Context: an optimization exercise on an open-source flow, tuned for small area. The choices shown serve that exercise and are no tape-out recipe. Where RTL was checked, it was by simulation tests only, not by an equivalence proof against the original. Not every run is shown, and edits may drop behaviour that the tests do not exercise. Only the layout flow was run in runs 3, 4 and 12; the RTL was not checked for function there.

## flow/run.sh

```bash
#!/bin/bash
# synth_recipe.tcl (not shown) runs the flow's synth.tcl, then flattens the netlist and writes it again
# the make line also repeats each setting of config.mk as NAME=value (left out here)
make -C /OpenROAD-flow-scripts/flow DESIGN_CONFIG=/design/flow/config.mk WORK_HOME=/design/flow/orfs CLKGATE_MAP_FILE= SYNTH_SCRIPT=/design/flow/synth_recipe.tcl finish
```

## flow/config.mk

```make
export PLATFORM = sky130hd
export DESIGN_NAME = top_fft
export DESIGN_NICKNAME = top_fft
export VERILOG_FILES = /design/flow/design.v
export SDC_FILE = /design/flow/constraint.sdc
export NUM_CORES = 4
export LEC_CHECK = 0
export CAP_MARGIN = 20
export CORE_MARGIN = 2
export CORE_UTILIZATION = 30
export PLACE_DENSITY = 0.4
export SLEW_MARGIN = 20
```

## flow/constraint.sdc

```tcl
create_clock -name core_clock -period 30.0 [get_ports {clk}]
set_input_delay 6.0000 -clock core_clock [delete_from_list [all_inputs] [get_ports {clk}]]
set_output_delay 6.0000 -clock core_clock [all_outputs]
set_load 0.01 [all_outputs]
```

## flow/design.v

```verilog
module cla_12bit(a,b,c_in,sum);
parameter ADDR_WIDTH = 12;
input [ADDR_WIDTH-1:0] a;
input [ADDR_WIDTH-1:0] b;
input c_in;
output [ADDR_WIDTH:0] sum;
wire [ADDR_WIDTH-1:0] p;
wire [ADDR_WIDTH-1:0] g;
wire [ADDR_WIDTH:0] c;
assign p[ADDR_WIDTH-1:0] = a[ADDR_WIDTH-1:0] ^ b[ADDR_WIDTH-1:0];
assign g[ADDR_WIDTH-1:0] = a[ADDR_WIDTH-1:0] & b[ADDR_WIDTH-1:0];
assign c[0] = c_in;
assign c[1] = g[0] | (p[0] & c[0]);
assign c[2] = g[1] | (p[1] & g[0]) | (p[1] & p[0] & c[0]);
assign c[3] = g[2] | (p[2] &  g[1]) | (p[2] & p[1] & g[0]) | (p[2] & p[1] & p[0] & c[0]);
assign c[4] = g[3] | (p[3] &  g[2]) | (p[3] & p[2] &  g[1]) | (p[3] & p[2] & p[1] & g[0]) | (p[3] & p[2] & p[1] & p[0] & c[0]);
assign c[5] = g[4] | (p[4] &  g[3]) | (p[4] & p[3] &  g[2]) | (p[4] & p[3] & p[2] &  g[1]) | (p[4] & p[3] & p[2] & p[1] & g[0]) | (p[4] & p[3] & p[2] & p[1] & p[0] & c[0]);
assign c[6] = g[5] | (p[5] &  g[4]) | (p[5] & p[4] &  g[3]) | (p[5] & p[4] & p[3] &  g[2]) | (p[5] & p[4] & p[3] & p[2] &  g[1]) | (p[5] & p[4] & p[3] & p[2] & p[1] & g[0]) | (p[5] & p[4] & p[3] & p[2] & p[1] & p[0] & c[0]);
assign c[7] = g[6] | (p[6] &  g[5]) | (p[6] & p[5] &  g[4]) | (p[6] & p[5] & p[4] &  g[3]) | (p[6] & p[5] & p[4] & p[3] &  g[2]) | (p[6] & p[5] & p[4] & p[3] & p[2] &  g[1]) | (p[6] & p[5] & p[4] & p[3] & p[2] & p[1] & g[0]) | (p[6] & p[5] & p[4] & p[3] & p[2] & p[1] & p[0] & c[0]);
assign c[8] = g[7] | (p[7] &  g[6]) | (p[7] & p[6] &  g[5]) | (p[7] & p[6] & p[5] &  g[4]) | (p[7] & p[6] & p[5] & p[4] &  g[3]) | (p[7] & p[6] & p[5] & p[4] & p[3] &  g[2]) | (p[7] & p[6] & p[5] & p[4] & p[3] & p[2] &  g[1]) | (p[7] & p[6] & p[5] & p[4] & p[3] & p[2] & p[1] & g[0]) | (p[7] & p[6] & p[5] & p[4] & p[3] & p[2] & p[1] & p[0] & c[0]);
assign c[9] = g[8] | (p[8] &  g[7]) | (p[8] & p[7] &  g[6]) | (p[8] & p[7] & p[6] &  g[5]) | (p[8] & p[7] & p[6] & p[5] &  g[4]) | (p[8] & p[7] & p[6] & p[5] & p[4] &  g[3]) | (p[8] & p[7] & p[6] & p[5] & p[4] & p[3] &  g[2]) | (p[8] & p[7] & p[6] & p[5] & p[4] & p[3] & p[2] &  g[1]) | (p[8] & p[7] & p[6] & p[5] & p[4] & p[3] & p[2] & p[1] & g[0]) | (p[8] & p[7] & p[6] & p[5] & p[4] & p[3] & p[2] & p[1] & p[0] & c[0]);
assign c[10] = g[9] | (p[9] &  g[8]) | (p[9] & p[8] &  g[7]) | (p[9] & p[8] & p[7] &  g[6]) | (p[9] & p[8] & p[7] & p[6] &  g[5]) | (p[9] & p[8] & p[7] & p[6] & p[5] &  g[4]) | (p[9] & p[8] & p[7] & p[6] & p[5] & p[4] &  g[3]) | (p[9] & p[8] & p[7] & p[6] & p[5] & p[4] & p[3] &  g[2]) | (p[9] & p[8] & p[7] & p[6] & p[5] & p[4] & p[3] & p[2] &  g[1]) | (p[9] & p[8] & p[7] & p[6] & p[5] & p[4] & p[3] & p[2] & p[1] & g[0]) | (p[9] & p[8] & p[7] & p[6] & p[5] & p[4] & p[3] & p[2] & p[1] & p[0] & c[0]);
assign c[11] = g[10] | (p[10] &  g[9]) | (p[10] & p[9] &  g[8]) | (p[10] & p[9] & p[8] &  g[7]) | (p[10] & p[9] & p[8] & p[7] &  g[6]) | (p[10] & p[9] & p[8] & p[7] & p[6] &  g[5]) | (p[10] & p[9] & p[8] & p[7] & p[6] & p[5] &  g[4]) | (p[10] & p[9] & p[8] & p[7] & p[6] & p[5] & p[4] &  g[3]) | (p[10] & p[9] & p[8] & p[7] & p[6] & p[5] & p[4] & p[3] &  g[2]) | (p[10] & p[9] & p[8] & p[7] & p[6] & p[5] & p[4] & p[3] & p[2] &  g[1]) | (p[10] & p[9] & p[8] & p[7] & p[6] & p[5] & p[4] & p[3] & p[2] & p[1] & g[0]) | (p[10] & p[9] & p[8] & p[7] & p[6] & p[5] & p[4] & p[3] & p[2] & p[1] & p[0] & c[0]);
assign c[12] = g[11] | (p[11] &  g[10]) | (p[11] & p[10] &  g[9]) | (p[11] & p[10] & p[9] &  g[8]) | (p[11] & p[10] & p[9] & p[8] &  g[7]) | (p[11] & p[10] & p[9] & p[8] & p[7] &  g[6]) | (p[11] & p[10] & p[9] & p[8] & p[7] & p[6] &  g[5]) | (p[11] & p[10] & p[9] & p[8] & p[7] & p[6] & p[5] &  g[4]) | (p[11] & p[10] & p[9] & p[8] & p[7] & p[5] & p[4] &  g[3]) | (p[11] & p[10] & p[9] & p[8] & p[7] & p[6] & p[5] & p[4] & p[3] &  g[2]) | (p[11] & p[10] & p[9] & p[8] & p[7] & p[6] & p[5] & p[4] & p[3] & p[2] &  g[1]) | (p[11] & p[10] & p[9] & p[8] & p[7] & p[6] & p[5] & p[4] & p[3] & p[2] & p[1] & g[0]) | (p[11] & p[10] & p[9] & p[8] & p[7] & p[6] & p[5] & p[4] & p[3] & p[2] & p[1] & p[0] & c[0]);
assign sum[ADDR_WIDTH:0] = {1'b0,p[ADDR_WIDTH-1:0]} ^ c[ADDR_WIDTH:0];
endmodule
module mul24x12 (a, b, c, p);
input  [23:0] a;
input  [11:0] b;
input  [23:0] c;
output [35:0] p;
wire [23:0] s [0:12];
wire [23:0] k [0:12];
assign s[0] = c;
assign k[0] = 24'd0;
genvar i, j;
generate
  for (i = 0; i < 12; i = i + 1) begin : row
    for (j = 0; j < 24; j = j + 1) begin : col
      wire x = a[j] & b[i];
      wire y = s[i][j];
      wire z = k[i][j];
      wire sum = x ^ y ^ z;
      if (j > 0) begin : sh
        assign s[i+1][j-1] = sum;
      end else begin : lo
        assign p[i] = sum;
      end
      assign k[i+1][j] = (x & y) | (x & z) | (y & z);
    end
    assign s[i+1][23] = 1'b0;
  end
endgenerate
wire [24:0] cc;
assign cc[0] = 1'b0;
generate
  for (j = 0; j < 24; j = j + 1) begin : fin
    assign p[12+j] = s[12][j] ^ k[12][j] ^ cc[j];
    assign cc[j+1] = (s[12][j] & k[12][j]) | (s[12][j] & cc[j]) | (k[12][j] & cc[j]);
  end
endgenerate
endmodule
module fp_mul_fin (x, y, p, z);
input  [31:0] x;
input  [31:0] y;
input  [35:0] p;
output [31:0] z;
wire zr = ~(|x) | ~(|y);
wire n  = p[35];
wire [7:0] e = x[30:23] + y[30:23] + 8'd129 + {7'd0, n};
wire [22:0] f = n ? p[34:12] : p[33:11];
assign z = zr ? 32'd0 : {x[31] ^ y[31], e, f};
endmodule
module fp_add (x, y, z);
input  [31:0] x;
input  [31:0] y;
output [31:0] z;
wire s1 = x[31];
wire s2 = y[31];
wire [7:0] e1 = x[30:23];
wire [7:0] e2 = y[30:23];
wire zz = ~(|x) | ~(|y);
wire [31:0] cmp_c;
assign cmp_c[0] = 1'b1;
genvar i;
generate
  for (i = 0; i < 31; i = i + 1) begin : cmp
    assign cmp_c[i+1] = (y[i] & ~x[i]) | (y[i] & cmp_c[i]) | (~x[i] & cmp_c[i]);
  end
endgenerate
wire swap = cmp_c[31];
wire [8:0] dc;
wire [7:0] d;
assign dc[0] = 1'b1;
generate
  for (i = 0; i < 8; i = i + 1) begin : dsub
    assign d[i] = e2[i] ^ ~e1[i] ^ dc[i];
    assign dc[i+1] = (e2[i] & ~e1[i]) | (e2[i] & dc[i]) | (~e1[i] & dc[i]);
  end
endgenerate
wire [7:0] dn = d ^ {8{~swap}};
wire [8:0] nc;
wire [7:0] ed;
assign nc[0] = ~swap;
generate
  for (i = 0; i < 8; i = i + 1) begin : dneg
    assign ed[i] = dn[i] ^ nc[i];
    assign nc[i+1] = dn[i] & nc[i];
  end
endgenerate
wire [23:0] lg  = swap ? {1'b1, y[22:0]} : {1'b1, x[22:0]};
wire [23:0] msm = swap ? {1'b1, x[22:0]} : {1'b1, y[22:0]};
wire [7:0]  le  = swap ? e2 : e1;
wire [23:0] sh0 = ed[0] ? {1'b0,  msm[23:1]}  : msm;
wire [23:0] sh1 = ed[1] ? {2'b0,  sh0[23:2]}  : sh0;
wire [23:0] sh2 = ed[2] ? {4'b0,  sh1[23:4]}  : sh1;
wire [23:0] sh3 = ed[3] ? {8'b0,  sh2[23:8]}  : sh2;
wire [23:0] sh4 = ed[4] ? {16'b0, sh3[23:16]} : sh3;
wire [23:0] sm  = (|ed[7:5]) ? 24'd0 : sh4;
wire same = ~(s1 ^ s2);
wire [23:0] t = sm ^ {24{~same}};
wire [24:0] ac;
wire [24:0] r;
assign ac[0] = ~same;
generate
  for (i = 0; i < 24; i = i + 1) begin : addsub
    assign r[i] = lg[i] ^ t[i] ^ ac[i];
    assign ac[i+1] = (lg[i] & t[i]) | (lg[i] & ac[i]) | (t[i] & ac[i]);
  end
endgenerate
assign r[24] = ac[24] ^ ~same;
wire rz = ~(|r);
wire l4 = ~(|r[24:9]);
wire [24:0] n4 = l4 ? {r[8:0], 16'd0} : r;
wire l3 = ~(|n4[24:17]);
wire [24:0] n3 = l3 ? {n4[16:0], 8'd0} : n4;
wire l2 = ~(|n3[24:21]);
wire [24:0] n2 = l2 ? {n3[20:0], 4'd0} : n3;
wire l1 = ~(|n2[24:23]);
wire [24:0] n1 = l1 ? {n2[22:0], 2'd0} : n2;
wire l0 = ~n1[24];
wire [24:0] n0 = l0 ? {n1[23:0], 1'b0} : n1;
wire [4:0] lz = {l4, l3, l2, l1, l0};
wire [7:0] eo = le + 8'd1 - {3'b000, lz};
assign z[31]    = ~rz & (swap ? s2 : s1);
assign z[30:23] = zz ? le : (rz ? 8'd0 : eo);
assign z[22:0]  = zz ? lg[22:0] : n0[23:1];
endmodule
module fft_core (clk, rst_n
                , ena_fft_core
                , ena_arrange
                , w11
                , ena_mul_fp_clk
                , phase
                , data_rd_01, data_rd_02, data_rd_03
                , data_rd_04, data_rd_05, data_rd_06
                , data_w_real, data_w_image
                , q1_real, q1_image
                , q3_real, q3_image
                , load_out
                );
input clk;
input rst_n;
input ena_fft_core;
input ena_arrange;
input w11;
input ena_mul_fp_clk;
input [3:0] phase;
input [31:0] data_rd_01, data_rd_02, data_rd_03, data_rd_04, data_rd_05, data_rd_06;
input [31:0] data_w_real, data_w_image;
output [31:0] q1_real, q1_image, q3_real, q3_image;
output load_out;
reg started;    
reg started2;   
always @(posedge clk or negedge rst_n) begin
  if (!rst_n) begin
    started  <= 1'b0;
    started2 <= 1'b0;
  end else begin
    started  <= ena_fft_core & (started | ena_mul_fp_clk);
    started2 <= ena_fft_core & (started2 | (started & ena_mul_fp_clk));
  end
end
wire ph0 = (phase == 4'd0);
wire ph1 = (phase == 4'd1);
wire ph2 = (phase == 4'd2);
wire ph3 = (phase == 4'd3);
wire ph4 = (phase == 4'd4);
wire ph6 = (phase == 4'd6);
wire ph8 = (phase == 4'd8);
wire ph9 = (phase == 4'd9);
assign load_out = started2 & ph1;
reg [23:0] l;
reg [31:0] t1, t2;
reg [31:0] q1r, q1i, q2r, q2i, q3r, q3i;
wire x_im = phase[0] ? (phase == 4'd7 || phase == 4'd1) : (phase == 4'd8 || phase == 4'd2);
wire y_im = (phase >= 4'd7 && phase <= 4'd9) || ph0;
wire hi   = ~phase[0];
wire [31:0] mx = x_im ? data_w_image : data_w_real;
wire [31:0] my = y_im ? data_rd_05 : data_rd_02;
wire [35:0] mp;
mul24x12 mul (.a({1'b1, mx[22:0]}), .b(hi ? {1'b1, my[22:12]} : my[11:0]),
              .c(hi ? l : 24'd0), .p(mp));
wire [31:0] mf;
fp_mul_fin mfin (.x(mx), .y(my), .p(mp), .z(mf));
wire [31:0] a1 = ph2 ? data_rd_01 : ph4 ? data_rd_04 : t2;
wire [31:0] a2s = (ph3 | ph4) ? q1i : t1;
wire [31:0] a2 = {a2s[31] ^ ph9, a2s[30:0]};
wire [31:0] as;
fp_add add (.x(a1), .y(a2), .z(as));
always @(posedge clk) begin
  l <= mp[35:12];
  if (ph6 | ph0) t2 <= mf;
  if (ph8) t1 <= mf;
  else if (ph9) t1 <= as;
  if (ena_arrange) begin
    q1r <= w11 ? data_rd_03 : 32'd0;
    q1i <= w11 ? data_rd_06 : 32'd0;
  end else if (!started) begin
    q1r <= 32'd0;
    q1i <= 32'd0;
  end else begin
    if (ph2) q1r <= as;
    if (ph2) q1i <= mf;
    else if (ph3 | ph4) q1i <= as;
  end
  if (ph1) begin
    q2r <= q1r;
    q2i <= q1i;
    q3r <= q2r;
    q3i <= q2i;
  end
end
assign q1_real  = q1r;
assign q1_image = q1i;
assign q3_real  = q3r;
assign q3_image = q3i;
endmodule
module control_floating_point(clk,rst_n
                              ,ena_fft_core
                              ,ena_mul_fp_clk
                              ,phase
                             );
parameter OVERLOAD = 9;
input clk;
input rst_n;
input ena_fft_core;
output ena_mul_fp_clk;
output [3:0] phase;
reg [3:0] counter;
reg ena_mul_fp_clk;
always@(posedge clk or negedge rst_n) begin
    if(!rst_n) begin
      counter    <= 0;
      ena_mul_fp_clk <= 1'b0;
    end
    else begin
      if(ena_fft_core) begin
        if (counter == OVERLOAD) begin
          counter    <= 0;
          ena_mul_fp_clk <= 1'b1;
        end
        else begin
          counter    <= counter + 1;
          ena_mul_fp_clk <= 1'b0;
        end
       end
     else begin
          counter    <= 0;
          ena_mul_fp_clk <= 1'b0;
       end
    end
end
assign phase = counter;
endmodule
module arrange (clk,rst_n
            , ena_arrange
            , max_point_fft
            , arrange_addr
            , arrange_addr_out
            );
parameter ADDR_WIDTH = 12;
input clk;
input rst_n;
input ena_arrange;
input  [ADDR_WIDTH-1:0]max_point_fft;
output [ADDR_WIDTH-1:0]arrange_addr;
wire   [ADDR_WIDTH-1:0]arrange_addr;
output [ADDR_WIDTH-1:0]arrange_addr_out;
reg    [ADDR_WIDTH-1:0]arrange_addr_out; 
reg    [ADDR_WIDTH-1:0]w1;               
reg    [ADDR_WIDTH-1:0]w2;               
wire   [ADDR_WIDTH-1:0]pre_count_addr;
reg    [ADDR_WIDTH-1:0]count_addr;
always@(posedge clk or negedge rst_n) begin
  if (!rst_n) begin
    count_addr <= 0;
  end
  else if (ena_arrange) begin
    if (pre_count_addr == max_point_fft) begin
      count_addr <= 0;
    end
    else begin
      count_addr <= pre_count_addr + 1;
    end
  end
  else begin
    count_addr <= 0;
  end
end
assign pre_count_addr = count_addr;
assign arrange_addr = count_addr;
always@(posedge clk or negedge rst_n) begin 
  if (!rst_n) begin
    w1 <= 0;
  end
  else begin
    w1 <= arrange_addr;
  end
end
always@(posedge clk or negedge rst_n) begin 
  if (!rst_n) begin
    w2 <= 0;
  end
  else begin
    w2 <= w1;
  end
end
always@(posedge clk or negedge rst_n) begin 
  if (!rst_n) begin
    arrange_addr_out <= 0;
  end
  else begin
    arrange_addr_out <= w2;
  end
end
endmodule
module prepare(clk,rst_n
                , ena_prepare
                , stage_number
                , max_point_fft
                , input_addr
                , fft_addr_prepare);
parameter ADDR_WIDTH = 12;
input clk;
input rst_n;
input ena_prepare;
input [3:0]stage_number;
input [ADDR_WIDTH-1:0]max_point_fft;
output [ADDR_WIDTH-1:0]input_addr;
wire   [ADDR_WIDTH-1:0]input_addr;
output [ADDR_WIDTH-1:0]fft_addr_prepare;
reg    [ADDR_WIDTH-1:0]fft_addr_prepare;
wire [ADDR_WIDTH-1:0]pre_count_addr;
reg  [ADDR_WIDTH-1:0]count_addr;
reg  [ADDR_WIDTH-1:0]w1;
wire [ADDR_WIDTH-1:0]w2;
always@(posedge clk or negedge rst_n) begin
  if (!rst_n) begin
    count_addr <= 0;
  end
  else if (ena_prepare) begin
    if (pre_count_addr == max_point_fft) begin
      count_addr <= 0;
    end
    else begin
      count_addr <= pre_count_addr + 1;
    end
  end
  else begin
    count_addr <= 0;
  end
end
assign pre_count_addr = count_addr;
assign    input_addr = pre_count_addr;
always@(posedge clk or negedge rst_n) begin
  if (!rst_n) begin
    w1 <= 0;
  end
  else begin
    case (stage_number)
      1: begin
        w1 <= {11'b0,pre_count_addr[0]};
      end
      2: begin
        w1 <= {10'b0,pre_count_addr[0],pre_count_addr[1]};
      end
      3: begin
        w1 <= {9'b0,pre_count_addr[0],pre_count_addr[1],pre_count_addr[2]};
      end
      4: begin
        w1 <= {8'b0,pre_count_addr[0],pre_count_addr[1],pre_count_addr[2],pre_count_addr[3]};
      end
      5: begin
        w1 <= {7'b0,pre_count_addr[0],pre_count_addr[1],pre_count_addr[2],pre_count_addr[3],pre_count_addr[4]};
      end
      6: begin
        w1 <= {6'b0,pre_count_addr[0],pre_count_addr[1],pre_count_addr[2],pre_count_addr[3],pre_count_addr[4],pre_count_addr[5]};
      end
      7: begin
        w1 <= {5'b0,pre_count_addr[0],pre_count_addr[1],pre_count_addr[2],pre_count_addr[3],pre_count_addr[4],pre_count_addr[5],pre_count_addr[6]};
      end
      8: begin
        w1 <= {4'b0,pre_count_addr[0],pre_count_addr[1],pre_count_addr[2],pre_count_addr[3],pre_count_addr[4],pre_count_addr[5],pre_count_addr[6],pre_count_addr[7]};
      end
      9: begin
        w1 <= {3'b0,pre_count_addr[0],pre_count_addr[1],pre_count_addr[2],pre_count_addr[3],pre_count_addr[4],pre_count_addr[5],pre_count_addr[6],pre_count_addr[7],pre_count_addr[8]};
      end
      default: begin
        w1 <= {2'b0,pre_count_addr[0],pre_count_addr[1],pre_count_addr[2],pre_count_addr[3],pre_count_addr[4],pre_count_addr[5],pre_count_addr[6],pre_count_addr[7],pre_count_addr[8],pre_count_addr[9]};
      end
    endcase
  end
end
assign w2 = w1;
always@(posedge clk or negedge rst_n) begin
  if(!rst_n) begin
    fft_addr_prepare <= 0;
  end
  else if (ena_prepare) begin
    fft_addr_prepare <= w2+1;
  end
  else begin
    fft_addr_prepare <= 0;
  end
end
endmodule
module fft_core_control(clk,rst_n
                      , ena_fft_core
                      , ena_fft_wait
                      , ena_mul_fp_clk
                      , stage_number
                      , stage_level
                      , max_point_fft
                      , fft_addr
                      , jump_fft_addr
                      , w_addr
                      , out_fft_addr
                      );
parameter ADDR_WIDTH = 12;
input clk;
input rst_n;
input ena_fft_core;
input ena_mul_fp_clk;
input ena_fft_wait;
reg ena_fft_result;
input [3:0] stage_level;
input [3:0] stage_number;
input [ADDR_WIDTH-1:0] max_point_fft; 
output [ADDR_WIDTH-1:0] fft_addr;
reg    [ADDR_WIDTH-1:0] fft_addr;
output [ADDR_WIDTH-1:0] w_addr;
reg    [ADDR_WIDTH-1:0] w_addr;
output [ADDR_WIDTH:0] jump_fft_addr;
reg    [ADDR_WIDTH:0] jump_fft_addr;
output [ADDR_WIDTH-1:0] out_fft_addr;
wire   [ADDR_WIDTH-1:0] out_fft_addr;
wire [ADDR_WIDTH-1:0] w2;
wire [ADDR_WIDTH-1:0] w3;
wire [ADDR_WIDTH-1:0] w4;
wire [ADDR_WIDTH-1:0] jump_factor;
wire [ADDR_WIDTH-1:0] pre_w_addr;
wire [ADDR_WIDTH-1:0] pre_sub_jump_factor;  
wire [ADDR_WIDTH-1:0] sub_jump_factor;  
wire c_in = 1'b0;                       
wire [ADDR_WIDTH-1:0] pre_count_pos;
wire [ADDR_WIDTH-1:0] pre_count_addr;
wire [ADDR_WIDTH-1:0] pre_count_addr_out;
wire pre_is_low_pos;
wire [ADDR_WIDTH:0] jump_fft_addr_inc;
wire [ADDR_WIDTH:0] jump_fft_addr_dec;
wire [3:0] w5;
wire [3:0] w6;
reg ena_rd_w1;
reg [5:0] count_result;
wire [5:0] pre_count_result;
reg [5:0] count_rd;
wire [5:0] pre_count_rd;
wire ena_fft_result_xor_ena_fft_core;
reg ena_fft_core_delay_1clk;
reg [ADDR_WIDTH-1:0] w1;
reg [ADDR_WIDTH-1:0] count_pos;
reg [ADDR_WIDTH-1:0] count_addr;
reg [ADDR_WIDTH-1:0] count_addr_out;
reg is_low_pos;
reg [ADDR_WIDTH-1:0] w7;
wire [ADDR_WIDTH-1:0] w10;
wire w8;
reg w9;
wire pre_w9;
always@(posedge clk or negedge rst_n) begin
  if (!rst_n) begin
    w1 <= 0;
  end
  else begin
    case (stage_level)
      0: begin
        w1 <= 0;
      end
      1: begin
        w1 <= 1;
      end
      2: begin
        w1 <= 3;
      end
      3: begin
        w1 <= 7;
      end
      4: begin
        w1 <= 15;
      end
      5: begin
        w1 <= 31;
      end
      6: begin
        w1 <= 63;
      end
      7: begin
        w1 <= 127;
      end
      8: begin
        w1 <= 255;
      end
      9: begin
        w1 <= 511;
      end
      default: begin
        w1 <= 1023;
      end
    endcase
  end
end
assign w2 = w1;
assign w3 = w2 << 1;
assign w4 = w3 + 1;
assign jump_factor = w2 + 1;
always@(posedge clk or negedge rst_n) begin
	if (!rst_n) begin 
		ena_rd_w1 <= 0;
		count_rd <= 0;
	end
	else if (ena_fft_core) begin
	if (pre_count_rd == 9) begin
		ena_rd_w1 <= 0;
		count_rd  <= 0;
	end
	else if (pre_count_rd == 0) begin
		count_rd <= pre_count_rd + 1;
		ena_rd_w1 <= 1;
	end
	else begin
 		count_rd <= pre_count_rd + 1;
		ena_rd_w1 <= 0;
	end
	end
	else begin
		count_rd <= 0;
		ena_rd_w1 <= 0;
	end
end
assign pre_count_rd	= count_rd;
always@(posedge clk or negedge rst_n) begin
  if (!rst_n) begin
    count_pos <= 0;
    is_low_pos <= 1'b1;
  end
  else if (ena_fft_core) begin
	if (ena_rd_w1) begin
	    if (pre_count_pos == w4) begin
	      count_pos <= 0;
	      is_low_pos <= 1'b1;
	    end
	    else if (pre_count_pos == w2) begin
	      count_pos <= pre_count_pos + 1;
	      is_low_pos <= 1'b0;
	    end
	    else begin
	      count_pos <= pre_count_pos + 1;
	      is_low_pos <= pre_is_low_pos;
	    end
	end
	else begin
		count_pos <= pre_count_pos;
		is_low_pos <= pre_is_low_pos;
	end
  end
  else begin
    count_pos <= 0;
    is_low_pos <= 1'b1;
  end
end
assign pre_count_pos = count_pos;
assign pre_is_low_pos = is_low_pos;
assign pre_sub_jump_factor = {~jump_factor[11:0]};  
assign sub_jump_factor = pre_sub_jump_factor +1 ;  
always@(posedge clk or negedge rst_n) begin
  if (!rst_n) begin
    count_addr <= 0;
  end
  else if (ena_fft_core) begin
	if (ena_rd_w1) begin
	    if (pre_count_addr == max_point_fft) begin
	      count_addr <= 0;
	    end
	    else begin
	      count_addr <= pre_count_addr + 1;
	    end
	end
	else begin
	count_addr <= pre_count_addr;
	end
  end
  else begin
    count_addr <= 0;
  end
end
assign pre_count_addr = count_addr;
always@(posedge clk or negedge rst_n) begin
  if (!rst_n) begin
    count_addr_out <= 0;
  end
  else if (ena_fft_result_xor_ena_fft_core || ena_fft_wait) begin
	if(ena_mul_fp_clk) begin
          if (pre_count_addr_out == max_point_fft) begin
          count_addr_out <= 0;
          end
          else begin
          count_addr_out <= pre_count_addr_out + 1;
          end
        end
        else begin
        count_addr_out <= pre_count_addr_out;
        end
  end
  else begin
    count_addr_out <= 0;
  end
end
assign pre_count_addr_out = count_addr_out;
assign out_fft_addr = count_addr_out; 
assign ena_fft_result_xor_ena_fft_core = ena_fft_result ^ ena_fft_core;
always@(posedge clk or negedge rst_n) begin
        if (!rst_n) begin
                ena_fft_result <= 0;
                count_result <= 0;
        end
        else if (ena_fft_core) begin
        if (pre_count_result == 32) begin
                ena_fft_result <= 0;
                count_result  <= 0;
        end
	else if ((pre_count_result == 0) && ena_fft_core_delay_1clk) begin
                ena_fft_result <= 0;
                count_result  <= pre_count_result; 
	end
        else begin
                count_result <= pre_count_result + 1;
                ena_fft_result <= 1;
        end
        end
        else begin
                count_result <= 0;
                ena_fft_result <= 0;
        end
end
assign pre_count_result     = count_result;
always@(posedge clk or negedge rst_n) begin
	if(!rst_n) begin
		ena_fft_core_delay_1clk <= 0;
	end
	else begin
		ena_fft_core_delay_1clk <= ena_fft_core;
	end
end
cla_12bit cla_12bit_01(   .a(count_addr)
                         ,.b(jump_factor)
                         ,.c_in(c_in)
                         ,.sum(jump_fft_addr_inc)
                         );
cla_12bit cla_12bit_02(   .a(count_addr)
                         ,.b(sub_jump_factor)
                         ,.c_in(c_in)
                         ,.sum(jump_fft_addr_dec)
                         );
assign pre_count_addr = count_addr;
assign w8 = is_low_pos;
always@(posedge clk or negedge rst_n) begin
  if (!rst_n) begin
    w9 <=0;
  end
  else begin
	if (ena_rd_w1) begin
   	 w9 <=is_low_pos;
	end
	else begin
	w9 <= pre_w9;
	end
  end
end
assign pre_w9 = w9;
always@(posedge clk or negedge rst_n) begin
  if (!rst_n) begin
    jump_fft_addr <= 0;
    fft_addr      <= 0;
  end
  else begin
    if (ena_fft_core) begin
      if (w9) begin
        jump_fft_addr <= jump_fft_addr_inc;
        fft_addr      <= count_addr;
      end
      else begin
        jump_fft_addr <= count_addr;
        fft_addr      <= jump_fft_addr_dec;
      end
    end
    else begin
      jump_fft_addr   <= 0;
      fft_addr        <= 0;
    end
  end
end
assign w5 = stage_level + 1;
assign w6 = stage_number - w5;
always@(posedge clk or negedge rst_n) begin
  if (!rst_n) begin
    w7 <= 0;
  end
  else begin
    case (w6)
      0: begin
        w7 <= pre_count_pos;
      end
      1: begin
        w7 <= {pre_count_pos[10:0],1'b0};
      end
      2: begin
        w7 <= {pre_count_pos[9:0],2'b00};
      end
      3: begin
        w7 <= {pre_count_pos[8:0],3'b000};
      end
      4: begin
        w7 <= {pre_count_pos[7:0],4'b0000};
      end
      5: begin
        w7 <= {pre_count_pos[6:0],5'b0000_0};
      end
      6: begin
        w7 <= {pre_count_pos[5:0],6'b0000_00};
      end
      7: begin
        w7 <= {pre_count_pos[4:0],7'b0000_000};
      end
      8: begin
        w7 <= {pre_count_pos[3:0],8'b0000_0000};
      end
      default: begin
        w7 <= {pre_count_pos[2:0],9'b0000_0000_0};
      end
    endcase
  end
end
assign w10 = w7+1;
always@(posedge clk or negedge rst_n) begin
  if (!rst_n) begin
    w_addr <= 0;
  end
  else if (ena_fft_core) begin
	if (ena_rd_w1) begin
	    w_addr <= w10;
	end
	else begin
	    w_addr <= pre_w_addr;
	end
  end
  else begin
    w_addr <= 0;
  end
end
assign pre_w_addr = w_addr;
endmodule
module network_control (clk
           , rst_n
           , ena_fft
           , ena_prepare
           , ena_fft_core
           , ena_fft_wait
           , ena_arrange
           , end_fft
           , max_point_fft
           , max_point_fft_core
	         , stage_level
           , stage_number
           , wr_ena_int_01
           , wr_ena_int_02
           , wr_ena_int_03
           , wr_ena_int_04
           , wr_ena_int_05
           , wr_ena_int_06
           );
parameter RESET          = 0;
parameter INITIAL        = 1;
parameter PREPARE        = 2;
parameter FFT_CORE       = 3;
parameter FFT_WAIT       = 4;
parameter ARRANGE        = 5;
parameter ADDR_WIDTH = 12;
parameter MAX_WAIT_TIME = 7;
input clk;
input rst_n;
input ena_fft;
output ena_prepare;
reg    ena_prepare;
output ena_fft_core;
reg    ena_fft_core;
output ena_fft_wait;
reg    ena_fft_wait;
output ena_arrange;
reg    ena_arrange;
output end_fft;
wire   end_fft;
input  [ADDR_WIDTH -1:0]max_point_fft;
wire   [ADDR_WIDTH -1:0]max_point_fft;
input  [15:0]max_point_fft_core;
wire   [15:0]max_point_fft_core;
input  [3:0]stage_number;
wire   [3:0]stage_number;
output [3:0]stage_level;
output wr_ena_int_01;
output wr_ena_int_02;
output wr_ena_int_03;
output wr_ena_int_04;
output wr_ena_int_05;
output wr_ena_int_06;
reg    wr_ena_int_01;
reg    wr_ena_int_02;
reg    wr_ena_int_03;
reg    wr_ena_int_04;
reg    wr_ena_int_05;
reg    wr_ena_int_06;
reg    w_01;
reg    w_02;
reg    w_03;
reg    w_04;
reg    w_05;
reg    w_06;
reg    flag_end;
wire   pre_flag_end;
reg    [2:0] state;
reg    [ADDR_WIDTH -1:0] counter_prepare;
wire   [ADDR_WIDTH -1:0] pre_counter_prepare;
reg    [15:0] counter_fft_core;
wire   [15:0] pre_counter_fft_core;
reg    [ADDR_WIDTH -1:0] counter_fft_wait;
wire   [ADDR_WIDTH -1:0] pre_counter_fft_wait;
reg    [ADDR_WIDTH -1:0] counter_arrange;
wire   [ADDR_WIDTH -1:0] pre_counter_arrange;
reg    ena_state1;
reg    ena_state2;
reg    ena_state3;
reg    ena_state4;
wire   ena_state;   
reg    [2:0] next_state;
reg    w1;
wire   ena_fft_core_flag;
wire   w2;
reg    w3;
wire   w4;
wire pre_end_fft;
reg w5;
reg w6;
reg w7;
reg w8;
reg w9;
reg w10;
reg w11;
reg w12;
reg w13;
reg w14;
reg    [3:0]stage_level;
wire   [3:0]pre_stage_level;
always@(posedge clk or negedge rst_n) begin
    if(!rst_n) begin
        state <= RESET;
    end
    else begin
        state <= next_state;
    end
end
always@(*) begin
    case (state) 
        RESET: begin
            next_state <= INITIAL;
        end
        INITIAL: begin
            if (ena_fft) begin
               next_state   <= PREPARE;
            end
            else begin
               next_state <= state;
            end
        end
        PREPARE: begin
            if (ena_state) begin
               next_state <= FFT_CORE;
            end
            else begin
               next_state   <= state;
            end
        end
        ARRANGE: begin
            if(!flag_end) begin
               if (ena_state) begin
                  next_state <= FFT_CORE;
               end
               else begin
                  next_state   <= state;
               end
            end
            else begin
               next_state   <= INITIAL;
            end
        end
        FFT_CORE: begin
            if(ena_state) begin
               next_state <= FFT_WAIT;
            end
            else begin
               next_state   <= state;
            end
        end
        FFT_WAIT: begin
            if(ena_state) begin
               next_state <= ARRANGE;
            end
            else begin
               next_state   <= state;
            end
        end
        default: begin
            next_state <= RESET;
        end
  endcase
end
always@(state) begin
        case(state)
          INITIAL: begin
            ena_prepare    <= 1'b0;
            ena_fft_core   <= 1'b0;
            ena_fft_wait   <= 1'b0;
            ena_arrange    <= 1'b0;
            w_01  <= 1'b0;
            w_02  <= 1'b0;
            w_03  <= 1'b0;
            w_04  <= 1'b0;
            w_05  <= 1'b0;
            w_06  <= 1'b0;
          end
          PREPARE: begin
            ena_prepare    <= 1'b1;
            ena_fft_core   <= 1'b0;
            ena_fft_wait   <= 1'b0;
            ena_arrange    <= 1'b0;
            w_01  <= 1'b1;
            w_02  <= 1'b1;
            w_03  <= 1'b0;
            w_04  <= 1'b1;
            w_05  <= 1'b1;
            w_06  <= 1'b0;
          end
          FFT_CORE: begin
            ena_prepare    <= 1'b0;
            ena_fft_core   <= 1'b1;
            ena_fft_wait   <= 1'b0;
            ena_arrange    <= 1'b0;
            w_01  <= 1'b0;
            w_02  <= 1'b0;
            w_03  <= 1'b1;
            w_04  <= 1'b0;
            w_05  <= 1'b0;
            w_06  <= 1'b1;
          end
          FFT_WAIT: begin
            ena_prepare    <= 1'b0;
            ena_fft_core   <= 1'b0;
            ena_fft_wait   <= 1'b1;
            ena_arrange    <= 1'b0;
            w_01  <= 1'b0;
            w_02  <= 1'b0;
            w_03  <= 1'b1;
            w_04  <= 1'b0;
            w_05  <= 1'b0;
            w_06  <= 1'b1;
          end
          ARRANGE: begin
            ena_prepare    <= 1'b0;
            ena_fft_core   <= 1'b0;
            ena_fft_wait   <= 1'b0;
            ena_arrange    <= 1'b1;
            w_01  <= 1'b1;
            w_02  <= 1'b1;
            w_03  <= 1'b0;
            w_04  <= 1'b1;
            w_05  <= 1'b1;
            w_06  <= 1'b0;
          end
          default: begin 
            ena_prepare    <= 1'b0;
            ena_fft_core   <= 1'b0;
            ena_fft_wait   <= 1'b0;
            ena_arrange    <= 1'b0;
            w_01  <= 1'b0;
            w_02  <= 1'b0;
            w_03  <= 1'b0;
            w_04  <= 1'b0;
            w_05  <= 1'b0;
            w_06  <= 1'b0;
           end
        endcase
    end
always@(posedge clk or negedge rst_n) begin    
    if(!rst_n) begin
      counter_prepare  <= 0;
      ena_state1     <= 1'b0;
    end
    else begin
      if(ena_prepare) begin
        if (pre_counter_prepare == max_point_fft) begin
          counter_prepare  <= 0;
          ena_state1     <= 1'b1;
        end
        else begin               
          counter_prepare  <= pre_counter_prepare + 1;
          ena_state1     <= 1'b0;
        end
       end
       else begin
               counter_prepare <= 0;
               ena_state1    <= 1'b0;
       end
    end
end
assign pre_counter_prepare = counter_prepare;
always@(posedge clk or negedge rst_n) begin    
    if(!rst_n) begin
      counter_fft_core  <= 0;
      ena_state2        <= 1'b0;
    end
    else begin
      if(ena_fft_core) begin
        if (pre_counter_fft_core == max_point_fft_core) begin  
          counter_fft_core  <= 0;
          ena_state2        <= 1'b1;
        end
        else begin               
          counter_fft_core  <= pre_counter_fft_core + 1;
          ena_state2        <= 1'b0;
        end
       end
       else begin
          counter_fft_core <= 0;
          ena_state2       <= 1'b0;
       end
    end
end
assign pre_counter_fft_core = counter_fft_core;
always@(posedge clk or negedge rst_n) begin    
    if(!rst_n) begin
      counter_fft_wait  <= 0;
      ena_state3        <= 1'b0;
    end
    else begin
      if(ena_fft_wait) begin
        if (pre_counter_fft_wait == MAX_WAIT_TIME) begin  
          counter_fft_wait  <= 0;
          ena_state3        <= 1'b1;
        end
        else begin               
          counter_fft_wait  <= pre_counter_fft_wait + 1;
          ena_state3        <= 1'b0;
        end
       end
       else begin
          counter_fft_wait <= 0;
          ena_state3       <= 1'b0;
       end
    end
end
assign pre_counter_fft_wait = counter_fft_wait;
always@(posedge clk or negedge rst_n) begin    
    if(!rst_n) begin
      counter_arrange  <= 0;
      ena_state4        <= 1'b0;
    end
    else begin
      if(ena_arrange) begin
        if (pre_counter_arrange == max_point_fft+2) begin
          counter_arrange  <= 0;
          ena_state4        <= 1'b1;
        end
        else begin               
          counter_arrange  <= pre_counter_arrange + 1;
          ena_state4        <= 1'b0;
        end
       end
       else begin
               counter_arrange <= 0;
               ena_state4       <= 1'b0;
       end
    end
end
assign pre_counter_arrange = counter_arrange;
assign ena_state = ((ena_state1 | ena_state2) | ena_state3 | ena_state4); 
always@(posedge clk or negedge rst_n) begin
    if(!rst_n) begin
     	stage_level <= 0;
      flag_end    <= 1'b0;
    end
    else begin
      if (ena_fft_core_flag) begin
          if (stage_level == (stage_number - 1)) begin
            stage_level <= 0;
            flag_end    <= 1'b1;
          end
          else begin
            stage_level <= pre_stage_level + 1;
            flag_end    <= 1'b0;
          end
      end
      else begin
         stage_level <= pre_stage_level;
         flag_end    <= pre_flag_end;
      end
    end
end
assign pre_stage_level = stage_level;
assign pre_flag_end    = flag_end;
always@(posedge clk or negedge rst_n) begin
  if (!rst_n) begin
    wr_ena_int_01 <= 0;
    wr_ena_int_02 <= 0;
    wr_ena_int_03 <= 0;
    wr_ena_int_04 <= 0;
    wr_ena_int_05 <= 0;
    wr_ena_int_06 <= 0;
  end
  else begin
    wr_ena_int_01 <= w_01;
    wr_ena_int_02 <= w_02;
    wr_ena_int_03 <= w_03;
    wr_ena_int_04 <= w_04;
    wr_ena_int_05 <= w_05;
    wr_ena_int_06 <= w_06;
  end
end
always@(posedge clk or negedge rst_n) begin
	if (!rst_n) begin
		w1 <= 0;
	end
	else begin 
        	w1 <= ena_fft_core;
	end
end
assign w2 = w1 ^ ena_fft_core;
assign ena_fft_core_flag = w1 &  w2;
always@(posedge clk or negedge rst_n) begin
	if (!rst_n) begin
		w3 <= 1'b0;
	end
	else begin
       	 	w3 <= flag_end;
	end
end
assign w4 = w3 ^ flag_end;
assign pre_end_fft = flag_end &  w4;
always@(posedge clk or negedge rst_n) begin
        if (!rst_n) begin
                w5 <= 0;
        end
        else begin
                w5 <= pre_end_fft;
        end
end
always@(posedge clk or negedge rst_n) begin
        if (!rst_n) begin
                w6 <= 0;
        end
        else begin
                w6 <= w5;
        end
end
always@(posedge clk or negedge rst_n) begin
        if (!rst_n) begin
                w7 <= 0;
        end
        else begin
                w7 <= w6;
        end
end
always@(posedge clk or negedge rst_n) begin
        if (!rst_n) begin
                w8 <= 0;
        end
        else begin
                w8 <= w7;
        end
end
always@(posedge clk or negedge rst_n) begin
        if (!rst_n) begin
                w9 <= 0;
        end
        else begin
                w9 <= w8;
        end
end
always@(posedge clk or negedge rst_n) begin
        if (!rst_n) begin
                w10 <= 0;
        end
        else begin
                w10 <= w9;
        end
end
always@(posedge clk or negedge rst_n) begin
        if (!rst_n) begin
                w11 <= 0;
        end
        else begin
                w11 <= w10;
        end
end
always@(posedge clk or negedge rst_n) begin
        if (!rst_n) begin
                w12 <= 0;
        end
        else begin
                w12 <= w11;
        end
end
always@(posedge clk or negedge rst_n) begin
        if (!rst_n) begin
                w13 <= 0;
        end
        else begin
                w13 <= w12;
        end
end
always@(posedge clk or negedge rst_n) begin
        if (!rst_n) begin
                w14 <= 0;
        end
        else begin
                w14 <= w13;
        end
end
assign end_fft = w14;
endmodule
module top_fft(clk
               ,rst_n
               ,ena_fft
               ,ena_mag
               ,data_rd_int_01
               ,data_rd_int_02
               ,data_rd_int_03
               ,data_rd_int_04
               ,data_rd_int_05
               ,data_rd_int_06
               ,data_w_real
               ,data_w_image
               ,wr_ena_int_01        
               ,wr_ena_int_02
               ,wr_ena_int_03
               ,wr_ena_int_04
               ,wr_ena_int_05
               ,wr_ena_int_06
               ,addr_mem_int_01
               ,addr_mem_int_02
               ,addr_mem_int_03
               ,addr_mem_int_04
               ,addr_mem_int_05
               ,addr_mem_int_06
               ,addr_input
               ,addr_w
               ,data_wr_int_01
               ,data_wr_int_02
               ,data_wr_int_03
               ,data_wr_int_04
               ,data_wr_int_05
               ,data_wr_int_06
               ,data_input
               ,stage_number
               ,max_point_fft
               ,max_point_fft_core
               );
parameter ADDR_WIDTH = 12;
parameter DATA_WIDTH = 32;
input clk;
input rst_n;
input ena_fft;
input [3:0]stage_number;
input [ADDR_WIDTH-1:0]max_point_fft;
input [15:0]max_point_fft_core;
wire [3:0]stage_number;
wire [ADDR_WIDTH-1:0]max_point_fft;
wire [15:0]max_point_fft_core;
output ena_mag;
input[DATA_WIDTH-1:0] data_rd_int_01;
input[DATA_WIDTH-1:0] data_rd_int_02;
input[DATA_WIDTH-1:0] data_rd_int_03;
input[DATA_WIDTH-1:0] data_rd_int_04;
input[DATA_WIDTH-1:0] data_rd_int_05;
input[DATA_WIDTH-1:0] data_rd_int_06;
input[DATA_WIDTH-1:0] data_w_real;
input[DATA_WIDTH-1:0] data_w_image;
output wr_ena_int_01;
output wr_ena_int_02;
output wr_ena_int_03;
output wr_ena_int_04;
output wr_ena_int_05;
output wr_ena_int_06;
output[ADDR_WIDTH-1:0] addr_mem_int_01;
output[ADDR_WIDTH-1:0] addr_mem_int_02;
output[ADDR_WIDTH-1:0] addr_mem_int_03;
output[ADDR_WIDTH-1:0] addr_mem_int_04;
output[ADDR_WIDTH-1:0] addr_mem_int_05;
output[ADDR_WIDTH-1:0] addr_mem_int_06;
output[ADDR_WIDTH-1:0] addr_input;
output[ADDR_WIDTH-1:0] addr_w;
output[DATA_WIDTH-1:0] data_wr_int_01;
output[DATA_WIDTH-1:0] data_wr_int_02;
output[DATA_WIDTH-1:0] data_wr_int_03;
output[DATA_WIDTH-1:0] data_wr_int_04;
output[DATA_WIDTH-1:0] data_wr_int_05;
output[DATA_WIDTH-1:0] data_wr_int_06;
input [DATA_WIDTH-1:0] data_input;
wire ena_mag;
wire ena_prepare;
wire ena_fft_core;
wire ena_fft_wait;
wire ena_arrange;
wire ena_mul_fp_clk;
wire [3:0] phase;
wire [ADDR_WIDTH-1:0] addr_fft_prepare;
wire [ADDR_WIDTH-1:0] addr_fft;
wire [ADDR_WIDTH:0]   addr_jump_fft;
wire [ADDR_WIDTH-1:0] addr_fft_out;
wire [ADDR_WIDTH-1:0] addr_w1;
wire [ADDR_WIDTH-1:0] addr_arrange;
wire [ADDR_WIDTH-1:0] addr_arrange_out;
wire [3:0] stage_level;
reg  [ADDR_WIDTH-1:0] addr_w2;
reg  [ADDR_WIDTH-1:0] addr_w_r;
reg  [ADDR_WIDTH-1:0] a01, a02, a03;
reg  [DATA_WIDTH-1:0] out_real, out_image;
reg  w9, w10;
wire w11;
wire [DATA_WIDTH-1:0] q1_real, q1_image, q3_real, q3_image;
wire load_out;
control_floating_point control_floating_point_01(.clk(clk), .rst_n(rst_n)
                              , .ena_fft_core(ena_fft_core)
                              , .ena_mul_fp_clk(ena_mul_fp_clk)
                              , .phase(phase)
                              );
always@(posedge clk or negedge rst_n) begin
  if (!rst_n) begin
    a01 <= 0;
    a02 <= 0;
    a03 <= 0;
  end
  else begin
    a01 <= ena_prepare ? addr_fft_prepare : ena_arrange ? addr_arrange_out : ena_fft_core ? addr_fft : {ADDR_WIDTH{1'b0}};
    a02 <= ena_prepare ? addr_fft_prepare : ena_arrange ? addr_arrange_out : ena_fft_core ? addr_jump_fft[ADDR_WIDTH-1:0] : {ADDR_WIDTH{1'b0}};
    a03 <= (ena_fft_core | ena_fft_wait) ? addr_fft_out : ena_arrange ? addr_arrange : {ADDR_WIDTH{1'b0}};
  end
end
assign addr_mem_int_01 = a01;
assign addr_mem_int_04 = a01;
assign addr_mem_int_02 = a02;
assign addr_mem_int_05 = a02;
assign addr_mem_int_03 = a03;
assign addr_mem_int_06 = a03;
always@(posedge clk) begin
  if (ena_prepare) begin
    out_real  <= data_input;
    out_image <= 0;
  end
  else if (ena_fft_core | ena_fft_wait) begin
    if (!wr_ena_int_03) begin
      out_real  <= 0;
      out_image <= 0;
    end
    else if (load_out) begin
      out_real  <= q3_real;
      out_image <= q3_image;
    end
  end
  else begin
    out_real  <= q1_real;
    out_image <= q1_image;
  end
end
assign data_wr_int_01 = out_real;
assign data_wr_int_02 = out_real;
assign data_wr_int_03 = out_real;
assign data_wr_int_04 = out_image;
assign data_wr_int_05 = out_image;
assign data_wr_int_06 = out_image;
prepare prepare_01(.clk(clk), .rst_n(rst_n)
           , .ena_prepare(ena_prepare)
           , .stage_number(stage_number)
           , .max_point_fft(max_point_fft)
           , .input_addr(addr_input)
           , .fft_addr_prepare(addr_fft_prepare)
           );
always@(posedge clk or negedge rst_n) begin
  if (!rst_n) begin
    addr_w2  <= 0;
    addr_w_r <= 0;
  end
  else begin
    addr_w2  <= addr_w1;
    addr_w_r <= addr_w2;
  end
end
assign addr_w = addr_w_r;
fft_core_control fft_core_control_01(.clk(clk), .rst_n(rst_n)
           , .ena_fft_core(ena_fft_core)
           , .ena_mul_fp_clk(ena_mul_fp_clk)
           , .ena_fft_wait(ena_fft_wait)
           , .stage_number(stage_number)
           , .stage_level(stage_level)
           , .max_point_fft(max_point_fft)
           , .fft_addr(addr_fft)
           , .jump_fft_addr(addr_jump_fft)
           , .w_addr(addr_w1)
           , .out_fft_addr(addr_fft_out)
           );
fft_core fft_core_01(.clk(clk), .rst_n(rst_n)
           , .ena_fft_core(ena_fft_core)
           , .ena_arrange(ena_arrange)
           , .w11(w11)
           , .ena_mul_fp_clk(ena_mul_fp_clk)
           , .phase(phase)
           , .data_rd_01(data_rd_int_01), .data_rd_02(data_rd_int_02), .data_rd_03(data_rd_int_03)
           , .data_rd_04(data_rd_int_04), .data_rd_05(data_rd_int_05), .data_rd_06(data_rd_int_06)
           , .data_w_real(data_w_real), .data_w_image(data_w_image)
           , .q1_real(q1_real), .q1_image(q1_image)
           , .q3_real(q3_real), .q3_image(q3_image)
           , .load_out(load_out)
           );
arrange arrange_01(.clk(clk), .rst_n(rst_n)
           , .ena_arrange(ena_arrange)
           , .max_point_fft(max_point_fft)
           , .arrange_addr(addr_arrange)
           , .arrange_addr_out(addr_arrange_out)
           );
always@(posedge clk or negedge rst_n) begin
  if (!rst_n) begin
    w9  <= 0;
    w10 <= 0;
  end
  else begin
    w9  <= ena_arrange;
    w10 <= w9;
  end
end
assign w11 = w10 & ena_arrange;
network_control network_control_01 (.clk(clk)
          , .rst_n(rst_n)
          , .ena_fft(ena_fft)
          , .ena_prepare(ena_prepare)
          , .ena_fft_core(ena_fft_core)
          , .ena_fft_wait(ena_fft_wait)
          , .ena_arrange(ena_arrange)
          , .end_fft(ena_mag)
          , .max_point_fft(max_point_fft)
          , .max_point_fft_core(max_point_fft_core)
          , .stage_level(stage_level)
          , .stage_number(stage_number)
          , .wr_ena_int_01(wr_ena_int_01)
          , .wr_ena_int_02(wr_ena_int_02)
          , .wr_ena_int_03(wr_ena_int_03)
          , .wr_ena_int_04(wr_ena_int_04)
          , .wr_ena_int_05(wr_ena_int_05)
          , .wr_ena_int_06(wr_ena_int_06)
          );
endmodule
```

run_1/pdn.png
Scale bar: 100 um. Pins as bars on the die edge.
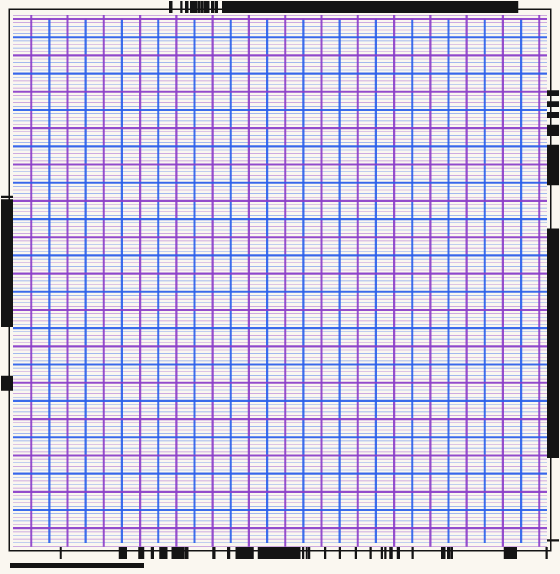
VDD: shown in blue. VSS: shown in purple.
618 signal pins sit on the boundary. 147 met1 rails follow the rows. 29 straps on met4. 29 straps on met5. The core has 146 rows.

run_1/cell_classes.png
Fill, decap, tap and diode cells in gray.
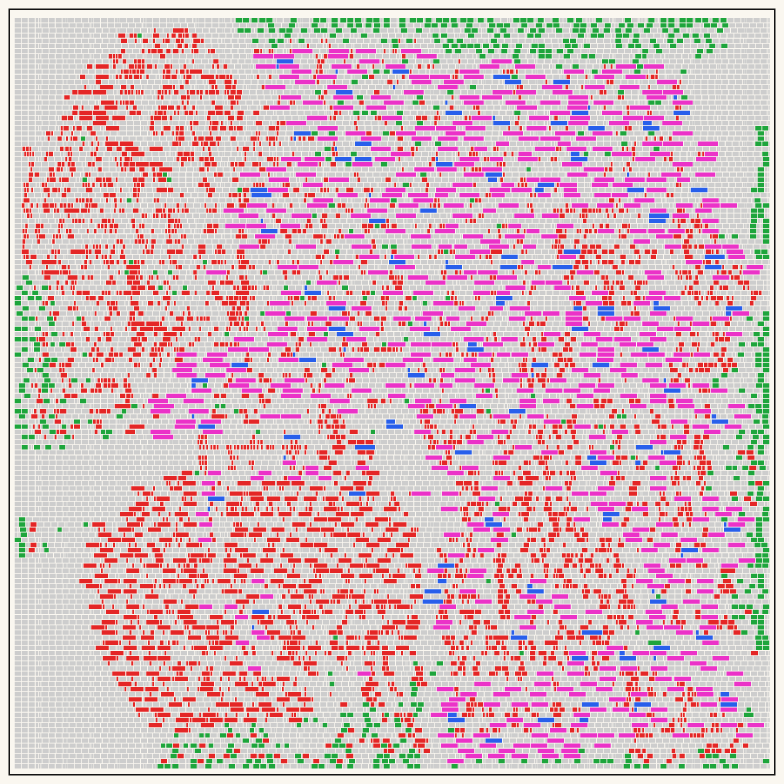
all other logic: shown in red, cells 3858. clock drivers and dummy loads: shown in blue, cells 149. other buffers and delay cells: shown in green, cells 727. flops: shown in magenta, cells 682.

run_1/clock_map.png
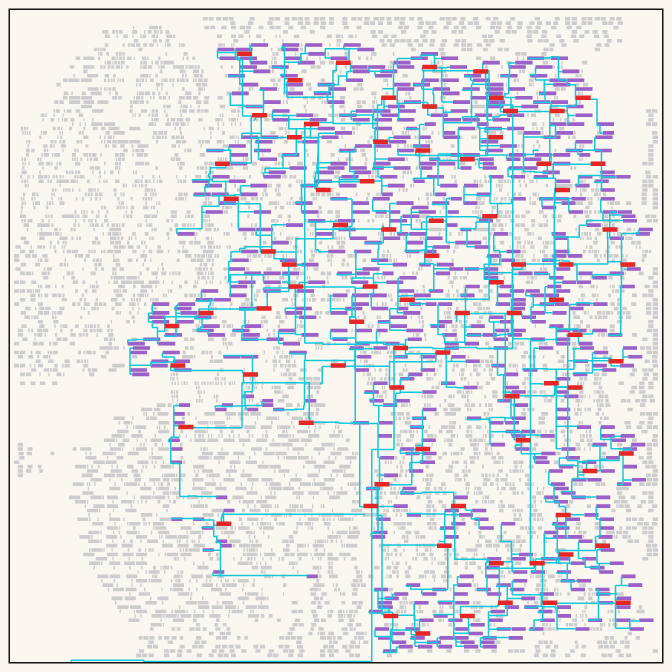
clock wires: shown in cyan, length 10800 um. cells driving clock nets: shown in red, count 80. flip-flops: shown in purple, count 682.
There are 81 routed clock nets.

-- run 1: synth_stat cells (8+ instances only) --
library cell  count  share of area [%]
and2_1           13               0.17
mux2i_1         137                2.9
a22oi_1          30               0.47
o21ai_1          19               0.20
ha_1            127                3.3
a21oi_1         185                1.9
inv_1           279                2.2
nand4_1          49               0.64
nand2_1         466                3.6
o21bai_1          8               0.13
edfxtp_1        288                 18
a222oi_1         18               0.38
nor2b_1          53               0.69
buf_1            35               0.27
dfxtp_1          56                2.3
nand3_1         193                2.0
or3_1            20               0.26
buf_4           173                2.7
o221ai_1         30               0.55
o21ai_0         244                2.5
buf_2            11               0.11
nor4b_1          24               0.44
a211oi_1         30               0.47
or2_2            21               0.27
a31oi_1          49               0.64
dfrtp_1         337                 18
nor3_1           65               0.68
o211ai_1         14               0.22
a21o_1           22               0.34
xnor2_1         141                2.6
o31ai_1          13               0.20
clkbuf_1        259                2.0
mux2_2           46                1.1
o22ai_1          24               0.31
o21a_1           13               0.20
nor4_1           50               0.65
fa_1            298                 12
and3_1           44               0.57
a22o_1           79                1.4
a221oi_1         12               0.22
nand2b_1         44               0.57
nor2_1          686                5.4
xor2_1          157                2.9
-- run 1: worst paths after layout --
kind	startpoint	end	slack (ps)	depth (start not counted)
max	data_rd_int_05[13]	fft_core_01.q1i[30]$_DFFE_PP_	5140	54
min in group asynchronous	rst_n	network_control_01.counter_fft_core[0]$_DFF_PN0_	5360	1
min	arrange_01.w1[11]$_DFF_PN0_	arrange_01.w2[11]$_DFF_PN0_	340	0
min reg2reg	arrange_01.w1[11]$_DFF_PN0_	arrange_01.w2[11]$_DFF_PN0_	340	0
max in group asynchronous	rst_n	network_control_01.counter_arrange[3]$_DFF_PN0_	23240	2
max reg2reg	control_floating_point_01.counter[0]$_DFF_PN0_	fft_core_01.q1i[30]$_DFFE_PP_	8350	60
-- run 1: area by class of cell --
| cell class | count | area [um^2] | share of cell area [%] |
|---|---|---|---|
| diodes | 6 | 15.01 | 0.02587 |
| multi-input cells | 3570 | 26320 | 45.35 |
| well taps | 2072 | 2592 | 4.466 |
| clock buffers | 121 | 2434 | 4.193 |
| flip-flops and latches | 682 | 18240 | 31.42 |
| inverters | 288 | 1086 | 1.871 |
| repair buffers | 727 | 7019 | 12.09 |
| clock inverters | 28 | 336.6 | 0.5799 |
==> results.txt, run 1 <==
Area Growth Syn to Fin=21.00%; Critical Path AT=25300 ps; DP Area=55250 um^2; CP Launch Type=input pin; clk buf depth=3; unrepaired setup endpoints after global routing=no; CP most frequent cell=fa_1; vias in the first global route=38.24k; HP Class=reg -> reg; most used flip-flop cell after synthesis=dfrtp_1; Die Y=403.9 um; final cell count without fillers=7494; TritonCTS Buffers=80; Ports=618; most frequent cells in the layout=nor2_1 (684), clkdlybuf4s50_1 (616), nand2_1 (465); Core ar.=158600 um^2; GR Overflow Total=0; GRT met2 Usage=36.38%; Fill cells=16.09k; standard-cell row count=146; status=complete, no violations; final hold vios=0; gpl congestion=0.8804; final setup margin=5136 ps; slowest CP cell=mux4_2; DRT iter0 DRCs=3077; Critical Path Max Stage Delay=850 ps; Rel. slew slack=13.20%; drt drc=0; GR peak layer=met2; max-capacitance violation count=0; hold_ws=336.4 ps; Die X=403.9 um; max-slew violations=0; Post-synth EDFFs=288; met1 Usage GRT=31.48%; largest family of logic cells by synthesized area=simple AND/OR/NAND/NOR gates; post-synthesis mux area share=4.345%; PostCTS Resize Cnt=0; layout cells sized above 1=7.053%; initial core utilization=30.25%; H-tree Lvls=3; vias post-DR=38.55k; syn_area_per_cell=9.549 um^2; CTS Sinks=682; port bufs=617; drt pass-1 iters=8; Post-Route WL=185.1 mm; ys async rst share=49.56%; cts hold-fix bufs=0; post-synthesis xor/xnor area fraction=5.441%; commonest non-fill, non-tap cell in the layout=nor2_1; Crit Path Max Fanout=25; final cycle utilization of the critical path=82.88%; latest clock arrival within the worst-skew pair=680 ps; Bufs and invs on worst path=5; drt via density=5.145; pin count of the biggest net entering global routing=127; clock slew at reported path FFs=60 ps; Synth Instances=5024; fmax=40.22 MHz; DP Cell Count=7339; met3 wire len=9.822 mm; M1 WL=84.37 mm; initial antenna violation count=11; Yosys Warn Count=8; Slew @ Worst Pin=1288 ps; crit-path leading delay family=adder cells
==> inputs of run 2 (changes only) <==
==> flow/flow/run.sh (new file) <==
#!/bin/bash
set -euo pipefail
bash standard.sh "BUFFER_PORTS_ARGS=-buffer_cell sky130_fd_sc_hd__buf_1" finish > layout.log 2>&1
==> flow/standard.sh (new file) <==
#!/bin/bash
# synth_recipe.tcl (not shown) runs the flow's synth.tcl, then flattens the netlist and writes it again
# the make line also repeats each setting of config.mk as NAME=value (left out here)
make -C /OpenROAD-flow-scripts/flow DESIGN_CONFIG=/design/flow/config.mk WORK_HOME=/design/flow/orfs CLKGATE_MAP_FILE= SYNTH_SCRIPT=/design/flow/synth_recipe.tcl "${@:-finish}"
--- a/flow/config.mk
+++ b/flow/config.mk
@@ -8,5 +8,6 @@
 export CAP_MARGIN = 20
 export CORE_MARGIN = 2
 export CORE_UTILIZATION = 30
+export CTS_BUF_LIST = sky130_fd_sc_hd__clkbuf_4
 export PLACE_DENSITY = 0.4
 export SLEW_MARGIN = 20
removed: flow/run.sh
run_2/final_routing.png
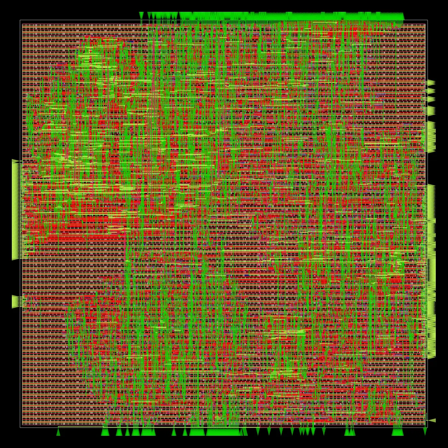
Post-Route WL: 181.9 mm
DR top layer: met4
drt wl/cell: 23.61 um
DR WL met2: 84.83 mm

==> run 2 against run 1 <==
Effect of this change:
- global-route usage decreased by 0.34 points
- cell count increased by 2.8%
- final area decreased by 6.9%
- critical path depth unchanged
- synthesized cell count unchanged
- first-iteration DRC count increased by 11%
- critical path type unchanged
- highest routed layer is now met4
==> results.txt, run 2 <==
post-detail-place hpwl=137.7 mm (was 141.9 mm); post-layout util=34.07% (was 36.61%); critical path type=in -> reg (unchanged); Rel. slew slack=16.79% (was 13.20%); final cycle utilization of the critical path=80.97% (was 82.88%); Post-CTS Setup Bufs=0 (unchanged); vias in the first global route=38.49k (was 38.24k); most used flip-flop cell after synthesis=dfrtp_1 (unchanged); final hold vios=0 (unchanged); max-capacitance violation count=0 (unchanged); hold_ws=331.1 ps (was 336.4 ps); Post-synth EDFFs=288 (unchanged); DP Area=51480 um^2 (was 55250 um^2); worst slack at placement=4383 ps (was 4051 ps); final cell count without fillers=7705 (was 7494); fmax=41.17 MHz (was 40.22 MHz); max-slew violations=0 (unchanged); final setup TNS=0 ps (unchanged); Root Buffer=clkbuf_4 (was clkbuf_16); Synth Instances=5024 (unchanged); HP Class=reg -> reg (unchanged); initial antenna violation count=10 (was 11); GR Overflow Total=0 (unchanged); Critical Path AT=25180 ps (was 25300 ps); Bufs and invs on worst path=5 (unchanged); initial core utilization=30.25% (unchanged); clk buf depth=3 (unchanged); standard-cell row count=146 (unchanged); top cells by area, synth=edfxtp_1 (18%), dfrtp_1 (18%), fa_1 (12%), nor2_1 (5.4%), nand2_1 (3.6%) (unchanged); worst clock skew=69.12 ps (was 21.56 ps); Core ar.=158600 um^2 (unchanged); vias post-DR=39.35k (was 38.55k); final net count=6216 (was 6097); Ports=618 (unchanged); drt via density=5.107 (was 5.145); post-synthesis cell area=47970 um^2 (unchanged); Critical Path Max Stage Delay=850 ps (about the same); CTS Sinks=682 (unchanged); register area share after synthesis=38.00% (unchanged); total track usage=22.05% (was 22.39%); H-tree Lvls=4 (was 3); drt pass-1 iters=9 (was 8); Design Area, Final=54020 um^2 (was 58040 um^2); Req. time, crit path=30890 ps (was 30440 ps); Die Y=403.9 um (unchanged); crit-path leading delay family=adder cells (unchanged); final setup fails=0 (unchanged); ys async rst share=49.56% (unchanged); drt drc=0 (unchanged); syn_area_per_cell=9.549 um^2 (unchanged); Die X=403.9 um (unchanged); post-synth cell types=109 (unchanged); Yosys top cell by area=edfxtp_1 (unchanged); final setup margin=5708 ps (was 5136 ps); most frequent cells in the layout=nor2_1 (683), buf_1 (616), nand2_1 (465) (was nor2_1 (684), clkdlybuf4s50_1 (616), nand2_1 (465)); CP most frequent cell=fa_1 (unchanged); status=complete, no violations (unchanged); first-pass GRT wire length=265.8 mm (was 269.8 mm); port bufs=617 (unchanged); #FFs+latches synth=682 (unchanged); slowest CP cell=mux4_2 (unchanged); commonest non-fill, non-tap cell in the layout=nor2_1 (unchanged); latest clock arrival within the worst-skew pair=1160 ps (was 680 ps); Yosys Warn Count=8 (unchanged); DP Cell Count=7351 (was 7339); crit path time final=24290 ps (was 24860 ps); Antenna Nets Post-Route=0 (unchanged); DRT iter0 DRCs=3419 (was 3077); unrepaired setup endpoints after global routing=no (unchanged); Crit Path Max Fanout=25 (unchanged); gpl congestion=0.8798 (was 0.8804); clock slew at reported path FFs=60 ps (about the same); PostCTS Resize Cnt=0 (unchanged); TritonCTS Buffers=187 (was 80); TritonCTS clock tree=built (unchanged); area of the die=163100 um^2 (unchanged); cts hold-fix bufs=0 (unchanged); Slew @ Worst Pin=1248 ps (was 1288 ps); CP Launch Type=input pin (unchanged); Setup crit end kind=register (unchanged); most frequent cell after synthesis=nor2_1 (unchanged); Area Growth Syn to Fin=12.61% (was 21.00%); post-synth top area share=18.03% (unchanged); pin count of the biggest net entering global routing=160 (was 127); layout cells sized above 1=10.21% (was 7.053%); commonest cells in the netlist=nor2_1 (686), nand2_1 (466), dfrtp_1 (337) (unchanged)
run_2/clock_map.png
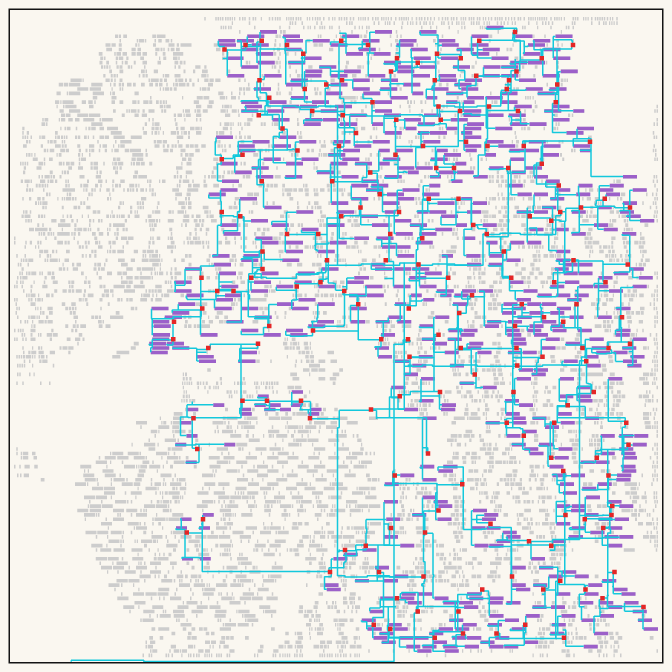
cells driving clock nets: shown in red, count 187. flip-flops: shown in purple, count 682. clock wires: shown in cyan, length 11800 um.
There are 188 routed clock nets.

run 2: changes by cell type in the layout (fill, tap and decap cells not counted), sizes merged:
cell           previous run  this run
buf                     111       738
clkbuf                  121       285
clkinv                   22        52
inv                     287       288
diode                     6        12
bufinv                    5         4
clkdlybuf4s50           616         0
run 2: worst reg2reg max path, delay by kind of cell (launching register included):
family          cells  cell delay (ps)
compound gates      7             1040
fa+ha+maj          38            15530
simple gates        5             1010
mux                 1              300
buf+inv             9             2120
flops               1              340
xor+xnor            2              830
run 2: cell families after synthesis:
logic type	Yosys count	synth area share, %
adders and majority gates	430	15.86
xor gates and xnor gates	298	5.441
muxes	192	4.345
buffers and inverters	772	7.527
AOI/OAI and AO/OA	880	12.04
and+or+nand+nor	1770	16.79
DFF	682	38.00
run 2: per-layer routing:
metal	up-vias	GRT usage [%]	routed length (um)
met5	-	0	0
met4	0	5.047	3490
met3	231	3.264	10460
met2	1340	35.33	84830
met1	19640	31.31	83120
li1	18130	-	-
run 2: cell type report:
class / instances / area (um^2)
repair buffers: 739 / 3252
clock buffers: 284 / 2132
clock inverters: 58 / 366.6
fillers: 16480 / 104500
multi-input cells: 3570 / 26320
well taps: 2072 / 2592
diodes: 12 / 30.03
flip-flops and latches: 682 / 18240
inverters: 288 / 1086
run 2: worst paths after layout:
path	startpoint	endpoint	slack, ps	cells after the start
setup / recovery	data_rd_int_02[13]	fft_core_01.q1i[29]$_DFFE_PP_	5710	54
hold / removal	addr_w2[6]$_DFF_PN0_	addr_w_r[6]$_DFF_PN0_	330	0
setup reg to reg	control_floating_point_01.counter[3]$_DFF_PN0_	fft_core_01.q1i[29]$_DFFE_PP_	8510	62
hold reg to reg	addr_w2[6]$_DFF_PN0_	addr_w_r[6]$_DFF_PN0_	330	0
max in group asynchronous	rst_n	control_floating_point_01.counter[0]$_DFF_PN0_	22810	3
min in group asynchronous	rst_n	network_control_01.counter_fft_core[6]$_DFF_PN0_	4900	1
## Run 3: files that changed since run 2, shown whole
removed: flow/flow/run.sh
removed: flow/standard.sh
==> flow/design.v <==
module mul24x12 (a, b, c, p);
input  [23:0] a;
input  [11:0] b;
input  [23:0] c;
output [35:0] p;
wire [23:0] s [0:12];
wire [23:0] k [0:12];
assign s[0] = c;
assign k[0] = 24'd0;
genvar i, j;
generate
  for (i = 0; i < 12; i = i + 1) begin : row
    for (j = 0; j < 24; j = j + 1) begin : col
      wire x = a[j] & b[i];
      wire y = s[i][j];
      wire z = k[i][j];
      wire sum = x ^ y ^ z;
      if (j > 0) begin : sh
        assign s[i+1][j-1] = sum;
      end else begin : lo
        assign p[i] = sum;
      end
      assign k[i+1][j] = (x & y) | (x & z) | (y & z);
    end
    assign s[i+1][23] = 1'b0;
  end
endgenerate
wire [24:0] cc;
assign cc[0] = 1'b0;
generate
  for (j = 0; j < 24; j = j + 1) begin : fin
    assign p[12+j] = s[12][j] ^ k[12][j] ^ cc[j];
    assign cc[j+1] = (s[12][j] & k[12][j]) | (s[12][j] & cc[j]) | (k[12][j] & cc[j]);
  end
endgenerate
endmodule
module fp_mul_fin (x, y, p, z);
input  [31:0] x;
input  [31:0] y;
input  [35:0] p;
output [31:0] z;
wire zr = ~(|x) | ~(|y);
wire n  = p[35];
wire [7:0] e = x[30:23] + y[30:23] + 8'd129 + {7'd0, n};
wire [22:0] f = n ? p[34:12] : p[33:11];
assign z = zr ? 32'd0 : {x[31] ^ y[31], e, f};
endmodule
module fp_add (x, y, z);
input  [31:0] x;
input  [31:0] y;
output [31:0] z;
wire s1 = x[31];
wire s2 = y[31];
wire [7:0] e1 = x[30:23];
wire [7:0] e2 = y[30:23];
wire zz = ~(|x) | ~(|y);
wire [31:0] cmp_c;
assign cmp_c[0] = 1'b1;
genvar i;
generate
  for (i = 0; i < 31; i = i + 1) begin : cmp
    assign cmp_c[i+1] = (y[i] & ~x[i]) | (y[i] & cmp_c[i]) | (~x[i] & cmp_c[i]);
  end
endgenerate
wire swap = cmp_c[31];
wire [8:0] dc;
wire [7:0] d;
assign dc[0] = 1'b1;
generate
  for (i = 0; i < 8; i = i + 1) begin : dsub
    assign d[i] = e2[i] ^ ~e1[i] ^ dc[i];
    assign dc[i+1] = (e2[i] & ~e1[i]) | (e2[i] & dc[i]) | (~e1[i] & dc[i]);
  end
endgenerate
wire [7:0] dn = d ^ {8{~swap}};
wire [8:0] nc;
wire [7:0] ed;
assign nc[0] = ~swap;
generate
  for (i = 0; i < 8; i = i + 1) begin : dneg
    assign ed[i] = dn[i] ^ nc[i];
    assign nc[i+1] = dn[i] & nc[i];
  end
endgenerate
wire [23:0] lg  = swap ? {1'b1, y[22:0]} : {1'b1, x[22:0]};
wire [23:0] msm = swap ? {1'b1, x[22:0]} : {1'b1, y[22:0]};
wire [7:0]  le  = swap ? e2 : e1;
wire [23:0] sh0 = ed[0] ? {1'b0,  msm[23:1]}  : msm;
wire [23:0] sh1 = ed[1] ? {2'b0,  sh0[23:2]}  : sh0;
wire [23:0] sh2 = ed[2] ? {4'b0,  sh1[23:4]}  : sh1;
wire [23:0] sh3 = ed[3] ? {8'b0,  sh2[23:8]}  : sh2;
wire [23:0] sh4 = ed[4] ? {16'b0, sh3[23:16]} : sh3;
wire [23:0] sm  = (|ed[7:5]) ? 24'd0 : sh4;
wire same = ~(s1 ^ s2);
wire [23:0] t = sm ^ {24{~same}};
wire [24:0] ac;
wire [24:0] r;
assign ac[0] = ~same;
generate
  for (i = 0; i < 24; i = i + 1) begin : addsub
    assign r[i] = lg[i] ^ t[i] ^ ac[i];
    assign ac[i+1] = (lg[i] & t[i]) | (lg[i] & ac[i]) | (t[i] & ac[i]);
  end
endgenerate
assign r[24] = ac[24] ^ ~same;
wire rz = ~(|r);
wire l4 = ~(|r[24:9]);
wire [24:0] n4 = l4 ? {r[8:0], 16'd0} : r;
wire l3 = ~(|n4[24:17]);
wire [24:0] n3 = l3 ? {n4[16:0], 8'd0} : n4;
wire l2 = ~(|n3[24:21]);
wire [24:0] n2 = l2 ? {n3[20:0], 4'd0} : n3;
wire l1 = ~(|n2[24:23]);
wire [24:0] n1 = l1 ? {n2[22:0], 2'd0} : n2;
wire l0 = ~n1[24];
wire [24:0] n0 = l0 ? {n1[23:0], 1'b0} : n1;
wire [4:0] lz = {l4, l3, l2, l1, l0};
wire [7:0] eo = le + 8'd1 - {3'b000, lz};
assign z[31]    = ~rz & (swap ? s2 : s1);
assign z[30:23] = zz ? le : (rz ? 8'd0 : eo);
assign z[22:0]  = zz ? lg[22:0] : n0[23:1];
endmodule
module fft_core (clk, rst_n
                , ena_fft_core
                , ena_arrange
                , w11
                , started
                , started2
                , phase
                , data_rd_01, data_rd_02, data_rd_03
                , data_rd_04, data_rd_05, data_rd_06
                , data_w_real, data_w_image
                , q1_real, q1_image
                , q3_real, q3_image
                , load_out
                );
input clk;
input rst_n;
input ena_fft_core;
input ena_arrange;
input w11;
input started;    
input started2;   
input [3:0] phase;
input [31:0] data_rd_01, data_rd_02, data_rd_03, data_rd_04, data_rd_05, data_rd_06;
input [31:0] data_w_real, data_w_image;
output [31:0] q1_real, q1_image, q3_real, q3_image;
output load_out;
wire ph0 = (phase == 4'd0);
wire ph1 = (phase == 4'd1);
wire ph2 = (phase == 4'd2);
wire ph3 = (phase == 4'd3);
wire ph4 = (phase == 4'd4);
wire ph6 = (phase == 4'd6);
wire ph8 = (phase == 4'd8);
wire ph9 = (phase == 4'd9);
assign load_out = started2 & ph1;
reg [23:0] l;
reg [31:0] t1, t2;
reg [31:0] q1r, q1i, q2r, q2i, q3r, q3i;
wire x_im = phase[0] ? (phase == 4'd7 || phase == 4'd1) : (phase == 4'd8 || phase == 4'd2);
wire y_im = (phase >= 4'd7 && phase <= 4'd9) || ph0;
wire hi   = ~phase[0];
wire [31:0] mx = x_im ? data_w_image : data_w_real;
wire [31:0] my = y_im ? data_rd_05 : data_rd_02;
wire [35:0] mp;
mul24x12 mul (.a({1'b1, mx[22:0]}), .b(hi ? {1'b1, my[22:12]} : my[11:0]),
              .c(hi ? l : 24'd0), .p(mp));
wire [31:0] mf;
fp_mul_fin mfin (.x(mx), .y(my), .p(mp), .z(mf));
wire [31:0] a1 = ph2 ? data_rd_01 : ph4 ? data_rd_04 : t2;
wire [31:0] a2s = (ph3 | ph4) ? q1i : t1;
wire [31:0] a2 = {a2s[31] ^ ph9, a2s[30:0]};
wire [31:0] as;
fp_add add (.x(a1), .y(a2), .z(as));
always @(posedge clk) begin
  l <= mp[35:12];
  if (ph6 | ph0) t2 <= mf;
  if (ph8) t1 <= mf;
  else if (ph9) t1 <= as;
  if (ena_arrange) begin
    q1r <= w11 ? data_rd_03 : 32'd0;
    q1i <= w11 ? data_rd_06 : 32'd0;
  end else if (!started) begin
    q1r <= 32'd0;
    q1i <= 32'd0;
  end else begin
    if (ph2) q1r <= as;
    if (ph2) q1i <= mf;
    else if (ph3 | ph4) q1i <= as;
  end
  if (ph1) begin
    q2r <= q1r;
    q2i <= q1i;
    q3r <= q2r;
    q3i <= q2i;
  end
end
assign q1_real  = q1r;
assign q1_image = q1i;
assign q3_real  = q3r;
assign q3_image = q3i;
endmodule
module top_fft(clk
               ,rst_n
               ,ena_fft
               ,ena_mag
               ,data_rd_int_01
               ,data_rd_int_02
               ,data_rd_int_03
               ,data_rd_int_04
               ,data_rd_int_05
               ,data_rd_int_06
               ,data_w_real
               ,data_w_image
               ,wr_ena_int_01        
               ,wr_ena_int_02
               ,wr_ena_int_03
               ,wr_ena_int_04
               ,wr_ena_int_05
               ,wr_ena_int_06
               ,addr_mem_int_01
               ,addr_mem_int_02
               ,addr_mem_int_03
               ,addr_mem_int_04
               ,addr_mem_int_05
               ,addr_mem_int_06
               ,addr_input
               ,addr_w
               ,data_wr_int_01
               ,data_wr_int_02
               ,data_wr_int_03
               ,data_wr_int_04
               ,data_wr_int_05
               ,data_wr_int_06
               ,data_input
               ,stage_number
               ,max_point_fft
               ,max_point_fft_core
               );
parameter ADDR_WIDTH = 12;
parameter DATA_WIDTH = 32;
input clk;
input rst_n;
input ena_fft;
input [3:0]stage_number;
input [ADDR_WIDTH-1:0]max_point_fft;
input [15:0]max_point_fft_core;
wire [3:0]stage_number;
wire [ADDR_WIDTH-1:0]max_point_fft;
wire [15:0]max_point_fft_core;
output ena_mag;
input[DATA_WIDTH-1:0] data_rd_int_01;
input[DATA_WIDTH-1:0] data_rd_int_02;
input[DATA_WIDTH-1:0] data_rd_int_03;
input[DATA_WIDTH-1:0] data_rd_int_04;
input[DATA_WIDTH-1:0] data_rd_int_05;
input[DATA_WIDTH-1:0] data_rd_int_06;
input[DATA_WIDTH-1:0] data_w_real;
input[DATA_WIDTH-1:0] data_w_image;
output wr_ena_int_01;
output wr_ena_int_02;
output wr_ena_int_03;
output wr_ena_int_04;
output wr_ena_int_05;
output wr_ena_int_06;
output[ADDR_WIDTH-1:0] addr_mem_int_01;
output[ADDR_WIDTH-1:0] addr_mem_int_02;
output[ADDR_WIDTH-1:0] addr_mem_int_03;
output[ADDR_WIDTH-1:0] addr_mem_int_04;
output[ADDR_WIDTH-1:0] addr_mem_int_05;
output[ADDR_WIDTH-1:0] addr_mem_int_06;
output[ADDR_WIDTH-1:0] addr_input;
output[ADDR_WIDTH-1:0] addr_w;
output[DATA_WIDTH-1:0] data_wr_int_01;
output[DATA_WIDTH-1:0] data_wr_int_02;
output[DATA_WIDTH-1:0] data_wr_int_03;
output[DATA_WIDTH-1:0] data_wr_int_04;
output[DATA_WIDTH-1:0] data_wr_int_05;
output[DATA_WIDTH-1:0] data_wr_int_06;
input [DATA_WIDTH-1:0] data_input;
wire ena_mag;
localparam RESET    = 3'd0;
localparam INITIAL  = 3'd1;
localparam PREPARE  = 3'd2;
localparam FFT_CORE = 3'd3;
localparam FFT_WAIT = 3'd4;
localparam ARRANGE  = 3'd5;
reg  [2:0] state;
reg  [2:0] next_state;
reg        ena_state;     
reg        flag_end;
reg  [3:0] stage_level;
reg  [10:0] c;            
reg        arr_hit1, arr_hit2;
reg        mag_pending;
reg        ena_mag_r;
reg        wr01, wr03;
reg  [3:0] phase;         
reg  [3:0] pc;            
reg        w9;            
reg  [9:0] xw;            
reg        xw_v;
reg  [9:0] rc;            
reg  [11:0] a01, a02;
reg  [10:0] a03;
wire prep   = (state == PREPARE);
wire core   = (state == FFT_CORE);
wire wait_s = (state == FFT_WAIT);
wire arr    = (state == ARRANGE);
always @(*) begin
  case (state)
    RESET:    next_state = INITIAL;
    INITIAL:  next_state = ena_fft ? PREPARE : INITIAL;
    PREPARE:  next_state = ena_state ? FFT_CORE : PREPARE;
    ARRANGE:  next_state = flag_end ? INITIAL : (ena_state ? FFT_CORE : ARRANGE);
    FFT_CORE: next_state = ena_state ? FFT_WAIT : FFT_CORE;
    FFT_WAIT: next_state = ena_state ? ARRANGE : FFT_WAIT;
    default:  next_state = RESET;
  endcase
end
wire ph0 = (phase == 4'd0);
wire ph1 = (phase == 4'd1);
wire ph2 = (phase == 4'd2);
wire ph3 = (phase == 4'd3);
wire ena_mul = core & ph0 & wr03;           
wire [10:0] c_inc = c + 11'd1;
wire c_eqN  = ({1'b0, c} == max_point_fft);
wire c_eq0  = (c == 11'd0);
wire c_eq1  = (c == 11'd1);
wire wait0  = wait_s & c_eq0;               
wire wait1  = wait_s & c_eq1;               
wire [3:0] sn = stage_number;
wire [3:0] sh = sn - stage_level - 4'd1;    
reg  [9:0] sh_1h, sl_1h, sn_mask, sn_top;
integer i;
always @(*) begin
  for (i = 0; i < 10; i = i + 1) begin
    sh_1h[i]   = (sh == i) || (i == 9 && sh > 4'd9);
    sl_1h[i]   = (stage_level == i);
    sn_mask[i] = (i < sn) || (sn == 4'd0) || (sn > 4'd10);
    sn_top[i]  = (i == sn - 1) || (i == 9 && (sn == 4'd0 || sn > 4'd10));
  end
end
always @(posedge clk or negedge rst_n) begin
  if (!rst_n) begin
    state <= RESET;
    ena_state <= 1'b0;
    c <= 0;
    arr_hit1 <= 1'b0;
    arr_hit2 <= 1'b0;
    flag_end <= 1'b0;
    stage_level <= 0;
    mag_pending <= 1'b0;
    ena_mag_r <= 1'b0;
    wr01 <= 1'b0;
    wr03 <= 1'b0;
    phase <= 0;
    pc <= 0;
  end
  else begin
    state <= next_state;
    if (ena_state | (arr & flag_end) | ~(prep | core | wait_s | arr))
      c <= 0;
    else if (core) begin
      if (ph2) c <= c_eqN ? 11'd0 : c_inc;
    end
    else
      c <= c_inc;
    ena_state <= (prep & c_eqN) | (wait_s & (c == 11'd7)) | (arr & arr_hit2)
               | (ena_mul & ({1'b0, a03_inc} == max_point_fft));
    arr_hit1 <= arr & c_eqN;
    arr_hit2 <= arr & arr_hit1;
    if (wait0) flag_end <= (stage_level == sn - 4'd1);
    if (wait1) stage_level <= flag_end ? 4'd0 : stage_level + 4'd1;
    if (wait0 & (stage_level == sn - 4'd1) & ~flag_end) mag_pending <= 1'b1;
    else if (ena_mag_r) mag_pending <= 1'b0;
    ena_mag_r <= mag_pending & (state == INITIAL) & wr01;
    wr01 <= prep | arr;
    wr03 <= core | wait_s;
    phase <= (core & (phase != 4'd9)) ? phase + 4'd1 : 4'd0;
    pc <= core ? (pc | ({pc[2:0], 1'b1} & {4{ena_mul}})) : 4'd0;
  end
end
assign ena_mag = ena_mag_r;
assign wr_ena_int_01 = wr01;
assign wr_ena_int_02 = wr01;
assign wr_ena_int_04 = wr01;
assign wr_ena_int_05 = wr01;
assign wr_ena_int_03 = wr03;
assign wr_ena_int_06 = wr03;
wire [9:0] xw_step = sh_1h;
wire [9:0] xw_next;
wire [10:0] xw_c;
assign xw_c[0] = 1'b0;
genvar g;
generate
  for (g = 0; g < 10; g = g + 1) begin : xwadd
    assign xw_next[g] = (xw[g] ^ xw_step[g] ^ xw_c[g]) & sn_mask[g];
    assign xw_c[g+1] = (xw[g] & xw_step[g]) | (xw[g] & xw_c[g]) | (xw_step[g] & xw_c[g]);
  end
endgenerate
wire xw_ld = (core & ph3) | wait1;
wire xw_keep = core | wait0 | wait1;
always @(posedge clk) begin
  if (!xw_keep) begin
    xw <= 0;
    xw_v <= 1'b0;
  end
  else if (xw_ld) begin
    xw <= xw_v ? xw_next : 10'd0;
    xw_v <= 1'b1;
  end
end
assign addr_w = xw_v ? {2'b00, xw} + 12'd1 : 12'd0;
always @(posedge clk or negedge rst_n) begin
  if (!rst_n) w9 <= 1'b0;
  else if (ph2) w9 <= xw_v ? ~(|(xw_next & sn_top)) : 1'b1;
end
wire [9:0] rc_next;
wire [10:0] rc_c;
assign rc_c[10] = 1'b0;
generate
  for (g = 9; g >= 0; g = g - 1) begin : rcinc
    wire cin = sn_top[g] | rc_c[g+1];
    assign rc_next[g] = (rc[g] ^ cin) & sn_mask[g];
    assign rc_c[g] = cin & rc[g];
  end
endgenerate
always @(posedge clk) begin
  if (prep & ~c_eq0 & ~c_eq1) rc <= rc_next;
  else rc <= 0;
end
wire [11:0] jf = {2'b00, sl_1h};
wire [11:0] c_pj = {1'b0, c} + jf;
wire [11:0] c_mj = {1'b0, c} - jf;
wire [11:0] inc_in = prep ? {2'b00, rc} : a01;
wire [11:0] inc_out = inc_in + 12'd1;
wire [10:0] a03_inc = a03 + 11'd1;
reg  [11:0] a01_n, a02_n;
always @(*) begin
  if (prep) begin
    a01_n = wr01 ? inc_out : 12'd0;
    a02_n = a01_n;
  end else if (arr) begin
    a01_n = (|c[10:2]) ? inc_out : 12'd0;
    a02_n = a01_n;
  end else if (core) begin
    a01_n = ~wr03 ? 12'd0 : (w9 ? {1'b0, c} : c_mj);
    a02_n = ~wr03 ? 12'd0 : (w9 ? c_pj : {1'b0, c});
  end else begin
    a01_n = 12'd0;
    a02_n = 12'd0;
  end
end
always @(posedge clk or negedge rst_n) begin
  if (!rst_n) begin
    a01 <= 0;
    a02 <= 0;
    a03 <= 0;
  end
  else begin
    a01 <= a01_n;
    a02 <= a02_n;
    if (core)
      a03 <= ~wr03 ? 11'd0 : (ph1 & pc[3]) ? a03_inc : a03;
    else if (arr)
      a03 <= (~wr01 | arr_hit1) ? 11'd0 : a03_inc;
    else if (~wait_s)
      a03 <= 0;
  end
end
assign addr_mem_int_01 = a01;
assign addr_mem_int_04 = a01;
assign addr_mem_int_02 = a02;
assign addr_mem_int_05 = a02;
assign addr_mem_int_03 = {1'b0, a03};
assign addr_mem_int_06 = {1'b0, a03};
assign addr_input = (prep & ~ena_state) ? {1'b0, c} : {11'd0, core & ~wr03 & (stage_level == 4'd0)};
wire [DATA_WIDTH-1:0] q1_real, q1_image, q3_real, q3_image;
wire load_out;
reg  [DATA_WIDTH-1:0] out_real, out_image;
wire w11 = arr & (|c[10:1]);
fft_core fft_core_01(.clk(clk), .rst_n(rst_n)
           , .ena_fft_core(core)
           , .ena_arrange(arr)
           , .w11(w11)
           , .started(pc[0])
           , .started2(pc[1])
           , .phase(phase)
           , .data_rd_01(data_rd_int_01), .data_rd_02(data_rd_int_02), .data_rd_03(data_rd_int_03)
           , .data_rd_04(data_rd_int_04), .data_rd_05(data_rd_int_05), .data_rd_06(data_rd_int_06)
           , .data_w_real(data_w_real), .data_w_image(data_w_image)
           , .q1_real(q1_real), .q1_image(q1_image)
           , .q3_real(q3_real), .q3_image(q3_image)
           , .load_out(load_out)
           );
always@(posedge clk) begin
  if (prep) begin
    out_real  <= data_input;
    out_image <= 0;
  end
  else if (core | wait_s) begin
    if (!wr03) begin
      out_real  <= 0;
      out_image <= 0;
    end
    else if (load_out) begin
      out_real  <= q3_real;
      out_image <= q3_image;
    end
  end
  else begin
    out_real  <= q1_real;
    out_image <= q1_image;
  end
end
assign data_wr_int_01 = out_real;
assign data_wr_int_02 = out_real;
assign data_wr_int_03 = out_real;
assign data_wr_int_04 = out_image;
assign data_wr_int_05 = out_image;
assign data_wr_int_06 = out_image;
endmodule
==> flow/run.sh <==
#!/bin/bash
# synth_recipe.tcl (not shown) runs the flow's synth.tcl, then flattens the netlist and writes it again
# the make line also repeats each setting of config.mk as NAME=value (left out here)
make -C /OpenROAD-flow-scripts/flow DESIGN_CONFIG=/design/flow/config.mk WORK_HOME=/design/flow/orfs CLKGATE_MAP_FILE= SYNTH_SCRIPT=/design/flow/synth_recipe.tcl finish
run_3/metal_stack.png
Scale bar: 100 um.
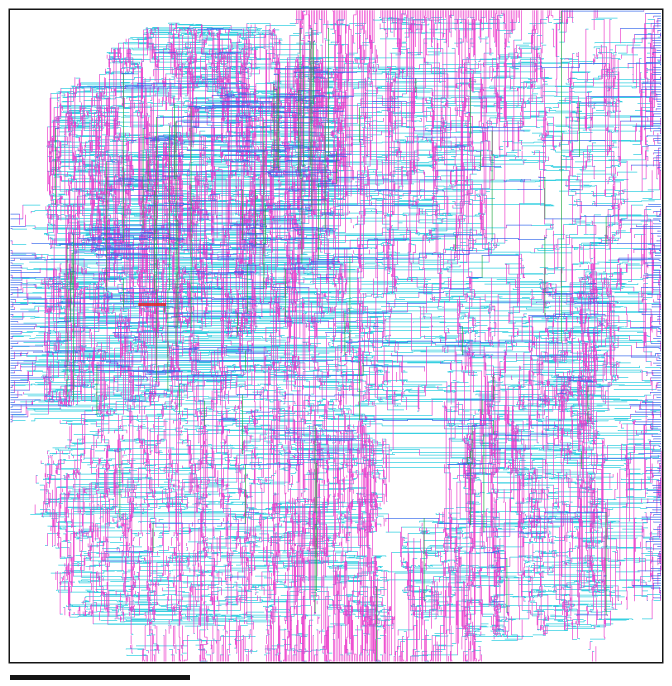
met5: shown in red, wire length 13.8 um. met4: shown in green, wire length 3520 um. met1: shown in cyan, wire length 73.4 mm. met3: shown in blue, wire length 9980 um. met2: shown in magenta, wire length 70.3 mm.

==> run 3 against run 2 <==
Effect of this change:
- clock skew increased by 5.9 ps
- non-clock buffer count decreased by 38
- fmax decreased by 5.2%
- critical path depth increased by 17
- sequential share of layout area decreased by 8.4 points
- cell count decreased by 18%
- sequential cell count decreased by 247
- still clean on timing, DRC and antenna
- core utilization increased by 2.9 points
- synthesized cell count decreased by 17%
- clock-buffer cell count decreased by 70
- first-iteration DRC count decreased by 23%
==> results.txt, run 3 <==
Post-Route WL=157.3 mm (was 181.9 mm); max-capacitance violation count=0 (unchanged); clock slew at reported path FFs=70 ps (was 60 ps); final hold vios=0 (unchanged); most used flip-flop cell after synthesis=edfxtp_1 (was dfrtp_1); drt wl/cell=24.77 um (was 23.61 um); TritonCTS clock tree=built (unchanged); Synth Instances=4150 (was 5024); final setup fails=0 (unchanged); status=complete, no violations (unchanged); Setup crit end kind=register (unchanged); Synth Area in Simple Gates=15.69% (was 16.79%); final net count=5334 (was 6216); initial antenna violation count=16 (was 10); TritonCTS Buffers=138 (was 187); Rel. slew slack=14.43% (was 16.79%); max-slew violations=0 (unchanged); PostCTS Resize Cnt=0 (unchanged); CP most frequent cell=fa_1 (unchanged); HP Class=reg -> reg (unchanged); Adder-Cell Fraction of Synth Area=20.27% (was 15.86%); post-synth cell types=105 (was 109); Die Y=362.7 um (was 403.9 um); critical path type=in -> reg (unchanged); Die X=362.7 um (was 403.9 um); largest family of logic cells by synthesized area=adder cells (was simple AND/OR/NAND/NOR gates); Yosys top cell by area=edfxtp_1 (unchanged); Critical Path Max Stage Delay=650 ps (was 850 ps); #FFs+latches synth=435 (was 682); commonest cells in the netlist=nor2_1 (533), nand2_1 (379), fa_1 (306) (was nor2_1 (686), nand2_1 (466), dfrtp_1 (337)); drt drc=0 (unchanged); most frequent cells in the layout=clkdlybuf4s50_1 (596), nor2_1 (532), nand2_1 (379) (was nor2_1 (683), buf_1 (616), nand2_1 (465)); CTS Sinks=435 (was 682); syn_area_per_cell=9.303 um^2 (was 9.549 um^2); post-synthesis xor/xnor area fraction=2.742% (was 5.441%); Crit Path Max Fanout=34 (was 25); top cells by area, synth=edfxtp_1 (22%), fa_1 (16%), nor2_1 (5.2%), dfrtp_1 (4.5%), ha_1 (4.2%) (was edfxtp_1 (18%), dfrtp_1 (18%), fa_1 (12%), nor2_1 (5.4%), nand2_1 (3.6%)); pin count of the biggest net entering global routing=86 (was 160); total track usage=23.70% (was 22.05%); vias in the first global route=33.05k (was 38.49k); first-pass GRT wire length=229.9 mm (was 265.8 mm); post-synthesis compound-gate area fraction=14.35% (was 12.04%); post-synthesis cell area=38610 um^2 (was 47970 um^2); latest clock arrival within the worst-skew pair=1020 ps (was 1160 ps); gpl congestion=0.8915 (was 0.8798); most frequent cell after synthesis=nor2_1 (unchanged); DRT iter0 DRCs=2629 (was 3419); area of the die=131600 um^2 (was 163100 um^2); crit path time final=25630 ps (was 24290 ps); final cycle utilization of the critical path=85.42% (was 80.97%); register area share after synthesis=30.93% (was 38.00%); Antenna Nets Post-Route=0 (unchanged); post-synth top area share=22.40% (was 18.03%); layout cells sized above 1=10.73% (was 10.21%); commonest non-fill, non-tap cell in the layout=clkdlybuf4s50_1 (was nor2_1); ys async rst share=16.09% (was 49.56%); port bufs=597 (was 617); Area Growth Syn to Fin=22.12% (was 12.61%); unrepaired setup endpoints after global routing=no (unchanged); slowest CP cell=clkinv_1 (was mux4_2); post-synthesis mux area share=7.000% (was 4.345%); CP Launch Type=input pin (unchanged)
run_3/pdn.png
Scale bar: 100 um. Pins as bars on the die edge.
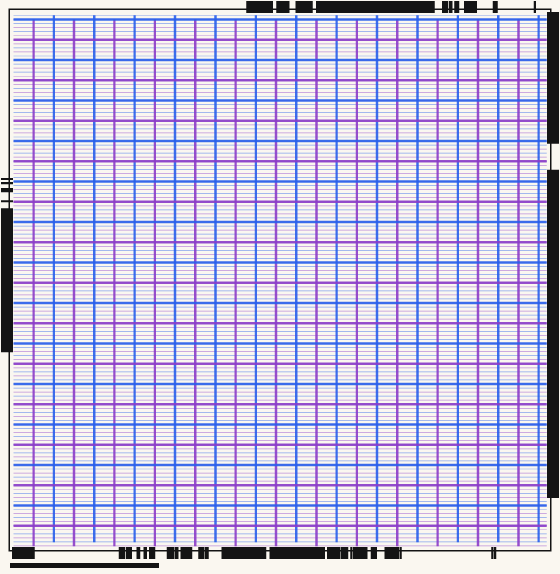
VSS: shown in purple. VDD: shown in blue.
618 signal pins sit on the boundary. 132 met1 rails follow the rows. The core has 131 rows. 26 straps on met4.

-- run 3: layout make-up --
cell class | count | area (um^2)
inverter | 294 | 1109
clock inverter | 29 | 196.4
tap | 1662 | 2079
antenna | 8 | 20.02
clock buffer | 214 | 1607
multi-input combinational | 3005 | 23400
sequential | 435 | 11950
fill | 13240 | 80530
timing repair buffer | 701 | 6792
-- run 3: logic make-up (layout without fill, tap and decap cells) --
| logic type | count (synthesis) | in the layout |
|---|---|---|
| flops | 435 | 435 |
| compound gates | 832 | 832 |
| other cells | 1 | 12 |
| mux | 244 | 244 |
| xor+xnor | 120 | 120 |
| fa+ha+maj | 443 | 443 |
| simple gates | 1362 | 1362 |
| buf+inv | 713 | 1238 |
-- run 3: worst paths after layout --
check	slack (ps)	end	cells after the start	startpoint
max reg2reg	7390	fft_core_01.q1i[30]$_DFFE_PP_	75	phase[0]$_DFF_PN0_
min in group asynchronous	5020	a02[0]$_DFF_PN0_	1	rst_n
max in group asynchronous	24040	phase[2]$_DFF_PN0_	2	rst_n
max	4370	fft_core_01.q1i[30]$_DFFE_PP_	71	data_rd_int_01[24]
min reg2reg	380	fft_core_01.q3i[26]$_DFFE_PP_	0	fft_core_01.q2i[26]$_DFFE_PP_
min	380	fft_core_01.q3i[26]$_DFFE_PP_	0	fft_core_01.q2i[26]$_DFFE_PP_
-- run 3: per-layer routing --
| layer | GRT usage (%) | routed length [um] |
|---|---|---|
| met5 | 0 | 13 |
| met4 | 6.395 | 3518 |
| met3 | 3.696 | 9977 |
| met2 | 37.06 | 70320 |
| met1 | 33.84 | 73420 |
-- run 3: metrics by stage --
step,setup WS [ps],util (%),hold WS (ps),cells,instance area [um^2]
after floorplan,5926,-,400.3,4153,38620
final,4373,36.93,375.2,6348,47150
after CTS,4699,36.86,365.2,6337,47070
after global placement,3609,35.44,400.5,6093,45250
after global routing,3684,36.92,388.8,6347,47150
after detailed placement,3636,35.45,404.5,6094,45260
-- run 3: critical path, delay by kind of cell --
family,cells,cell delay (ps)
compound gates,19,4900
xor+xnor,2,230
fa+ha+maj,27,8880
buf+inv,9,3050
mux,5,1440
simple gates,9,1750
==> inputs of run 4 (changes only) <==
==> flow/flow/run.sh (new file) <==
#!/bin/bash
set -euo pipefail
bash standard.sh "BUFFER_PORTS_ARGS=-buffer_cell sky130_fd_sc_hd__buf_1" finish > layout.log 2>&1
==> flow/standard.sh (new file) <==
#!/bin/bash
# synth_recipe.tcl (not shown) runs the flow's synth.tcl, then flattens the netlist and writes it again
# the make line also repeats each setting of config.mk as NAME=value (left out here)
make -C /OpenROAD-flow-scripts/flow DESIGN_CONFIG=/design/flow/config.mk WORK_HOME=/design/flow/orfs CLKGATE_MAP_FILE= SYNTH_SCRIPT=/design/flow/synth_recipe.tcl "${@:-finish}"
removed: flow/run.sh
run_4/metal_stack.png
Scale bar: 100 um.
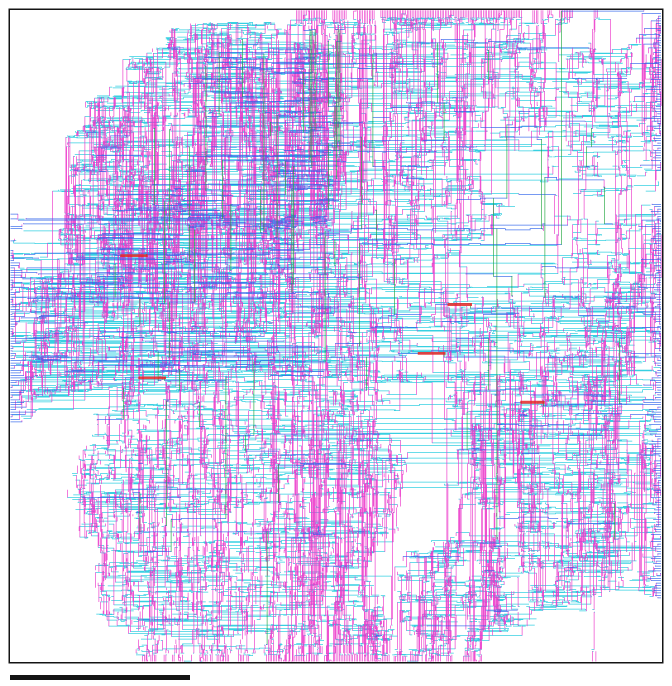
vias post-DR: 32.83k
Post-Route WL: 152.9 mm
drt wl/cell: 24.14 um
total track usage: 23.00%

==> run 4 against run 3 <==
Effect of this change:
- die area is the same
- sequential cell count unchanged
- critical path depth fell by 2
- critical path type unchanged
- sequential share of layout area is 2.2 points higher
- final area shrank 8.0%
- global-route usage fell by 0.69 points
- routed wire length fell by 2.8%
==> results.txt, run 4 <==
Area Growth Syn to Fin=12.31% (was 22.12%); CTS Sinks=435 (unchanged); final setup TNS=0 ps (unchanged); max-capacitance violation count=0 (unchanged); Root Buffer=clkbuf_4 (unchanged); slowest CP cell=xnor2_1 (was clkinv_1); TritonCTS Buffers=133 (was 138); PostCTS Resize Cnt=0 (unchanged); initial core utilization=30.24% (unchanged); post-synth cell types=105 (unchanged); Bufs and invs on worst path=6 (was 9); post-detail-place hpwl=118.5 mm (was 121.8 mm); drt via density=5.183 (was 5.188); crit-path leading delay family=adder cells (unchanged); status=complete, no violations (unchanged); DP Area=41500 um^2 (was 45260 um^2); area of the die=131600 um^2 (unchanged); register area share after synthesis=30.93% (unchanged); worst clock skew=152.9 ps (was 75.05 ps); Ports=618 (unchanged); cts hold-fix bufs=0 (unchanged); DRT iter0 DRCs=2970 (was 2629); post-synthesis cell area=38610 um^2 (unchanged); crit path time final=25060 ps (was 25630 ps); commonest cells in the netlist=nor2_1 (533), nand2_1 (379), fa_1 (306) (unchanged); initial antenna violation count=21 (was 16); first-pass GRT wire length=223.0 mm (was 229.9 mm); critical path type=in -> reg (unchanged); post-synth top area share=22.40% (unchanged); final setup fails=0 (unchanged); vias in the first global route=32.38k (was 33.05k); gpl congestion=0.9039 (was 0.8915); Rel. slew slack=21.08% (was 14.43%); Req. time, crit path=30720 ps (was 30730 ps); Setup crit end kind=register (unchanged); standard-cell row count=131 (unchanged); Die X=362.7 um (unchanged); final net count=5324 (was 5334); CP Launch Type=input pin (unchanged); #FFs+latches synth=435 (unchanged); Antenna Nets Post-Route=0 (unchanged); Fill cells=13.51k (was 13.24k); GR Overflow Total=0 (unchanged); fmax=39.91 MHz (was 39.02 MHz); Yosys Warn Count=3 (unchanged); ys async rst share=16.09% (unchanged); Post-synth EDFFs=288 (unchanged); max-slew violations=0 (unchanged); Crit Path Max Fanout=30 (was 34); Yosys top cell by area=edfxtp_1 (unchanged); unrepaired setup endpoints after global routing=no (unchanged); Post-CTS Setup Bufs=0 (unchanged); TritonCTS clock tree=built (unchanged); port bufs=597 (unchanged); Critical Path AT=25780 ps (was 26360 ps); latest clock arrival within the worst-skew pair=1060 ps (was 1020 ps); final cycle utilization of the critical path=83.53% (was 85.42%); layout cells sized above 1=10.52% (was 10.73%); top cells by area, synth=edfxtp_1 (22%), fa_1 (16%), nor2_1 (5.2%), dfrtp_1 (4.5%), ha_1 (4.2%) (unchanged); drt drc=0 (unchanged); commonest non-fill, non-tap cell in the layout=buf_1 (was clkdlybuf4s50_1); drt pass-1 iters=9 (was 8); most used flip-flop cell after synthesis=edfxtp_1 (unchanged); H-tree Lvls=4 (unchanged); Critical Path Max Stage Delay=740 ps (was 650 ps); pin count of the biggest net entering global routing=79 (was 86); most frequent cell after synthesis=nor2_1 (unchanged); CP most frequent cell=fa_1 (unchanged); clk buf depth=3 (unchanged); Core ar.=127700 um^2 (unchanged); most frequent cells in the layout=buf_1 (596), nor2_1 (531), nand2_1 (379) (was clkdlybuf4s50_1 (596), nor2_1 (532), nand2_1 (379)); Die Y=362.7 um (unchanged); clock slew at reported path FFs=70 ps (about the same); HP Class=reg -> reg (unchanged); Slew @ Worst Pin=1171 ps (was 1284 ps); final hold vios=0 (unchanged); Synth Instances=4150 (unchanged)
run_4/final_routing.png
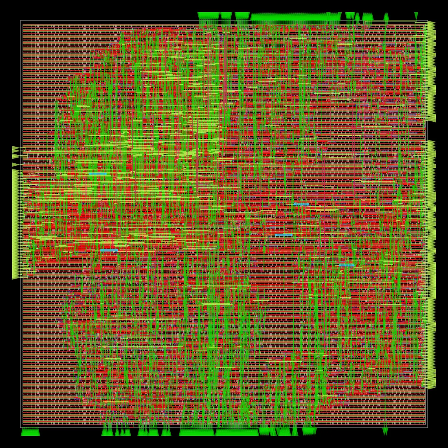
M1 WL: 70.71 mm
met3 wire len: 10.86 mm

-- run 4: area by class of cell --
class / instances / area [um^2] / share of cell area, %
Sequential cell: 435 / 11950 / 27.55
Inverter: 294 / 1109 / 2.556
Multi-Input combinational cell: 3005 / 23420 / 54.01
Antenna cell: 5 / 12.51 / 0.02885
Tap cell: 1662 / 2079 / 4.796
Clock inverter: 33 / 251.5 / 0.5800
Clock buffer: 204 / 1531 / 3.532
Timing Repair Buffer: 696 / 3015 / 6.954
-- run 4: cell families (layout without fill, tap and decap cells) --
group           Yosys count  after routing  synth area share (%)
simple gates           1362           1362                 15.69
compound gates          832            832                 14.35
buf+inv                 713           1227                 9.009
fa+ha+maj               443            443                 20.27
flops                   435            435                 30.93
mux                     244            244                 7.000
xor+xnor                120            120                 2.742
other cells               1              9              0.009713
-- run 4: per-stage QoR --
step                      utilization, %  cells  hold WS, ps  setup WS [ps]
after floorplan                        -   4153        400.3           5926
after global placement             32.50   6089        400.1           4130
after detailed placement           32.50   6090        404.5           4058
after CTS                          33.90   6327        357.3           5181
after global routing               33.95   6330        372.1           4038
final                              33.96   6334        383.7           4941
-- run 4: routing by layer --
metal,part of all wire [%],vias up,GRT usage (%)
met5,0.043,-,0
met4,1.9,10,5.476
met3,7.1,171,4.759
met2,45,1219,35.86
met1,46,16260,32.48
li1,-,15170,-
-- run 4: path summary, 6_finish.rpt --
path                                                    start                            end  slack [ps]  depth (start not counted)
worst max-delay path                       data_rd_int_01[24]  fft_core_01.q1i[30]$_DFFE_PP_        4940                         69
worst min-delay path            fft_core_01.q2i[30]$_DFFE_PP_  fft_core_01.q3i[30]$_DFFE_PP_         380                          0
worst max register to register             phase[0]$_DFF_PN0_  fft_core_01.q1i[30]$_DFFE_PP_        7700                         78
worst min register to register  fft_core_01.q2i[30]$_DFFE_PP_  fft_core_01.q3i[30]$_DFFE_PP_         380                          0
max in group asynchronous                               rst_n             phase[0]$_DFF_PN0_       23970                          2
min in group asynchronous                               rst_n             a03[4]$_DFFE_PN0P_        4980                          1
==> run 5: a larger rewrite; changed files in full <==
==> flow/design.v <==
module mul24x12 (a, b, c, p);
input  [23:0] a;
input  [11:0] b;
input  [23:0] c;
output [35:0] p;
wire [23:0] s0  = c;
wire [23:0] k0  = 24'd0;
wire [23:0] x0  = a & {24{b[0]}};
wire [23:0] u0  = s0 ^ k0 ^ x0;
wire [23:0] k1  = (s0 & k0) | (s0 & x0) | (k0 & x0);
wire [23:0] s1  = {1'b0, u0[23:1]};
wire [23:0] x1  = a & {24{b[1]}};
wire [23:0] u1  = s1 ^ k1 ^ x1;
wire [23:0] k2  = (s1 & k1) | (s1 & x1) | (k1 & x1);
wire [23:0] s2  = {1'b0, u1[23:1]};
wire [23:0] x2  = a & {24{b[2]}};
wire [23:0] u2  = s2 ^ k2 ^ x2;
wire [23:0] k3  = (s2 & k2) | (s2 & x2) | (k2 & x2);
wire [23:0] s3  = {1'b0, u2[23:1]};
wire [23:0] x3  = a & {24{b[3]}};
wire [23:0] u3  = s3 ^ k3 ^ x3;
wire [23:0] k4  = (s3 & k3) | (s3 & x3) | (k3 & x3);
wire [23:0] s4  = {1'b0, u3[23:1]};
wire [23:0] x4  = a & {24{b[4]}};
wire [23:0] u4  = s4 ^ k4 ^ x4;
wire [23:0] k5  = (s4 & k4) | (s4 & x4) | (k4 & x4);
wire [23:0] s5  = {1'b0, u4[23:1]};
wire [23:0] x5  = a & {24{b[5]}};
wire [23:0] u5  = s5 ^ k5 ^ x5;
wire [23:0] k6  = (s5 & k5) | (s5 & x5) | (k5 & x5);
wire [23:0] s6  = {1'b0, u5[23:1]};
wire [23:0] x6  = a & {24{b[6]}};
wire [23:0] u6  = s6 ^ k6 ^ x6;
wire [23:0] k7  = (s6 & k6) | (s6 & x6) | (k6 & x6);
wire [23:0] s7  = {1'b0, u6[23:1]};
wire [23:0] x7  = a & {24{b[7]}};
wire [23:0] u7  = s7 ^ k7 ^ x7;
wire [23:0] k8  = (s7 & k7) | (s7 & x7) | (k7 & x7);
wire [23:0] s8  = {1'b0, u7[23:1]};
wire [23:0] x8  = a & {24{b[8]}};
wire [23:0] u8  = s8 ^ k8 ^ x8;
wire [23:0] k9  = (s8 & k8) | (s8 & x8) | (k8 & x8);
wire [23:0] s9  = {1'b0, u8[23:1]};
wire [23:0] x9  = a & {24{b[9]}};
wire [23:0] u9  = s9 ^ k9 ^ x9;
wire [23:0] k10 = (s9 & k9) | (s9 & x9) | (k9 & x9);
wire [23:0] s10 = {1'b0, u9[23:1]};
wire [23:0] x10 = a & {24{b[10]}};
wire [23:0] u10 = s10 ^ k10 ^ x10;
wire [23:0] k11 = (s10 & k10) | (s10 & x10) | (k10 & x10);
wire [23:0] s11 = {1'b0, u10[23:1]};
wire [23:0] x11 = a & {24{b[11]}};
wire [23:0] u11 = s11 ^ k11 ^ x11;
wire [23:0] k12 = (s11 & k11) | (s11 & x11) | (k11 & x11);
wire [23:0] s12 = {1'b0, u11[23:1]};
assign p[11:0] = {u11[0], u10[0], u9[0], u8[0], u7[0], u6[0], u5[0], u4[0], u3[0], u2[0], u1[0], u0[0]};
wire fa_c0 = 1'b0;
assign p[12+0] = s12[0] ^ k12[0] ^ fa_c0;
wire fa_c1 = (s12[0] & k12[0]) | ((s12[0] | k12[0]) & fa_c0);
assign p[12+1] = s12[1] ^ k12[1] ^ fa_c1;
wire fa_c2 = (s12[1] & k12[1]) | ((s12[1] | k12[1]) & fa_c1);
assign p[12+2] = s12[2] ^ k12[2] ^ fa_c2;
wire fa_c3 = (s12[2] & k12[2]) | ((s12[2] | k12[2]) & fa_c2);
assign p[12+3] = s12[3] ^ k12[3] ^ fa_c3;
wire fa_c4 = (s12[3] & k12[3]) | ((s12[3] | k12[3]) & fa_c3);
assign p[12+4] = s12[4] ^ k12[4] ^ fa_c4;
wire fa_c5 = (s12[4] & k12[4]) | ((s12[4] | k12[4]) & fa_c4);
assign p[12+5] = s12[5] ^ k12[5] ^ fa_c5;
wire fa_c6 = (s12[5] & k12[5]) | ((s12[5] | k12[5]) & fa_c5);
assign p[12+6] = s12[6] ^ k12[6] ^ fa_c6;
wire fa_c7 = (s12[6] & k12[6]) | ((s12[6] | k12[6]) & fa_c6);
assign p[12+7] = s12[7] ^ k12[7] ^ fa_c7;
wire fa_c8 = (s12[7] & k12[7]) | ((s12[7] | k12[7]) & fa_c7);
assign p[12+8] = s12[8] ^ k12[8] ^ fa_c8;
wire fa_c9 = (s12[8] & k12[8]) | ((s12[8] | k12[8]) & fa_c8);
assign p[12+9] = s12[9] ^ k12[9] ^ fa_c9;
wire fa_c10 = (s12[9] & k12[9]) | ((s12[9] | k12[9]) & fa_c9);
assign p[12+10] = s12[10] ^ k12[10] ^ fa_c10;
wire fa_c11 = (s12[10] & k12[10]) | ((s12[10] | k12[10]) & fa_c10);
assign p[12+11] = s12[11] ^ k12[11] ^ fa_c11;
wire fa_c12 = (s12[11] & k12[11]) | ((s12[11] | k12[11]) & fa_c11);
assign p[12+12] = s12[12] ^ k12[12] ^ fa_c12;
wire fa_c13 = (s12[12] & k12[12]) | ((s12[12] | k12[12]) & fa_c12);
assign p[12+13] = s12[13] ^ k12[13] ^ fa_c13;
wire fa_c14 = (s12[13] & k12[13]) | ((s12[13] | k12[13]) & fa_c13);
assign p[12+14] = s12[14] ^ k12[14] ^ fa_c14;
wire fa_c15 = (s12[14] & k12[14]) | ((s12[14] | k12[14]) & fa_c14);
assign p[12+15] = s12[15] ^ k12[15] ^ fa_c15;
wire fa_c16 = (s12[15] & k12[15]) | ((s12[15] | k12[15]) & fa_c15);
assign p[12+16] = s12[16] ^ k12[16] ^ fa_c16;
wire fa_c17 = (s12[16] & k12[16]) | ((s12[16] | k12[16]) & fa_c16);
assign p[12+17] = s12[17] ^ k12[17] ^ fa_c17;
wire fa_c18 = (s12[17] & k12[17]) | ((s12[17] | k12[17]) & fa_c17);
assign p[12+18] = s12[18] ^ k12[18] ^ fa_c18;
wire fa_c19 = (s12[18] & k12[18]) | ((s12[18] | k12[18]) & fa_c18);
assign p[12+19] = s12[19] ^ k12[19] ^ fa_c19;
wire fa_c20 = (s12[19] & k12[19]) | ((s12[19] | k12[19]) & fa_c19);
assign p[12+20] = s12[20] ^ k12[20] ^ fa_c20;
wire fa_c21 = (s12[20] & k12[20]) | ((s12[20] | k12[20]) & fa_c20);
assign p[12+21] = s12[21] ^ k12[21] ^ fa_c21;
wire fa_c22 = (s12[21] & k12[21]) | ((s12[21] | k12[21]) & fa_c21);
assign p[12+22] = s12[22] ^ k12[22] ^ fa_c22;
wire fa_c23 = (s12[22] & k12[22]) | ((s12[22] | k12[22]) & fa_c22);
assign p[12+23] = s12[23] ^ k12[23] ^ fa_c23;
wire fa_c24 = (s12[23] & k12[23]) | ((s12[23] | k12[23]) & fa_c23);
endmodule
module fp_mul_fin (x, y, p, z);
input  [31:0] x;
input  [31:0] y;
input  [35:0] p;
output [31:0] z;
wire zr = ~(|x) | ~(|y);
wire n  = p[35];
wire [7:0] e = x[30:23] + y[30:23] + 8'd129 + {7'd0, n};
wire [22:0] f = n ? p[34:12] : p[33:11];
assign z = zr ? 32'd0 : {x[31] ^ y[31], e, f};
endmodule
module fp_add (x, y, z);
input  [31:0] x;
input  [31:0] y;
output [31:0] z;
wire s1 = x[31];
wire s2 = y[31];
wire [7:0] e1 = x[30:23];
wire [7:0] e2 = y[30:23];
wire zz = ~(|x) | ~(|y);
wire cmp_c0 = 1'b1;
wire cmp_c1 = (y[0] & ~x[0]) | ((y[0] | ~x[0]) & cmp_c0);
wire cmp_c2 = (y[1] & ~x[1]) | ((y[1] | ~x[1]) & cmp_c1);
wire cmp_c3 = (y[2] & ~x[2]) | ((y[2] | ~x[2]) & cmp_c2);
wire cmp_c4 = (y[3] & ~x[3]) | ((y[3] | ~x[3]) & cmp_c3);
wire cmp_c5 = (y[4] & ~x[4]) | ((y[4] | ~x[4]) & cmp_c4);
wire cmp_c6 = (y[5] & ~x[5]) | ((y[5] | ~x[5]) & cmp_c5);
wire cmp_c7 = (y[6] & ~x[6]) | ((y[6] | ~x[6]) & cmp_c6);
wire cmp_c8 = (y[7] & ~x[7]) | ((y[7] | ~x[7]) & cmp_c7);
wire cmp_c9 = (y[8] & ~x[8]) | ((y[8] | ~x[8]) & cmp_c8);
wire cmp_c10 = (y[9] & ~x[9]) | ((y[9] | ~x[9]) & cmp_c9);
wire cmp_c11 = (y[10] & ~x[10]) | ((y[10] | ~x[10]) & cmp_c10);
wire cmp_c12 = (y[11] & ~x[11]) | ((y[11] | ~x[11]) & cmp_c11);
wire cmp_c13 = (y[12] & ~x[12]) | ((y[12] | ~x[12]) & cmp_c12);
wire cmp_c14 = (y[13] & ~x[13]) | ((y[13] | ~x[13]) & cmp_c13);
wire cmp_c15 = (y[14] & ~x[14]) | ((y[14] | ~x[14]) & cmp_c14);
wire cmp_c16 = (y[15] & ~x[15]) | ((y[15] | ~x[15]) & cmp_c15);
wire cmp_c17 = (y[16] & ~x[16]) | ((y[16] | ~x[16]) & cmp_c16);
wire cmp_c18 = (y[17] & ~x[17]) | ((y[17] | ~x[17]) & cmp_c17);
wire cmp_c19 = (y[18] & ~x[18]) | ((y[18] | ~x[18]) & cmp_c18);
wire cmp_c20 = (y[19] & ~x[19]) | ((y[19] | ~x[19]) & cmp_c19);
wire cmp_c21 = (y[20] & ~x[20]) | ((y[20] | ~x[20]) & cmp_c20);
wire cmp_c22 = (y[21] & ~x[21]) | ((y[21] | ~x[21]) & cmp_c21);
wire cmp_c23 = (y[22] & ~x[22]) | ((y[22] | ~x[22]) & cmp_c22);
wire cmp_c24 = (y[23] & ~x[23]) | ((y[23] | ~x[23]) & cmp_c23);
wire cmp_c25 = (y[24] & ~x[24]) | ((y[24] | ~x[24]) & cmp_c24);
wire cmp_c26 = (y[25] & ~x[25]) | ((y[25] | ~x[25]) & cmp_c25);
wire cmp_c27 = (y[26] & ~x[26]) | ((y[26] | ~x[26]) & cmp_c26);
wire cmp_c28 = (y[27] & ~x[27]) | ((y[27] | ~x[27]) & cmp_c27);
wire cmp_c29 = (y[28] & ~x[28]) | ((y[28] | ~x[28]) & cmp_c28);
wire cmp_c30 = (y[29] & ~x[29]) | ((y[29] | ~x[29]) & cmp_c29);
wire cmp_c31 = (y[30] & ~x[30]) | ((y[30] | ~x[30]) & cmp_c30);
wire swap = cmp_c31;
wire [7:0] ed = swap ? e2 - e1 : e1 - e2;
wire [23:0] lg  = swap ? {1'b1, y[22:0]} : {1'b1, x[22:0]};
wire [23:0] msm = swap ? {1'b1, x[22:0]} : {1'b1, y[22:0]};
wire [7:0]  le  = swap ? e2 : e1;
wire [23:0] sh0 = ed[0] ? {1'b0,  msm[23:1]}  : msm;
wire [23:0] sh1 = ed[1] ? {2'b0,  sh0[23:2]}  : sh0;
wire [23:0] sh2 = ed[2] ? {4'b0,  sh1[23:4]}  : sh1;
wire [23:0] sh3 = ed[3] ? {8'b0,  sh2[23:8]}  : sh2;
wire [23:0] sh4 = ed[4] ? {16'b0, sh3[23:16]} : sh3;
wire [23:0] sm  = (|ed[7:5]) ? 24'd0 : sh4;
wire same = ~(s1 ^ s2);
wire [23:0] t = sm ^ {24{~same}};
wire [24:0] r;
wire as_c0 = ~same;
assign r[0] = lg[0] ^ t[0] ^ as_c0;
wire as_c1 = (lg[0] & t[0]) | ((lg[0] | t[0]) & as_c0);
assign r[1] = lg[1] ^ t[1] ^ as_c1;
wire as_c2 = (lg[1] & t[1]) | ((lg[1] | t[1]) & as_c1);
assign r[2] = lg[2] ^ t[2] ^ as_c2;
wire as_c3 = (lg[2] & t[2]) | ((lg[2] | t[2]) & as_c2);
assign r[3] = lg[3] ^ t[3] ^ as_c3;
wire as_c4 = (lg[3] & t[3]) | ((lg[3] | t[3]) & as_c3);
assign r[4] = lg[4] ^ t[4] ^ as_c4;
wire as_c5 = (lg[4] & t[4]) | ((lg[4] | t[4]) & as_c4);
assign r[5] = lg[5] ^ t[5] ^ as_c5;
wire as_c6 = (lg[5] & t[5]) | ((lg[5] | t[5]) & as_c5);
assign r[6] = lg[6] ^ t[6] ^ as_c6;
wire as_c7 = (lg[6] & t[6]) | ((lg[6] | t[6]) & as_c6);
assign r[7] = lg[7] ^ t[7] ^ as_c7;
wire as_c8 = (lg[7] & t[7]) | ((lg[7] | t[7]) & as_c7);
assign r[8] = lg[8] ^ t[8] ^ as_c8;
wire as_c9 = (lg[8] & t[8]) | ((lg[8] | t[8]) & as_c8);
assign r[9] = lg[9] ^ t[9] ^ as_c9;
wire as_c10 = (lg[9] & t[9]) | ((lg[9] | t[9]) & as_c9);
assign r[10] = lg[10] ^ t[10] ^ as_c10;
wire as_c11 = (lg[10] & t[10]) | ((lg[10] | t[10]) & as_c10);
assign r[11] = lg[11] ^ t[11] ^ as_c11;
wire as_c12 = (lg[11] & t[11]) | ((lg[11] | t[11]) & as_c11);
assign r[12] = lg[12] ^ t[12] ^ as_c12;
wire as_c13 = (lg[12] & t[12]) | ((lg[12] | t[12]) & as_c12);
assign r[13] = lg[13] ^ t[13] ^ as_c13;
wire as_c14 = (lg[13] & t[13]) | ((lg[13] | t[13]) & as_c13);
assign r[14] = lg[14] ^ t[14] ^ as_c14;
wire as_c15 = (lg[14] & t[14]) | ((lg[14] | t[14]) & as_c14);
assign r[15] = lg[15] ^ t[15] ^ as_c15;
wire as_c16 = (lg[15] & t[15]) | ((lg[15] | t[15]) & as_c15);
assign r[16] = lg[16] ^ t[16] ^ as_c16;
wire as_c17 = (lg[16] & t[16]) | ((lg[16] | t[16]) & as_c16);
assign r[17] = lg[17] ^ t[17] ^ as_c17;
wire as_c18 = (lg[17] & t[17]) | ((lg[17] | t[17]) & as_c17);
assign r[18] = lg[18] ^ t[18] ^ as_c18;
wire as_c19 = (lg[18] & t[18]) | ((lg[18] | t[18]) & as_c18);
assign r[19] = lg[19] ^ t[19] ^ as_c19;
wire as_c20 = (lg[19] & t[19]) | ((lg[19] | t[19]) & as_c19);
assign r[20] = lg[20] ^ t[20] ^ as_c20;
wire as_c21 = (lg[20] & t[20]) | ((lg[20] | t[20]) & as_c20);
assign r[21] = lg[21] ^ t[21] ^ as_c21;
wire as_c22 = (lg[21] & t[21]) | ((lg[21] | t[21]) & as_c21);
assign r[22] = lg[22] ^ t[22] ^ as_c22;
wire as_c23 = (lg[22] & t[22]) | ((lg[22] | t[22]) & as_c22);
assign r[23] = lg[23] ^ t[23] ^ as_c23;
wire as_c24 = (lg[23] & t[23]) | ((lg[23] | t[23]) & as_c23);
assign r[24] = as_c24 ^ ~same;
wire rz = ~(|r);
wire l4 = ~(|r[24:9]);
wire [24:0] n4 = l4 ? {r[8:0], 16'd0} : r;
wire l3 = ~(|n4[24:17]);
wire [24:0] n3 = l3 ? {n4[16:0], 8'd0} : n4;
wire l2 = ~(|n3[24:21]);
wire [24:0] n2 = l2 ? {n3[20:0], 4'd0} : n3;
wire l1 = ~(|n2[24:23]);
wire [24:0] n1 = l1 ? {n2[22:0], 2'd0} : n2;
wire l0 = ~n1[24];
wire [24:0] n0 = l0 ? {n1[23:0], 1'b0} : n1;
wire [4:0] lz = {l4, l3, l2, l1, l0};
wire [7:0] eo = le + 8'd1 - {3'b000, lz};
assign z[31]    = ~rz & (swap ? s2 : s1);
assign z[30:23] = zz ? le : (rz ? 8'd0 : eo);
assign z[22:0]  = zz ? lg[22:0] : n0[23:1];
endmodule
module fft_core (clk, rst_n
                , ena_fft_core
                , ena_arrange
                , w11
                , started
                , started2
                , phase
                , data_rd_01, data_rd_02, data_rd_03
                , data_rd_04, data_rd_05, data_rd_06
                , data_w_real, data_w_image
                , q1_real, q1_image
                , q3_real, q3_image
                , load_out
                );
input clk;
input rst_n;
input ena_fft_core;
input ena_arrange;
input w11;
input started;    
input started2;   
input [3:0] phase;
input [31:0] data_rd_01, data_rd_02, data_rd_03, data_rd_04, data_rd_05, data_rd_06;
input [31:0] data_w_real, data_w_image;
output [31:0] q1_real, q1_image, q3_real, q3_image;
output load_out;
wire ph0 = (phase == 4'd0);
wire ph1 = (phase == 4'd1);
wire ph2 = (phase == 4'd2);
wire ph3 = (phase == 4'd3);
wire ph4 = (phase == 4'd4);
wire ph6 = (phase == 4'd6);
wire ph8 = (phase == 4'd8);
wire ph9 = (phase == 4'd9);
assign load_out = started2 & ph1;
reg [23:0] l;
reg [31:0] t1, t2;
reg [31:0] q1r, q1i, q2r, q2i, q3r, q3i;
wire x_im = phase[0] ? (phase == 4'd7 || phase == 4'd1) : (phase == 4'd8 || phase == 4'd2);
wire y_im = (phase >= 4'd7 && phase <= 4'd9) || ph0;
wire hi   = ~phase[0];
wire [31:0] mx = x_im ? data_w_image : data_w_real;
wire [31:0] my = y_im ? data_rd_05 : data_rd_02;
wire [35:0] mp;
mul24x12 mul (.a({1'b1, mx[22:0]}), .b(hi ? {1'b1, my[22:12]} : my[11:0]),
              .c(hi ? l : 24'd0), .p(mp));
wire [31:0] mf;
fp_mul_fin mfin (.x(mx), .y(my), .p(mp), .z(mf));
wire [31:0] a1 = ph2 ? data_rd_01 : ph4 ? data_rd_04 : t2;
wire [31:0] a2s = (ph3 | ph4) ? q1i : t1;
wire [31:0] a2 = {a2s[31] ^ ph9, a2s[30:0]};
wire [31:0] as;
fp_add add (.x(a1), .y(a2), .z(as));
always @(posedge clk) begin
  l <= mp[35:12];
  if (ph6 | ph0) t2 <= mf;
  if (ph8) t1 <= mf;
  else if (ph9) t1 <= as;
  if (ena_arrange) begin
    q1r <= w11 ? data_rd_03 : 32'd0;
    q1i <= w11 ? data_rd_06 : 32'd0;
  end else if (!started) begin
    q1r <= 32'd0;
    q1i <= 32'd0;
  end else begin
    if (ph2) q1r <= as;
    if (ph2) q1i <= mf;
    else if (ph3 | ph4) q1i <= as;
  end
  if (ph1) begin
    q2r <= q1r;
    q2i <= q1i;
    q3r <= q2r;
    q3i <= q2i;
  end
end
assign q1_real  = q1r;
assign q1_image = q1i;
assign q3_real  = q3r;
assign q3_image = q3i;
endmodule
module top_fft(clk
               ,rst_n
               ,ena_fft
               ,ena_mag
               ,data_rd_int_01
               ,data_rd_int_02
               ,data_rd_int_03
               ,data_rd_int_04
               ,data_rd_int_05
               ,data_rd_int_06
               ,data_w_real
               ,data_w_image
               ,wr_ena_int_01        
               ,wr_ena_int_02
               ,wr_ena_int_03
               ,wr_ena_int_04
               ,wr_ena_int_05
               ,wr_ena_int_06
               ,addr_mem_int_01
               ,addr_mem_int_02
               ,addr_mem_int_03
               ,addr_mem_int_04
               ,addr_mem_int_05
               ,addr_mem_int_06
               ,addr_input
               ,addr_w
               ,data_wr_int_01
               ,data_wr_int_02
               ,data_wr_int_03
               ,data_wr_int_04
               ,data_wr_int_05
               ,data_wr_int_06
               ,data_input
               ,stage_number
               ,max_point_fft
               ,max_point_fft_core
               );
parameter ADDR_WIDTH = 12;
parameter DATA_WIDTH = 32;
input clk;
input rst_n;
input ena_fft;
input [3:0]stage_number;
input [ADDR_WIDTH-1:0]max_point_fft;
input [15:0]max_point_fft_core;
wire [3:0]stage_number;
wire [ADDR_WIDTH-1:0]max_point_fft;
wire [15:0]max_point_fft_core;
output ena_mag;
input[DATA_WIDTH-1:0] data_rd_int_01;
input[DATA_WIDTH-1:0] data_rd_int_02;
input[DATA_WIDTH-1:0] data_rd_int_03;
input[DATA_WIDTH-1:0] data_rd_int_04;
input[DATA_WIDTH-1:0] data_rd_int_05;
input[DATA_WIDTH-1:0] data_rd_int_06;
input[DATA_WIDTH-1:0] data_w_real;
input[DATA_WIDTH-1:0] data_w_image;
output wr_ena_int_01;
output wr_ena_int_02;
output wr_ena_int_03;
output wr_ena_int_04;
output wr_ena_int_05;
output wr_ena_int_06;
output[ADDR_WIDTH-1:0] addr_mem_int_01;
output[ADDR_WIDTH-1:0] addr_mem_int_02;
output[ADDR_WIDTH-1:0] addr_mem_int_03;
output[ADDR_WIDTH-1:0] addr_mem_int_04;
output[ADDR_WIDTH-1:0] addr_mem_int_05;
output[ADDR_WIDTH-1:0] addr_mem_int_06;
output[ADDR_WIDTH-1:0] addr_input;
output[ADDR_WIDTH-1:0] addr_w;
output[DATA_WIDTH-1:0] data_wr_int_01;
output[DATA_WIDTH-1:0] data_wr_int_02;
output[DATA_WIDTH-1:0] data_wr_int_03;
output[DATA_WIDTH-1:0] data_wr_int_04;
output[DATA_WIDTH-1:0] data_wr_int_05;
output[DATA_WIDTH-1:0] data_wr_int_06;
input [DATA_WIDTH-1:0] data_input;
wire ena_mag;
localparam RESET    = 3'd0;
localparam INITIAL  = 3'd1;
localparam PREPARE  = 3'd2;
localparam FFT_CORE = 3'd3;
localparam FFT_WAIT = 3'd4;
localparam ARRANGE  = 3'd5;
reg  [2:0] state;
reg  [2:0] next_state;
reg        ena_state;     
reg        flag_end;
reg  [3:0] stage_level;
reg  [10:0] c;            
reg        arr_hit1, arr_hit2;
reg        mag_pending;
reg        ena_mag_r;
reg        wr01, wr03;
reg  [3:0] phase;         
reg  [3:0] pc;            
reg        w9;            
reg  [9:0] xw;            
reg        xw_v;
reg  [9:0] rc;            
reg  [11:0] a01, a02;
reg  [10:0] a03;
wire prep   = (state == PREPARE);
wire core   = (state == FFT_CORE);
wire wait_s = (state == FFT_WAIT);
wire arr    = (state == ARRANGE);
always @(*) begin
  case (state)
    RESET:    next_state = INITIAL;
    INITIAL:  next_state = ena_fft ? PREPARE : INITIAL;
    PREPARE:  next_state = ena_state ? FFT_CORE : PREPARE;
    ARRANGE:  next_state = flag_end ? INITIAL : (ena_state ? FFT_CORE : ARRANGE);
    FFT_CORE: next_state = ena_state ? FFT_WAIT : FFT_CORE;
    FFT_WAIT: next_state = ena_state ? ARRANGE : FFT_WAIT;
    default:  next_state = RESET;
  endcase
end
wire ph0 = (phase == 4'd0);
wire ph1 = (phase == 4'd1);
wire ph2 = (phase == 4'd2);
wire ph3 = (phase == 4'd3);
wire ena_mul = core & ph0 & wr03;           
wire [10:0] c_inc = c + 11'd1;
wire c_eqN  = ({1'b0, c} == max_point_fft);
wire c_eq0  = (c == 11'd0);
wire c_eq1  = (c == 11'd1);
wire wait0  = wait_s & c_eq0;               
wire wait1  = wait_s & c_eq1;               
wire [3:0] sn = stage_number;
wire [3:0] sh = sn - stage_level - 4'd1;    
reg  [9:0] sh_1h, sl_1h, sn_mask, sn_top;
integer i;
always @(*) begin
  for (i = 0; i < 10; i = i + 1) begin
    sh_1h[i]   = (sh == i) || (i == 9 && sh > 4'd9);
    sl_1h[i]   = (stage_level == i);
    sn_mask[i] = (i < sn) || (sn == 4'd0) || (sn > 4'd10);
    sn_top[i]  = (i == sn - 1) || (i == 9 && (sn == 4'd0 || sn > 4'd10));
  end
end
always @(posedge clk or negedge rst_n) begin
  if (!rst_n) begin
    state <= RESET;
    ena_state <= 1'b0;
    c <= 0;
    arr_hit1 <= 1'b0;
    arr_hit2 <= 1'b0;
    flag_end <= 1'b0;
    stage_level <= 0;
    mag_pending <= 1'b0;
    ena_mag_r <= 1'b0;
    wr01 <= 1'b0;
    wr03 <= 1'b0;
    phase <= 0;
    pc <= 0;
  end
  else begin
    state <= next_state;
    if (ena_state | (arr & flag_end) | ~(prep | core | wait_s | arr))
      c <= 0;
    else if (core) begin
      if (ph2) c <= c_eqN ? 11'd0 : c_inc;
    end
    else
      c <= c_inc;
    ena_state <= (prep & c_eqN) | (wait_s & (c == 11'd7)) | (arr & arr_hit2)
               | (ena_mul & ({1'b0, a03_inc} == max_point_fft));
    arr_hit1 <= arr & c_eqN;
    arr_hit2 <= arr & arr_hit1;
    if (wait0) flag_end <= (stage_level == sn - 4'd1);
    if (wait1) stage_level <= flag_end ? 4'd0 : stage_level + 4'd1;
    if (wait0 & (stage_level == sn - 4'd1) & ~flag_end) mag_pending <= 1'b1;
    else if (ena_mag_r) mag_pending <= 1'b0;
    ena_mag_r <= mag_pending & (state == INITIAL) & wr01;
    wr01 <= prep | arr;
    wr03 <= core | wait_s;
    phase <= (core & (phase != 4'd9)) ? phase + 4'd1 : 4'd0;
    pc <= core ? (pc | ({pc[2:0], 1'b1} & {4{ena_mul}})) : 4'd0;
  end
end
assign ena_mag = ena_mag_r;
assign wr_ena_int_01 = wr01;
assign wr_ena_int_02 = wr01;
assign wr_ena_int_04 = wr01;
assign wr_ena_int_05 = wr01;
assign wr_ena_int_03 = wr03;
assign wr_ena_int_06 = wr03;
wire [9:0] xw_step = sh_1h;
wire [9:0] xw_next;
wire xa_c0 = 1'b0;
assign xw_next[0] = (xw[0] ^ xw_step[0] ^ xa_c0) & sn_mask[0];
wire xa_c1 = (xw[0] & xw_step[0]) | ((xw[0] | xw_step[0]) & xa_c0);
assign xw_next[1] = (xw[1] ^ xw_step[1] ^ xa_c1) & sn_mask[1];
wire xa_c2 = (xw[1] & xw_step[1]) | ((xw[1] | xw_step[1]) & xa_c1);
assign xw_next[2] = (xw[2] ^ xw_step[2] ^ xa_c2) & sn_mask[2];
wire xa_c3 = (xw[2] & xw_step[2]) | ((xw[2] | xw_step[2]) & xa_c2);
assign xw_next[3] = (xw[3] ^ xw_step[3] ^ xa_c3) & sn_mask[3];
wire xa_c4 = (xw[3] & xw_step[3]) | ((xw[3] | xw_step[3]) & xa_c3);
assign xw_next[4] = (xw[4] ^ xw_step[4] ^ xa_c4) & sn_mask[4];
wire xa_c5 = (xw[4] & xw_step[4]) | ((xw[4] | xw_step[4]) & xa_c4);
assign xw_next[5] = (xw[5] ^ xw_step[5] ^ xa_c5) & sn_mask[5];
wire xa_c6 = (xw[5] & xw_step[5]) | ((xw[5] | xw_step[5]) & xa_c5);
assign xw_next[6] = (xw[6] ^ xw_step[6] ^ xa_c6) & sn_mask[6];
wire xa_c7 = (xw[6] & xw_step[6]) | ((xw[6] | xw_step[6]) & xa_c6);
assign xw_next[7] = (xw[7] ^ xw_step[7] ^ xa_c7) & sn_mask[7];
wire xa_c8 = (xw[7] & xw_step[7]) | ((xw[7] | xw_step[7]) & xa_c7);
assign xw_next[8] = (xw[8] ^ xw_step[8] ^ xa_c8) & sn_mask[8];
wire xa_c9 = (xw[8] & xw_step[8]) | ((xw[8] | xw_step[8]) & xa_c8);
assign xw_next[9] = (xw[9] ^ xw_step[9] ^ xa_c9) & sn_mask[9];
wire xa_c10 = (xw[9] & xw_step[9]) | ((xw[9] | xw_step[9]) & xa_c9);
wire xw_ld = (core & ph3) | wait1;
wire xw_keep = core | wait0 | wait1;
always @(posedge clk) begin
  if (!xw_keep) begin
    xw <= 0;
    xw_v <= 1'b0;
  end
  else if (xw_ld) begin
    xw <= xw_v ? xw_next : 10'd0;
    xw_v <= 1'b1;
  end
end
assign addr_w = xw_v ? {2'b00, xw} + 12'd1 : 12'd0;
always @(posedge clk or negedge rst_n) begin
  if (!rst_n) w9 <= 1'b0;
  else if (ph2) w9 <= xw_v ? ~(|(xw_next & sn_top)) : 1'b1;
end
wire [9:0] rc_next;
wire rc_k10 = 1'b0;
wire rc_k9 = sn_top[9];
assign rc_next[9] = (rc[9] ^ rc_k9) & sn_mask[9];
wire rc_k8 = sn_top[8] | rc_k9 & rc[9];
assign rc_next[8] = (rc[8] ^ rc_k8) & sn_mask[8];
wire rc_k7 = sn_top[7] | rc_k8 & rc[8];
assign rc_next[7] = (rc[7] ^ rc_k7) & sn_mask[7];
wire rc_k6 = sn_top[6] | rc_k7 & rc[7];
assign rc_next[6] = (rc[6] ^ rc_k6) & sn_mask[6];
wire rc_k5 = sn_top[5] | rc_k6 & rc[6];
assign rc_next[5] = (rc[5] ^ rc_k5) & sn_mask[5];
wire rc_k4 = sn_top[4] | rc_k5 & rc[5];
assign rc_next[4] = (rc[4] ^ rc_k4) & sn_mask[4];
wire rc_k3 = sn_top[3] | rc_k4 & rc[4];
assign rc_next[3] = (rc[3] ^ rc_k3) & sn_mask[3];
wire rc_k2 = sn_top[2] | rc_k3 & rc[3];
assign rc_next[2] = (rc[2] ^ rc_k2) & sn_mask[2];
wire rc_k1 = sn_top[1] | rc_k2 & rc[2];
assign rc_next[1] = (rc[1] ^ rc_k1) & sn_mask[1];
wire rc_k0 = sn_top[0] | rc_k1 & rc[1];
assign rc_next[0] = (rc[0] ^ rc_k0) & sn_mask[0];
always @(posedge clk) begin
  if (prep & ~c_eq0 & ~c_eq1) rc <= rc_next;
  else rc <= 0;
end
wire [11:0] jf = {2'b00, sl_1h};
wire [11:0] c_pj = {1'b0, c} + jf;
wire [11:0] c_mj = {1'b0, c} - jf;
wire [11:0] inc_in = prep ? {2'b00, rc} : a01;
wire [11:0] inc_out = inc_in + 12'd1;
wire [10:0] a03_inc = a03 + 11'd1;
reg  [11:0] a01_n, a02_n;
always @(*) begin
  if (prep) begin
    a01_n = wr01 ? inc_out : 12'd0;
    a02_n = a01_n;
  end else if (arr) begin
    a01_n = (|c[10:2]) ? inc_out : 12'd0;
    a02_n = a01_n;
  end else if (core) begin
    a01_n = ~wr03 ? 12'd0 : (w9 ? {1'b0, c} : c_mj);
    a02_n = ~wr03 ? 12'd0 : (w9 ? c_pj : {1'b0, c});
  end else begin
    a01_n = 12'd0;
    a02_n = 12'd0;
  end
end
always @(posedge clk or negedge rst_n) begin
  if (!rst_n) begin
    a01 <= 0;
    a02 <= 0;
    a03 <= 0;
  end
  else begin
    a01 <= a01_n;
    a02 <= a02_n;
    if (core)
      a03 <= ~wr03 ? 11'd0 : (ph1 & pc[3]) ? a03_inc : a03;
    else if (arr)
      a03 <= (~wr01 | arr_hit1) ? 11'd0 : a03_inc;
    else if (~wait_s)
      a03 <= 0;
  end
end
assign addr_mem_int_01 = a01;
assign addr_mem_int_04 = a01;
assign addr_mem_int_02 = a02;
assign addr_mem_int_05 = a02;
assign addr_mem_int_03 = {1'b0, a03};
assign addr_mem_int_06 = {1'b0, a03};
assign addr_input = (prep & ~ena_state) ? {1'b0, c} : {11'd0, core & ~wr03 & (stage_level == 4'd0)};
wire [DATA_WIDTH-1:0] q1_real, q1_image, q3_real, q3_image;
wire load_out;
reg  [DATA_WIDTH-1:0] out_real, out_image;
wire w11 = arr & (|c[10:1]);
fft_core fft_core_01(.clk(clk), .rst_n(rst_n)
           , .ena_fft_core(core)
           , .ena_arrange(arr)
           , .w11(w11)
           , .started(pc[0])
           , .started2(pc[1])
           , .phase(phase)
           , .data_rd_01(data_rd_int_01), .data_rd_02(data_rd_int_02), .data_rd_03(data_rd_int_03)
           , .data_rd_04(data_rd_int_04), .data_rd_05(data_rd_int_05), .data_rd_06(data_rd_int_06)
           , .data_w_real(data_w_real), .data_w_image(data_w_image)
           , .q1_real(q1_real), .q1_image(q1_image)
           , .q3_real(q3_real), .q3_image(q3_image)
           , .load_out(load_out)
           );
always@(posedge clk) begin
  if (prep) begin
    out_real  <= data_input;
    out_image <= 0;
  end
  else if (core | wait_s) begin
    if (!wr03) begin
      out_real  <= 0;
      out_image <= 0;
    end
    else if (load_out) begin
      out_real  <= q3_real;
      out_image <= q3_image;
    end
  end
  else begin
    out_real  <= q1_real;
    out_image <= q1_image;
  end
end
assign data_wr_int_01 = out_real;
assign data_wr_int_02 = out_real;
assign data_wr_int_03 = out_real;
assign data_wr_int_04 = out_image;
assign data_wr_int_05 = out_image;
assign data_wr_int_06 = out_image;
endmodule
==> flow/config.mk <==
export PLATFORM = sky130hd
export DESIGN_NAME = top_fft
export DESIGN_NICKNAME = top_fft
export VERILOG_FILES = /design/flow/design.v
export SDC_FILE = /design/flow/constraint.sdc
export NUM_CORES = 4
export LEC_CHECK = 0
export ABC_AREA = 1
export CAP_MARGIN = 20
export CORE_MARGIN = 2
export CORE_UTILIZATION = 30
export CTS_BUF_LIST = sky130_fd_sc_hd__clkbuf_4
export PLACE_DENSITY = 0.4
export SLEW_MARGIN = 20
run_5/cell_classes.png
Fill, decap, tap and diode cells in gray.
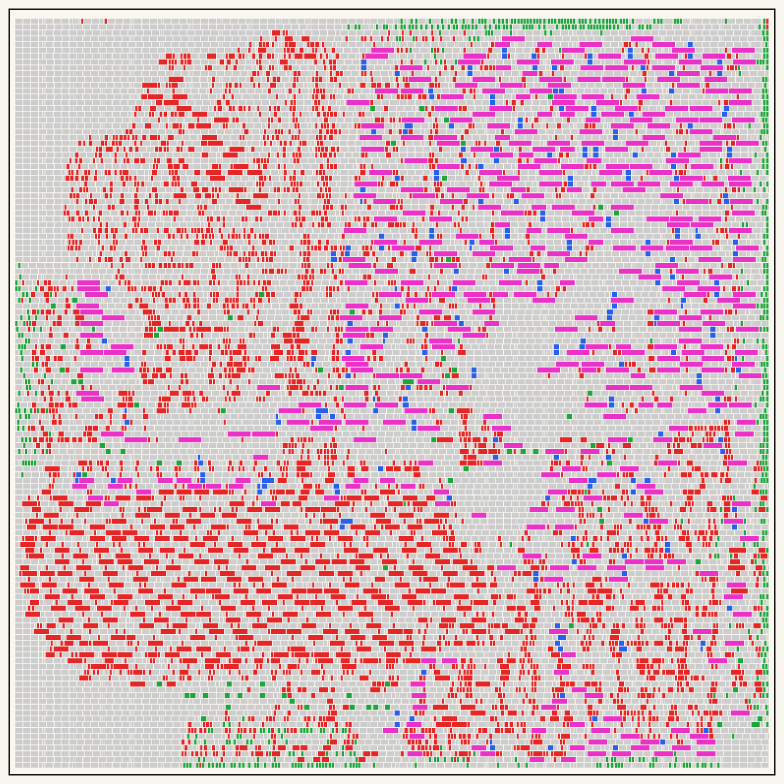
other buffers and delay cells: shown in green, cells 674. all other logic: shown in red, cells 3805. clock drivers and dummy loads: shown in blue, cells 232. flops: shown in magenta, cells 435.

==> run 5 against run 4 <==
Effect of this change:
- still clean on timing, DRC and antenna
- die area decreased by 2.9%
- hold slack got worse by 16 ps
- worst setup slack improved by 17 ps
- sequential cell count unchanged
- non-clock buffer count decreased by 22
- fmax about the same
- core utilization about the same
- synthesized cell count increased by 11%
- clock-buffer cell count decreased by 4
- area after synthesis decreased by 2.9%
- critical endpoint unchanged
==> results.txt, run 5 <==
pin count of the biggest net entering global routing=97 (was 79); Yosys Warn Count=2 (was 3); drt wl/cell=20.53 um (was 24.14 um); DRT iter0 DRCs=2319 (was 2970); PostCTS Resize Cnt=0 (unchanged); commonest cells in the netlist=nand2_1 (1210), inv_1 (568), fa_1 (302) (was nor2_1 (533), nand2_1 (379), fa_1 (306)); Core ar.=123800 um^2 (was 127700 um^2); first-pass GRT wire length=203.8 mm (was 223.0 mm); Ports=618 (unchanged); post-layout util=33.99% (was 33.96%); area of the die=127800 um^2 (was 131600 um^2); clock slew at reported path FFs=60 ps (was 70 ps); post-detail-place hpwl=111.9 mm (was 118.5 mm); register area share after synthesis=31.85% (was 30.93%); Adder-Cell Fraction of Synth Area=20.65% (was 20.27%); port bufs=597 (unchanged); latest clock arrival within the worst-skew pair=1030 ps (was 1060 ps); R2R cell count=71 (was 78); gpl congestion=0.9075 (was 0.9039); drt pass-1 iters=6 (was 9); CP most frequent cell=fa_1 (unchanged); Worst R2R Start=phase[2]$_DFF_PN0_ (was phase[0]$_DFF_PN0_); Rel. slew slack=22.60% (was 21.08%); Req. time, crit path=30710 ps (was 30720 ps); unrepaired setup endpoints after global routing=no (unchanged); Slew @ Worst Pin=1161 ps (was 1171 ps); Root Buffer=clkbuf_4 (unchanged); layout cells sized above 1=8.628% (was 10.52%); Crit Path Max Fanout=24 (was 30); post-synth top area share=23.07% (was 22.40%); post-synthesis xor/xnor area fraction=1.869% (was 2.742%); vias post-DR=32.75k (was 32.83k); fmax=39.93 MHz (was 39.91 MHz); clk buf depth=3 (unchanged); vias in the first global route=32.03k (was 32.38k); Critical Path Max Stage Delay=610 ps (was 740 ps); Setup crit end kind=register (unchanged); Die X=357.5 um (was 362.7 um); status=complete, no violations (unchanged); Post-CTS Setup Bufs=0 (unchanged); WHS Endpoint=fft_core_01.q3r[19]$_DFFE_PN_ (was fft_core_01.q3i[30]$_DFFE_PP_); Area Growth Syn to Fin=12.24% (was 12.31%); ys async rst share=16.09% (unchanged); slowest CP cell=o21a_2 (was xnor2_1); Fill cells=13.61k (was 13.51k); initial antenna violation count=17 (was 21); Synth Area in Simple Gates=21.94% (was 15.69%); drt drc=0 (unchanged); Hold Path Origin=fft_core_01.q2r[19]$_DFFE_PN_ (was fft_core_01.q2i[30]$_DFFE_PP_); initial core utilization=30.28% (was 30.24%); standard-cell row count=129 (was 131); RR Endpoint=fft_core_01.q1i[30]$_DFFE_PP_ (unchanged); post-synthesis compound-gate area fraction=10.72% (was 14.35%); final hold vios=0 (unchanged); Multi-input gate area=21290 um^2 (was 23420 um^2); CTS Sinks=435 (unchanged); Post-Route WL=139.4 mm (was 152.9 mm); max-capacitance violation count=0 (unchanged); Critical Path AT=25750 ps (was 25780 ps); post-synthesis mux area share=1.245% (was 7.000%); drt via density=4.824 (was 5.183); Yosys top cell by area=edfxtp_1 (unchanged); Post-synth EDFFs=288 (unchanged); hold_ws=368.1 ps (was 383.7 ps); final net count=5806 (was 5324); GR Overflow Total=0 (unchanged); cts hold-fix bufs=0 (unchanged); most frequent cells in the layout=nand2_1 (1209), buf_1 (596), inv_1 (566) (was buf_1 (596), nor2_1 (531), nand2_1 (379)); most frequent cell after synthesis=nand2_1 (was nor2_1); critical path type=in -> reg (unchanged); TritonCTS clock tree=built (unchanged); commonest non-fill, non-tap cell in the layout=nand2_1 (was buf_1); TritonCTS Buffers=132 (was 133); max-slew violations=0 (unchanged); worst clock skew=99.30 ps (was 152.9 ps); crit path time final=25040 ps (was 25060 ps); #FFs+latches synth=435 (unchanged); top cells by area, synth=edfxtp_1 (23%), fa_1 (16%), nand2_1 (12%), inv_1 (5.7%), dfrtp_1 (4.7%) (was edfxtp_1 (22%), fa_1 (16%), nor2_1 (5.2%), dfrtp_1 (4.5%), ha_1 (4.2%)); total track usage=21.52% (was 23.00%); most used flip-flop cell after synthesis=edfxtp_1 (unchanged); syn_area_per_cell=8.118 um^2 (was 9.303 um^2); final cycle utilization of the critical path=83.47% (was 83.53%); hold depth=0 (unchanged); final setup fails=0 (unchanged); H-tree Lvls=4 (unchanged); post-synth cell types=67 (was 105); Die Y=357.5 um (was 362.7 um); CP Launch Type=input pin (unchanged); reg2reg setup slack=7430 ps (was 7700 ps); HP Class=reg -> reg (unchanged); register area=11940 um^2 (was 11950 um^2); Synth Instances=4618 (was 4150); Antenna Nets Post-Route=0 (unchanged); final setup TNS=0 ps (unchanged); post-synthesis cell area=37490 um^2 (was 38610 um^2); largest family of logic cells by synthesized area=simple AND/OR/NAND/NOR gates (was adder cells)
run_5/metal_stack.png
Scale bar: 100 um.
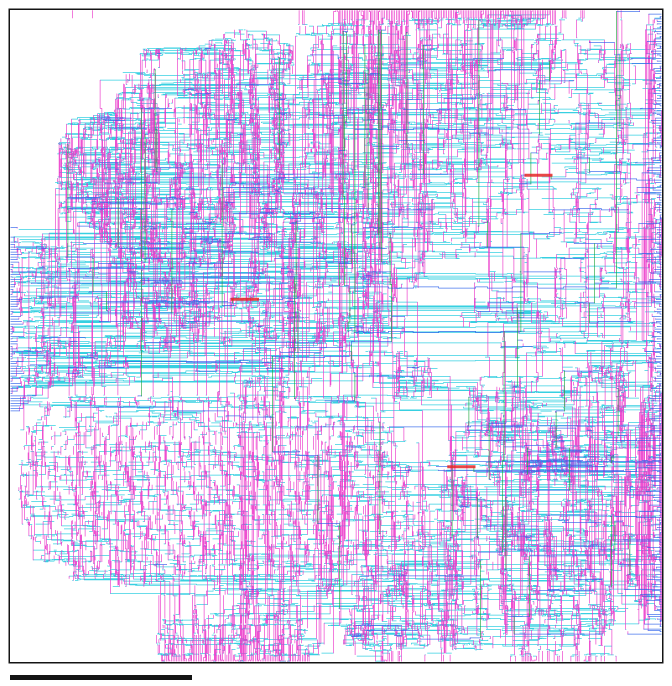
met1: shown in cyan, wire length 65.2 mm. met5: shown in red, wire length 41.4 um. met4: shown in green, wire length 3120 um. met3: shown in blue, wire length 7550 um. met2: shown in magenta, wire length 63.5 mm.

[run 5: cell count changes in the layout (fill, tap and decap cells not counted), sizes merged, moves of 44 or more]
cell    before   now
nand2      379  1228
inv        303   592
nor2       533   293
mux2i      170    41
o21ai      248   354
nand3      161   235
xnor2       87    14
or2         10    80
a21oi      178   114
mux2        65     5
o211ai       6    60
nor2b       44     0
[run 5: critical path, delay by kind of cell]
family,cells,cell delay [ps]
AOI/OAI and AO/OA,5,1350
adders and majority gates,37,15960
buffers and inverters,8,740
and+or+nand+nor,16,1680
[run 5: metrics by stage]
step,cells,instance area (um^2),setup WS [ps]
final,6789,42080,4959
after global routing,6784,42070,3775
after CTS,6782,42050,4618
after detailed placement,6550,40320,3530
after global placement,6549,40300,3605
after floorplan,4621,37500,4921
[run 5: layer usage]
metal	GRT usage [%]	up-vias	wire length (um)
met1	29.91	15830	65180
met5	0	-	41
met3	3.338	166	7553
li1	-	15720	-
met2	34.77	1033	63500
met4	5.773	6	3124
[run 5: cell families (layout without fill, tap and decap cells)]
kind of cell | count (synthesis) | after routing
and+or+nand+nor | 1951 | 1951
AOI/OAI and AO/OA | 696 | 696
xor gates and xnor gates | 80 | 80
buffers and inverters | 971 | 1496
adders and majority gates | 438 | 438
DFF | 435 | 435
muxes | 46 | 46
other | 1 | 10
[run 5: how the worst max path moves through the flow]
stage	start	endpoint	slack (ps)	cells after the start
global route	data_rd_int_02[12]	fft_core_01.q1i[30]$_DFFE_PP_	3770	66
floorplan	data_rd_int_02[12]	fft_core_01.q1i[30]$_DFFE_PP_	4920	66
finish	data_rd_int_02[12]	fft_core_01.q1i[30]$_DFFE_PP_	4960	66
global placement	data_rd_int_02[12]	fft_core_01.q1i[30]$_DFFE_PP_	3610	66
CTS	data_rd_int_02[12]	fft_core_01.q1i[30]$_DFFE_PP_	4620	66
detailed placement	data_rd_int_02[12]	fft_core_01.q1i[30]$_DFFE_PP_	3530	66
[run 5: cell type report]
cell class	instances	share of cell area (%)
repair buffers	674	6.729
well taps	1637	4.868
flip-flops and latches	435	28.38
clock inverters	32	0.5441
inverters	590	5.287
clock buffers	200	3.568
multi-input cells	3215	50.59
diodes	6	0.03568
--- run 6: outline of the changes from run 5 ---
flow/design.v: 665 -> 1193 lines; modules unchanged: 4
  mul24x12: edited, 106 -> 634 lines
--- a/flow/config.mk
+++ b/flow/config.mk
@@ -7,8 +7,8 @@
 export LEC_CHECK = 0
 export ABC_AREA = 1
-export CAP_MARGIN = 20
+export CAP_MARGIN = 0
 export CORE_MARGIN = 2
 export CORE_UTILIZATION = 30
 export CTS_BUF_LIST = sky130_fd_sc_hd__clkbuf_4
 export PLACE_DENSITY = 0.4
-export SLEW_MARGIN = 20
+export SLEW_MARGIN = 0
run_6/pdn.png
Scale bar: 100 um. Pins as bars on the die edge.
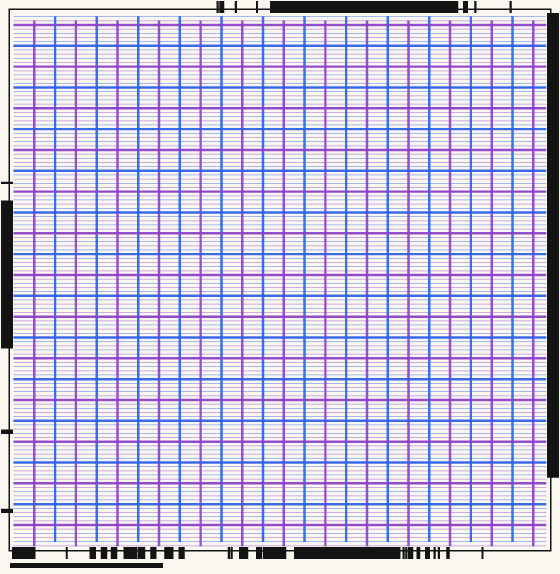
VSS: shown in purple. VDD: shown in blue.
128 met1 rails follow the rows. 25 straps on met5.

==> run 6 against run 5 <==
Effect of this change:
- still clean on timing, DRC and antenna
- sequential share of layout area is 0.82 points higher
- area after synthesis is 2.8% lower
- hold slack better by 9.6 ps
- critical path type unchanged
==> results.txt, run 6 <==
Rel. slew slack=15.65% (was 22.60%); CP most frequent cell=nand2_1 (was fa_1); unrepaired setup endpoints after global routing=no (unchanged); RR Endpoint=fft_core_01.q1i[30]$_DFFE_PP_ (unchanged); top cells by area, synth=edfxtp_1 (24%), fa_1 (11%), nand2_1 (10%), inv_1 (5.5%), xor2_1 (4.9%) (was edfxtp_1 (23%), fa_1 (16%), nand2_1 (12%), inv_1 (5.7%), dfrtp_1 (4.7%)); register area share after synthesis=32.78% (was 31.85%); M1 WL=67.31 mm (was 65.18 mm); met1 Usage GRT=31.68% (was 29.91%); WHS Endpoint=fft_core_01.q3i[0]$_DFFE_PP_ (was fft_core_01.q3r[19]$_DFFE_PN_); clock slew at reported path FFs=60 ps (about the same); Setup crit end kind=register (unchanged); Core ar.=120100 um^2 (was 123800 um^2); Crit Path Max Fanout=92 (was 24); latest clock arrival within the worst-skew pair=990 ps (was 1030 ps); initial core utilization=30.33% (was 30.28%); cts hold-fix bufs=0 (unchanged); Root Buffer=clkbuf_4 (unchanged); commonest non-fill, non-tap cell in the layout=nand2_1 (unchanged); vias in the first global route=31.59k (was 32.03k); final setup fails=0 (unchanged); drt wl/cell=21.34 um (was 20.53 um); R2R cell count=119 (was 71); Ports=618 (unchanged); port bufs=597 (unchanged); first-pass GRT wire length=208.2 mm (was 203.8 mm); post-detail-place hpwl=111.3 mm (was 111.9 mm); post-synthesis cell area=36430 um^2 (was 37490 um^2); Post-CTS Setup Bufs=0 (unchanged); total track usage=22.38% (was 21.52%); GRT met2 Usage=35.17% (was 34.77%); CTS Sinks=435 (unchanged); hold depth=0 (unchanged); initial antenna violation count=12 (was 17); max-slew violations=0 (unchanged); status=complete, no violations (unchanged); GR peak layer=met2 (unchanged); most frequent cell after synthesis=nand2_1 (unchanged); met3 wire len=7.893 mm (was 7.553 mm); Antenna Nets Post-Route=0 (unchanged); PostCTS Resize Cnt=0 (unchanged); final cycle utilization of the critical path=83.34% (was 83.47%); DR top layer=met5 (unchanged); Die Y=352.5 um (was 357.5 um); final net count=5602 (was 5806); crit-path leading delay family=adder cells (unchanged); CP Launch Type=input pin (unchanged); CP Launch Point=data_rd_int_04[1] (was data_rd_int_02[12]); DR WL met2=63.89 mm (was 63.50 mm); Critical Path Max Stage Delay=680 ps (was 610 ps); area of the die=124200 um^2 (was 127800 um^2); TritonCTS clock tree=built (unchanged); final hold vios=0 (unchanged); critical path type=in -> reg (unchanged); Area Growth Syn to Fin=12.23% (was 12.24%); post-synth top area share=23.74% (was 23.07%); #FFs+latches synth=435 (unchanged); Yosys top cell by area=edfxtp_1 (unchanged); Synth Instances=4564 (was 4618); Req. time, crit path=30680 ps (was 30710 ps); HP Class=reg -> reg (unchanged); gpl congestion=0.9082 (was 0.9075); Worst R2R Start=phase[0]$_DFF_PN0_ (was phase[2]$_DFF_PN0_); ys async rst share=16.09% (unchanged); crit path time final=25000 ps (was 25040 ps); most frequent cells in the layout=nand2_1 (988), buf_1 (596), inv_1 (534) (was nand2_1 (1209), buf_1 (596), inv_1 (566)); Post-synth EDFFs=288 (unchanged); DRT iter0 DRCs=2347 (was 2319); reg2reg setup slack=7950 ps (was 7430 ps); Post-Route WL=142.7 mm (was 139.4 mm); TritonCTS Buffers=131 (was 132); pin count of the biggest net entering global routing=93 (was 97); met3 Usage GRT=3.545% (was 3.338%); H-tree Lvls=4 (unchanged); standard-cell row count=127 (was 129); commonest cells in the netlist=nand2_1 (991), inv_1 (535), o21ai_0 (300) (was nand2_1 (1210), inv_1 (568), fa_1 (302)); layout cells sized above 1=9.475% (was 8.628%); Die X=352.5 um (was 357.5 um); vias post-DR=32.72k (was 32.75k)
run_6/clock_map.png
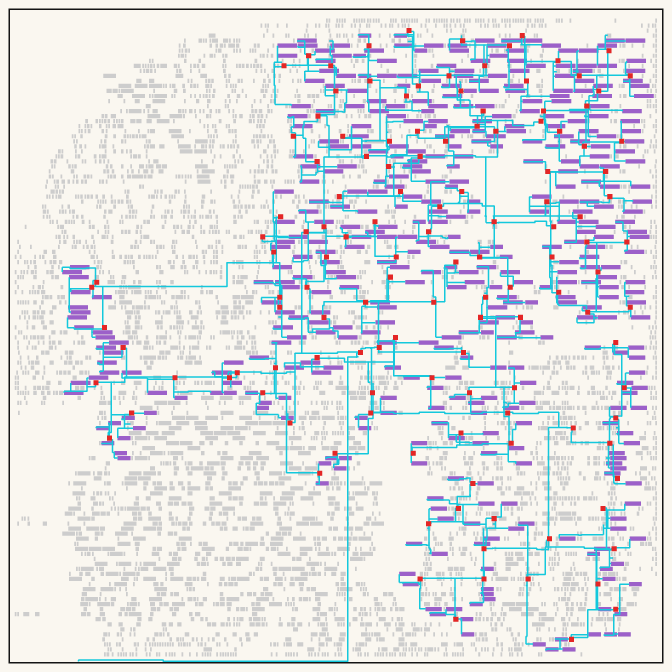
cells driving clock nets: shown in red, count 131. flip-flops: shown in purple, count 435. clock wires: shown in cyan, length 8050 um.
There are 132 routed clock nets.

-- run 6: changes by cell type after synthesis, sizes merged, moves of 20 or more --
cell,delta
o22ai,+134
fa,-109
o21ai,+34
nand2,-222
inv,-30
xor2,+138
or2,+20
-- run 6: layout make-up --
class	count	area [um^2]
clock buffers	198	1486
multi-input cells	3166	20260
repair buffers	677	2845
inverters	556	2092
fillers	12920	79240
diodes	8	20.02
flip-flops and latches	435	11940
clock inverters	34	224.0
well taps	1612	2017
-- run 6: kinds of logic after synthesis --
family | synth area share (%)
simple gates | 20.35
buf+inv | 11.98
xor+xnor | 5.337
fa+ha+maj | 14.72
mux | 1.391
compound gates | 13.44
other cells | 0.01029
flops | 32.78
-- run 6: worst register-to-register path: cells and delay by family, from the launching register on --
kind,cells,cell delay [ps]
simple gates,64,7180
buf+inv,17,3550
xor+xnor,2,290
compound gates,10,2480
fa+ha+maj,26,7990
flops,1,320
-- run 6: worst max-delay path by stage --
stage                                     to  depth (start not counted)  slack, ps
6_report       fft_core_01.q1i[30]$_DFFE_PP_                        115       5000
5_1_grt        fft_core_01.q1i[30]$_DFFE_PP_                        115       3390
4_1_cts        fft_core_01.q1i[30]$_DFFE_PP_                        115       5180
3_5_place_dp   fft_core_01.q1i[30]$_DFFE_PP_                        115       4140
3_3_place_gp   fft_core_01.q1i[30]$_DFFE_PP_                        115       4170
2_1_floorplan  fft_core_01.q1i[30]$_DFFE_PP_                         70       7920
-- run 6: metrics by stage --
| stage | instances | cell area (um^2) | util (%) | hold WS [ps] | worst slack [ps] |
|---|---|---|---|---|---|
| 6_report | 6686 | 40890 | 34.04 | 377.7 | 5000 |
| 5_1_grt | 6684 | 40890 | 34.03 | 392.5 | 3387 |
| 4_1_cts | 6678 | 40870 | 34.02 | 368.8 | 5176 |
| 3_5_place_dp | 6446 | 39160 | 32.60 | 404.5 | 4141 |
| 3_3_place_gp | 6446 | 39160 | 32.60 | 400.5 | 4172 |
| 2_1_floorplan | 4567 | 36450 | - | 400.3 | 7919 |
==> inputs of run 7 (changes only) <==
--- a/flow/config.mk
+++ b/flow/config.mk
@@ -6,9 +6,9 @@
 export NUM_CORES = 4
 export LEC_CHECK = 0
 export ABC_AREA = 1
-export CAP_MARGIN = 0
+export CAP_MARGIN = 20
 export CORE_MARGIN = 2
 export CORE_UTILIZATION = 30
 export CTS_BUF_LIST = sky130_fd_sc_hd__clkbuf_4
 export PLACE_DENSITY = 0.4
-export SLEW_MARGIN = 0
+export SLEW_MARGIN = 20
run_7/final_routing.png
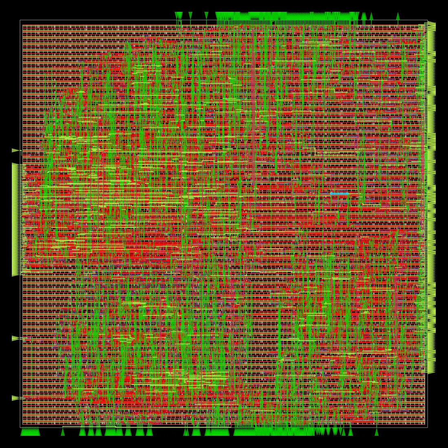
Post-Route WL: 142.6 mm
DR top layer: met5
total track usage: 22.38%
drt wl/cell: 21.32 um

==> run 7 against run 6 <==
Effect of this change:
- routed wire length hardly changed
- largest cell class unchanged
- clock skew grew 0.64 ps
- global-route usage about the same
- synthesized cell count stayed put
- highest routed layer unchanged
- critical path depth unchanged
- still clean
- final area is 0.11% higher
- sequential share of layout area barely moved
- register-to-register slack better by 120 ps
==> results.txt, run 7 <==
most frequent cell after synthesis=nand2_1 (unchanged); crit path time final=24900 ps (was 25000 ps); critical path type=in -> reg (unchanged); top cells by area, synth=edfxtp_1 (24%), fa_1 (11%), nand2_1 (10%), inv_1 (5.5%), xor2_1 (4.9%) (unchanged); CP Launch Type=input pin (unchanged); R2R cell count=119 (unchanged); layout cells sized above 1=9.511% (was 9.475%); unrepaired setup endpoints after global routing=no (unchanged); Core ar.=120100 um^2 (unchanged); TritonCTS clock tree=built (unchanged); final hold vios=0 (unchanged); CTS Sinks=435 (unchanged); Setup crit end kind=register (unchanged); HP Class=reg -> reg (unchanged); RR Endpoint=fft_core_01.q1i[30]$_DFFE_PP_ (unchanged); CP most frequent cell=nand2_1 (unchanged); register area share after synthesis=32.78% (unchanged); commonest cells in the netlist=nand2_1 (991), inv_1 (535), o21ai_0 (300) (unchanged); fmax=40.16 MHz (was 40.00 MHz); drt drc=0 (unchanged); post-detail-place hpwl=111.3 mm (about the same); final setup TNS=0 ps (unchanged); Post-CTS Setup Bufs=0 (unchanged); gpl congestion=0.9082 (unchanged); clk buf depth=3 (unchanged); slowest CP cell=buf_4 (unchanged); status=complete, no violations (unchanged); latest clock arrival within the worst-skew pair=1000 ps (was 990 ps); commonest non-fill, non-tap cell in the layout=nand2_1 (unchanged); Area Growth Syn to Fin=12.36% (was 12.23%); vias in the first global route=31.59k (about the same); max-capacitance violation count=0 (unchanged); post-synthesis cell area=36430 um^2 (unchanged); worst slack at placement=4330 ps (was 4141 ps); PostCTS Resize Cnt=0 (unchanged); DP Cell Count=6446 (unchanged); drt via density=4.886 (was 4.894); Fill cells=12.91k (was 12.92k); initial antenna violation count=12 (unchanged); standard-cell row count=127 (unchanged); #FFs+latches synth=435 (unchanged); GR Overflow Total=0 (unchanged); DP Area=39160 um^2 (unchanged); TritonCTS Buffers=131 (unchanged); Yosys top cell by area=edfxtp_1 (unchanged); Design Area, Final=40940 um^2 (was 40890 um^2); pin count of the biggest net entering global routing=93 (unchanged); Die X=352.5 um (unchanged); Critical Path Max Stage Delay=680 ps (about the same); reg2reg setup slack=8070 ps (was 7950 ps); final setup fails=0 (unchanged); initial core utilization=30.33% (unchanged); post-layout util=34.08% (was 34.04%); Rel. slew slack=25.66% (was 15.65%); Worst R2R Start=phase[0]$_DFF_PN0_ (unchanged); Ports=618 (unchanged); WHS Endpoint=fft_core_01.q3i[0]$_DFFE_PP_ (unchanged); most frequent cells in the layout=nand2_1 (988), buf_1 (596), inv_1 (534) (unchanged); hold depth=0 (unchanged); Synth Instances=4564 (unchanged); hold_ws=379.2 ps (was 377.7 ps); Hold Path Origin=fft_core_01.q2i[0]$_DFFE_PP_ (unchanged); syn_area_per_cell=7.983 um^2 (unchanged); Slew @ Worst Pin=1115 ps (was 1252 ps); final setup margin=5100 ps (was 5000 ps); Req. time, crit path=30810 ps (was 30680 ps); worst clock skew=83.20 ps (was 82.56 ps); cts hold-fix bufs=0 (unchanged); Antenna Nets Post-Route=0 (unchanged); Post-synth EDFFs=288 (unchanged); port bufs=597 (unchanged); clock slew at reported path FFs=60 ps (about the same); drt pass-1 iters=8 (was 6); Die Y=352.5 um (unchanged); most used flip-flop cell after synthesis=edfxtp_1 (unchanged); area of the die=124200 um^2 (unchanged); first-pass GRT wire length=208.2 mm (about the same); DRT iter0 DRCs=2403 (was 2347); final cycle utilization of the critical path=83.00% (was 83.34%); H-tree Lvls=4 (unchanged); ys async rst share=16.09% (unchanged); post-synth top area share=23.74% (unchanged); max-slew violations=0 (unchanged); Critical Path AT=25710 ps (was 25680 ps); Yosys Warn Count=2 (unchanged); final net count=5604 (was 5602); final cell count without fillers=6689 (was 6686); Root Buffer=clkbuf_4 (unchanged); post-synth cell types=64 (unchanged); Crit Path Max Fanout=92 (unchanged)
run_7/metal_stack.png
Scale bar: 100 um.
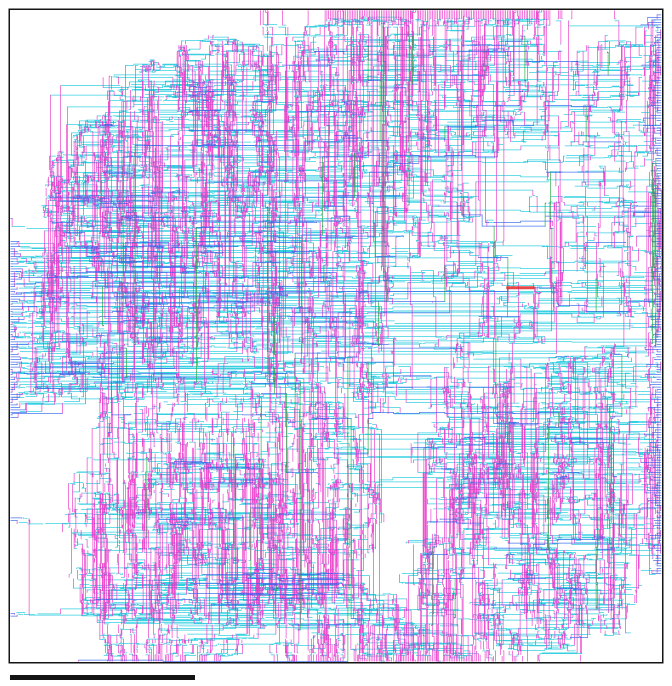
vias post-DR: 32.69k

-- run 7: worst max-delay path, delay by kind of cell --
kind,cells,cell delay (ps)
xor gates and xnor gates,2,380
and+or+nand+nor,66,7230
buffers and inverters,13,2340
adders and majority gates,25,7670
AOI/OAI and AO/OA,9,1960
-- run 7: logic make-up (layout without fill, tap and decap cells) --
group                      Yosys count  after routing  share of synthesized area, %
buffers and inverters              966           1467                         11.98
AOI/OAI and AO/OA                  851            851                         13.44
xor gates and xnor gates           222            222                         5.337
and+or+nand+nor                   1728           1728                         20.35
muxes                               48             48                         1.391
adders and majority gates          313            313                         14.72
DFF                                435            435                         32.78
other                                1             13                       0.01029
-- run 7: cell type report --
class	count	area, um^2	share of cell area [%]
Antenna cell	9	22.52	0.05502
Timing Repair Buffer	679	2888	7.054
Inverter	556	2092	5.111
Clock inverter	34	224.0	0.5471
Tap cell	1612	2017	4.927
Sequential cell	435	11940	29.17
Multi-Input combinational cell	3166	20260	49.50
Clock buffer	198	1486	3.631
-- run 7: routing by layer --
metal | track usage, % | wire (um) | share of wire [%]
met3 | 3.560 | 8280 | 5.8
met5 | 0 | 13 | 0.0091
met1 | 31.67 | 67050 | 47
met2 | 35.17 | 63760 | 45
met4 | 6.248 | 3509 | 2.5
-- run 7: worst max path at each step --
stage | startpoint | end | slack, ps | depth (start not counted)
3_5_place_dp | data_rd_int_04[1] | fft_core_01.q1i[30]$_DFFE_PP_ | 4330 | 115
2_1_floorplan | data_rd_int_05[3] | fft_core_01.q1i[30]$_DFFE_PP_ | 7920 | 70
4_1_cts | data_rd_int_04[1] | fft_core_01.q1i[30]$_DFFE_PP_ | 5360 | 115
6_report | data_rd_int_04[1] | fft_core_01.q1i[30]$_DFFE_PP_ | 5100 | 115
3_3_place_gp | data_rd_int_04[1] | fft_core_01.q1i[30]$_DFFE_PP_ | 4170 | 115
5_1_grt | data_rd_int_04[1] | fft_core_01.q1i[30]$_DFFE_PP_ | 3550 | 115
==> inputs of run 8 (changes only) <==
--- a/flow/config.mk
+++ b/flow/config.mk
@@ -10,5 +10,7 @@
 export CORE_MARGIN = 2
 export CORE_UTILIZATION = 30
 export CTS_BUF_LIST = sky130_fd_sc_hd__clkbuf_4
+export CTS_CLUSTER_DIAMETER = 50
+export CTS_CLUSTER_SIZE = 10
 export PLACE_DENSITY = 0.4
 export SLEW_MARGIN = 20
run_8/final_routing.png
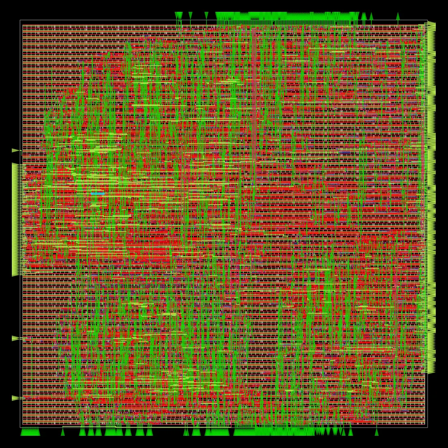
met3 wire len: 7.640 mm
vias post-DR: 32.23k
M1 WL: 67.11 mm
DR WL met2: 64.12 mm
Post-Route WL: 141.6 mm

==> run 8 against run 7 <==
Effect of this change:
- still clean on timing, DRC and antenna
- area after synthesis stayed put
- critical path depth stayed put
- core utilization is 0.44 points lower
- sequential cell count unchanged
- non-clock buffer count is the same
- critical path type unchanged
- critical endpoint unchanged
- largest cell class unchanged
==> results.txt, run 8 <==
Yosys top cell by area=edfxtp_1 (unchanged); post-synthesis cell area=36430 um^2 (unchanged); Post-synth EDFFs=288 (unchanged); clock slew at reported path FFs=120 ps (was 60 ps); Die X=352.5 um (unchanged); drt drc=0 (unchanged); Area Growth Syn to Fin=10.91% (was 12.36%); syn_area_per_cell=7.983 um^2 (unchanged); max-capacitance violation count=0 (unchanged); hold depth=0 (unchanged); post-synth top area share=23.74% (unchanged); latest clock arrival within the worst-skew pair=920 ps (was 1000 ps); post-detail-place hpwl=111.3 mm (unchanged); final setup fails=0 (unchanged); final setup TNS=0 ps (unchanged); Crit Path Max Fanout=92 (unchanged); Worst R2R Start=phase[0]$_DFF_PN0_ (unchanged); drt via density=4.888 (was 4.886); most frequent cells in the layout=nand2_1 (988), buf_1 (596), inv_1 (534) (unchanged); WHS Endpoint=fft_core_01.q3i[14]$_DFFE_PP_ (was fft_core_01.q3i[0]$_DFFE_PP_); commonest cells in the netlist=nand2_1 (991), inv_1 (535), o21ai_0 (300) (unchanged); fmax=40.11 MHz (was 40.16 MHz); most used flip-flop cell after synthesis=edfxtp_1 (unchanged); RR Endpoint=fft_core_01.q1i[30]$_DFFE_PP_ (unchanged); CP Launch Point=data_rd_int_04[1] (unchanged); pin count of the biggest net entering global routing=93 (unchanged); max-slew violations=0 (unchanged); Synth Instances=4564 (unchanged); first-pass GRT wire length=206.4 mm (was 208.2 mm); cts hold-fix bufs=0 (unchanged); TritonCTS Buffers=73 (was 131); drt pass-1 iters=5 (was 8); CTS Sinks=435 (unchanged); Setup crit end kind=register (unchanged); final cycle utilization of the critical path=83.11% (was 83.00%); clk buf depth=3 (unchanged); CP Launch Type=input pin (unchanged); crit path time final=24930 ps (was 24900 ps); status=complete, no violations (unchanged); Post-CTS Setup Bufs=0 (unchanged); GR Overflow Total=0 (unchanged); port bufs=597 (unchanged); #FFs+latches synth=435 (unchanged); post-synth cell types=64 (unchanged); gpl congestion=0.9082 (unchanged); R2R cell count=119 (unchanged); worst clock skew=101.2 ps (was 83.20 ps); commonest non-fill, non-tap cell in the layout=nand2_1 (unchanged); slowest CP cell=buf_4 (unchanged); register area share after synthesis=32.78% (unchanged); final hold vios=0 (unchanged); Die Y=352.5 um (unchanged); Req. time, crit path=30710 ps (was 30810 ps); Root Buffer=clkbuf_4 (unchanged); layout cells sized above 1=7.946% (was 9.511%); H-tree Lvls=3 (was 4); CP most frequent cell=nand2_1 (unchanged); Critical Path Max Stage Delay=680 ps (about the same); initial antenna violation count=14 (was 12); ys async rst share=16.09% (unchanged); most frequent cell after synthesis=nand2_1 (unchanged); critical path type=in -> reg (unchanged); area of the die=124200 um^2 (unchanged); Critical Path AT=25640 ps (was 25710 ps); Rel. slew slack=24.88% (was 25.66%); DRT iter0 DRCs=2413 (was 2403); Hold Path Origin=fft_core_01.q2i[14]$_DFFE_PP_ (was fft_core_01.q2i[0]$_DFFE_PP_); TritonCTS clock tree=built (unchanged); unrepaired setup endpoints after global routing=no (unchanged); Yosys Warn Count=2 (unchanged); PostCTS Resize Cnt=0 (unchanged); initial core utilization=30.33% (unchanged); top cells by area, synth=edfxtp_1 (24%), fa_1 (11%), nand2_1 (10%), inv_1 (5.5%), xor2_1 (4.9%) (unchanged); final net count=5546 (was 5604); Slew @ Worst Pin=1127 ps (was 1115 ps); HP Class=reg -> reg (unchanged); drt wl/cell=21.48 um (was 21.32 um); total track usage=22.16% (was 22.38%); Antenna Nets Post-Route=0 (unchanged); vias in the first global route=31.03k (was 31.59k); reg2reg setup slack=8160 ps (was 8070 ps); Ports=618 (unchanged)
run_8/cell_classes.png
Fill, decap, tap and diode cells in gray.
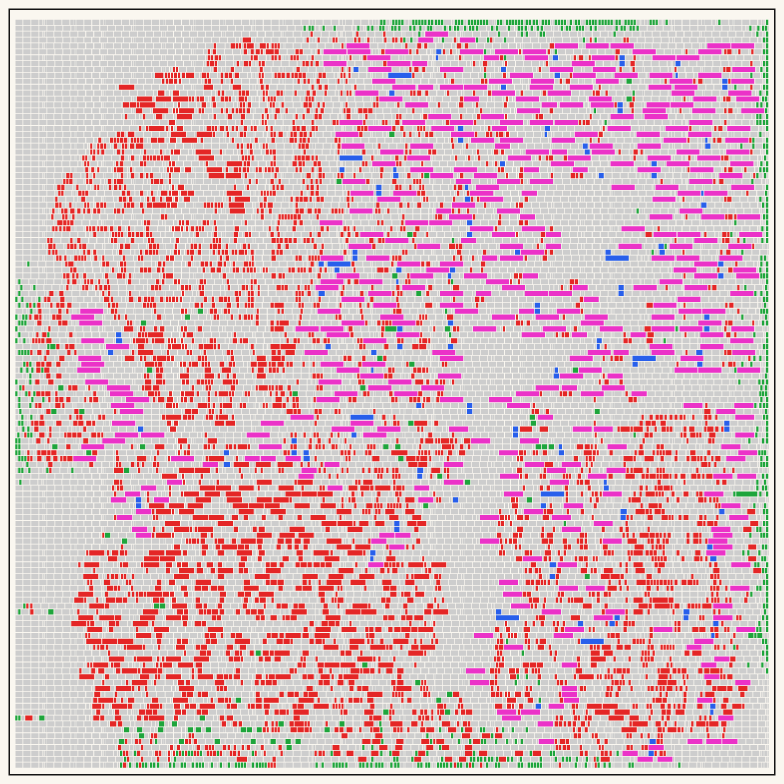
fraction of area in registers: 29.55%
post-layout util: 33.64%
Core ar.: 120100 um^2
Design Area, Final: 40410 um^2
standard-cell row count: 127

[run 8: per-stage QoR]
step	hold WS (ps)	setup slack (ps)	std cells	instance area, um^2
finish	376.8	5066	6594	40410
global route	345.3	3442	6592	40400
CTS	346.5	5231	6581	40340
detailed placement	404.5	4330	6446	39160
global placement	400.5	4172	6446	39160
floorplan	400.3	7919	4567	36450
[run 8: cells by family (layout without fill, tap and decap cells)]
logic type      after synthesis  in the layout  synth area share (%)
buf+inv                     966           1370                 11.98
flops                       435            435                 32.78
mux                          48             48                 1.391
xor+xnor                    222            222                 5.337
fa+ha+maj                   313            313                 14.72
compound gates              851            851                 13.44
other cells                   1             15               0.01029
simple gates               1728           1728                 20.35
[run 8: metal layers]
metal	vias to the layer above	routed length (um)	track usage, %
met5	-	10	0
met4	2	2734	4.778
li1	15630	-	-
met2	985	64120	35.41
met3	123	7640	2.665
met1	15490	67110	31.97
[run 8: how the worst max path moves through the flow]
| stage | to | depth (start not counted) | slack, ps |
|---|---|---|---|
| after floorplan | fft_core_01.q1i[30]$_DFFE_PP_ | 70 | 7920 |
| after global placement | fft_core_01.q1i[30]$_DFFE_PP_ | 115 | 4170 |
| after detailed placement | fft_core_01.q1i[30]$_DFFE_PP_ | 115 | 4330 |
| after CTS | fft_core_01.q1i[30]$_DFFE_PP_ | 115 | 5230 |
| after global routing | fft_core_01.q1i[30]$_DFFE_PP_ | 115 | 3440 |
| final | fft_core_01.q1i[30]$_DFFE_PP_ | 115 | 5070 |
[run 8: worst max-delay path: cells and delay by family]
| kind | cells | cell delay (ps) |
|---|---|---|
| buffers and inverters | 13 | 2350 |
| adder cells (fa/ha/maj) | 25 | 7680 |
| XOR/XNOR | 2 | 380 |
| AO/OA/AOI/OAI | 9 | 1890 |
| AND/OR/NAND/NOR | 66 | 7250 |
[run 8: cell type report]
class                   instances  area [um^2]
multi-input cells            3166        20260
clock buffers                  92        690.7
flip-flops and latches        435        11940
clock inverters                43        488.0
inverters                     556         2092
fillers                     12890        79720
well taps                    1612         2017
diodes                         11        27.53
repair buffers                679         2888
==> inputs of run 9 (changes only) <==
--- a/flow/config.mk
+++ b/flow/config.mk
@@ -9,8 +9,8 @@
 export CAP_MARGIN = 20
 export CORE_MARGIN = 2
 export CORE_UTILIZATION = 30
-export CTS_BUF_LIST = sky130_fd_sc_hd__clkbuf_4
-export CTS_CLUSTER_DIAMETER = 50
-export CTS_CLUSTER_SIZE = 10
+export CTS_BUF_LIST = sky130_fd_sc_hd__clkbuf_8
+export CTS_CLUSTER_DIAMETER = 60
+export CTS_CLUSTER_SIZE = 14
 export PLACE_DENSITY = 0.4
 export SLEW_MARGIN = 20
run_9/final_routing.png
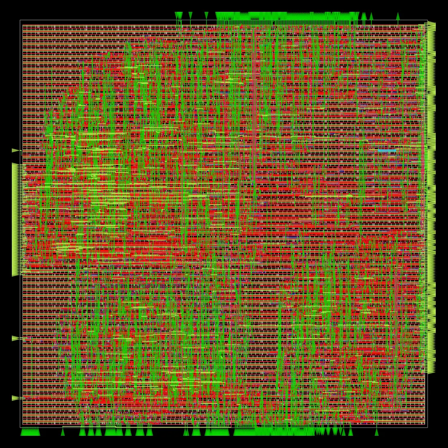
M1 WL: 67.44 mm
total track usage: 22.09%
Post-Route WL: 141.8 mm

==> run 9 against run 8 <==
Effect of this change:
- still clean on timing, DRC and antenna
- via count shrank 0.17%
- register-to-register slack is essentially flat
- final area is essentially flat
- worst setup slack lost 140 ps
- highest routed layer unchanged
==> results.txt, run 9 <==
final cell count without fillers=6550 (was 6594); area of the die=124200 um^2 (unchanged); initial core utilization=30.33% (unchanged); cts hold-fix bufs=0 (unchanged); final setup fails=0 (unchanged); RR Endpoint=fft_core_01.q1i[30]$_DFFE_PP_ (unchanged); post-detail-place hpwl=111.3 mm (unchanged); R2R cell count=119 (unchanged); WHS Endpoint=fft_core_01.q3r[27]$_DFFE_PP_ (was fft_core_01.q3i[14]$_DFFE_PP_); drt wl/cell=21.64 um (was 21.48 um); commonest cells in the netlist=nand2_1 (991), inv_1 (535), o21ai_0 (300) (unchanged); most frequent cells in the layout=nand2_1 (988), buf_1 (596), inv_1 (539) (was nand2_1 (988), buf_1 (596), inv_1 (534)); vias in the first global route=30.81k (was 31.03k); top cells by area, synth=edfxtp_1 (24%), fa_1 (11%), nand2_1 (10%), inv_1 (5.5%), xor2_1 (4.9%) (unchanged); post-synth top area share=23.74% (unchanged); Hold Path Origin=fft_core_01.q2r[27]$_DFFE_PP_ (was fft_core_01.q2i[14]$_DFFE_PP_); TritonCTS Buffers=52 (was 73); final hold vios=0 (unchanged); Bufs and invs on worst path=13 (unchanged); Die Y=352.5 um (unchanged); register area share after synthesis=32.78% (unchanged); Design Area, Final=40390 um^2 (was 40410 um^2); drt drc=0 (unchanged); Critical Path Max Stage Delay=690 ps (was 680 ps); PostCTS Resize Cnt=0 (unchanged); layout cells sized above 1=7.178% (was 7.946%); Req. time, crit path=30560 ps (was 30710 ps); DP Cell Count=6446 (unchanged); Critical Path AT=25640 ps (about the same); Core ar.=120100 um^2 (unchanged); syn_area_per_cell=7.983 um^2 (unchanged); initial antenna violation count=14 (unchanged); most used flip-flop cell after synthesis=edfxtp_1 (unchanged); hold depth=0 (unchanged); clk buf depth=3 (unchanged); H-tree Lvls=2 (was 3); Post-CTS Setup Bufs=0 (unchanged); GR Overflow Total=0 (unchanged); CTS Sinks=435 (unchanged); latest clock arrival within the worst-skew pair=760 ps (was 920 ps); commonest non-fill, non-tap cell in the layout=nand2_1 (unchanged); CP Launch Type=input pin (unchanged); port bufs=597 (unchanged); Worst R2R Start=phase[0]$_DFF_PN0_ (unchanged); most frequent cell after synthesis=nand2_1 (unchanged); gpl congestion=0.9082 (unchanged); Setup crit end kind=register (unchanged); worst slack at placement=4330 ps (unchanged); final cycle utilization of the critical path=83.58% (was 83.11%); Synth Instances=4564 (unchanged); Crit Path Max Fanout=92 (unchanged); first-pass GRT wire length=206.1 mm (was 206.4 mm); ys async rst share=16.09% (unchanged); standard-cell row count=127 (unchanged); drt via density=4.913 (was 4.888); Root Buffer=clkbuf_8 (was clkbuf_4); max-capacitance violation count=0 (unchanged); worst clock skew=104.7 ps (was 101.2 ps); max-slew violations=0 (unchanged); reg2reg setup slack=8170 ps (was 8160 ps); Yosys top cell by area=edfxtp_1 (unchanged); Ports=618 (unchanged); Area Growth Syn to Fin=10.85% (was 10.91%); clock slew at reported path FFs=100 ps (was 120 ps); pin count of the biggest net entering global routing=93 (unchanged); final setup margin=4926 ps (was 5066 ps); fmax=39.88 MHz (was 40.11 MHz); HP Class=reg -> reg (unchanged); final net count=5525 (was 5546); crit path time final=25070 ps (was 24930 ps); Die X=352.5 um (unchanged); Post-synth EDFFs=288 (unchanged); crit-path leading delay family=adder cells (unchanged); hold_ws=420.1 ps (was 376.8 ps); post-synthesis cell area=36430 um^2 (unchanged); Antenna Nets Post-Route=0 (unchanged); TritonCTS clock tree=built (unchanged); status=complete, no violations (unchanged); final setup TNS=0 ps (unchanged); unrepaired setup endpoints after global routing=no (unchanged); drt pass-1 iters=5 (unchanged); Slew @ Worst Pin=1110 ps (was 1127 ps); DRT iter0 DRCs=2369 (was 2413); DP Area=39160 um^2 (unchanged); Yosys Warn Count=2 (unchanged); CP most frequent cell=nand2_1 (unchanged); vias post-DR=32.18k (was 32.23k); Rel. slew slack=25.23% (was 24.88%); #FFs+latches synth=435 (unchanged); slowest CP cell=buf_4 (unchanged); post-synth cell types=64 (unchanged); critical path type=in -> reg (unchanged)
run_9/cell_classes.png
Fill, decap, tap and diode cells in gray.
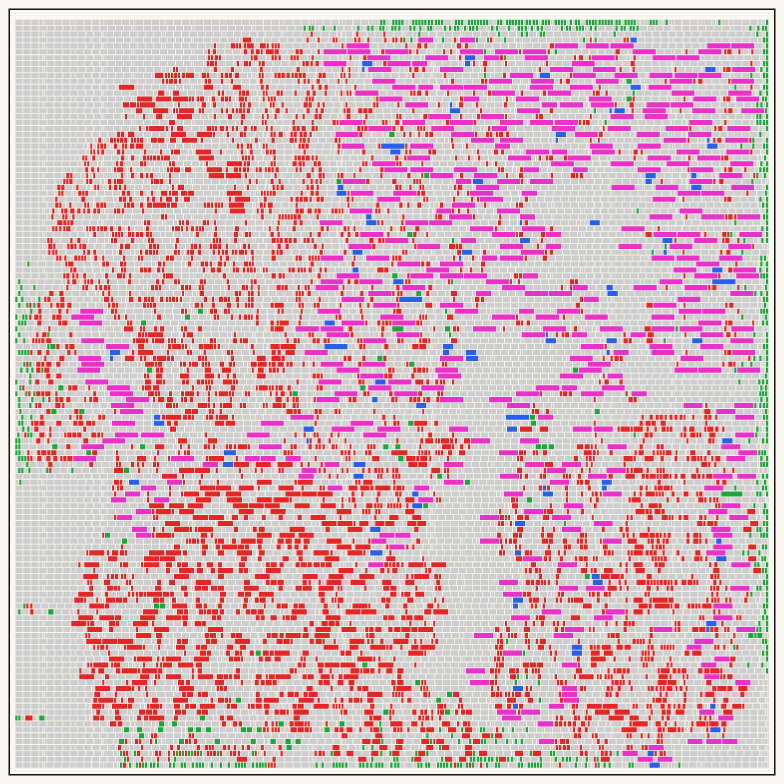
fraction of area in registers: 29.57%
post-layout util: 33.62%

==> run 9: cell counts after synthesis <==
Identical to the previous run, type by type.
==> run 9: layout make-up <==
cell class	instances	area, um^2
Timing Repair Buffer	679	2888
Antenna cell	6	15.01
Tap cell	1612	2017
Fill cell	12880	79740
Multi-Input combinational cell	3166	20260
Inverter	556	2092
Clock inverter	43	440.4
Sequential cell	435	11940
Clock buffer	53	729.5
==> run 9: cells by family (layout without fill, tap and decap cells) <==
logic type,count (synthesis),in the layout,synth area share [%]
AOI/OAI and AO/OA,851,851,13.44
muxes,48,48,1.391
DFF,435,435,32.78
buffers and inverters,966,1331,11.98
other,1,10,0.01029
xor gates and xnor gates,222,222,5.337
and+or+nand+nor,1728,1728,20.35
adders and majority gates,313,313,14.72
==> run 9: worst max path at each step <==
stage / startpoint / end / cells past startpoint
after floorplan: data_rd_int_05[3] / fft_core_01.q1i[30]$_DFFE_PP_ / 70
after global placement: data_rd_int_04[1] / fft_core_01.q1i[30]$_DFFE_PP_ / 115
after detailed placement: data_rd_int_04[1] / fft_core_01.q1i[30]$_DFFE_PP_ / 115
after CTS: data_rd_int_04[1] / fft_core_01.q1i[30]$_DFFE_PP_ / 115
after global routing: data_rd_int_04[1] / fft_core_01.q1i[30]$_DFFE_PP_ / 115
final: data_rd_int_04[1] / fft_core_01.q1i[30]$_DFFE_PP_ / 115
==> run 9: routing by layer <==
metal / global-route usage, % / vias up / share of wire (%)
li1: - / 15550 / -
met1: 31.91 / 15530 / 48
met2: 35.44 / 984 / 45
met3: 2.375 / 111 / 5.0
met4: 4.726 / 2 / 2.0
met5: 0 / - / 0.0092
==> inputs of run 10 (changes only) <==
--- a/flow/config.mk
+++ b/flow/config.mk
@@ -9,8 +9,8 @@
 export CAP_MARGIN = 20
 export CORE_MARGIN = 2
 export CORE_UTILIZATION = 30
-export CTS_BUF_LIST = sky130_fd_sc_hd__clkbuf_8
-export CTS_CLUSTER_DIAMETER = 60
-export CTS_CLUSTER_SIZE = 14
+export CTS_BUF_LIST = sky130_fd_sc_hd__clkbuf_16
+export CTS_CLUSTER_DIAMETER = 80
+export CTS_CLUSTER_SIZE = 24
 export PLACE_DENSITY = 0.4
 export SLEW_MARGIN = 20
run_10/cell_classes.png
Fill, decap, tap and diode cells in gray.
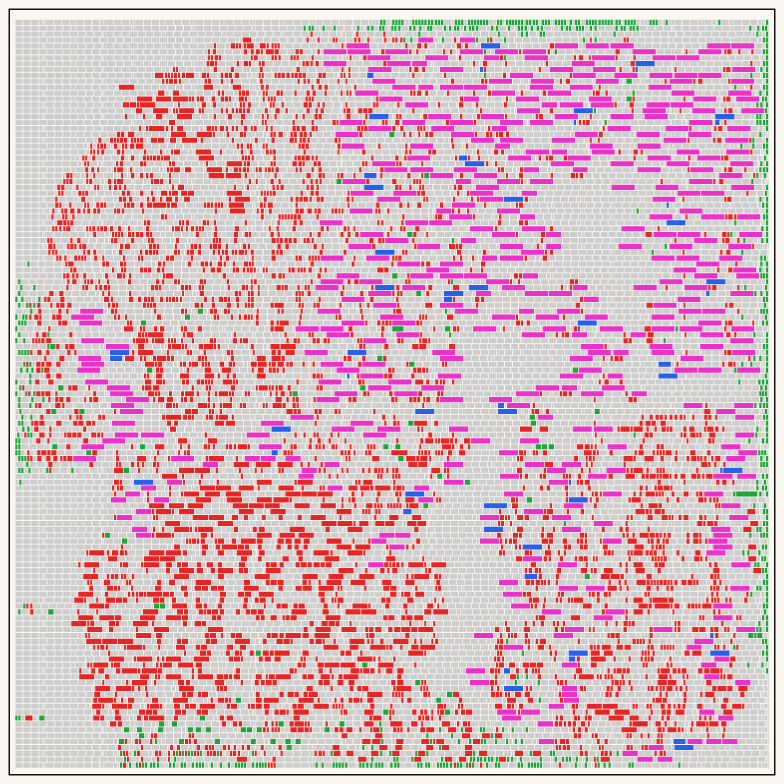
flops: shown in magenta, cells 435. clock drivers and dummy loads: shown in blue, cells 56. other buffers and delay cells: shown in green, cells 679. all other logic: shown in red, cells 3722.

==> run 10 against run 9 <==
Effect of this change:
- final area decreased by 0.38%
- hold slack worse by 2.2 ps
- clock-buffer cell count shrank 22
- critical path depth unchanged
==> results.txt, run 10 <==
initial antenna violation count=12 (was 14); commonest non-fill, non-tap cell in the layout=nand2_1 (unchanged); layout cells sized above 1=6.500% (was 7.178%); commonest cells in the netlist=nand2_1 (991), inv_1 (535), o21ai_0 (300) (unchanged); Crit Path Max Fanout=92 (unchanged); status=complete, no violations (unchanged); CP most frequent cell=nand2_1 (unchanged); first-pass GRT wire length=205.2 mm (was 206.1 mm); gpl congestion=0.9082 (unchanged); reg2reg setup slack=8300 ps (was 8170 ps); drt wl/cell=21.65 um (was 21.64 um); Critical Path AT=25510 ps (was 25640 ps); Multi-input gate area=20260 um^2 (unchanged); final net count=5503 (was 5525); vias in the first global route=30.66k (was 30.81k); max-capacitance violation count=0 (unchanged); fmax=40.07 MHz (was 39.88 MHz); unrepaired setup endpoints after global routing=no (unchanged); top cells by area, synth=edfxtp_1 (24%), fa_1 (11%), nand2_1 (10%), inv_1 (5.5%), xor2_1 (4.9%) (unchanged); final setup margin=5041 ps (was 4926 ps); R2R cell count=119 (unchanged); post-detail-place hpwl=111.3 mm (unchanged); RR Endpoint=fft_core_01.q1i[30]$_DFFE_PP_ (unchanged); Fill cells=12.87k (was 12.88k); Bufs and invs on worst path=13 (unchanged); most used flip-flop cell after synthesis=edfxtp_1 (unchanged); most frequent cells in the layout=nand2_1 (988), buf_1 (596), inv_1 (539) (unchanged); final setup fails=0 (unchanged); critical path type=in -> reg (unchanged); Post-synth EDFFs=288 (unchanged); Synth Instances=4564 (unchanged); post-synthesis cell area=36430 um^2 (unchanged); PostCTS Resize Cnt=0 (unchanged); final cell count without fillers=6511 (was 6550); CP Launch Type=input pin (unchanged); CP Capture Point=fft_core_01.q1i[30]$_DFFE_PP_ (unchanged); Core ar.=120100 um^2 (unchanged); DP Cell Count=6446 (unchanged); syn_area_per_cell=7.983 um^2 (unchanged); Post-Route WL=141.0 mm (was 141.8 mm); Design Area, Final=40230 um^2 (was 40390 um^2); post-synth top area share=23.74% (unchanged); register area share after synthesis=32.78% (unchanged); HP Class=reg -> reg (unchanged); Rel. slew slack=26.16% (was 25.23%); Worst R2R Start=phase[0]$_DFF_PN0_ (unchanged); vias post-DR=31.94k (was 32.18k); latest clock arrival within the worst-skew pair=670 ps (was 760 ps); Slew @ Worst Pin=1096 ps (was 1110 ps); GR Overflow Total=0 (unchanged); Die X=352.5 um (unchanged); clock slew at reported path FFs=100 ps (about the same); slowest CP cell=buf_4 (unchanged); DRT iter0 DRCs=2429 (was 2369); drt via density=4.905 (was 4.913); cts hold-fix bufs=0 (unchanged); final setup TNS=0 ps (unchanged); final cycle utilization of the critical path=83.20% (was 83.58%); max-slew violations=0 (unchanged); port bufs=597 (unchanged); Ports=618 (unchanged); Post-CTS Setup Bufs=0 (unchanged); worst clock skew=62.62 ps (was 104.7 ps); Setup crit end kind=register (unchanged); register area=11940 um^2 (unchanged); hold_ws=417.9 ps (was 420.1 ps); crit-path leading delay family=adder cells (unchanged); worst slack at placement=4330 ps (unchanged); final hold vios=0 (unchanged); Req. time, crit path=30550 ps (was 30560 ps); clk buf depth=3 (unchanged); post-synth cell types=64 (unchanged); Critical Path Max Stage Delay=680 ps (was 690 ps); Area Growth Syn to Fin=10.43% (was 10.85%); TritonCTS Buffers=30 (was 52); DP Area=39160 um^2 (unchanged); WP depth=115 (unchanged); crit path time final=24960 ps (was 25070 ps); drt pass-1 iters=6 (was 5); area of the die=124200 um^2 (unchanged); H-tree Lvls=1 (was 2); Yosys top cell by area=edfxtp_1 (unchanged); ys async rst share=16.09% (unchanged); Yosys Warn Count=2 (unchanged); TritonCTS clock tree=built (unchanged); drt drc=0 (unchanged); #FFs+latches synth=435 (unchanged); pin count of the biggest net entering global routing=93 (unchanged); post-layout util=33.49% (was 33.62%); standard-cell row count=127 (unchanged); most frequent cell after synthesis=nand2_1 (unchanged); CTS Sinks=435 (unchanged); Root Buffer=clkbuf_16 (was clkbuf_8); Antenna Nets Post-Route=0 (unchanged); total track usage=21.91% (was 22.09%); Die Y=352.5 um (unchanged); CP Launch Point=data_rd_int_04[1] (unchanged); initial core utilization=30.33% (unchanged)
run_10/clock_map.png
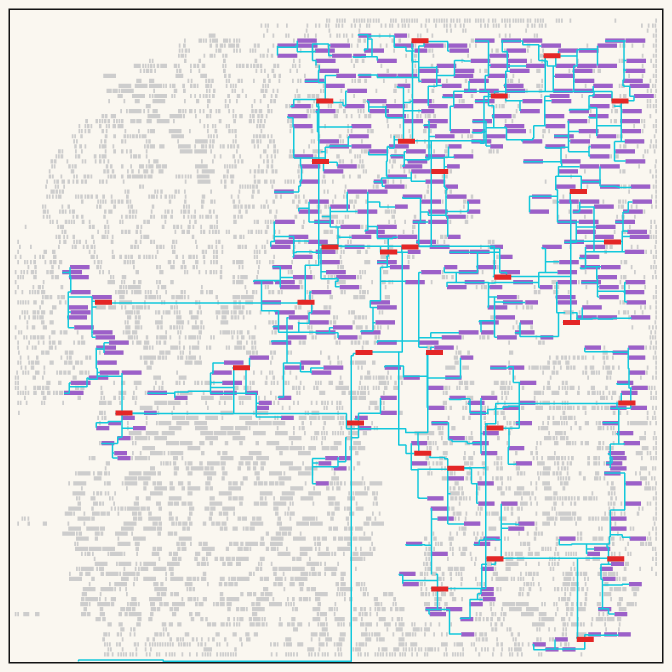
flip-flops: shown in purple, count 435. cells driving clock nets: shown in red, count 30. clock wires: shown in cyan, length 6480 um.
There are 31 routed clock nets.

run 10: cell counts after synthesis:
No cell type changed its count.
run 10: worst min-delay path by stage:
stage	start	end	slack, ps	depth (start not counted)
floorplan	fft_core_01.q2i[0]$_DFFE_PP_	fft_core_01.q3i[0]$_DFFE_PP_	400	0
global placement	fft_core_01.q2i[5]$_DFFE_PP_	fft_core_01.q3i[5]$_DFFE_PP_	400	0
detailed placement	fft_core_01.q2i[14]$_DFFE_PP_	fft_core_01.q3i[14]$_DFFE_PP_	400	0
CTS	fft_core_01.q2r[25]$_DFFE_PP_	fft_core_01.q3r[25]$_DFFE_PP_	420	0
global route	fft_core_01.q2r[25]$_DFFE_PP_	fft_core_01.q3r[25]$_DFFE_PP_	420	0
finish	fft_core_01.q2r[25]$_DFFE_PP_	fft_core_01.q3r[25]$_DFFE_PP_	420	0
run 10: logic make-up (layout without fill, tap and decap cells):
group / after synthesis / after routing / share of synthesized area (%)
AND/OR/NAND/NOR: 1728 / 1728 / 20.35
buffers and inverters: 966 / 1291 / 11.98
AO/OA/AOI/OAI: 851 / 851 / 13.44
flip-flops: 435 / 435 / 32.78
adder cells (fa/ha/maj): 313 / 313 / 14.72
XOR/XNOR: 222 / 222 / 5.337
multiplexers: 48 / 48 / 1.391
other: 1 / 11 / 0.01029
run 10: per-layer routing:
layer	vias to the layer above	track usage [%]	wire [um]
li1	15490	-	-
met1	15430	31.93	66790
met2	930	35.33	64060
met3	90	1.972	7374
met4	0	4.214	2750
met5	-	0	0
run 10: area by class of cell:
| type | instances | area share [%] |
|---|---|---|
| Clock inverter | 25 | 0.5878 |
| Tap cell | 1612 | 5.013 |
| Timing Repair Buffer | 679 | 7.178 |
| Antenna cell | 7 | 0.04354 |
| Multi-Input combinational cell | 3166 | 50.37 |
| Clock buffer | 31 | 1.928 |
| Inverter | 556 | 5.200 |
| Sequential cell | 435 | 29.68 |
==> inputs of run 11 (changes only) <==
--- a/flow/config.mk
+++ b/flow/config.mk
@@ -8,9 +8,9 @@
 export ABC_AREA = 1
 export CAP_MARGIN = 20
 export CORE_MARGIN = 2
-export CORE_UTILIZATION = 30
+export CORE_UTILIZATION = 50
 export CTS_BUF_LIST = sky130_fd_sc_hd__clkbuf_16
 export CTS_CLUSTER_DIAMETER = 80
 export CTS_CLUSTER_SIZE = 24
-export PLACE_DENSITY = 0.4
+export PLACE_DENSITY = 0.6
 export SLEW_MARGIN = 20
run_11/clock_map.png
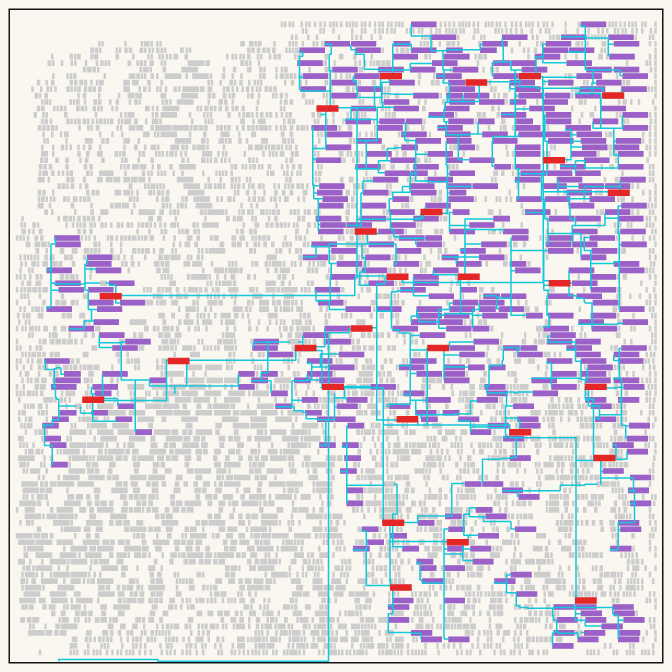
cells driving clock nets: shown in red, count 27. flip-flops: shown in purple, count 435. clock wires: shown in cyan, length 5190 um.
There are 28 routed clock nets.

==> run 11 against run 10 <==
Effect of this change:
- critical endpoint unchanged
- largest cell class unchanged
- hold slack better by 1.7 ps
- first-iteration DRC count is 24% higher
- via count is 0.99% higher
- die area is 40% lower
- critical path depth is 1 higher
==> results.txt, run 11 <==
status=complete, no violations (unchanged); clock slew at reported path FFs=100 ps (about the same); hold_ws=419.6 ps (was 417.9 ps); HP Class=reg -> reg (unchanged); final hold vios=0 (unchanged); Yosys top cell by area=edfxtp_1 (unchanged); gpl congestion=0.9804 (was 0.9082); Die Y=273.9 um (was 352.5 um); RR Endpoint=fft_core_01.q1i[30]$_DFFE_PP_ (unchanged); DRT iter0 DRCs=3008 (was 2429); Root Buffer=clkbuf_16 (unchanged); slowest CP cell=buf_4 (unchanged); top cells by area, synth=edfxtp_1 (24%), fa_1 (11%), nand2_1 (10%), inv_1 (5.5%), xor2_1 (4.9%) (unchanged); R2R cell count=117 (was 119); crit-path leading delay family=simple AND/OR/NAND/NOR gates (was adder cells); CTS Sinks=435 (unchanged); most frequent cell after synthesis=nand2_1 (unchanged); first-pass GRT wire length=181.1 mm (was 205.2 mm); area of the die=75040 um^2 (was 124200 um^2); fmax=39.93 MHz (was 40.07 MHz); Hold Path Origin=fft_core_01.q2r[6]$_DFFE_PP_ (was fft_core_01.q2r[25]$_DFFE_PP_); Post-synth EDFFs=288 (unchanged); Area Growth Syn to Fin=7.476% (was 10.43%); Core ar.=71850 um^2 (was 120100 um^2); total track usage=31.54% (was 21.91%); Yosys Warn Count=2 (unchanged); Post-CTS Setup Bufs=0 (unchanged); cts hold-fix bufs=0 (unchanged); drt pass-1 iters=6 (unchanged); Worst R2R Start=phase[0]$_DFF_PN0_ (unchanged); hold depth=0 (unchanged); max-capacitance violation count=0 (unchanged); drt drc=0 (unchanged); CP most frequent cell=nand2_1 (unchanged); TritonCTS Buffers=27 (was 30); latest clock arrival within the worst-skew pair=590 ps (was 670 ps); Bufs and invs on worst path=10 (was 13); Critical Path Max Stage Delay=600 ps (was 680 ps); commonest cells in the netlist=nand2_1 (991), inv_1 (535), o21ai_0 (300) (unchanged); PostCTS Resize Cnt=0 (unchanged); standard-cell row count=98 (was 127); initial antenna violation count=13 (was 12); pin count of the biggest net entering global routing=104 (was 93); layout cells sized above 1=6.074% (was 6.500%); ys async rst share=16.09% (unchanged); Critical Path AT=25400 ps (was 25510 ps); post-synth top area share=23.74% (unchanged); most used flip-flop cell after synthesis=edfxtp_1 (unchanged); WHS Endpoint=fft_core_01.q3r[6]$_DFFE_PP_ (was fft_core_01.q3r[25]$_DFFE_PP_); clk buf depth=3 (unchanged); worst clock skew=19.37 ps (was 62.62 ps); GR Overflow Total=0 (unchanged); Slew @ Worst Pin=1225 ps (was 1096 ps); Synth Instances=4564 (unchanged); TritonCTS clock tree=built (unchanged); vias in the first global route=29.65k (was 30.66k); final cycle utilization of the critical path=83.49% (was 83.20%); Crit Path Max Fanout=69 (was 92); final setup TNS=0 ps (unchanged); post-synthesis cell area=36430 um^2 (unchanged); register area share after synthesis=32.78% (unchanged); Ports=618 (unchanged); critical path type=in -> reg (unchanged); H-tree Lvls=1 (unchanged); final net count=5489 (was 5503); unrepaired setup endpoints after global routing=no (unchanged); syn_area_per_cell=7.983 um^2 (unchanged); reg2reg setup slack=8270 ps (was 8300 ps); post-detail-place hpwl=94.66 mm (was 111.3 mm); #FFs+latches synth=435 (unchanged); Rel. slew slack=17.49% (was 26.16%); crit path time final=25050 ps (was 24960 ps); Setup crit end kind=register (unchanged); max-slew violations=0 (unchanged); Req. time, crit path=30350 ps (was 30550 ps); most frequent cells in the layout=nand2_1 (987), buf_1 (596), inv_1 (540) (was nand2_1 (988), buf_1 (596), inv_1 (539)); post-synth cell types=64 (unchanged); CP Launch Point=data_rd_int_04[1] (unchanged); CP Launch Type=input pin (unchanged); initial core utilization=50.71% (was 30.33%); Die X=273.9 um (was 352.5 um); Antenna Nets Post-Route=0 (unchanged); port bufs=597 (unchanged); commonest non-fill, non-tap cell in the layout=nand2_1 (unchanged); final setup fails=0 (unchanged); drt via density=5.532 (was 4.905)
run_11/final_routing.png
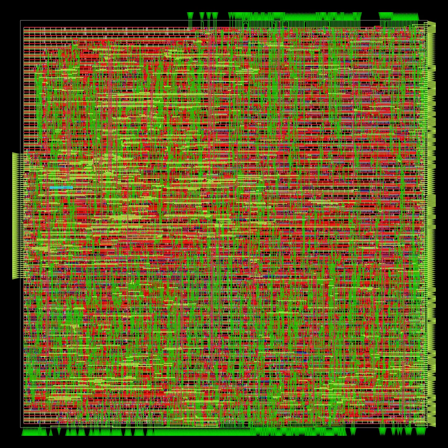
vias post-DR: 32.25k
Post-Route WL: 120.9 mm
DR WL met2: 55.29 mm
drt wl/cell: 20.74 um
M1 WL: 53.47 mm

[run 11: cell counts after synthesis]
No cell type changed its count.
[run 11: worst max-delay path by stage]
stage | end | cells past startpoint | slack, ps
6_report | fft_core_01.q1i[30]$_DFFE_PP_ | 116 | 4950
5_1_grt | fft_core_01.q1i[30]$_DFFE_PP_ | 113 | 3720
4_1_cts | fft_core_01.q1i[30]$_DFFE_PP_ | 118 | 5400
3_5_place_dp | fft_core_01.q1i[30]$_DFFE_PP_ | 118 | 4810
3_3_place_gp | fft_core_01.q1i[30]$_DFFE_PP_ | 112 | 4950
2_1_floorplan | fft_core_01.q1i[30]$_DFFE_PP_ | 70 | 7920
[run 11: cells by family (layout without fill, tap and decap cells)]
logic type | after synthesis | count (layout) | synth area share (%)
buffers and inverters | 966 | 1272 | 11.98
muxes | 48 | 48 | 1.391
AOI/OAI and AO/OA | 851 | 851 | 13.44
other | 1 | 11 | 0.01029
xor gates and xnor gates | 222 | 222 | 5.337
and+or+nand+nor | 1728 | 1728 | 20.35
DFF | 435 | 435 | 32.78
adders and majority gates | 313 | 313 | 14.72
[run 11: layer usage]
metal / vias up / GRT usage, % / share of wire, %
met5: - / 0 / 0.011
met4: 2 / 8.338 / 2.7
met3: 148 / 3.547 / 7.4
met2: 1305 / 50.35 / 46
met1: 15330 / 45.57 / 44
li1: 15470 / - / -
[run 11: area by class of cell]
cell class / count / area [um^2]
clock buffer: 28 / 700.7
timing repair buffer: 668 / 2775
tap: 950 / 1189
fill: 7049 / 32700
sequential: 435 / 11940
antenna: 7 / 17.52
clock inverter: 20 / 183.9
multi-input combinational: 3166 / 20260
inverter: 556 / 2090
[run 11: worst register-to-register path: cells and delay by family (launching register included)]
family          cells  cell delay (ps)
compound gates     12             2770
flops               1              760
fa+ha+maj          26             8030
buf+inv            12             2310
xor+xnor            2              290
simple gates       65             7370
[run 11: through the flow]
step / std cells / area (um^2) / setup WS, ps / utilization, %
final: 5830 / 39160 / 4954 / 54.50
after CTS: 5823 / 39130 / 5399 / 54.46
after global routing: 5829 / 39160 / 3715 / 54.49
after global placement: 5774 / 38240 / 4955 / 53.22
after floorplan: 4567 / 36450 / 7919 / -
after detailed placement: 5775 / 38250 / 4807 / 53.23
==> run 12: too many edits to list; what changed since run 11 <==
flow/design.v: 1193 -> 2996 lines; modules unchanged: 0
  add: new, 9 lines
  adder8: new, 19 lines
  adder24: new, 45 lines
  cla_12bit: new, 26 lines
  mul26: new, 134 lines
  booth27: new, 18 lines
  csa51squ: new, 9 lines
  cla51squ: new, 217 lines
  floating_point_multiple: new, 108 lines
  floating_point_adder: new, 383 lines
  fft_core: edited, 81 -> 430 lines
  control_floating_point: new, 129 lines
  arrange: new, 62 lines
  prepare: new, 90 lines
  fft_core_control: new, 355 lines
  network_control: new, 476 lines
  top_fft: edited, 345 -> 486 lines
  removed: mul24x12, fp_mul_fin, fp_add
==> module cla51squ as of run 12 <==
module cla51squ(out,a,b);
parameter WIDTH=50;
input  [WIDTH:0]a;
input  [WIDTH:0]b;
output [WIDTH:0]out;
wire [WIDTH+1:0]s;
wire [WIDTH+1:0]c;
wire [WIDTH:0]g;
wire [WIDTH:0]p;
assign out = s[WIDTH:0];
assign c[0] = 1'b0;
assign g[0] = a[0] &  b[0];
assign p[0] = a[0] ^  b[0];
assign c[1] = g[0] | (p[0] & c[0]);
assign s[0] = p[0] ^  c[0];
assign g[1] = a[1] &  b[1];
assign p[1] = a[1] ^  b[1];
assign c[2] = g[1] | (p[1] & c[1]);
assign s[1] = p[1] ^  c[1];
assign g[2] = a[2] &  b[2];
assign p[2] = a[2] ^  b[2];
assign c[3] = g[2] | (p[2] & c[2]);
assign s[2] = p[2] ^  c[2];
assign g[3] = a[3] &  b[3];
assign p[3] = a[3] ^  b[3];
assign c[4] = g[3] | (p[3] & c[3]);
assign s[3] = p[3] ^  c[3];
assign g[4] = a[4] &  b[4];
assign p[4] = a[4] ^  b[4];
assign c[5] = g[4] | (p[4] & c[4]);
assign s[4] = p[4] ^  c[4];
assign g[5] = a[5] &  b[5];
assign p[5] = a[5] ^  b[5];
assign c[6] = g[5] | (p[5] & c[5]);
assign s[5] = p[5] ^  c[5];
assign g[6] = a[6] &  b[6];
assign p[6] = a[6] ^  b[6];
assign c[7] = g[6] | (p[6] & c[6]);
assign s[6] = p[6] ^  c[6];
assign g[7] = a[7] &  b[7];
assign p[7] = a[7] ^  b[7];
assign c[8] = g[7] | (p[7] & c[7]);
assign s[7] = p[7] ^  c[7];
assign g[8] = a[8] &  b[8];
assign p[8] = a[8] ^  b[8];
assign c[9] = g[8] | (p[8] & c[8]);
assign s[8] = p[8] ^  c[8];
assign g[9] = a[9] &  b[9];
assign p[9] = a[9] ^  b[9];
assign c[10] =g[9] | (p[9] & c[9]);
assign s[9] = p[9] ^  c[9];
assign g[10] = a[10] &  b[10];
assign p[10] = a[10] ^  b[10];
assign c[11] = g[10] | (p[10] & c[10]);
assign s[10] = p[10] ^  c[10];
assign g[11] = a[11] &  b[11];
assign p[11] = a[11] ^  b[11];
assign c[12] = g[11] | (p[11] & c[11]);
assign s[11] = p[11] ^  c[11];
assign g[12] = a[12] &  b[12];
assign p[12] = a[12] ^  b[12];
assign c[13] = g[12] | (p[12] & c[12]);
assign s[12] = p[12] ^  c[12];
assign g[13] = a[13] &  b[13];
assign p[13] = a[13] ^  b[13];
assign c[14] = g[13] | (p[13] & c[13]);
assign s[13] = p[13] ^  c[13];
assign g[14] = a[14] &  b[14];
assign p[14] = a[14] ^  b[14];
assign c[15] = g[14] | (p[14] & c[14]);
assign s[14] = p[14] ^  c[14];
assign g[15] = a[15] &  b[15];
assign p[15] = a[15] ^  b[15];
assign c[16] = g[15] | (p[15] & c[15]);
assign s[15] = p[15] ^  c[15];
assign g[16] = a[16] &  b[16];
assign p[16] = a[16] ^  b[16];
assign c[17] = g[16] | (p[16] & c[16]);
assign s[16] = p[16] ^  c[16];
assign g[17] = a[17] &  b[17];
assign p[17] = a[17] ^  b[17];
assign c[18] = g[17] | (p[17] & c[17]);
assign s[17] = p[17] ^  c[17];
assign g[18] = a[18] &  b[18];
assign p[18] = a[18] ^  b[18];
assign c[19] = g[18] | (p[18] & c[18]);
assign s[18] = p[18] ^  c[18];
assign g[19] = a[19] &  b[19];
assign p[19] = a[19] ^  b[19];
assign c[20] = g[19] | (p[19] & c[19]);
assign s[19] = p[19] ^  c[19];
assign g[20] = a[20] &  b[20];
assign p[20] = a[20] ^  b[20];
assign c[21] = g[20] | (p[20] & c[20]);
assign s[20] = p[20] ^  c[20];
assign g[21] = a[21] &  b[21];
assign p[21] = a[21] ^  b[21];
assign c[22] = g[21] | (p[21] & c[21]);
assign s[21] = p[21] ^  c[21];
assign g[22] = a[22] &  b[22];
assign p[22] = a[22] ^  b[22];
assign c[23] = g[22] | (p[22] & c[22]);
assign s[22] = p[22] ^  c[22];
assign g[23] = a[23] &  b[23];
assign p[23] = a[23] ^  b[23];
assign c[24] = g[23] | (p[23] & c[23]);
assign s[23] = p[23] ^  c[23];
assign g[24] = a[24] &  b[24];
assign p[24] = a[24] ^  b[24];
assign c[25] = g[24] | (p[24] & c[24]);
assign s[24] = p[24] ^  c[24];
assign g[25] = a[25] &  b[25];
assign p[25] = a[25] ^  b[25];
assign c[26] = g[25] | (p[25] & c[25]);
assign s[25] = p[25] ^  c[25];
assign g[26] = a[26] &  b[26];
assign p[26] = a[26] ^  b[26];
assign c[27] = g[26] | (p[26] & c[26]);
assign s[26] = p[26] ^  c[26];
assign g[27] = a[27] &  b[27];
assign p[27] = a[27] ^  b[27];
assign c[28] = g[27] | (p[27] & c[27]);
assign s[27] = p[27] ^  c[27];
assign g[28] = a[28] &  b[28];
assign p[28] = a[28] ^  b[28];
assign c[29] = g[28] | (p[28] & c[28]);
assign s[28] = p[28] ^  c[28];
assign g[29] = a[29] &  b[29];
assign p[29] = a[29] ^  b[29];
assign c[30] = g[29] | (p[29] & c[29]);
assign s[29] = p[29] ^  c[29];
assign g[30] = a[30] &  b[30];
assign p[30] = a[30] ^  b[30];
assign c[31] = g[30] | (p[30] & c[30]);
assign s[30] = p[30] ^  c[30];
assign g[31] = a[31] &  b[31];
assign p[31] = a[31] ^  b[31];
assign c[32] = g[31] | (p[31] & c[31]);
assign s[31] = p[31] ^  c[31];
assign g[32] = a[32] &  b[32];
assign p[32] = a[32] ^  b[32];
assign c[33] = g[32] | (p[32] & c[32]);
assign s[32] = p[32] ^  c[32];
assign g[33] = a[33] &  b[33];
assign p[33] = a[33] ^  b[33];
assign c[34] = g[33] | (p[33] & c[33]);
assign s[33] = p[33] ^  c[33];
assign g[34] = a[34] &  b[34];
assign p[34] = a[34] ^  b[34];
assign c[35] = g[34] | (p[34] & c[34]);
assign s[34] = p[34] ^  c[34];
assign g[35] = a[35] &  b[35];
assign p[35] = a[35] ^  b[35];
assign c[36] = g[35] | (p[35] & c[35]);
assign s[35] = p[35] ^  c[35];
assign g[36] = a[36] &  b[36];
assign p[36] = a[36] ^  b[36];
assign c[37] = g[36] | (p[36] & c[36]);
assign s[36] = p[36] ^  c[36];
assign g[37] = a[37] &  b[37];
assign p[37] = a[37] ^  b[37];
assign c[38] = g[37] | (p[37] & c[37]);
assign s[37] = p[37] ^  c[37];
assign g[38] = a[38] &  b[38];
assign p[38] = a[38] ^  b[38];
assign c[39] = g[38] | (p[38] & c[38]);
assign s[38] = p[38] ^  c[38];
assign g[39] = a[39] &  b[39];
assign p[39] = a[39] ^  b[39];
assign c[40] = g[39] | (p[39] & c[39]);
assign s[39] = p[39] ^  c[39];
assign g[40] = a[40] &  b[40];
assign p[40] = a[40] ^  b[40];
assign c[41] = g[40] | (p[40] & c[40]);
assign s[40] = p[40] ^  c[40];
assign g[41] = a[41] &  b[41];
assign p[41] = a[41] ^  b[41];
assign c[42] = g[41] | (p[41] & c[41]);
assign s[41] = p[41] ^  c[41];
assign g[42] = a[42] &  b[42];
assign p[42] = a[42] ^  b[42];
assign c[43] = g[42] | (p[42] & c[42]);
assign s[42] = p[42] ^  c[42];
assign g[43] = a[43] &  b[43];
assign p[43] = a[43] ^  b[43];
assign c[44] = g[43] | (p[43] & c[43]);
assign s[43] = p[43] ^  c[43];
assign g[44] = a[44] &  b[44];
assign p[44] = a[44] ^  b[44];
assign c[45] = g[44] | (p[44] & c[44]);
assign s[44] = p[44] ^  c[44];
assign g[45] = a[45] &  b[45];
assign p[45] = a[45] ^  b[45];
assign c[46] = g[45] | (p[45] & c[45]);
assign s[45] = p[45] ^  c[45];
assign g[46] = a[46] &  b[46];
assign p[46] = a[46] ^  b[46];
assign c[47] = g[46] | (p[46] & c[46]);
assign s[46] = p[46] ^  c[46];
assign g[47] = a[47] &  b[47];
assign p[47] = a[47] ^  b[47];
assign c[48] = g[47] | (p[47] & c[47]);
assign s[47] = p[47] ^  c[47];
assign g[48] = a[48] &  b[48];
assign p[48] = a[48] ^  b[48];
assign c[49] = g[48] | (p[48] & c[48]);
assign s[48] = p[48] ^  c[48];
assign g[49] = a[49] &  b[49];
assign p[49] = a[49] ^  b[49];
assign c[50] = g[49] | (p[49] & c[49]);
assign s[49] = p[49] ^  c[49];
assign g[50] = a[50] &  b[50];
assign p[50] = a[50] ^  b[50];
assign c[51] = g[50] | (p[50] & c[50]);
assign s[50] = p[50] ^  c[50];
assign s[51] = c[51];
endmodule
==> module adder8 as of run 12 <==
module adder8(out,a,b,cin);
parameter WIDTH=8;
input  [WIDTH-1:0]a;
input  [WIDTH-1:0]b;
input  cin;
output [WIDTH-1:0]out;
wire [WIDTH:0]s;
wire [WIDTH-1:0]c;
assign out = s[WIDTH-1:0];
add add_01(.s(s[0]),.a(a[0]),.b(b[0]^cin),.ci(cin),.co(c[0]));
add add_02(.s(s[1]),.a(a[1]),.b(b[1]^cin),.ci(c[0]),.co(c[1]));
add add_03(.s(s[2]),.a(a[2]),.b(b[2]^cin),.ci(c[1]),.co(c[2]));
add add_04(.s(s[3]),.a(a[3]),.b(b[3]^cin),.ci(c[2]),.co(c[3]));
add add_05(.s(s[4]),.a(a[4]),.b(b[4]^cin),.ci(c[3]),.co(c[4]));
add add_06(.s(s[5]),.a(a[5]),.b(b[5]^cin),.ci(c[4]),.co(c[5]));
add add_07(.s(s[6]),.a(a[6]),.b(b[6]^cin),.ci(c[5]),.co(c[6]));
add add_08(.s(s[7]),.a(a[7]),.b(b[7]^cin),.ci(c[6]),.co(c[7]));
assign s[8] = c[7]^cin;
endmodule
==> module arrange as of run 12 <==
module arrange (clk,rst_n
            , ena_arrange
            , max_point_fft
            , arrange_addr
            , arrange_addr_out
            );
parameter ADDR_WIDTH = 12;
input clk;
input rst_n;
input ena_arrange;
input  [ADDR_WIDTH-1:0]max_point_fft;
output [ADDR_WIDTH-1:0]arrange_addr;
wire   [ADDR_WIDTH-1:0]arrange_addr;
output [ADDR_WIDTH-1:0]arrange_addr_out;
reg    [ADDR_WIDTH-1:0]arrange_addr_out; 
reg    [ADDR_WIDTH-1:0]w1;               
reg    [ADDR_WIDTH-1:0]w2;               
wire   [ADDR_WIDTH-1:0]pre_count_addr;
reg    [ADDR_WIDTH-1:0]count_addr;
always@(posedge clk or negedge rst_n) begin
  if (!rst_n) begin
    count_addr <= 0;
  end
  else if (ena_arrange) begin
    if (pre_count_addr == max_point_fft) begin
      count_addr <= 0;
    end
    else begin
      count_addr <= pre_count_addr + 1;
    end
  end
  else begin
    count_addr <= 0;
  end
end
assign pre_count_addr = count_addr;
assign arrange_addr = count_addr;
always@(posedge clk or negedge rst_n) begin 
  if (!rst_n) begin
    w1 <= 0;
  end
  else begin
    w1 <= arrange_addr;
  end
end
always@(posedge clk or negedge rst_n) begin 
  if (!rst_n) begin
    w2 <= 0;
  end
  else begin
    w2 <= w1;
  end
end
always@(posedge clk or negedge rst_n) begin 
  if (!rst_n) begin
    arrange_addr_out <= 0;
  end
  else begin
    arrange_addr_out <= w2;
  end
end
endmodule
==> module add as of run 12 <==
module add(s,a,b,ci,co);
input ci;
input a;
input b;
output co;
output s;
assign s = (a^b)^ci;
assign co = ((a^b)&ci)|(a&b);
endmodule 
==> module booth27 as of run 12 <==
module booth27(out1,in1,in2);
input  [2:0]in1;
input  [25:0]in2;
output [26:0]out1;
reg [26:0]out1_r;
always @(*) begin
  case (in1)
    3'b001: out1_r = {in2[25],in2};
    3'b010: out1_r = {in2[25],in2};
    3'b011: out1_r = {in2,1'b0};
    3'b100: out1_r = ~{in2,1'b0}+1'b1;
    3'b101: out1_r = (~{in2[25],in2})+1'b1;
    3'b110: out1_r = (~{in2[25],in2})+1'b1;
    default: out1_r = 27'b0;
  endcase
end
assign out1=out1_r;
endmodule
==> module csa51squ as of run 12 <==
module csa51squ(cout,sumout,in1,in2,in3);
input[50:0]in1;
input[50:0]in2;
input[50:0]in3;
output[50:0]cout;
output[50:0]sumout;
assign sumout=(in1^in2)^in3;
assign cout=((in1^in2)&in3)|(in1&in2);
endmodule
==> flow/run.sh (new file) <==
#!/bin/bash
# synth_recipe.tcl (not shown) runs the flow's synth.tcl, then flattens the netlist and writes it again
# the make line also repeats each setting of config.mk as NAME=value (left out here)
make -C /OpenROAD-flow-scripts/flow DESIGN_CONFIG=/design/flow/config.mk WORK_HOME=/design/flow/orfs CLKGATE_MAP_FILE= SYNTH_SCRIPT=/design/flow/synth_recipe.tcl finish
==> flow/config.mk (replaced) <==
export PLATFORM = sky130hd
export DESIGN_NAME = top_fft
export DESIGN_NICKNAME = top_fft
export VERILOG_FILES = /design/flow/design.v
export SDC_FILE = /design/flow/constraint.sdc
export NUM_CORES = 4
export LEC_CHECK = 0
export CAP_MARGIN = 20
export CORE_MARGIN = 2
export CORE_UTILIZATION = 30
export PLACE_DENSITY = 0.4
export SLEW_MARGIN = 20
removed: flow/flow/run.sh
removed: flow/standard.sh
run_12/pdn.png
Scale bar: 200 um. Pins as bars on the die edge.
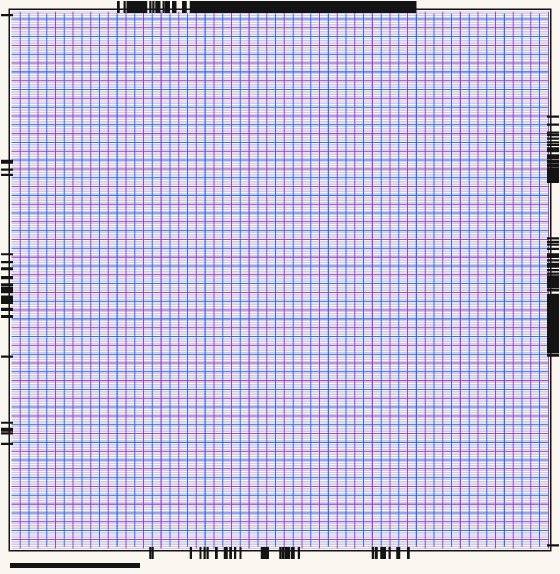
VSS: shown in purple. VDD: shown in blue.
The core has 304 rows. 60 straps on met5. 61 straps on met4.

==> run 12 against run 11 <==
Effect of this change:
- area after synthesis grew to 5.7 times the previous value
- clock skew rose by 150 ps
- clock-buffer cell count increased by 454
- register-to-register slack lost 7800 ps
- core utilization is 20 points lower
- synthesized cell count rose to 5.0 times the previous value
- critical path depth decreased by 80
- die area grew to 9.2 times the previous value
- sequential share of layout area fell by 1.4 points
==> results.txt, run 12 <==
GR Overflow Total=0 (unchanged); M1 WL=436.9 mm (was 53.47 mm); Crit Path Max Fanout=1 (was 69); GR peak layer=met2 (unchanged); Synth Instances=22.72k (was 4564); syn_area_per_cell=9.064 um^2 (was 7.983 um^2); layout cells sized above 1=9.205% (was 6.074%); CP most frequent cell=fa_1 (was nand2_1); drt drc=0 (unchanged); met3 wire len=95.35 mm (was 8.907 mm); area of the die=693100 um^2 (was 75040 um^2); #FFs+latches synth=2700 (was 435); commonest non-fill, non-tap cell in the layout=nor2_1 (was nand2_1); vias post-DR=183.3k (was 32.25k); slowest CP cell=fa_1 (was buf_4); post-synth top area share=27.84% (was 23.74%); initial antenna violation count=119 (was 13); max-slew violations=0 (unchanged); Setup crit end kind=register (unchanged); CP Launch Type=register (was input pin); final setup fails=0 (unchanged); drt pass-1 iters=9 (was 6); ys async rst share=96.74% (was 16.09%); Yosys top cell by area=dfrtp_1 (was edfxtp_1); final net count=24.78k (was 5489); gpl congestion=0.9961 (was 0.9804); post-layout util=34.29% (was 54.50%); Post-CTS Setup Bufs=0 (unchanged); clk buf depth=4 (was 3); DR top layer=met5 (unchanged); final hold vios=0 (unchanged); PostCTS Resize Cnt=0 (unchanged); initial core utilization=30.08% (was 50.71%); most used flip-flop cell after synthesis=dfrtp_1 (was edfxtp_1); top cells by area, synth=dfrtp_1 (28%), fa_1 (14%), mux2i_1 (5.6%), ha_1 (4.6%), nor2_1 (4.3%) (was edfxtp_1 (24%), fa_1 (11%), nand2_1 (10%), inv_1 (5.5%), xor2_1 (4.9%)); cts hold-fix bufs=0 (unchanged); Die Y=832.5 um (was 273.9 um); clock slew at reported path FFs=60 ps (was 100 ps); Die X=832.5 um (was 273.9 um); register area share after synthesis=33.02% (was 32.78%); met1 Usage GRT=39.73% (was 45.57%); max-capacitance violation count=0 (unchanged); Yosys Warn Count=12 (was 2); Fill cells=70.68k (was 7049); worst clock skew=169.7 ps (was 19.37 ps); TritonCTS Buffers=337 (was 27); final cell count without fillers=31.62k (was 5830); unrepaired setup endpoints after global routing=no (unchanged); final setup TNS=0 ps (unchanged); post-detail-place hpwl=743.2 mm (was 94.66 mm); Ports=618 (unchanged); standard-cell row count=304 (was 98); Area Growth Syn to Fin=14.00% (was 7.476%); pin count of the biggest net entering global routing=158 (was 104); GRT met2 Usage=43.91% (was 50.35%); post-synth cell types=103 (was 64); DR WL met2=448.0 mm (was 55.29 mm); most frequent cell after synthesis=nor2_1 (was nand2_1); met3 Usage GRT=6.409% (was 3.547%); most frequent cells in the layout=nor2_1 (2281), dfrtp_1 (2192), nand2_1 (1961) (was nand2_1 (987), buf_1 (596), inv_1 (540)); TritonCTS clock tree=built (unchanged); drt via density=5.799 (was 5.532); hold_ws=313.1 ps (was 419.6 ps); first-pass GRT wire length=1471 mm (was 181.1 mm); critical path type=reg -> reg (was in -> reg); Post-synth EDFFs=88 (was 288); Slew @ Worst Pin=1235 ps (was 1225 ps); port bufs=617 (was 597); Antenna Nets Post-Route=0 (unchanged); HP Class=reg -> reg (unchanged); Req. time, crit path=30890 ps (was 30350 ps); commonest cells in the netlist=nor2_1 (2343), dfrtp_1 (2291), nand2_1 (1966) (was nand2_1 (991), inv_1 (535), o21ai_0 (300)); Critical Path Max Stage Delay=530 ps (was 600 ps); status=complete, no violations (unchanged); total track usage=29.46% (was 31.54%); Post-Route WL=1053 mm (was 120.9 mm); Core ar.=684700 um^2 (was 71850 um^2); Root Buffer=clkbuf_16 (unchanged); Rel. slew slack=17.66% (was 17.49%); vias in the first global route=179.9k (was 29.65k); CTS Sinks=2700 (was 435); post-synthesis cell area=205900 um^2 (was 36430 um^2); DP Cell Count=30.95k (was 5775); latest clock arrival within the worst-skew pair=1080 ps (was 590 ps); drt wl/cell=33.32 um (was 20.74 um); DRT iter0 DRCs=23.61k (was 3008); Critical Path AT=30370 ps (was 25400 ps); H-tree Lvls=5 (was 1)
run_12/cell_classes.png
Fill, decap, tap and diode cells in gray.
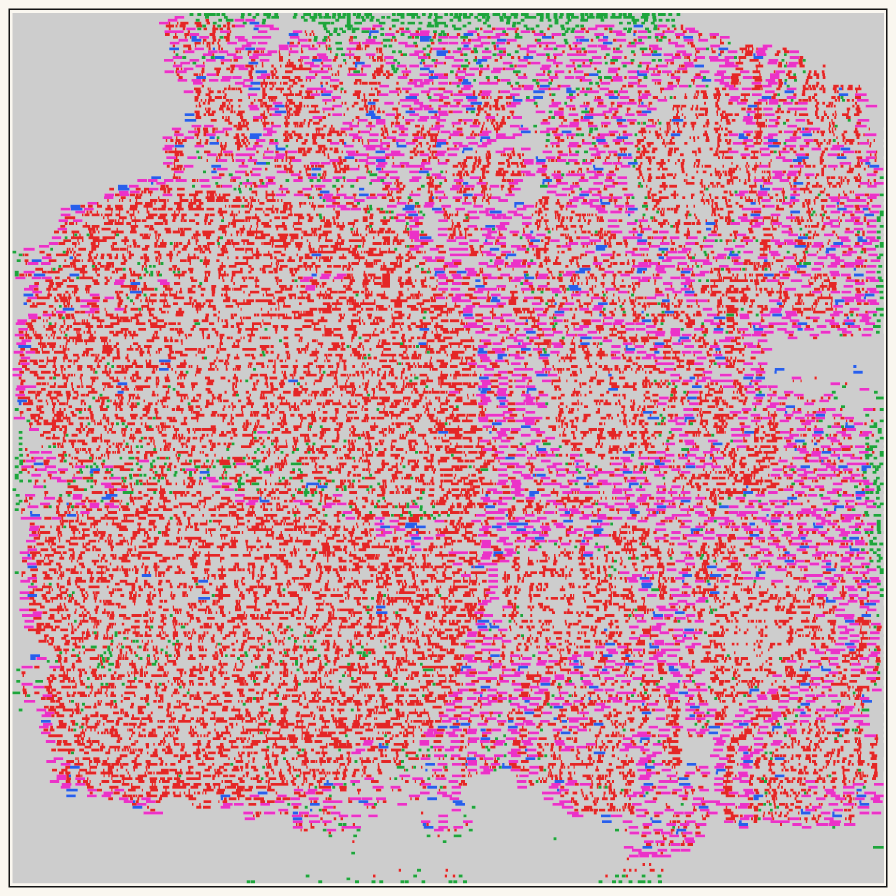
clock drivers and dummy loads: shown in blue, cells 614. all other logic: shown in red, cells 17780. other buffers and delay cells: shown in green, cells 1447. flops: shown in magenta, cells 2700.

==> run 12: layout make-up <==
| type | instances | area, um^2 | area share (%) |
|---|---|---|---|
| Multi-Input combinational cell | 15890 | 123700 | 52.70 |
| Sequential cell | 2700 | 68220 | 29.06 |
| Timing Repair Buffer | 1447 | 12680 | 5.401 |
| Tap cell | 9027 | 11290 | 4.811 |
| Clock buffer | 482 | 9746 | 4.151 |
| Inverter | 1889 | 7092 | 3.021 |
| Clock inverter | 132 | 1902 | 0.8101 |
| Antenna cell | 48 | 120.1 | 0.05116 |
==> run 12: metrics by stage <==
stage	area (um^2)	setup slack [ps]
6_report	234800	517.8
5_1_grt	234700	75.35
3_3_place_gp	222800	78.32
2_1_floorplan	205900	1737
3_5_place_dp	222900	207.4
4_1_cts	234600	234.7
==> run 12: worst paths after layout <==
kind | from | endpoint | slack, ps | cells past startpoint
worst max-delay path | register | register | 520 | 36
max in group asynchronous | rst_n | async pin | 8070 | 3
worst min-delay path | arrange_01.w2[11]$_DFF_PN0_ | arrange_01.arrange_addr_out[11]$_DFF_PN0_ | 310 | 0
worst max register to register | register | register | 520 | 36
min in group asynchronous | rst_n | async pin | 4790 | 1
worst min register to register | arrange_01.w2[11]$_DFF_PN0_ | arrange_01.arrange_addr_out[11]$_DFF_PN0_ | 310 | 0
==> run 12: critical path: cells and delay by family, from the launching register on <==
kind                       cells  cell delay [ps]
adders and majority gates     25            11710
AOI/OAI and AO/OA              9             2000
DFF                            1              390
xor gates and xnor gates       1              180
and+or+nand+nor                1               80
==> run 12: cells by family (layout without fill, tap and decap cells) <==
family / Yosys count / after routing / synth area share, %
AO/OA/AOI/OAI: 5799 / 5799 / 18.18
XOR/XNOR: 751 / 751 / 3.205
adder cells (fa/ha/maj): 2209 / 2209 / 18.62
buffers and inverters: 4131 / 3950 / 7.779
flip-flops: 2700 / 2700 / 33.02
multiplexers: 1433 / 1433 / 7.271
other: 1 / 49 / 0.001821
AND/OR/NAND/NOR: 5698 / 5698 / 11.92

==> layout pictures side by side <==
Routing view.
panel A
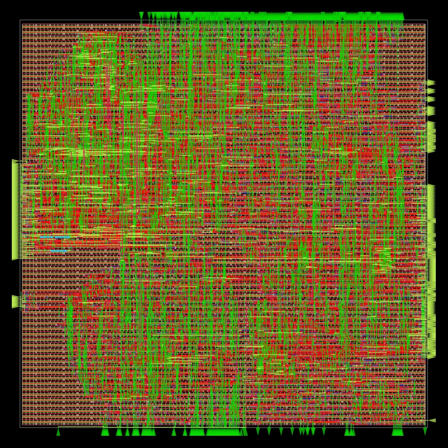
panel B
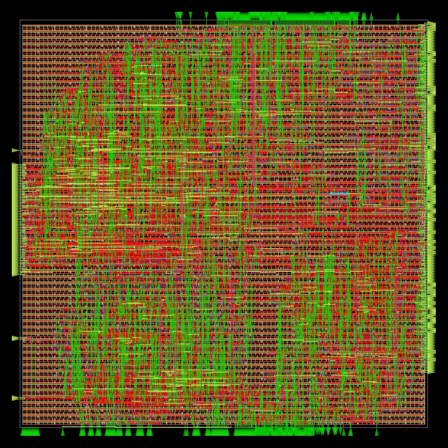
Of these, most wire: panel A
- run 1 = panel A
- run 6 = panel B

## afterwards: timing with drivers on the ports
In the flow no input, the clock included, has a driving cell. The finished layouts below were timed again as built, in two steps. Step 1 assumes that a clkbuf_16 drives the clock port and a buf_2 every other input. Step 2, shift: input delay + t, output delay - t, t = (earliest + latest rising clock arrival at the registers) / 2. This alone moves slack from input paths to output paths. Slacks: ideal / step 1 / step 2; pairs: ideal / step 1.
run	shift t [ns]	slack for setup (ns)	worst setup path at the end	clock arrival spread, ns
run 1	0.742	5.136 / 5.181 / 4.439	input to register	0.024 / 0.024
run 2	1.199	5.708 / 5.751 / 4.553	input to register	0.077 / 0.077
run 3	1.052	4.373 / 4.422 / 3.369	input to register	0.075 / 0.075
run 4	1.051	4.941 / 4.988 / 3.937	input to register	0.153 / 0.153
run 5	1.049	4.959 / 4.997 / 3.948	input to register	0.099 / 0.100
run 6	1.014	5.000 / 5.038 / 4.023	input to register	0.083 / 0.083
run 7	1.020	5.100 / 5.138 / 4.118	input to register	0.084 / 0.083
run 8	0.927	5.066 / 5.105 / 4.178	input to register	0.116 / 0.117
run 9	0.774	4.926 / 4.965 / 4.191	input to register	0.105 / 0.105
run 10	0.707	5.041 / 5.083 / 4.376	input to register	0.067 / 0.067
run 11	0.646	4.954 / 4.957 / 4.311	input to register	0.019 / 0.020
After both steps every run listed still meets setup and hold. For run 2, which loses most, drivers alone change the setup slack by +0.043 ns; drivers and shift together by -1.155 ns.
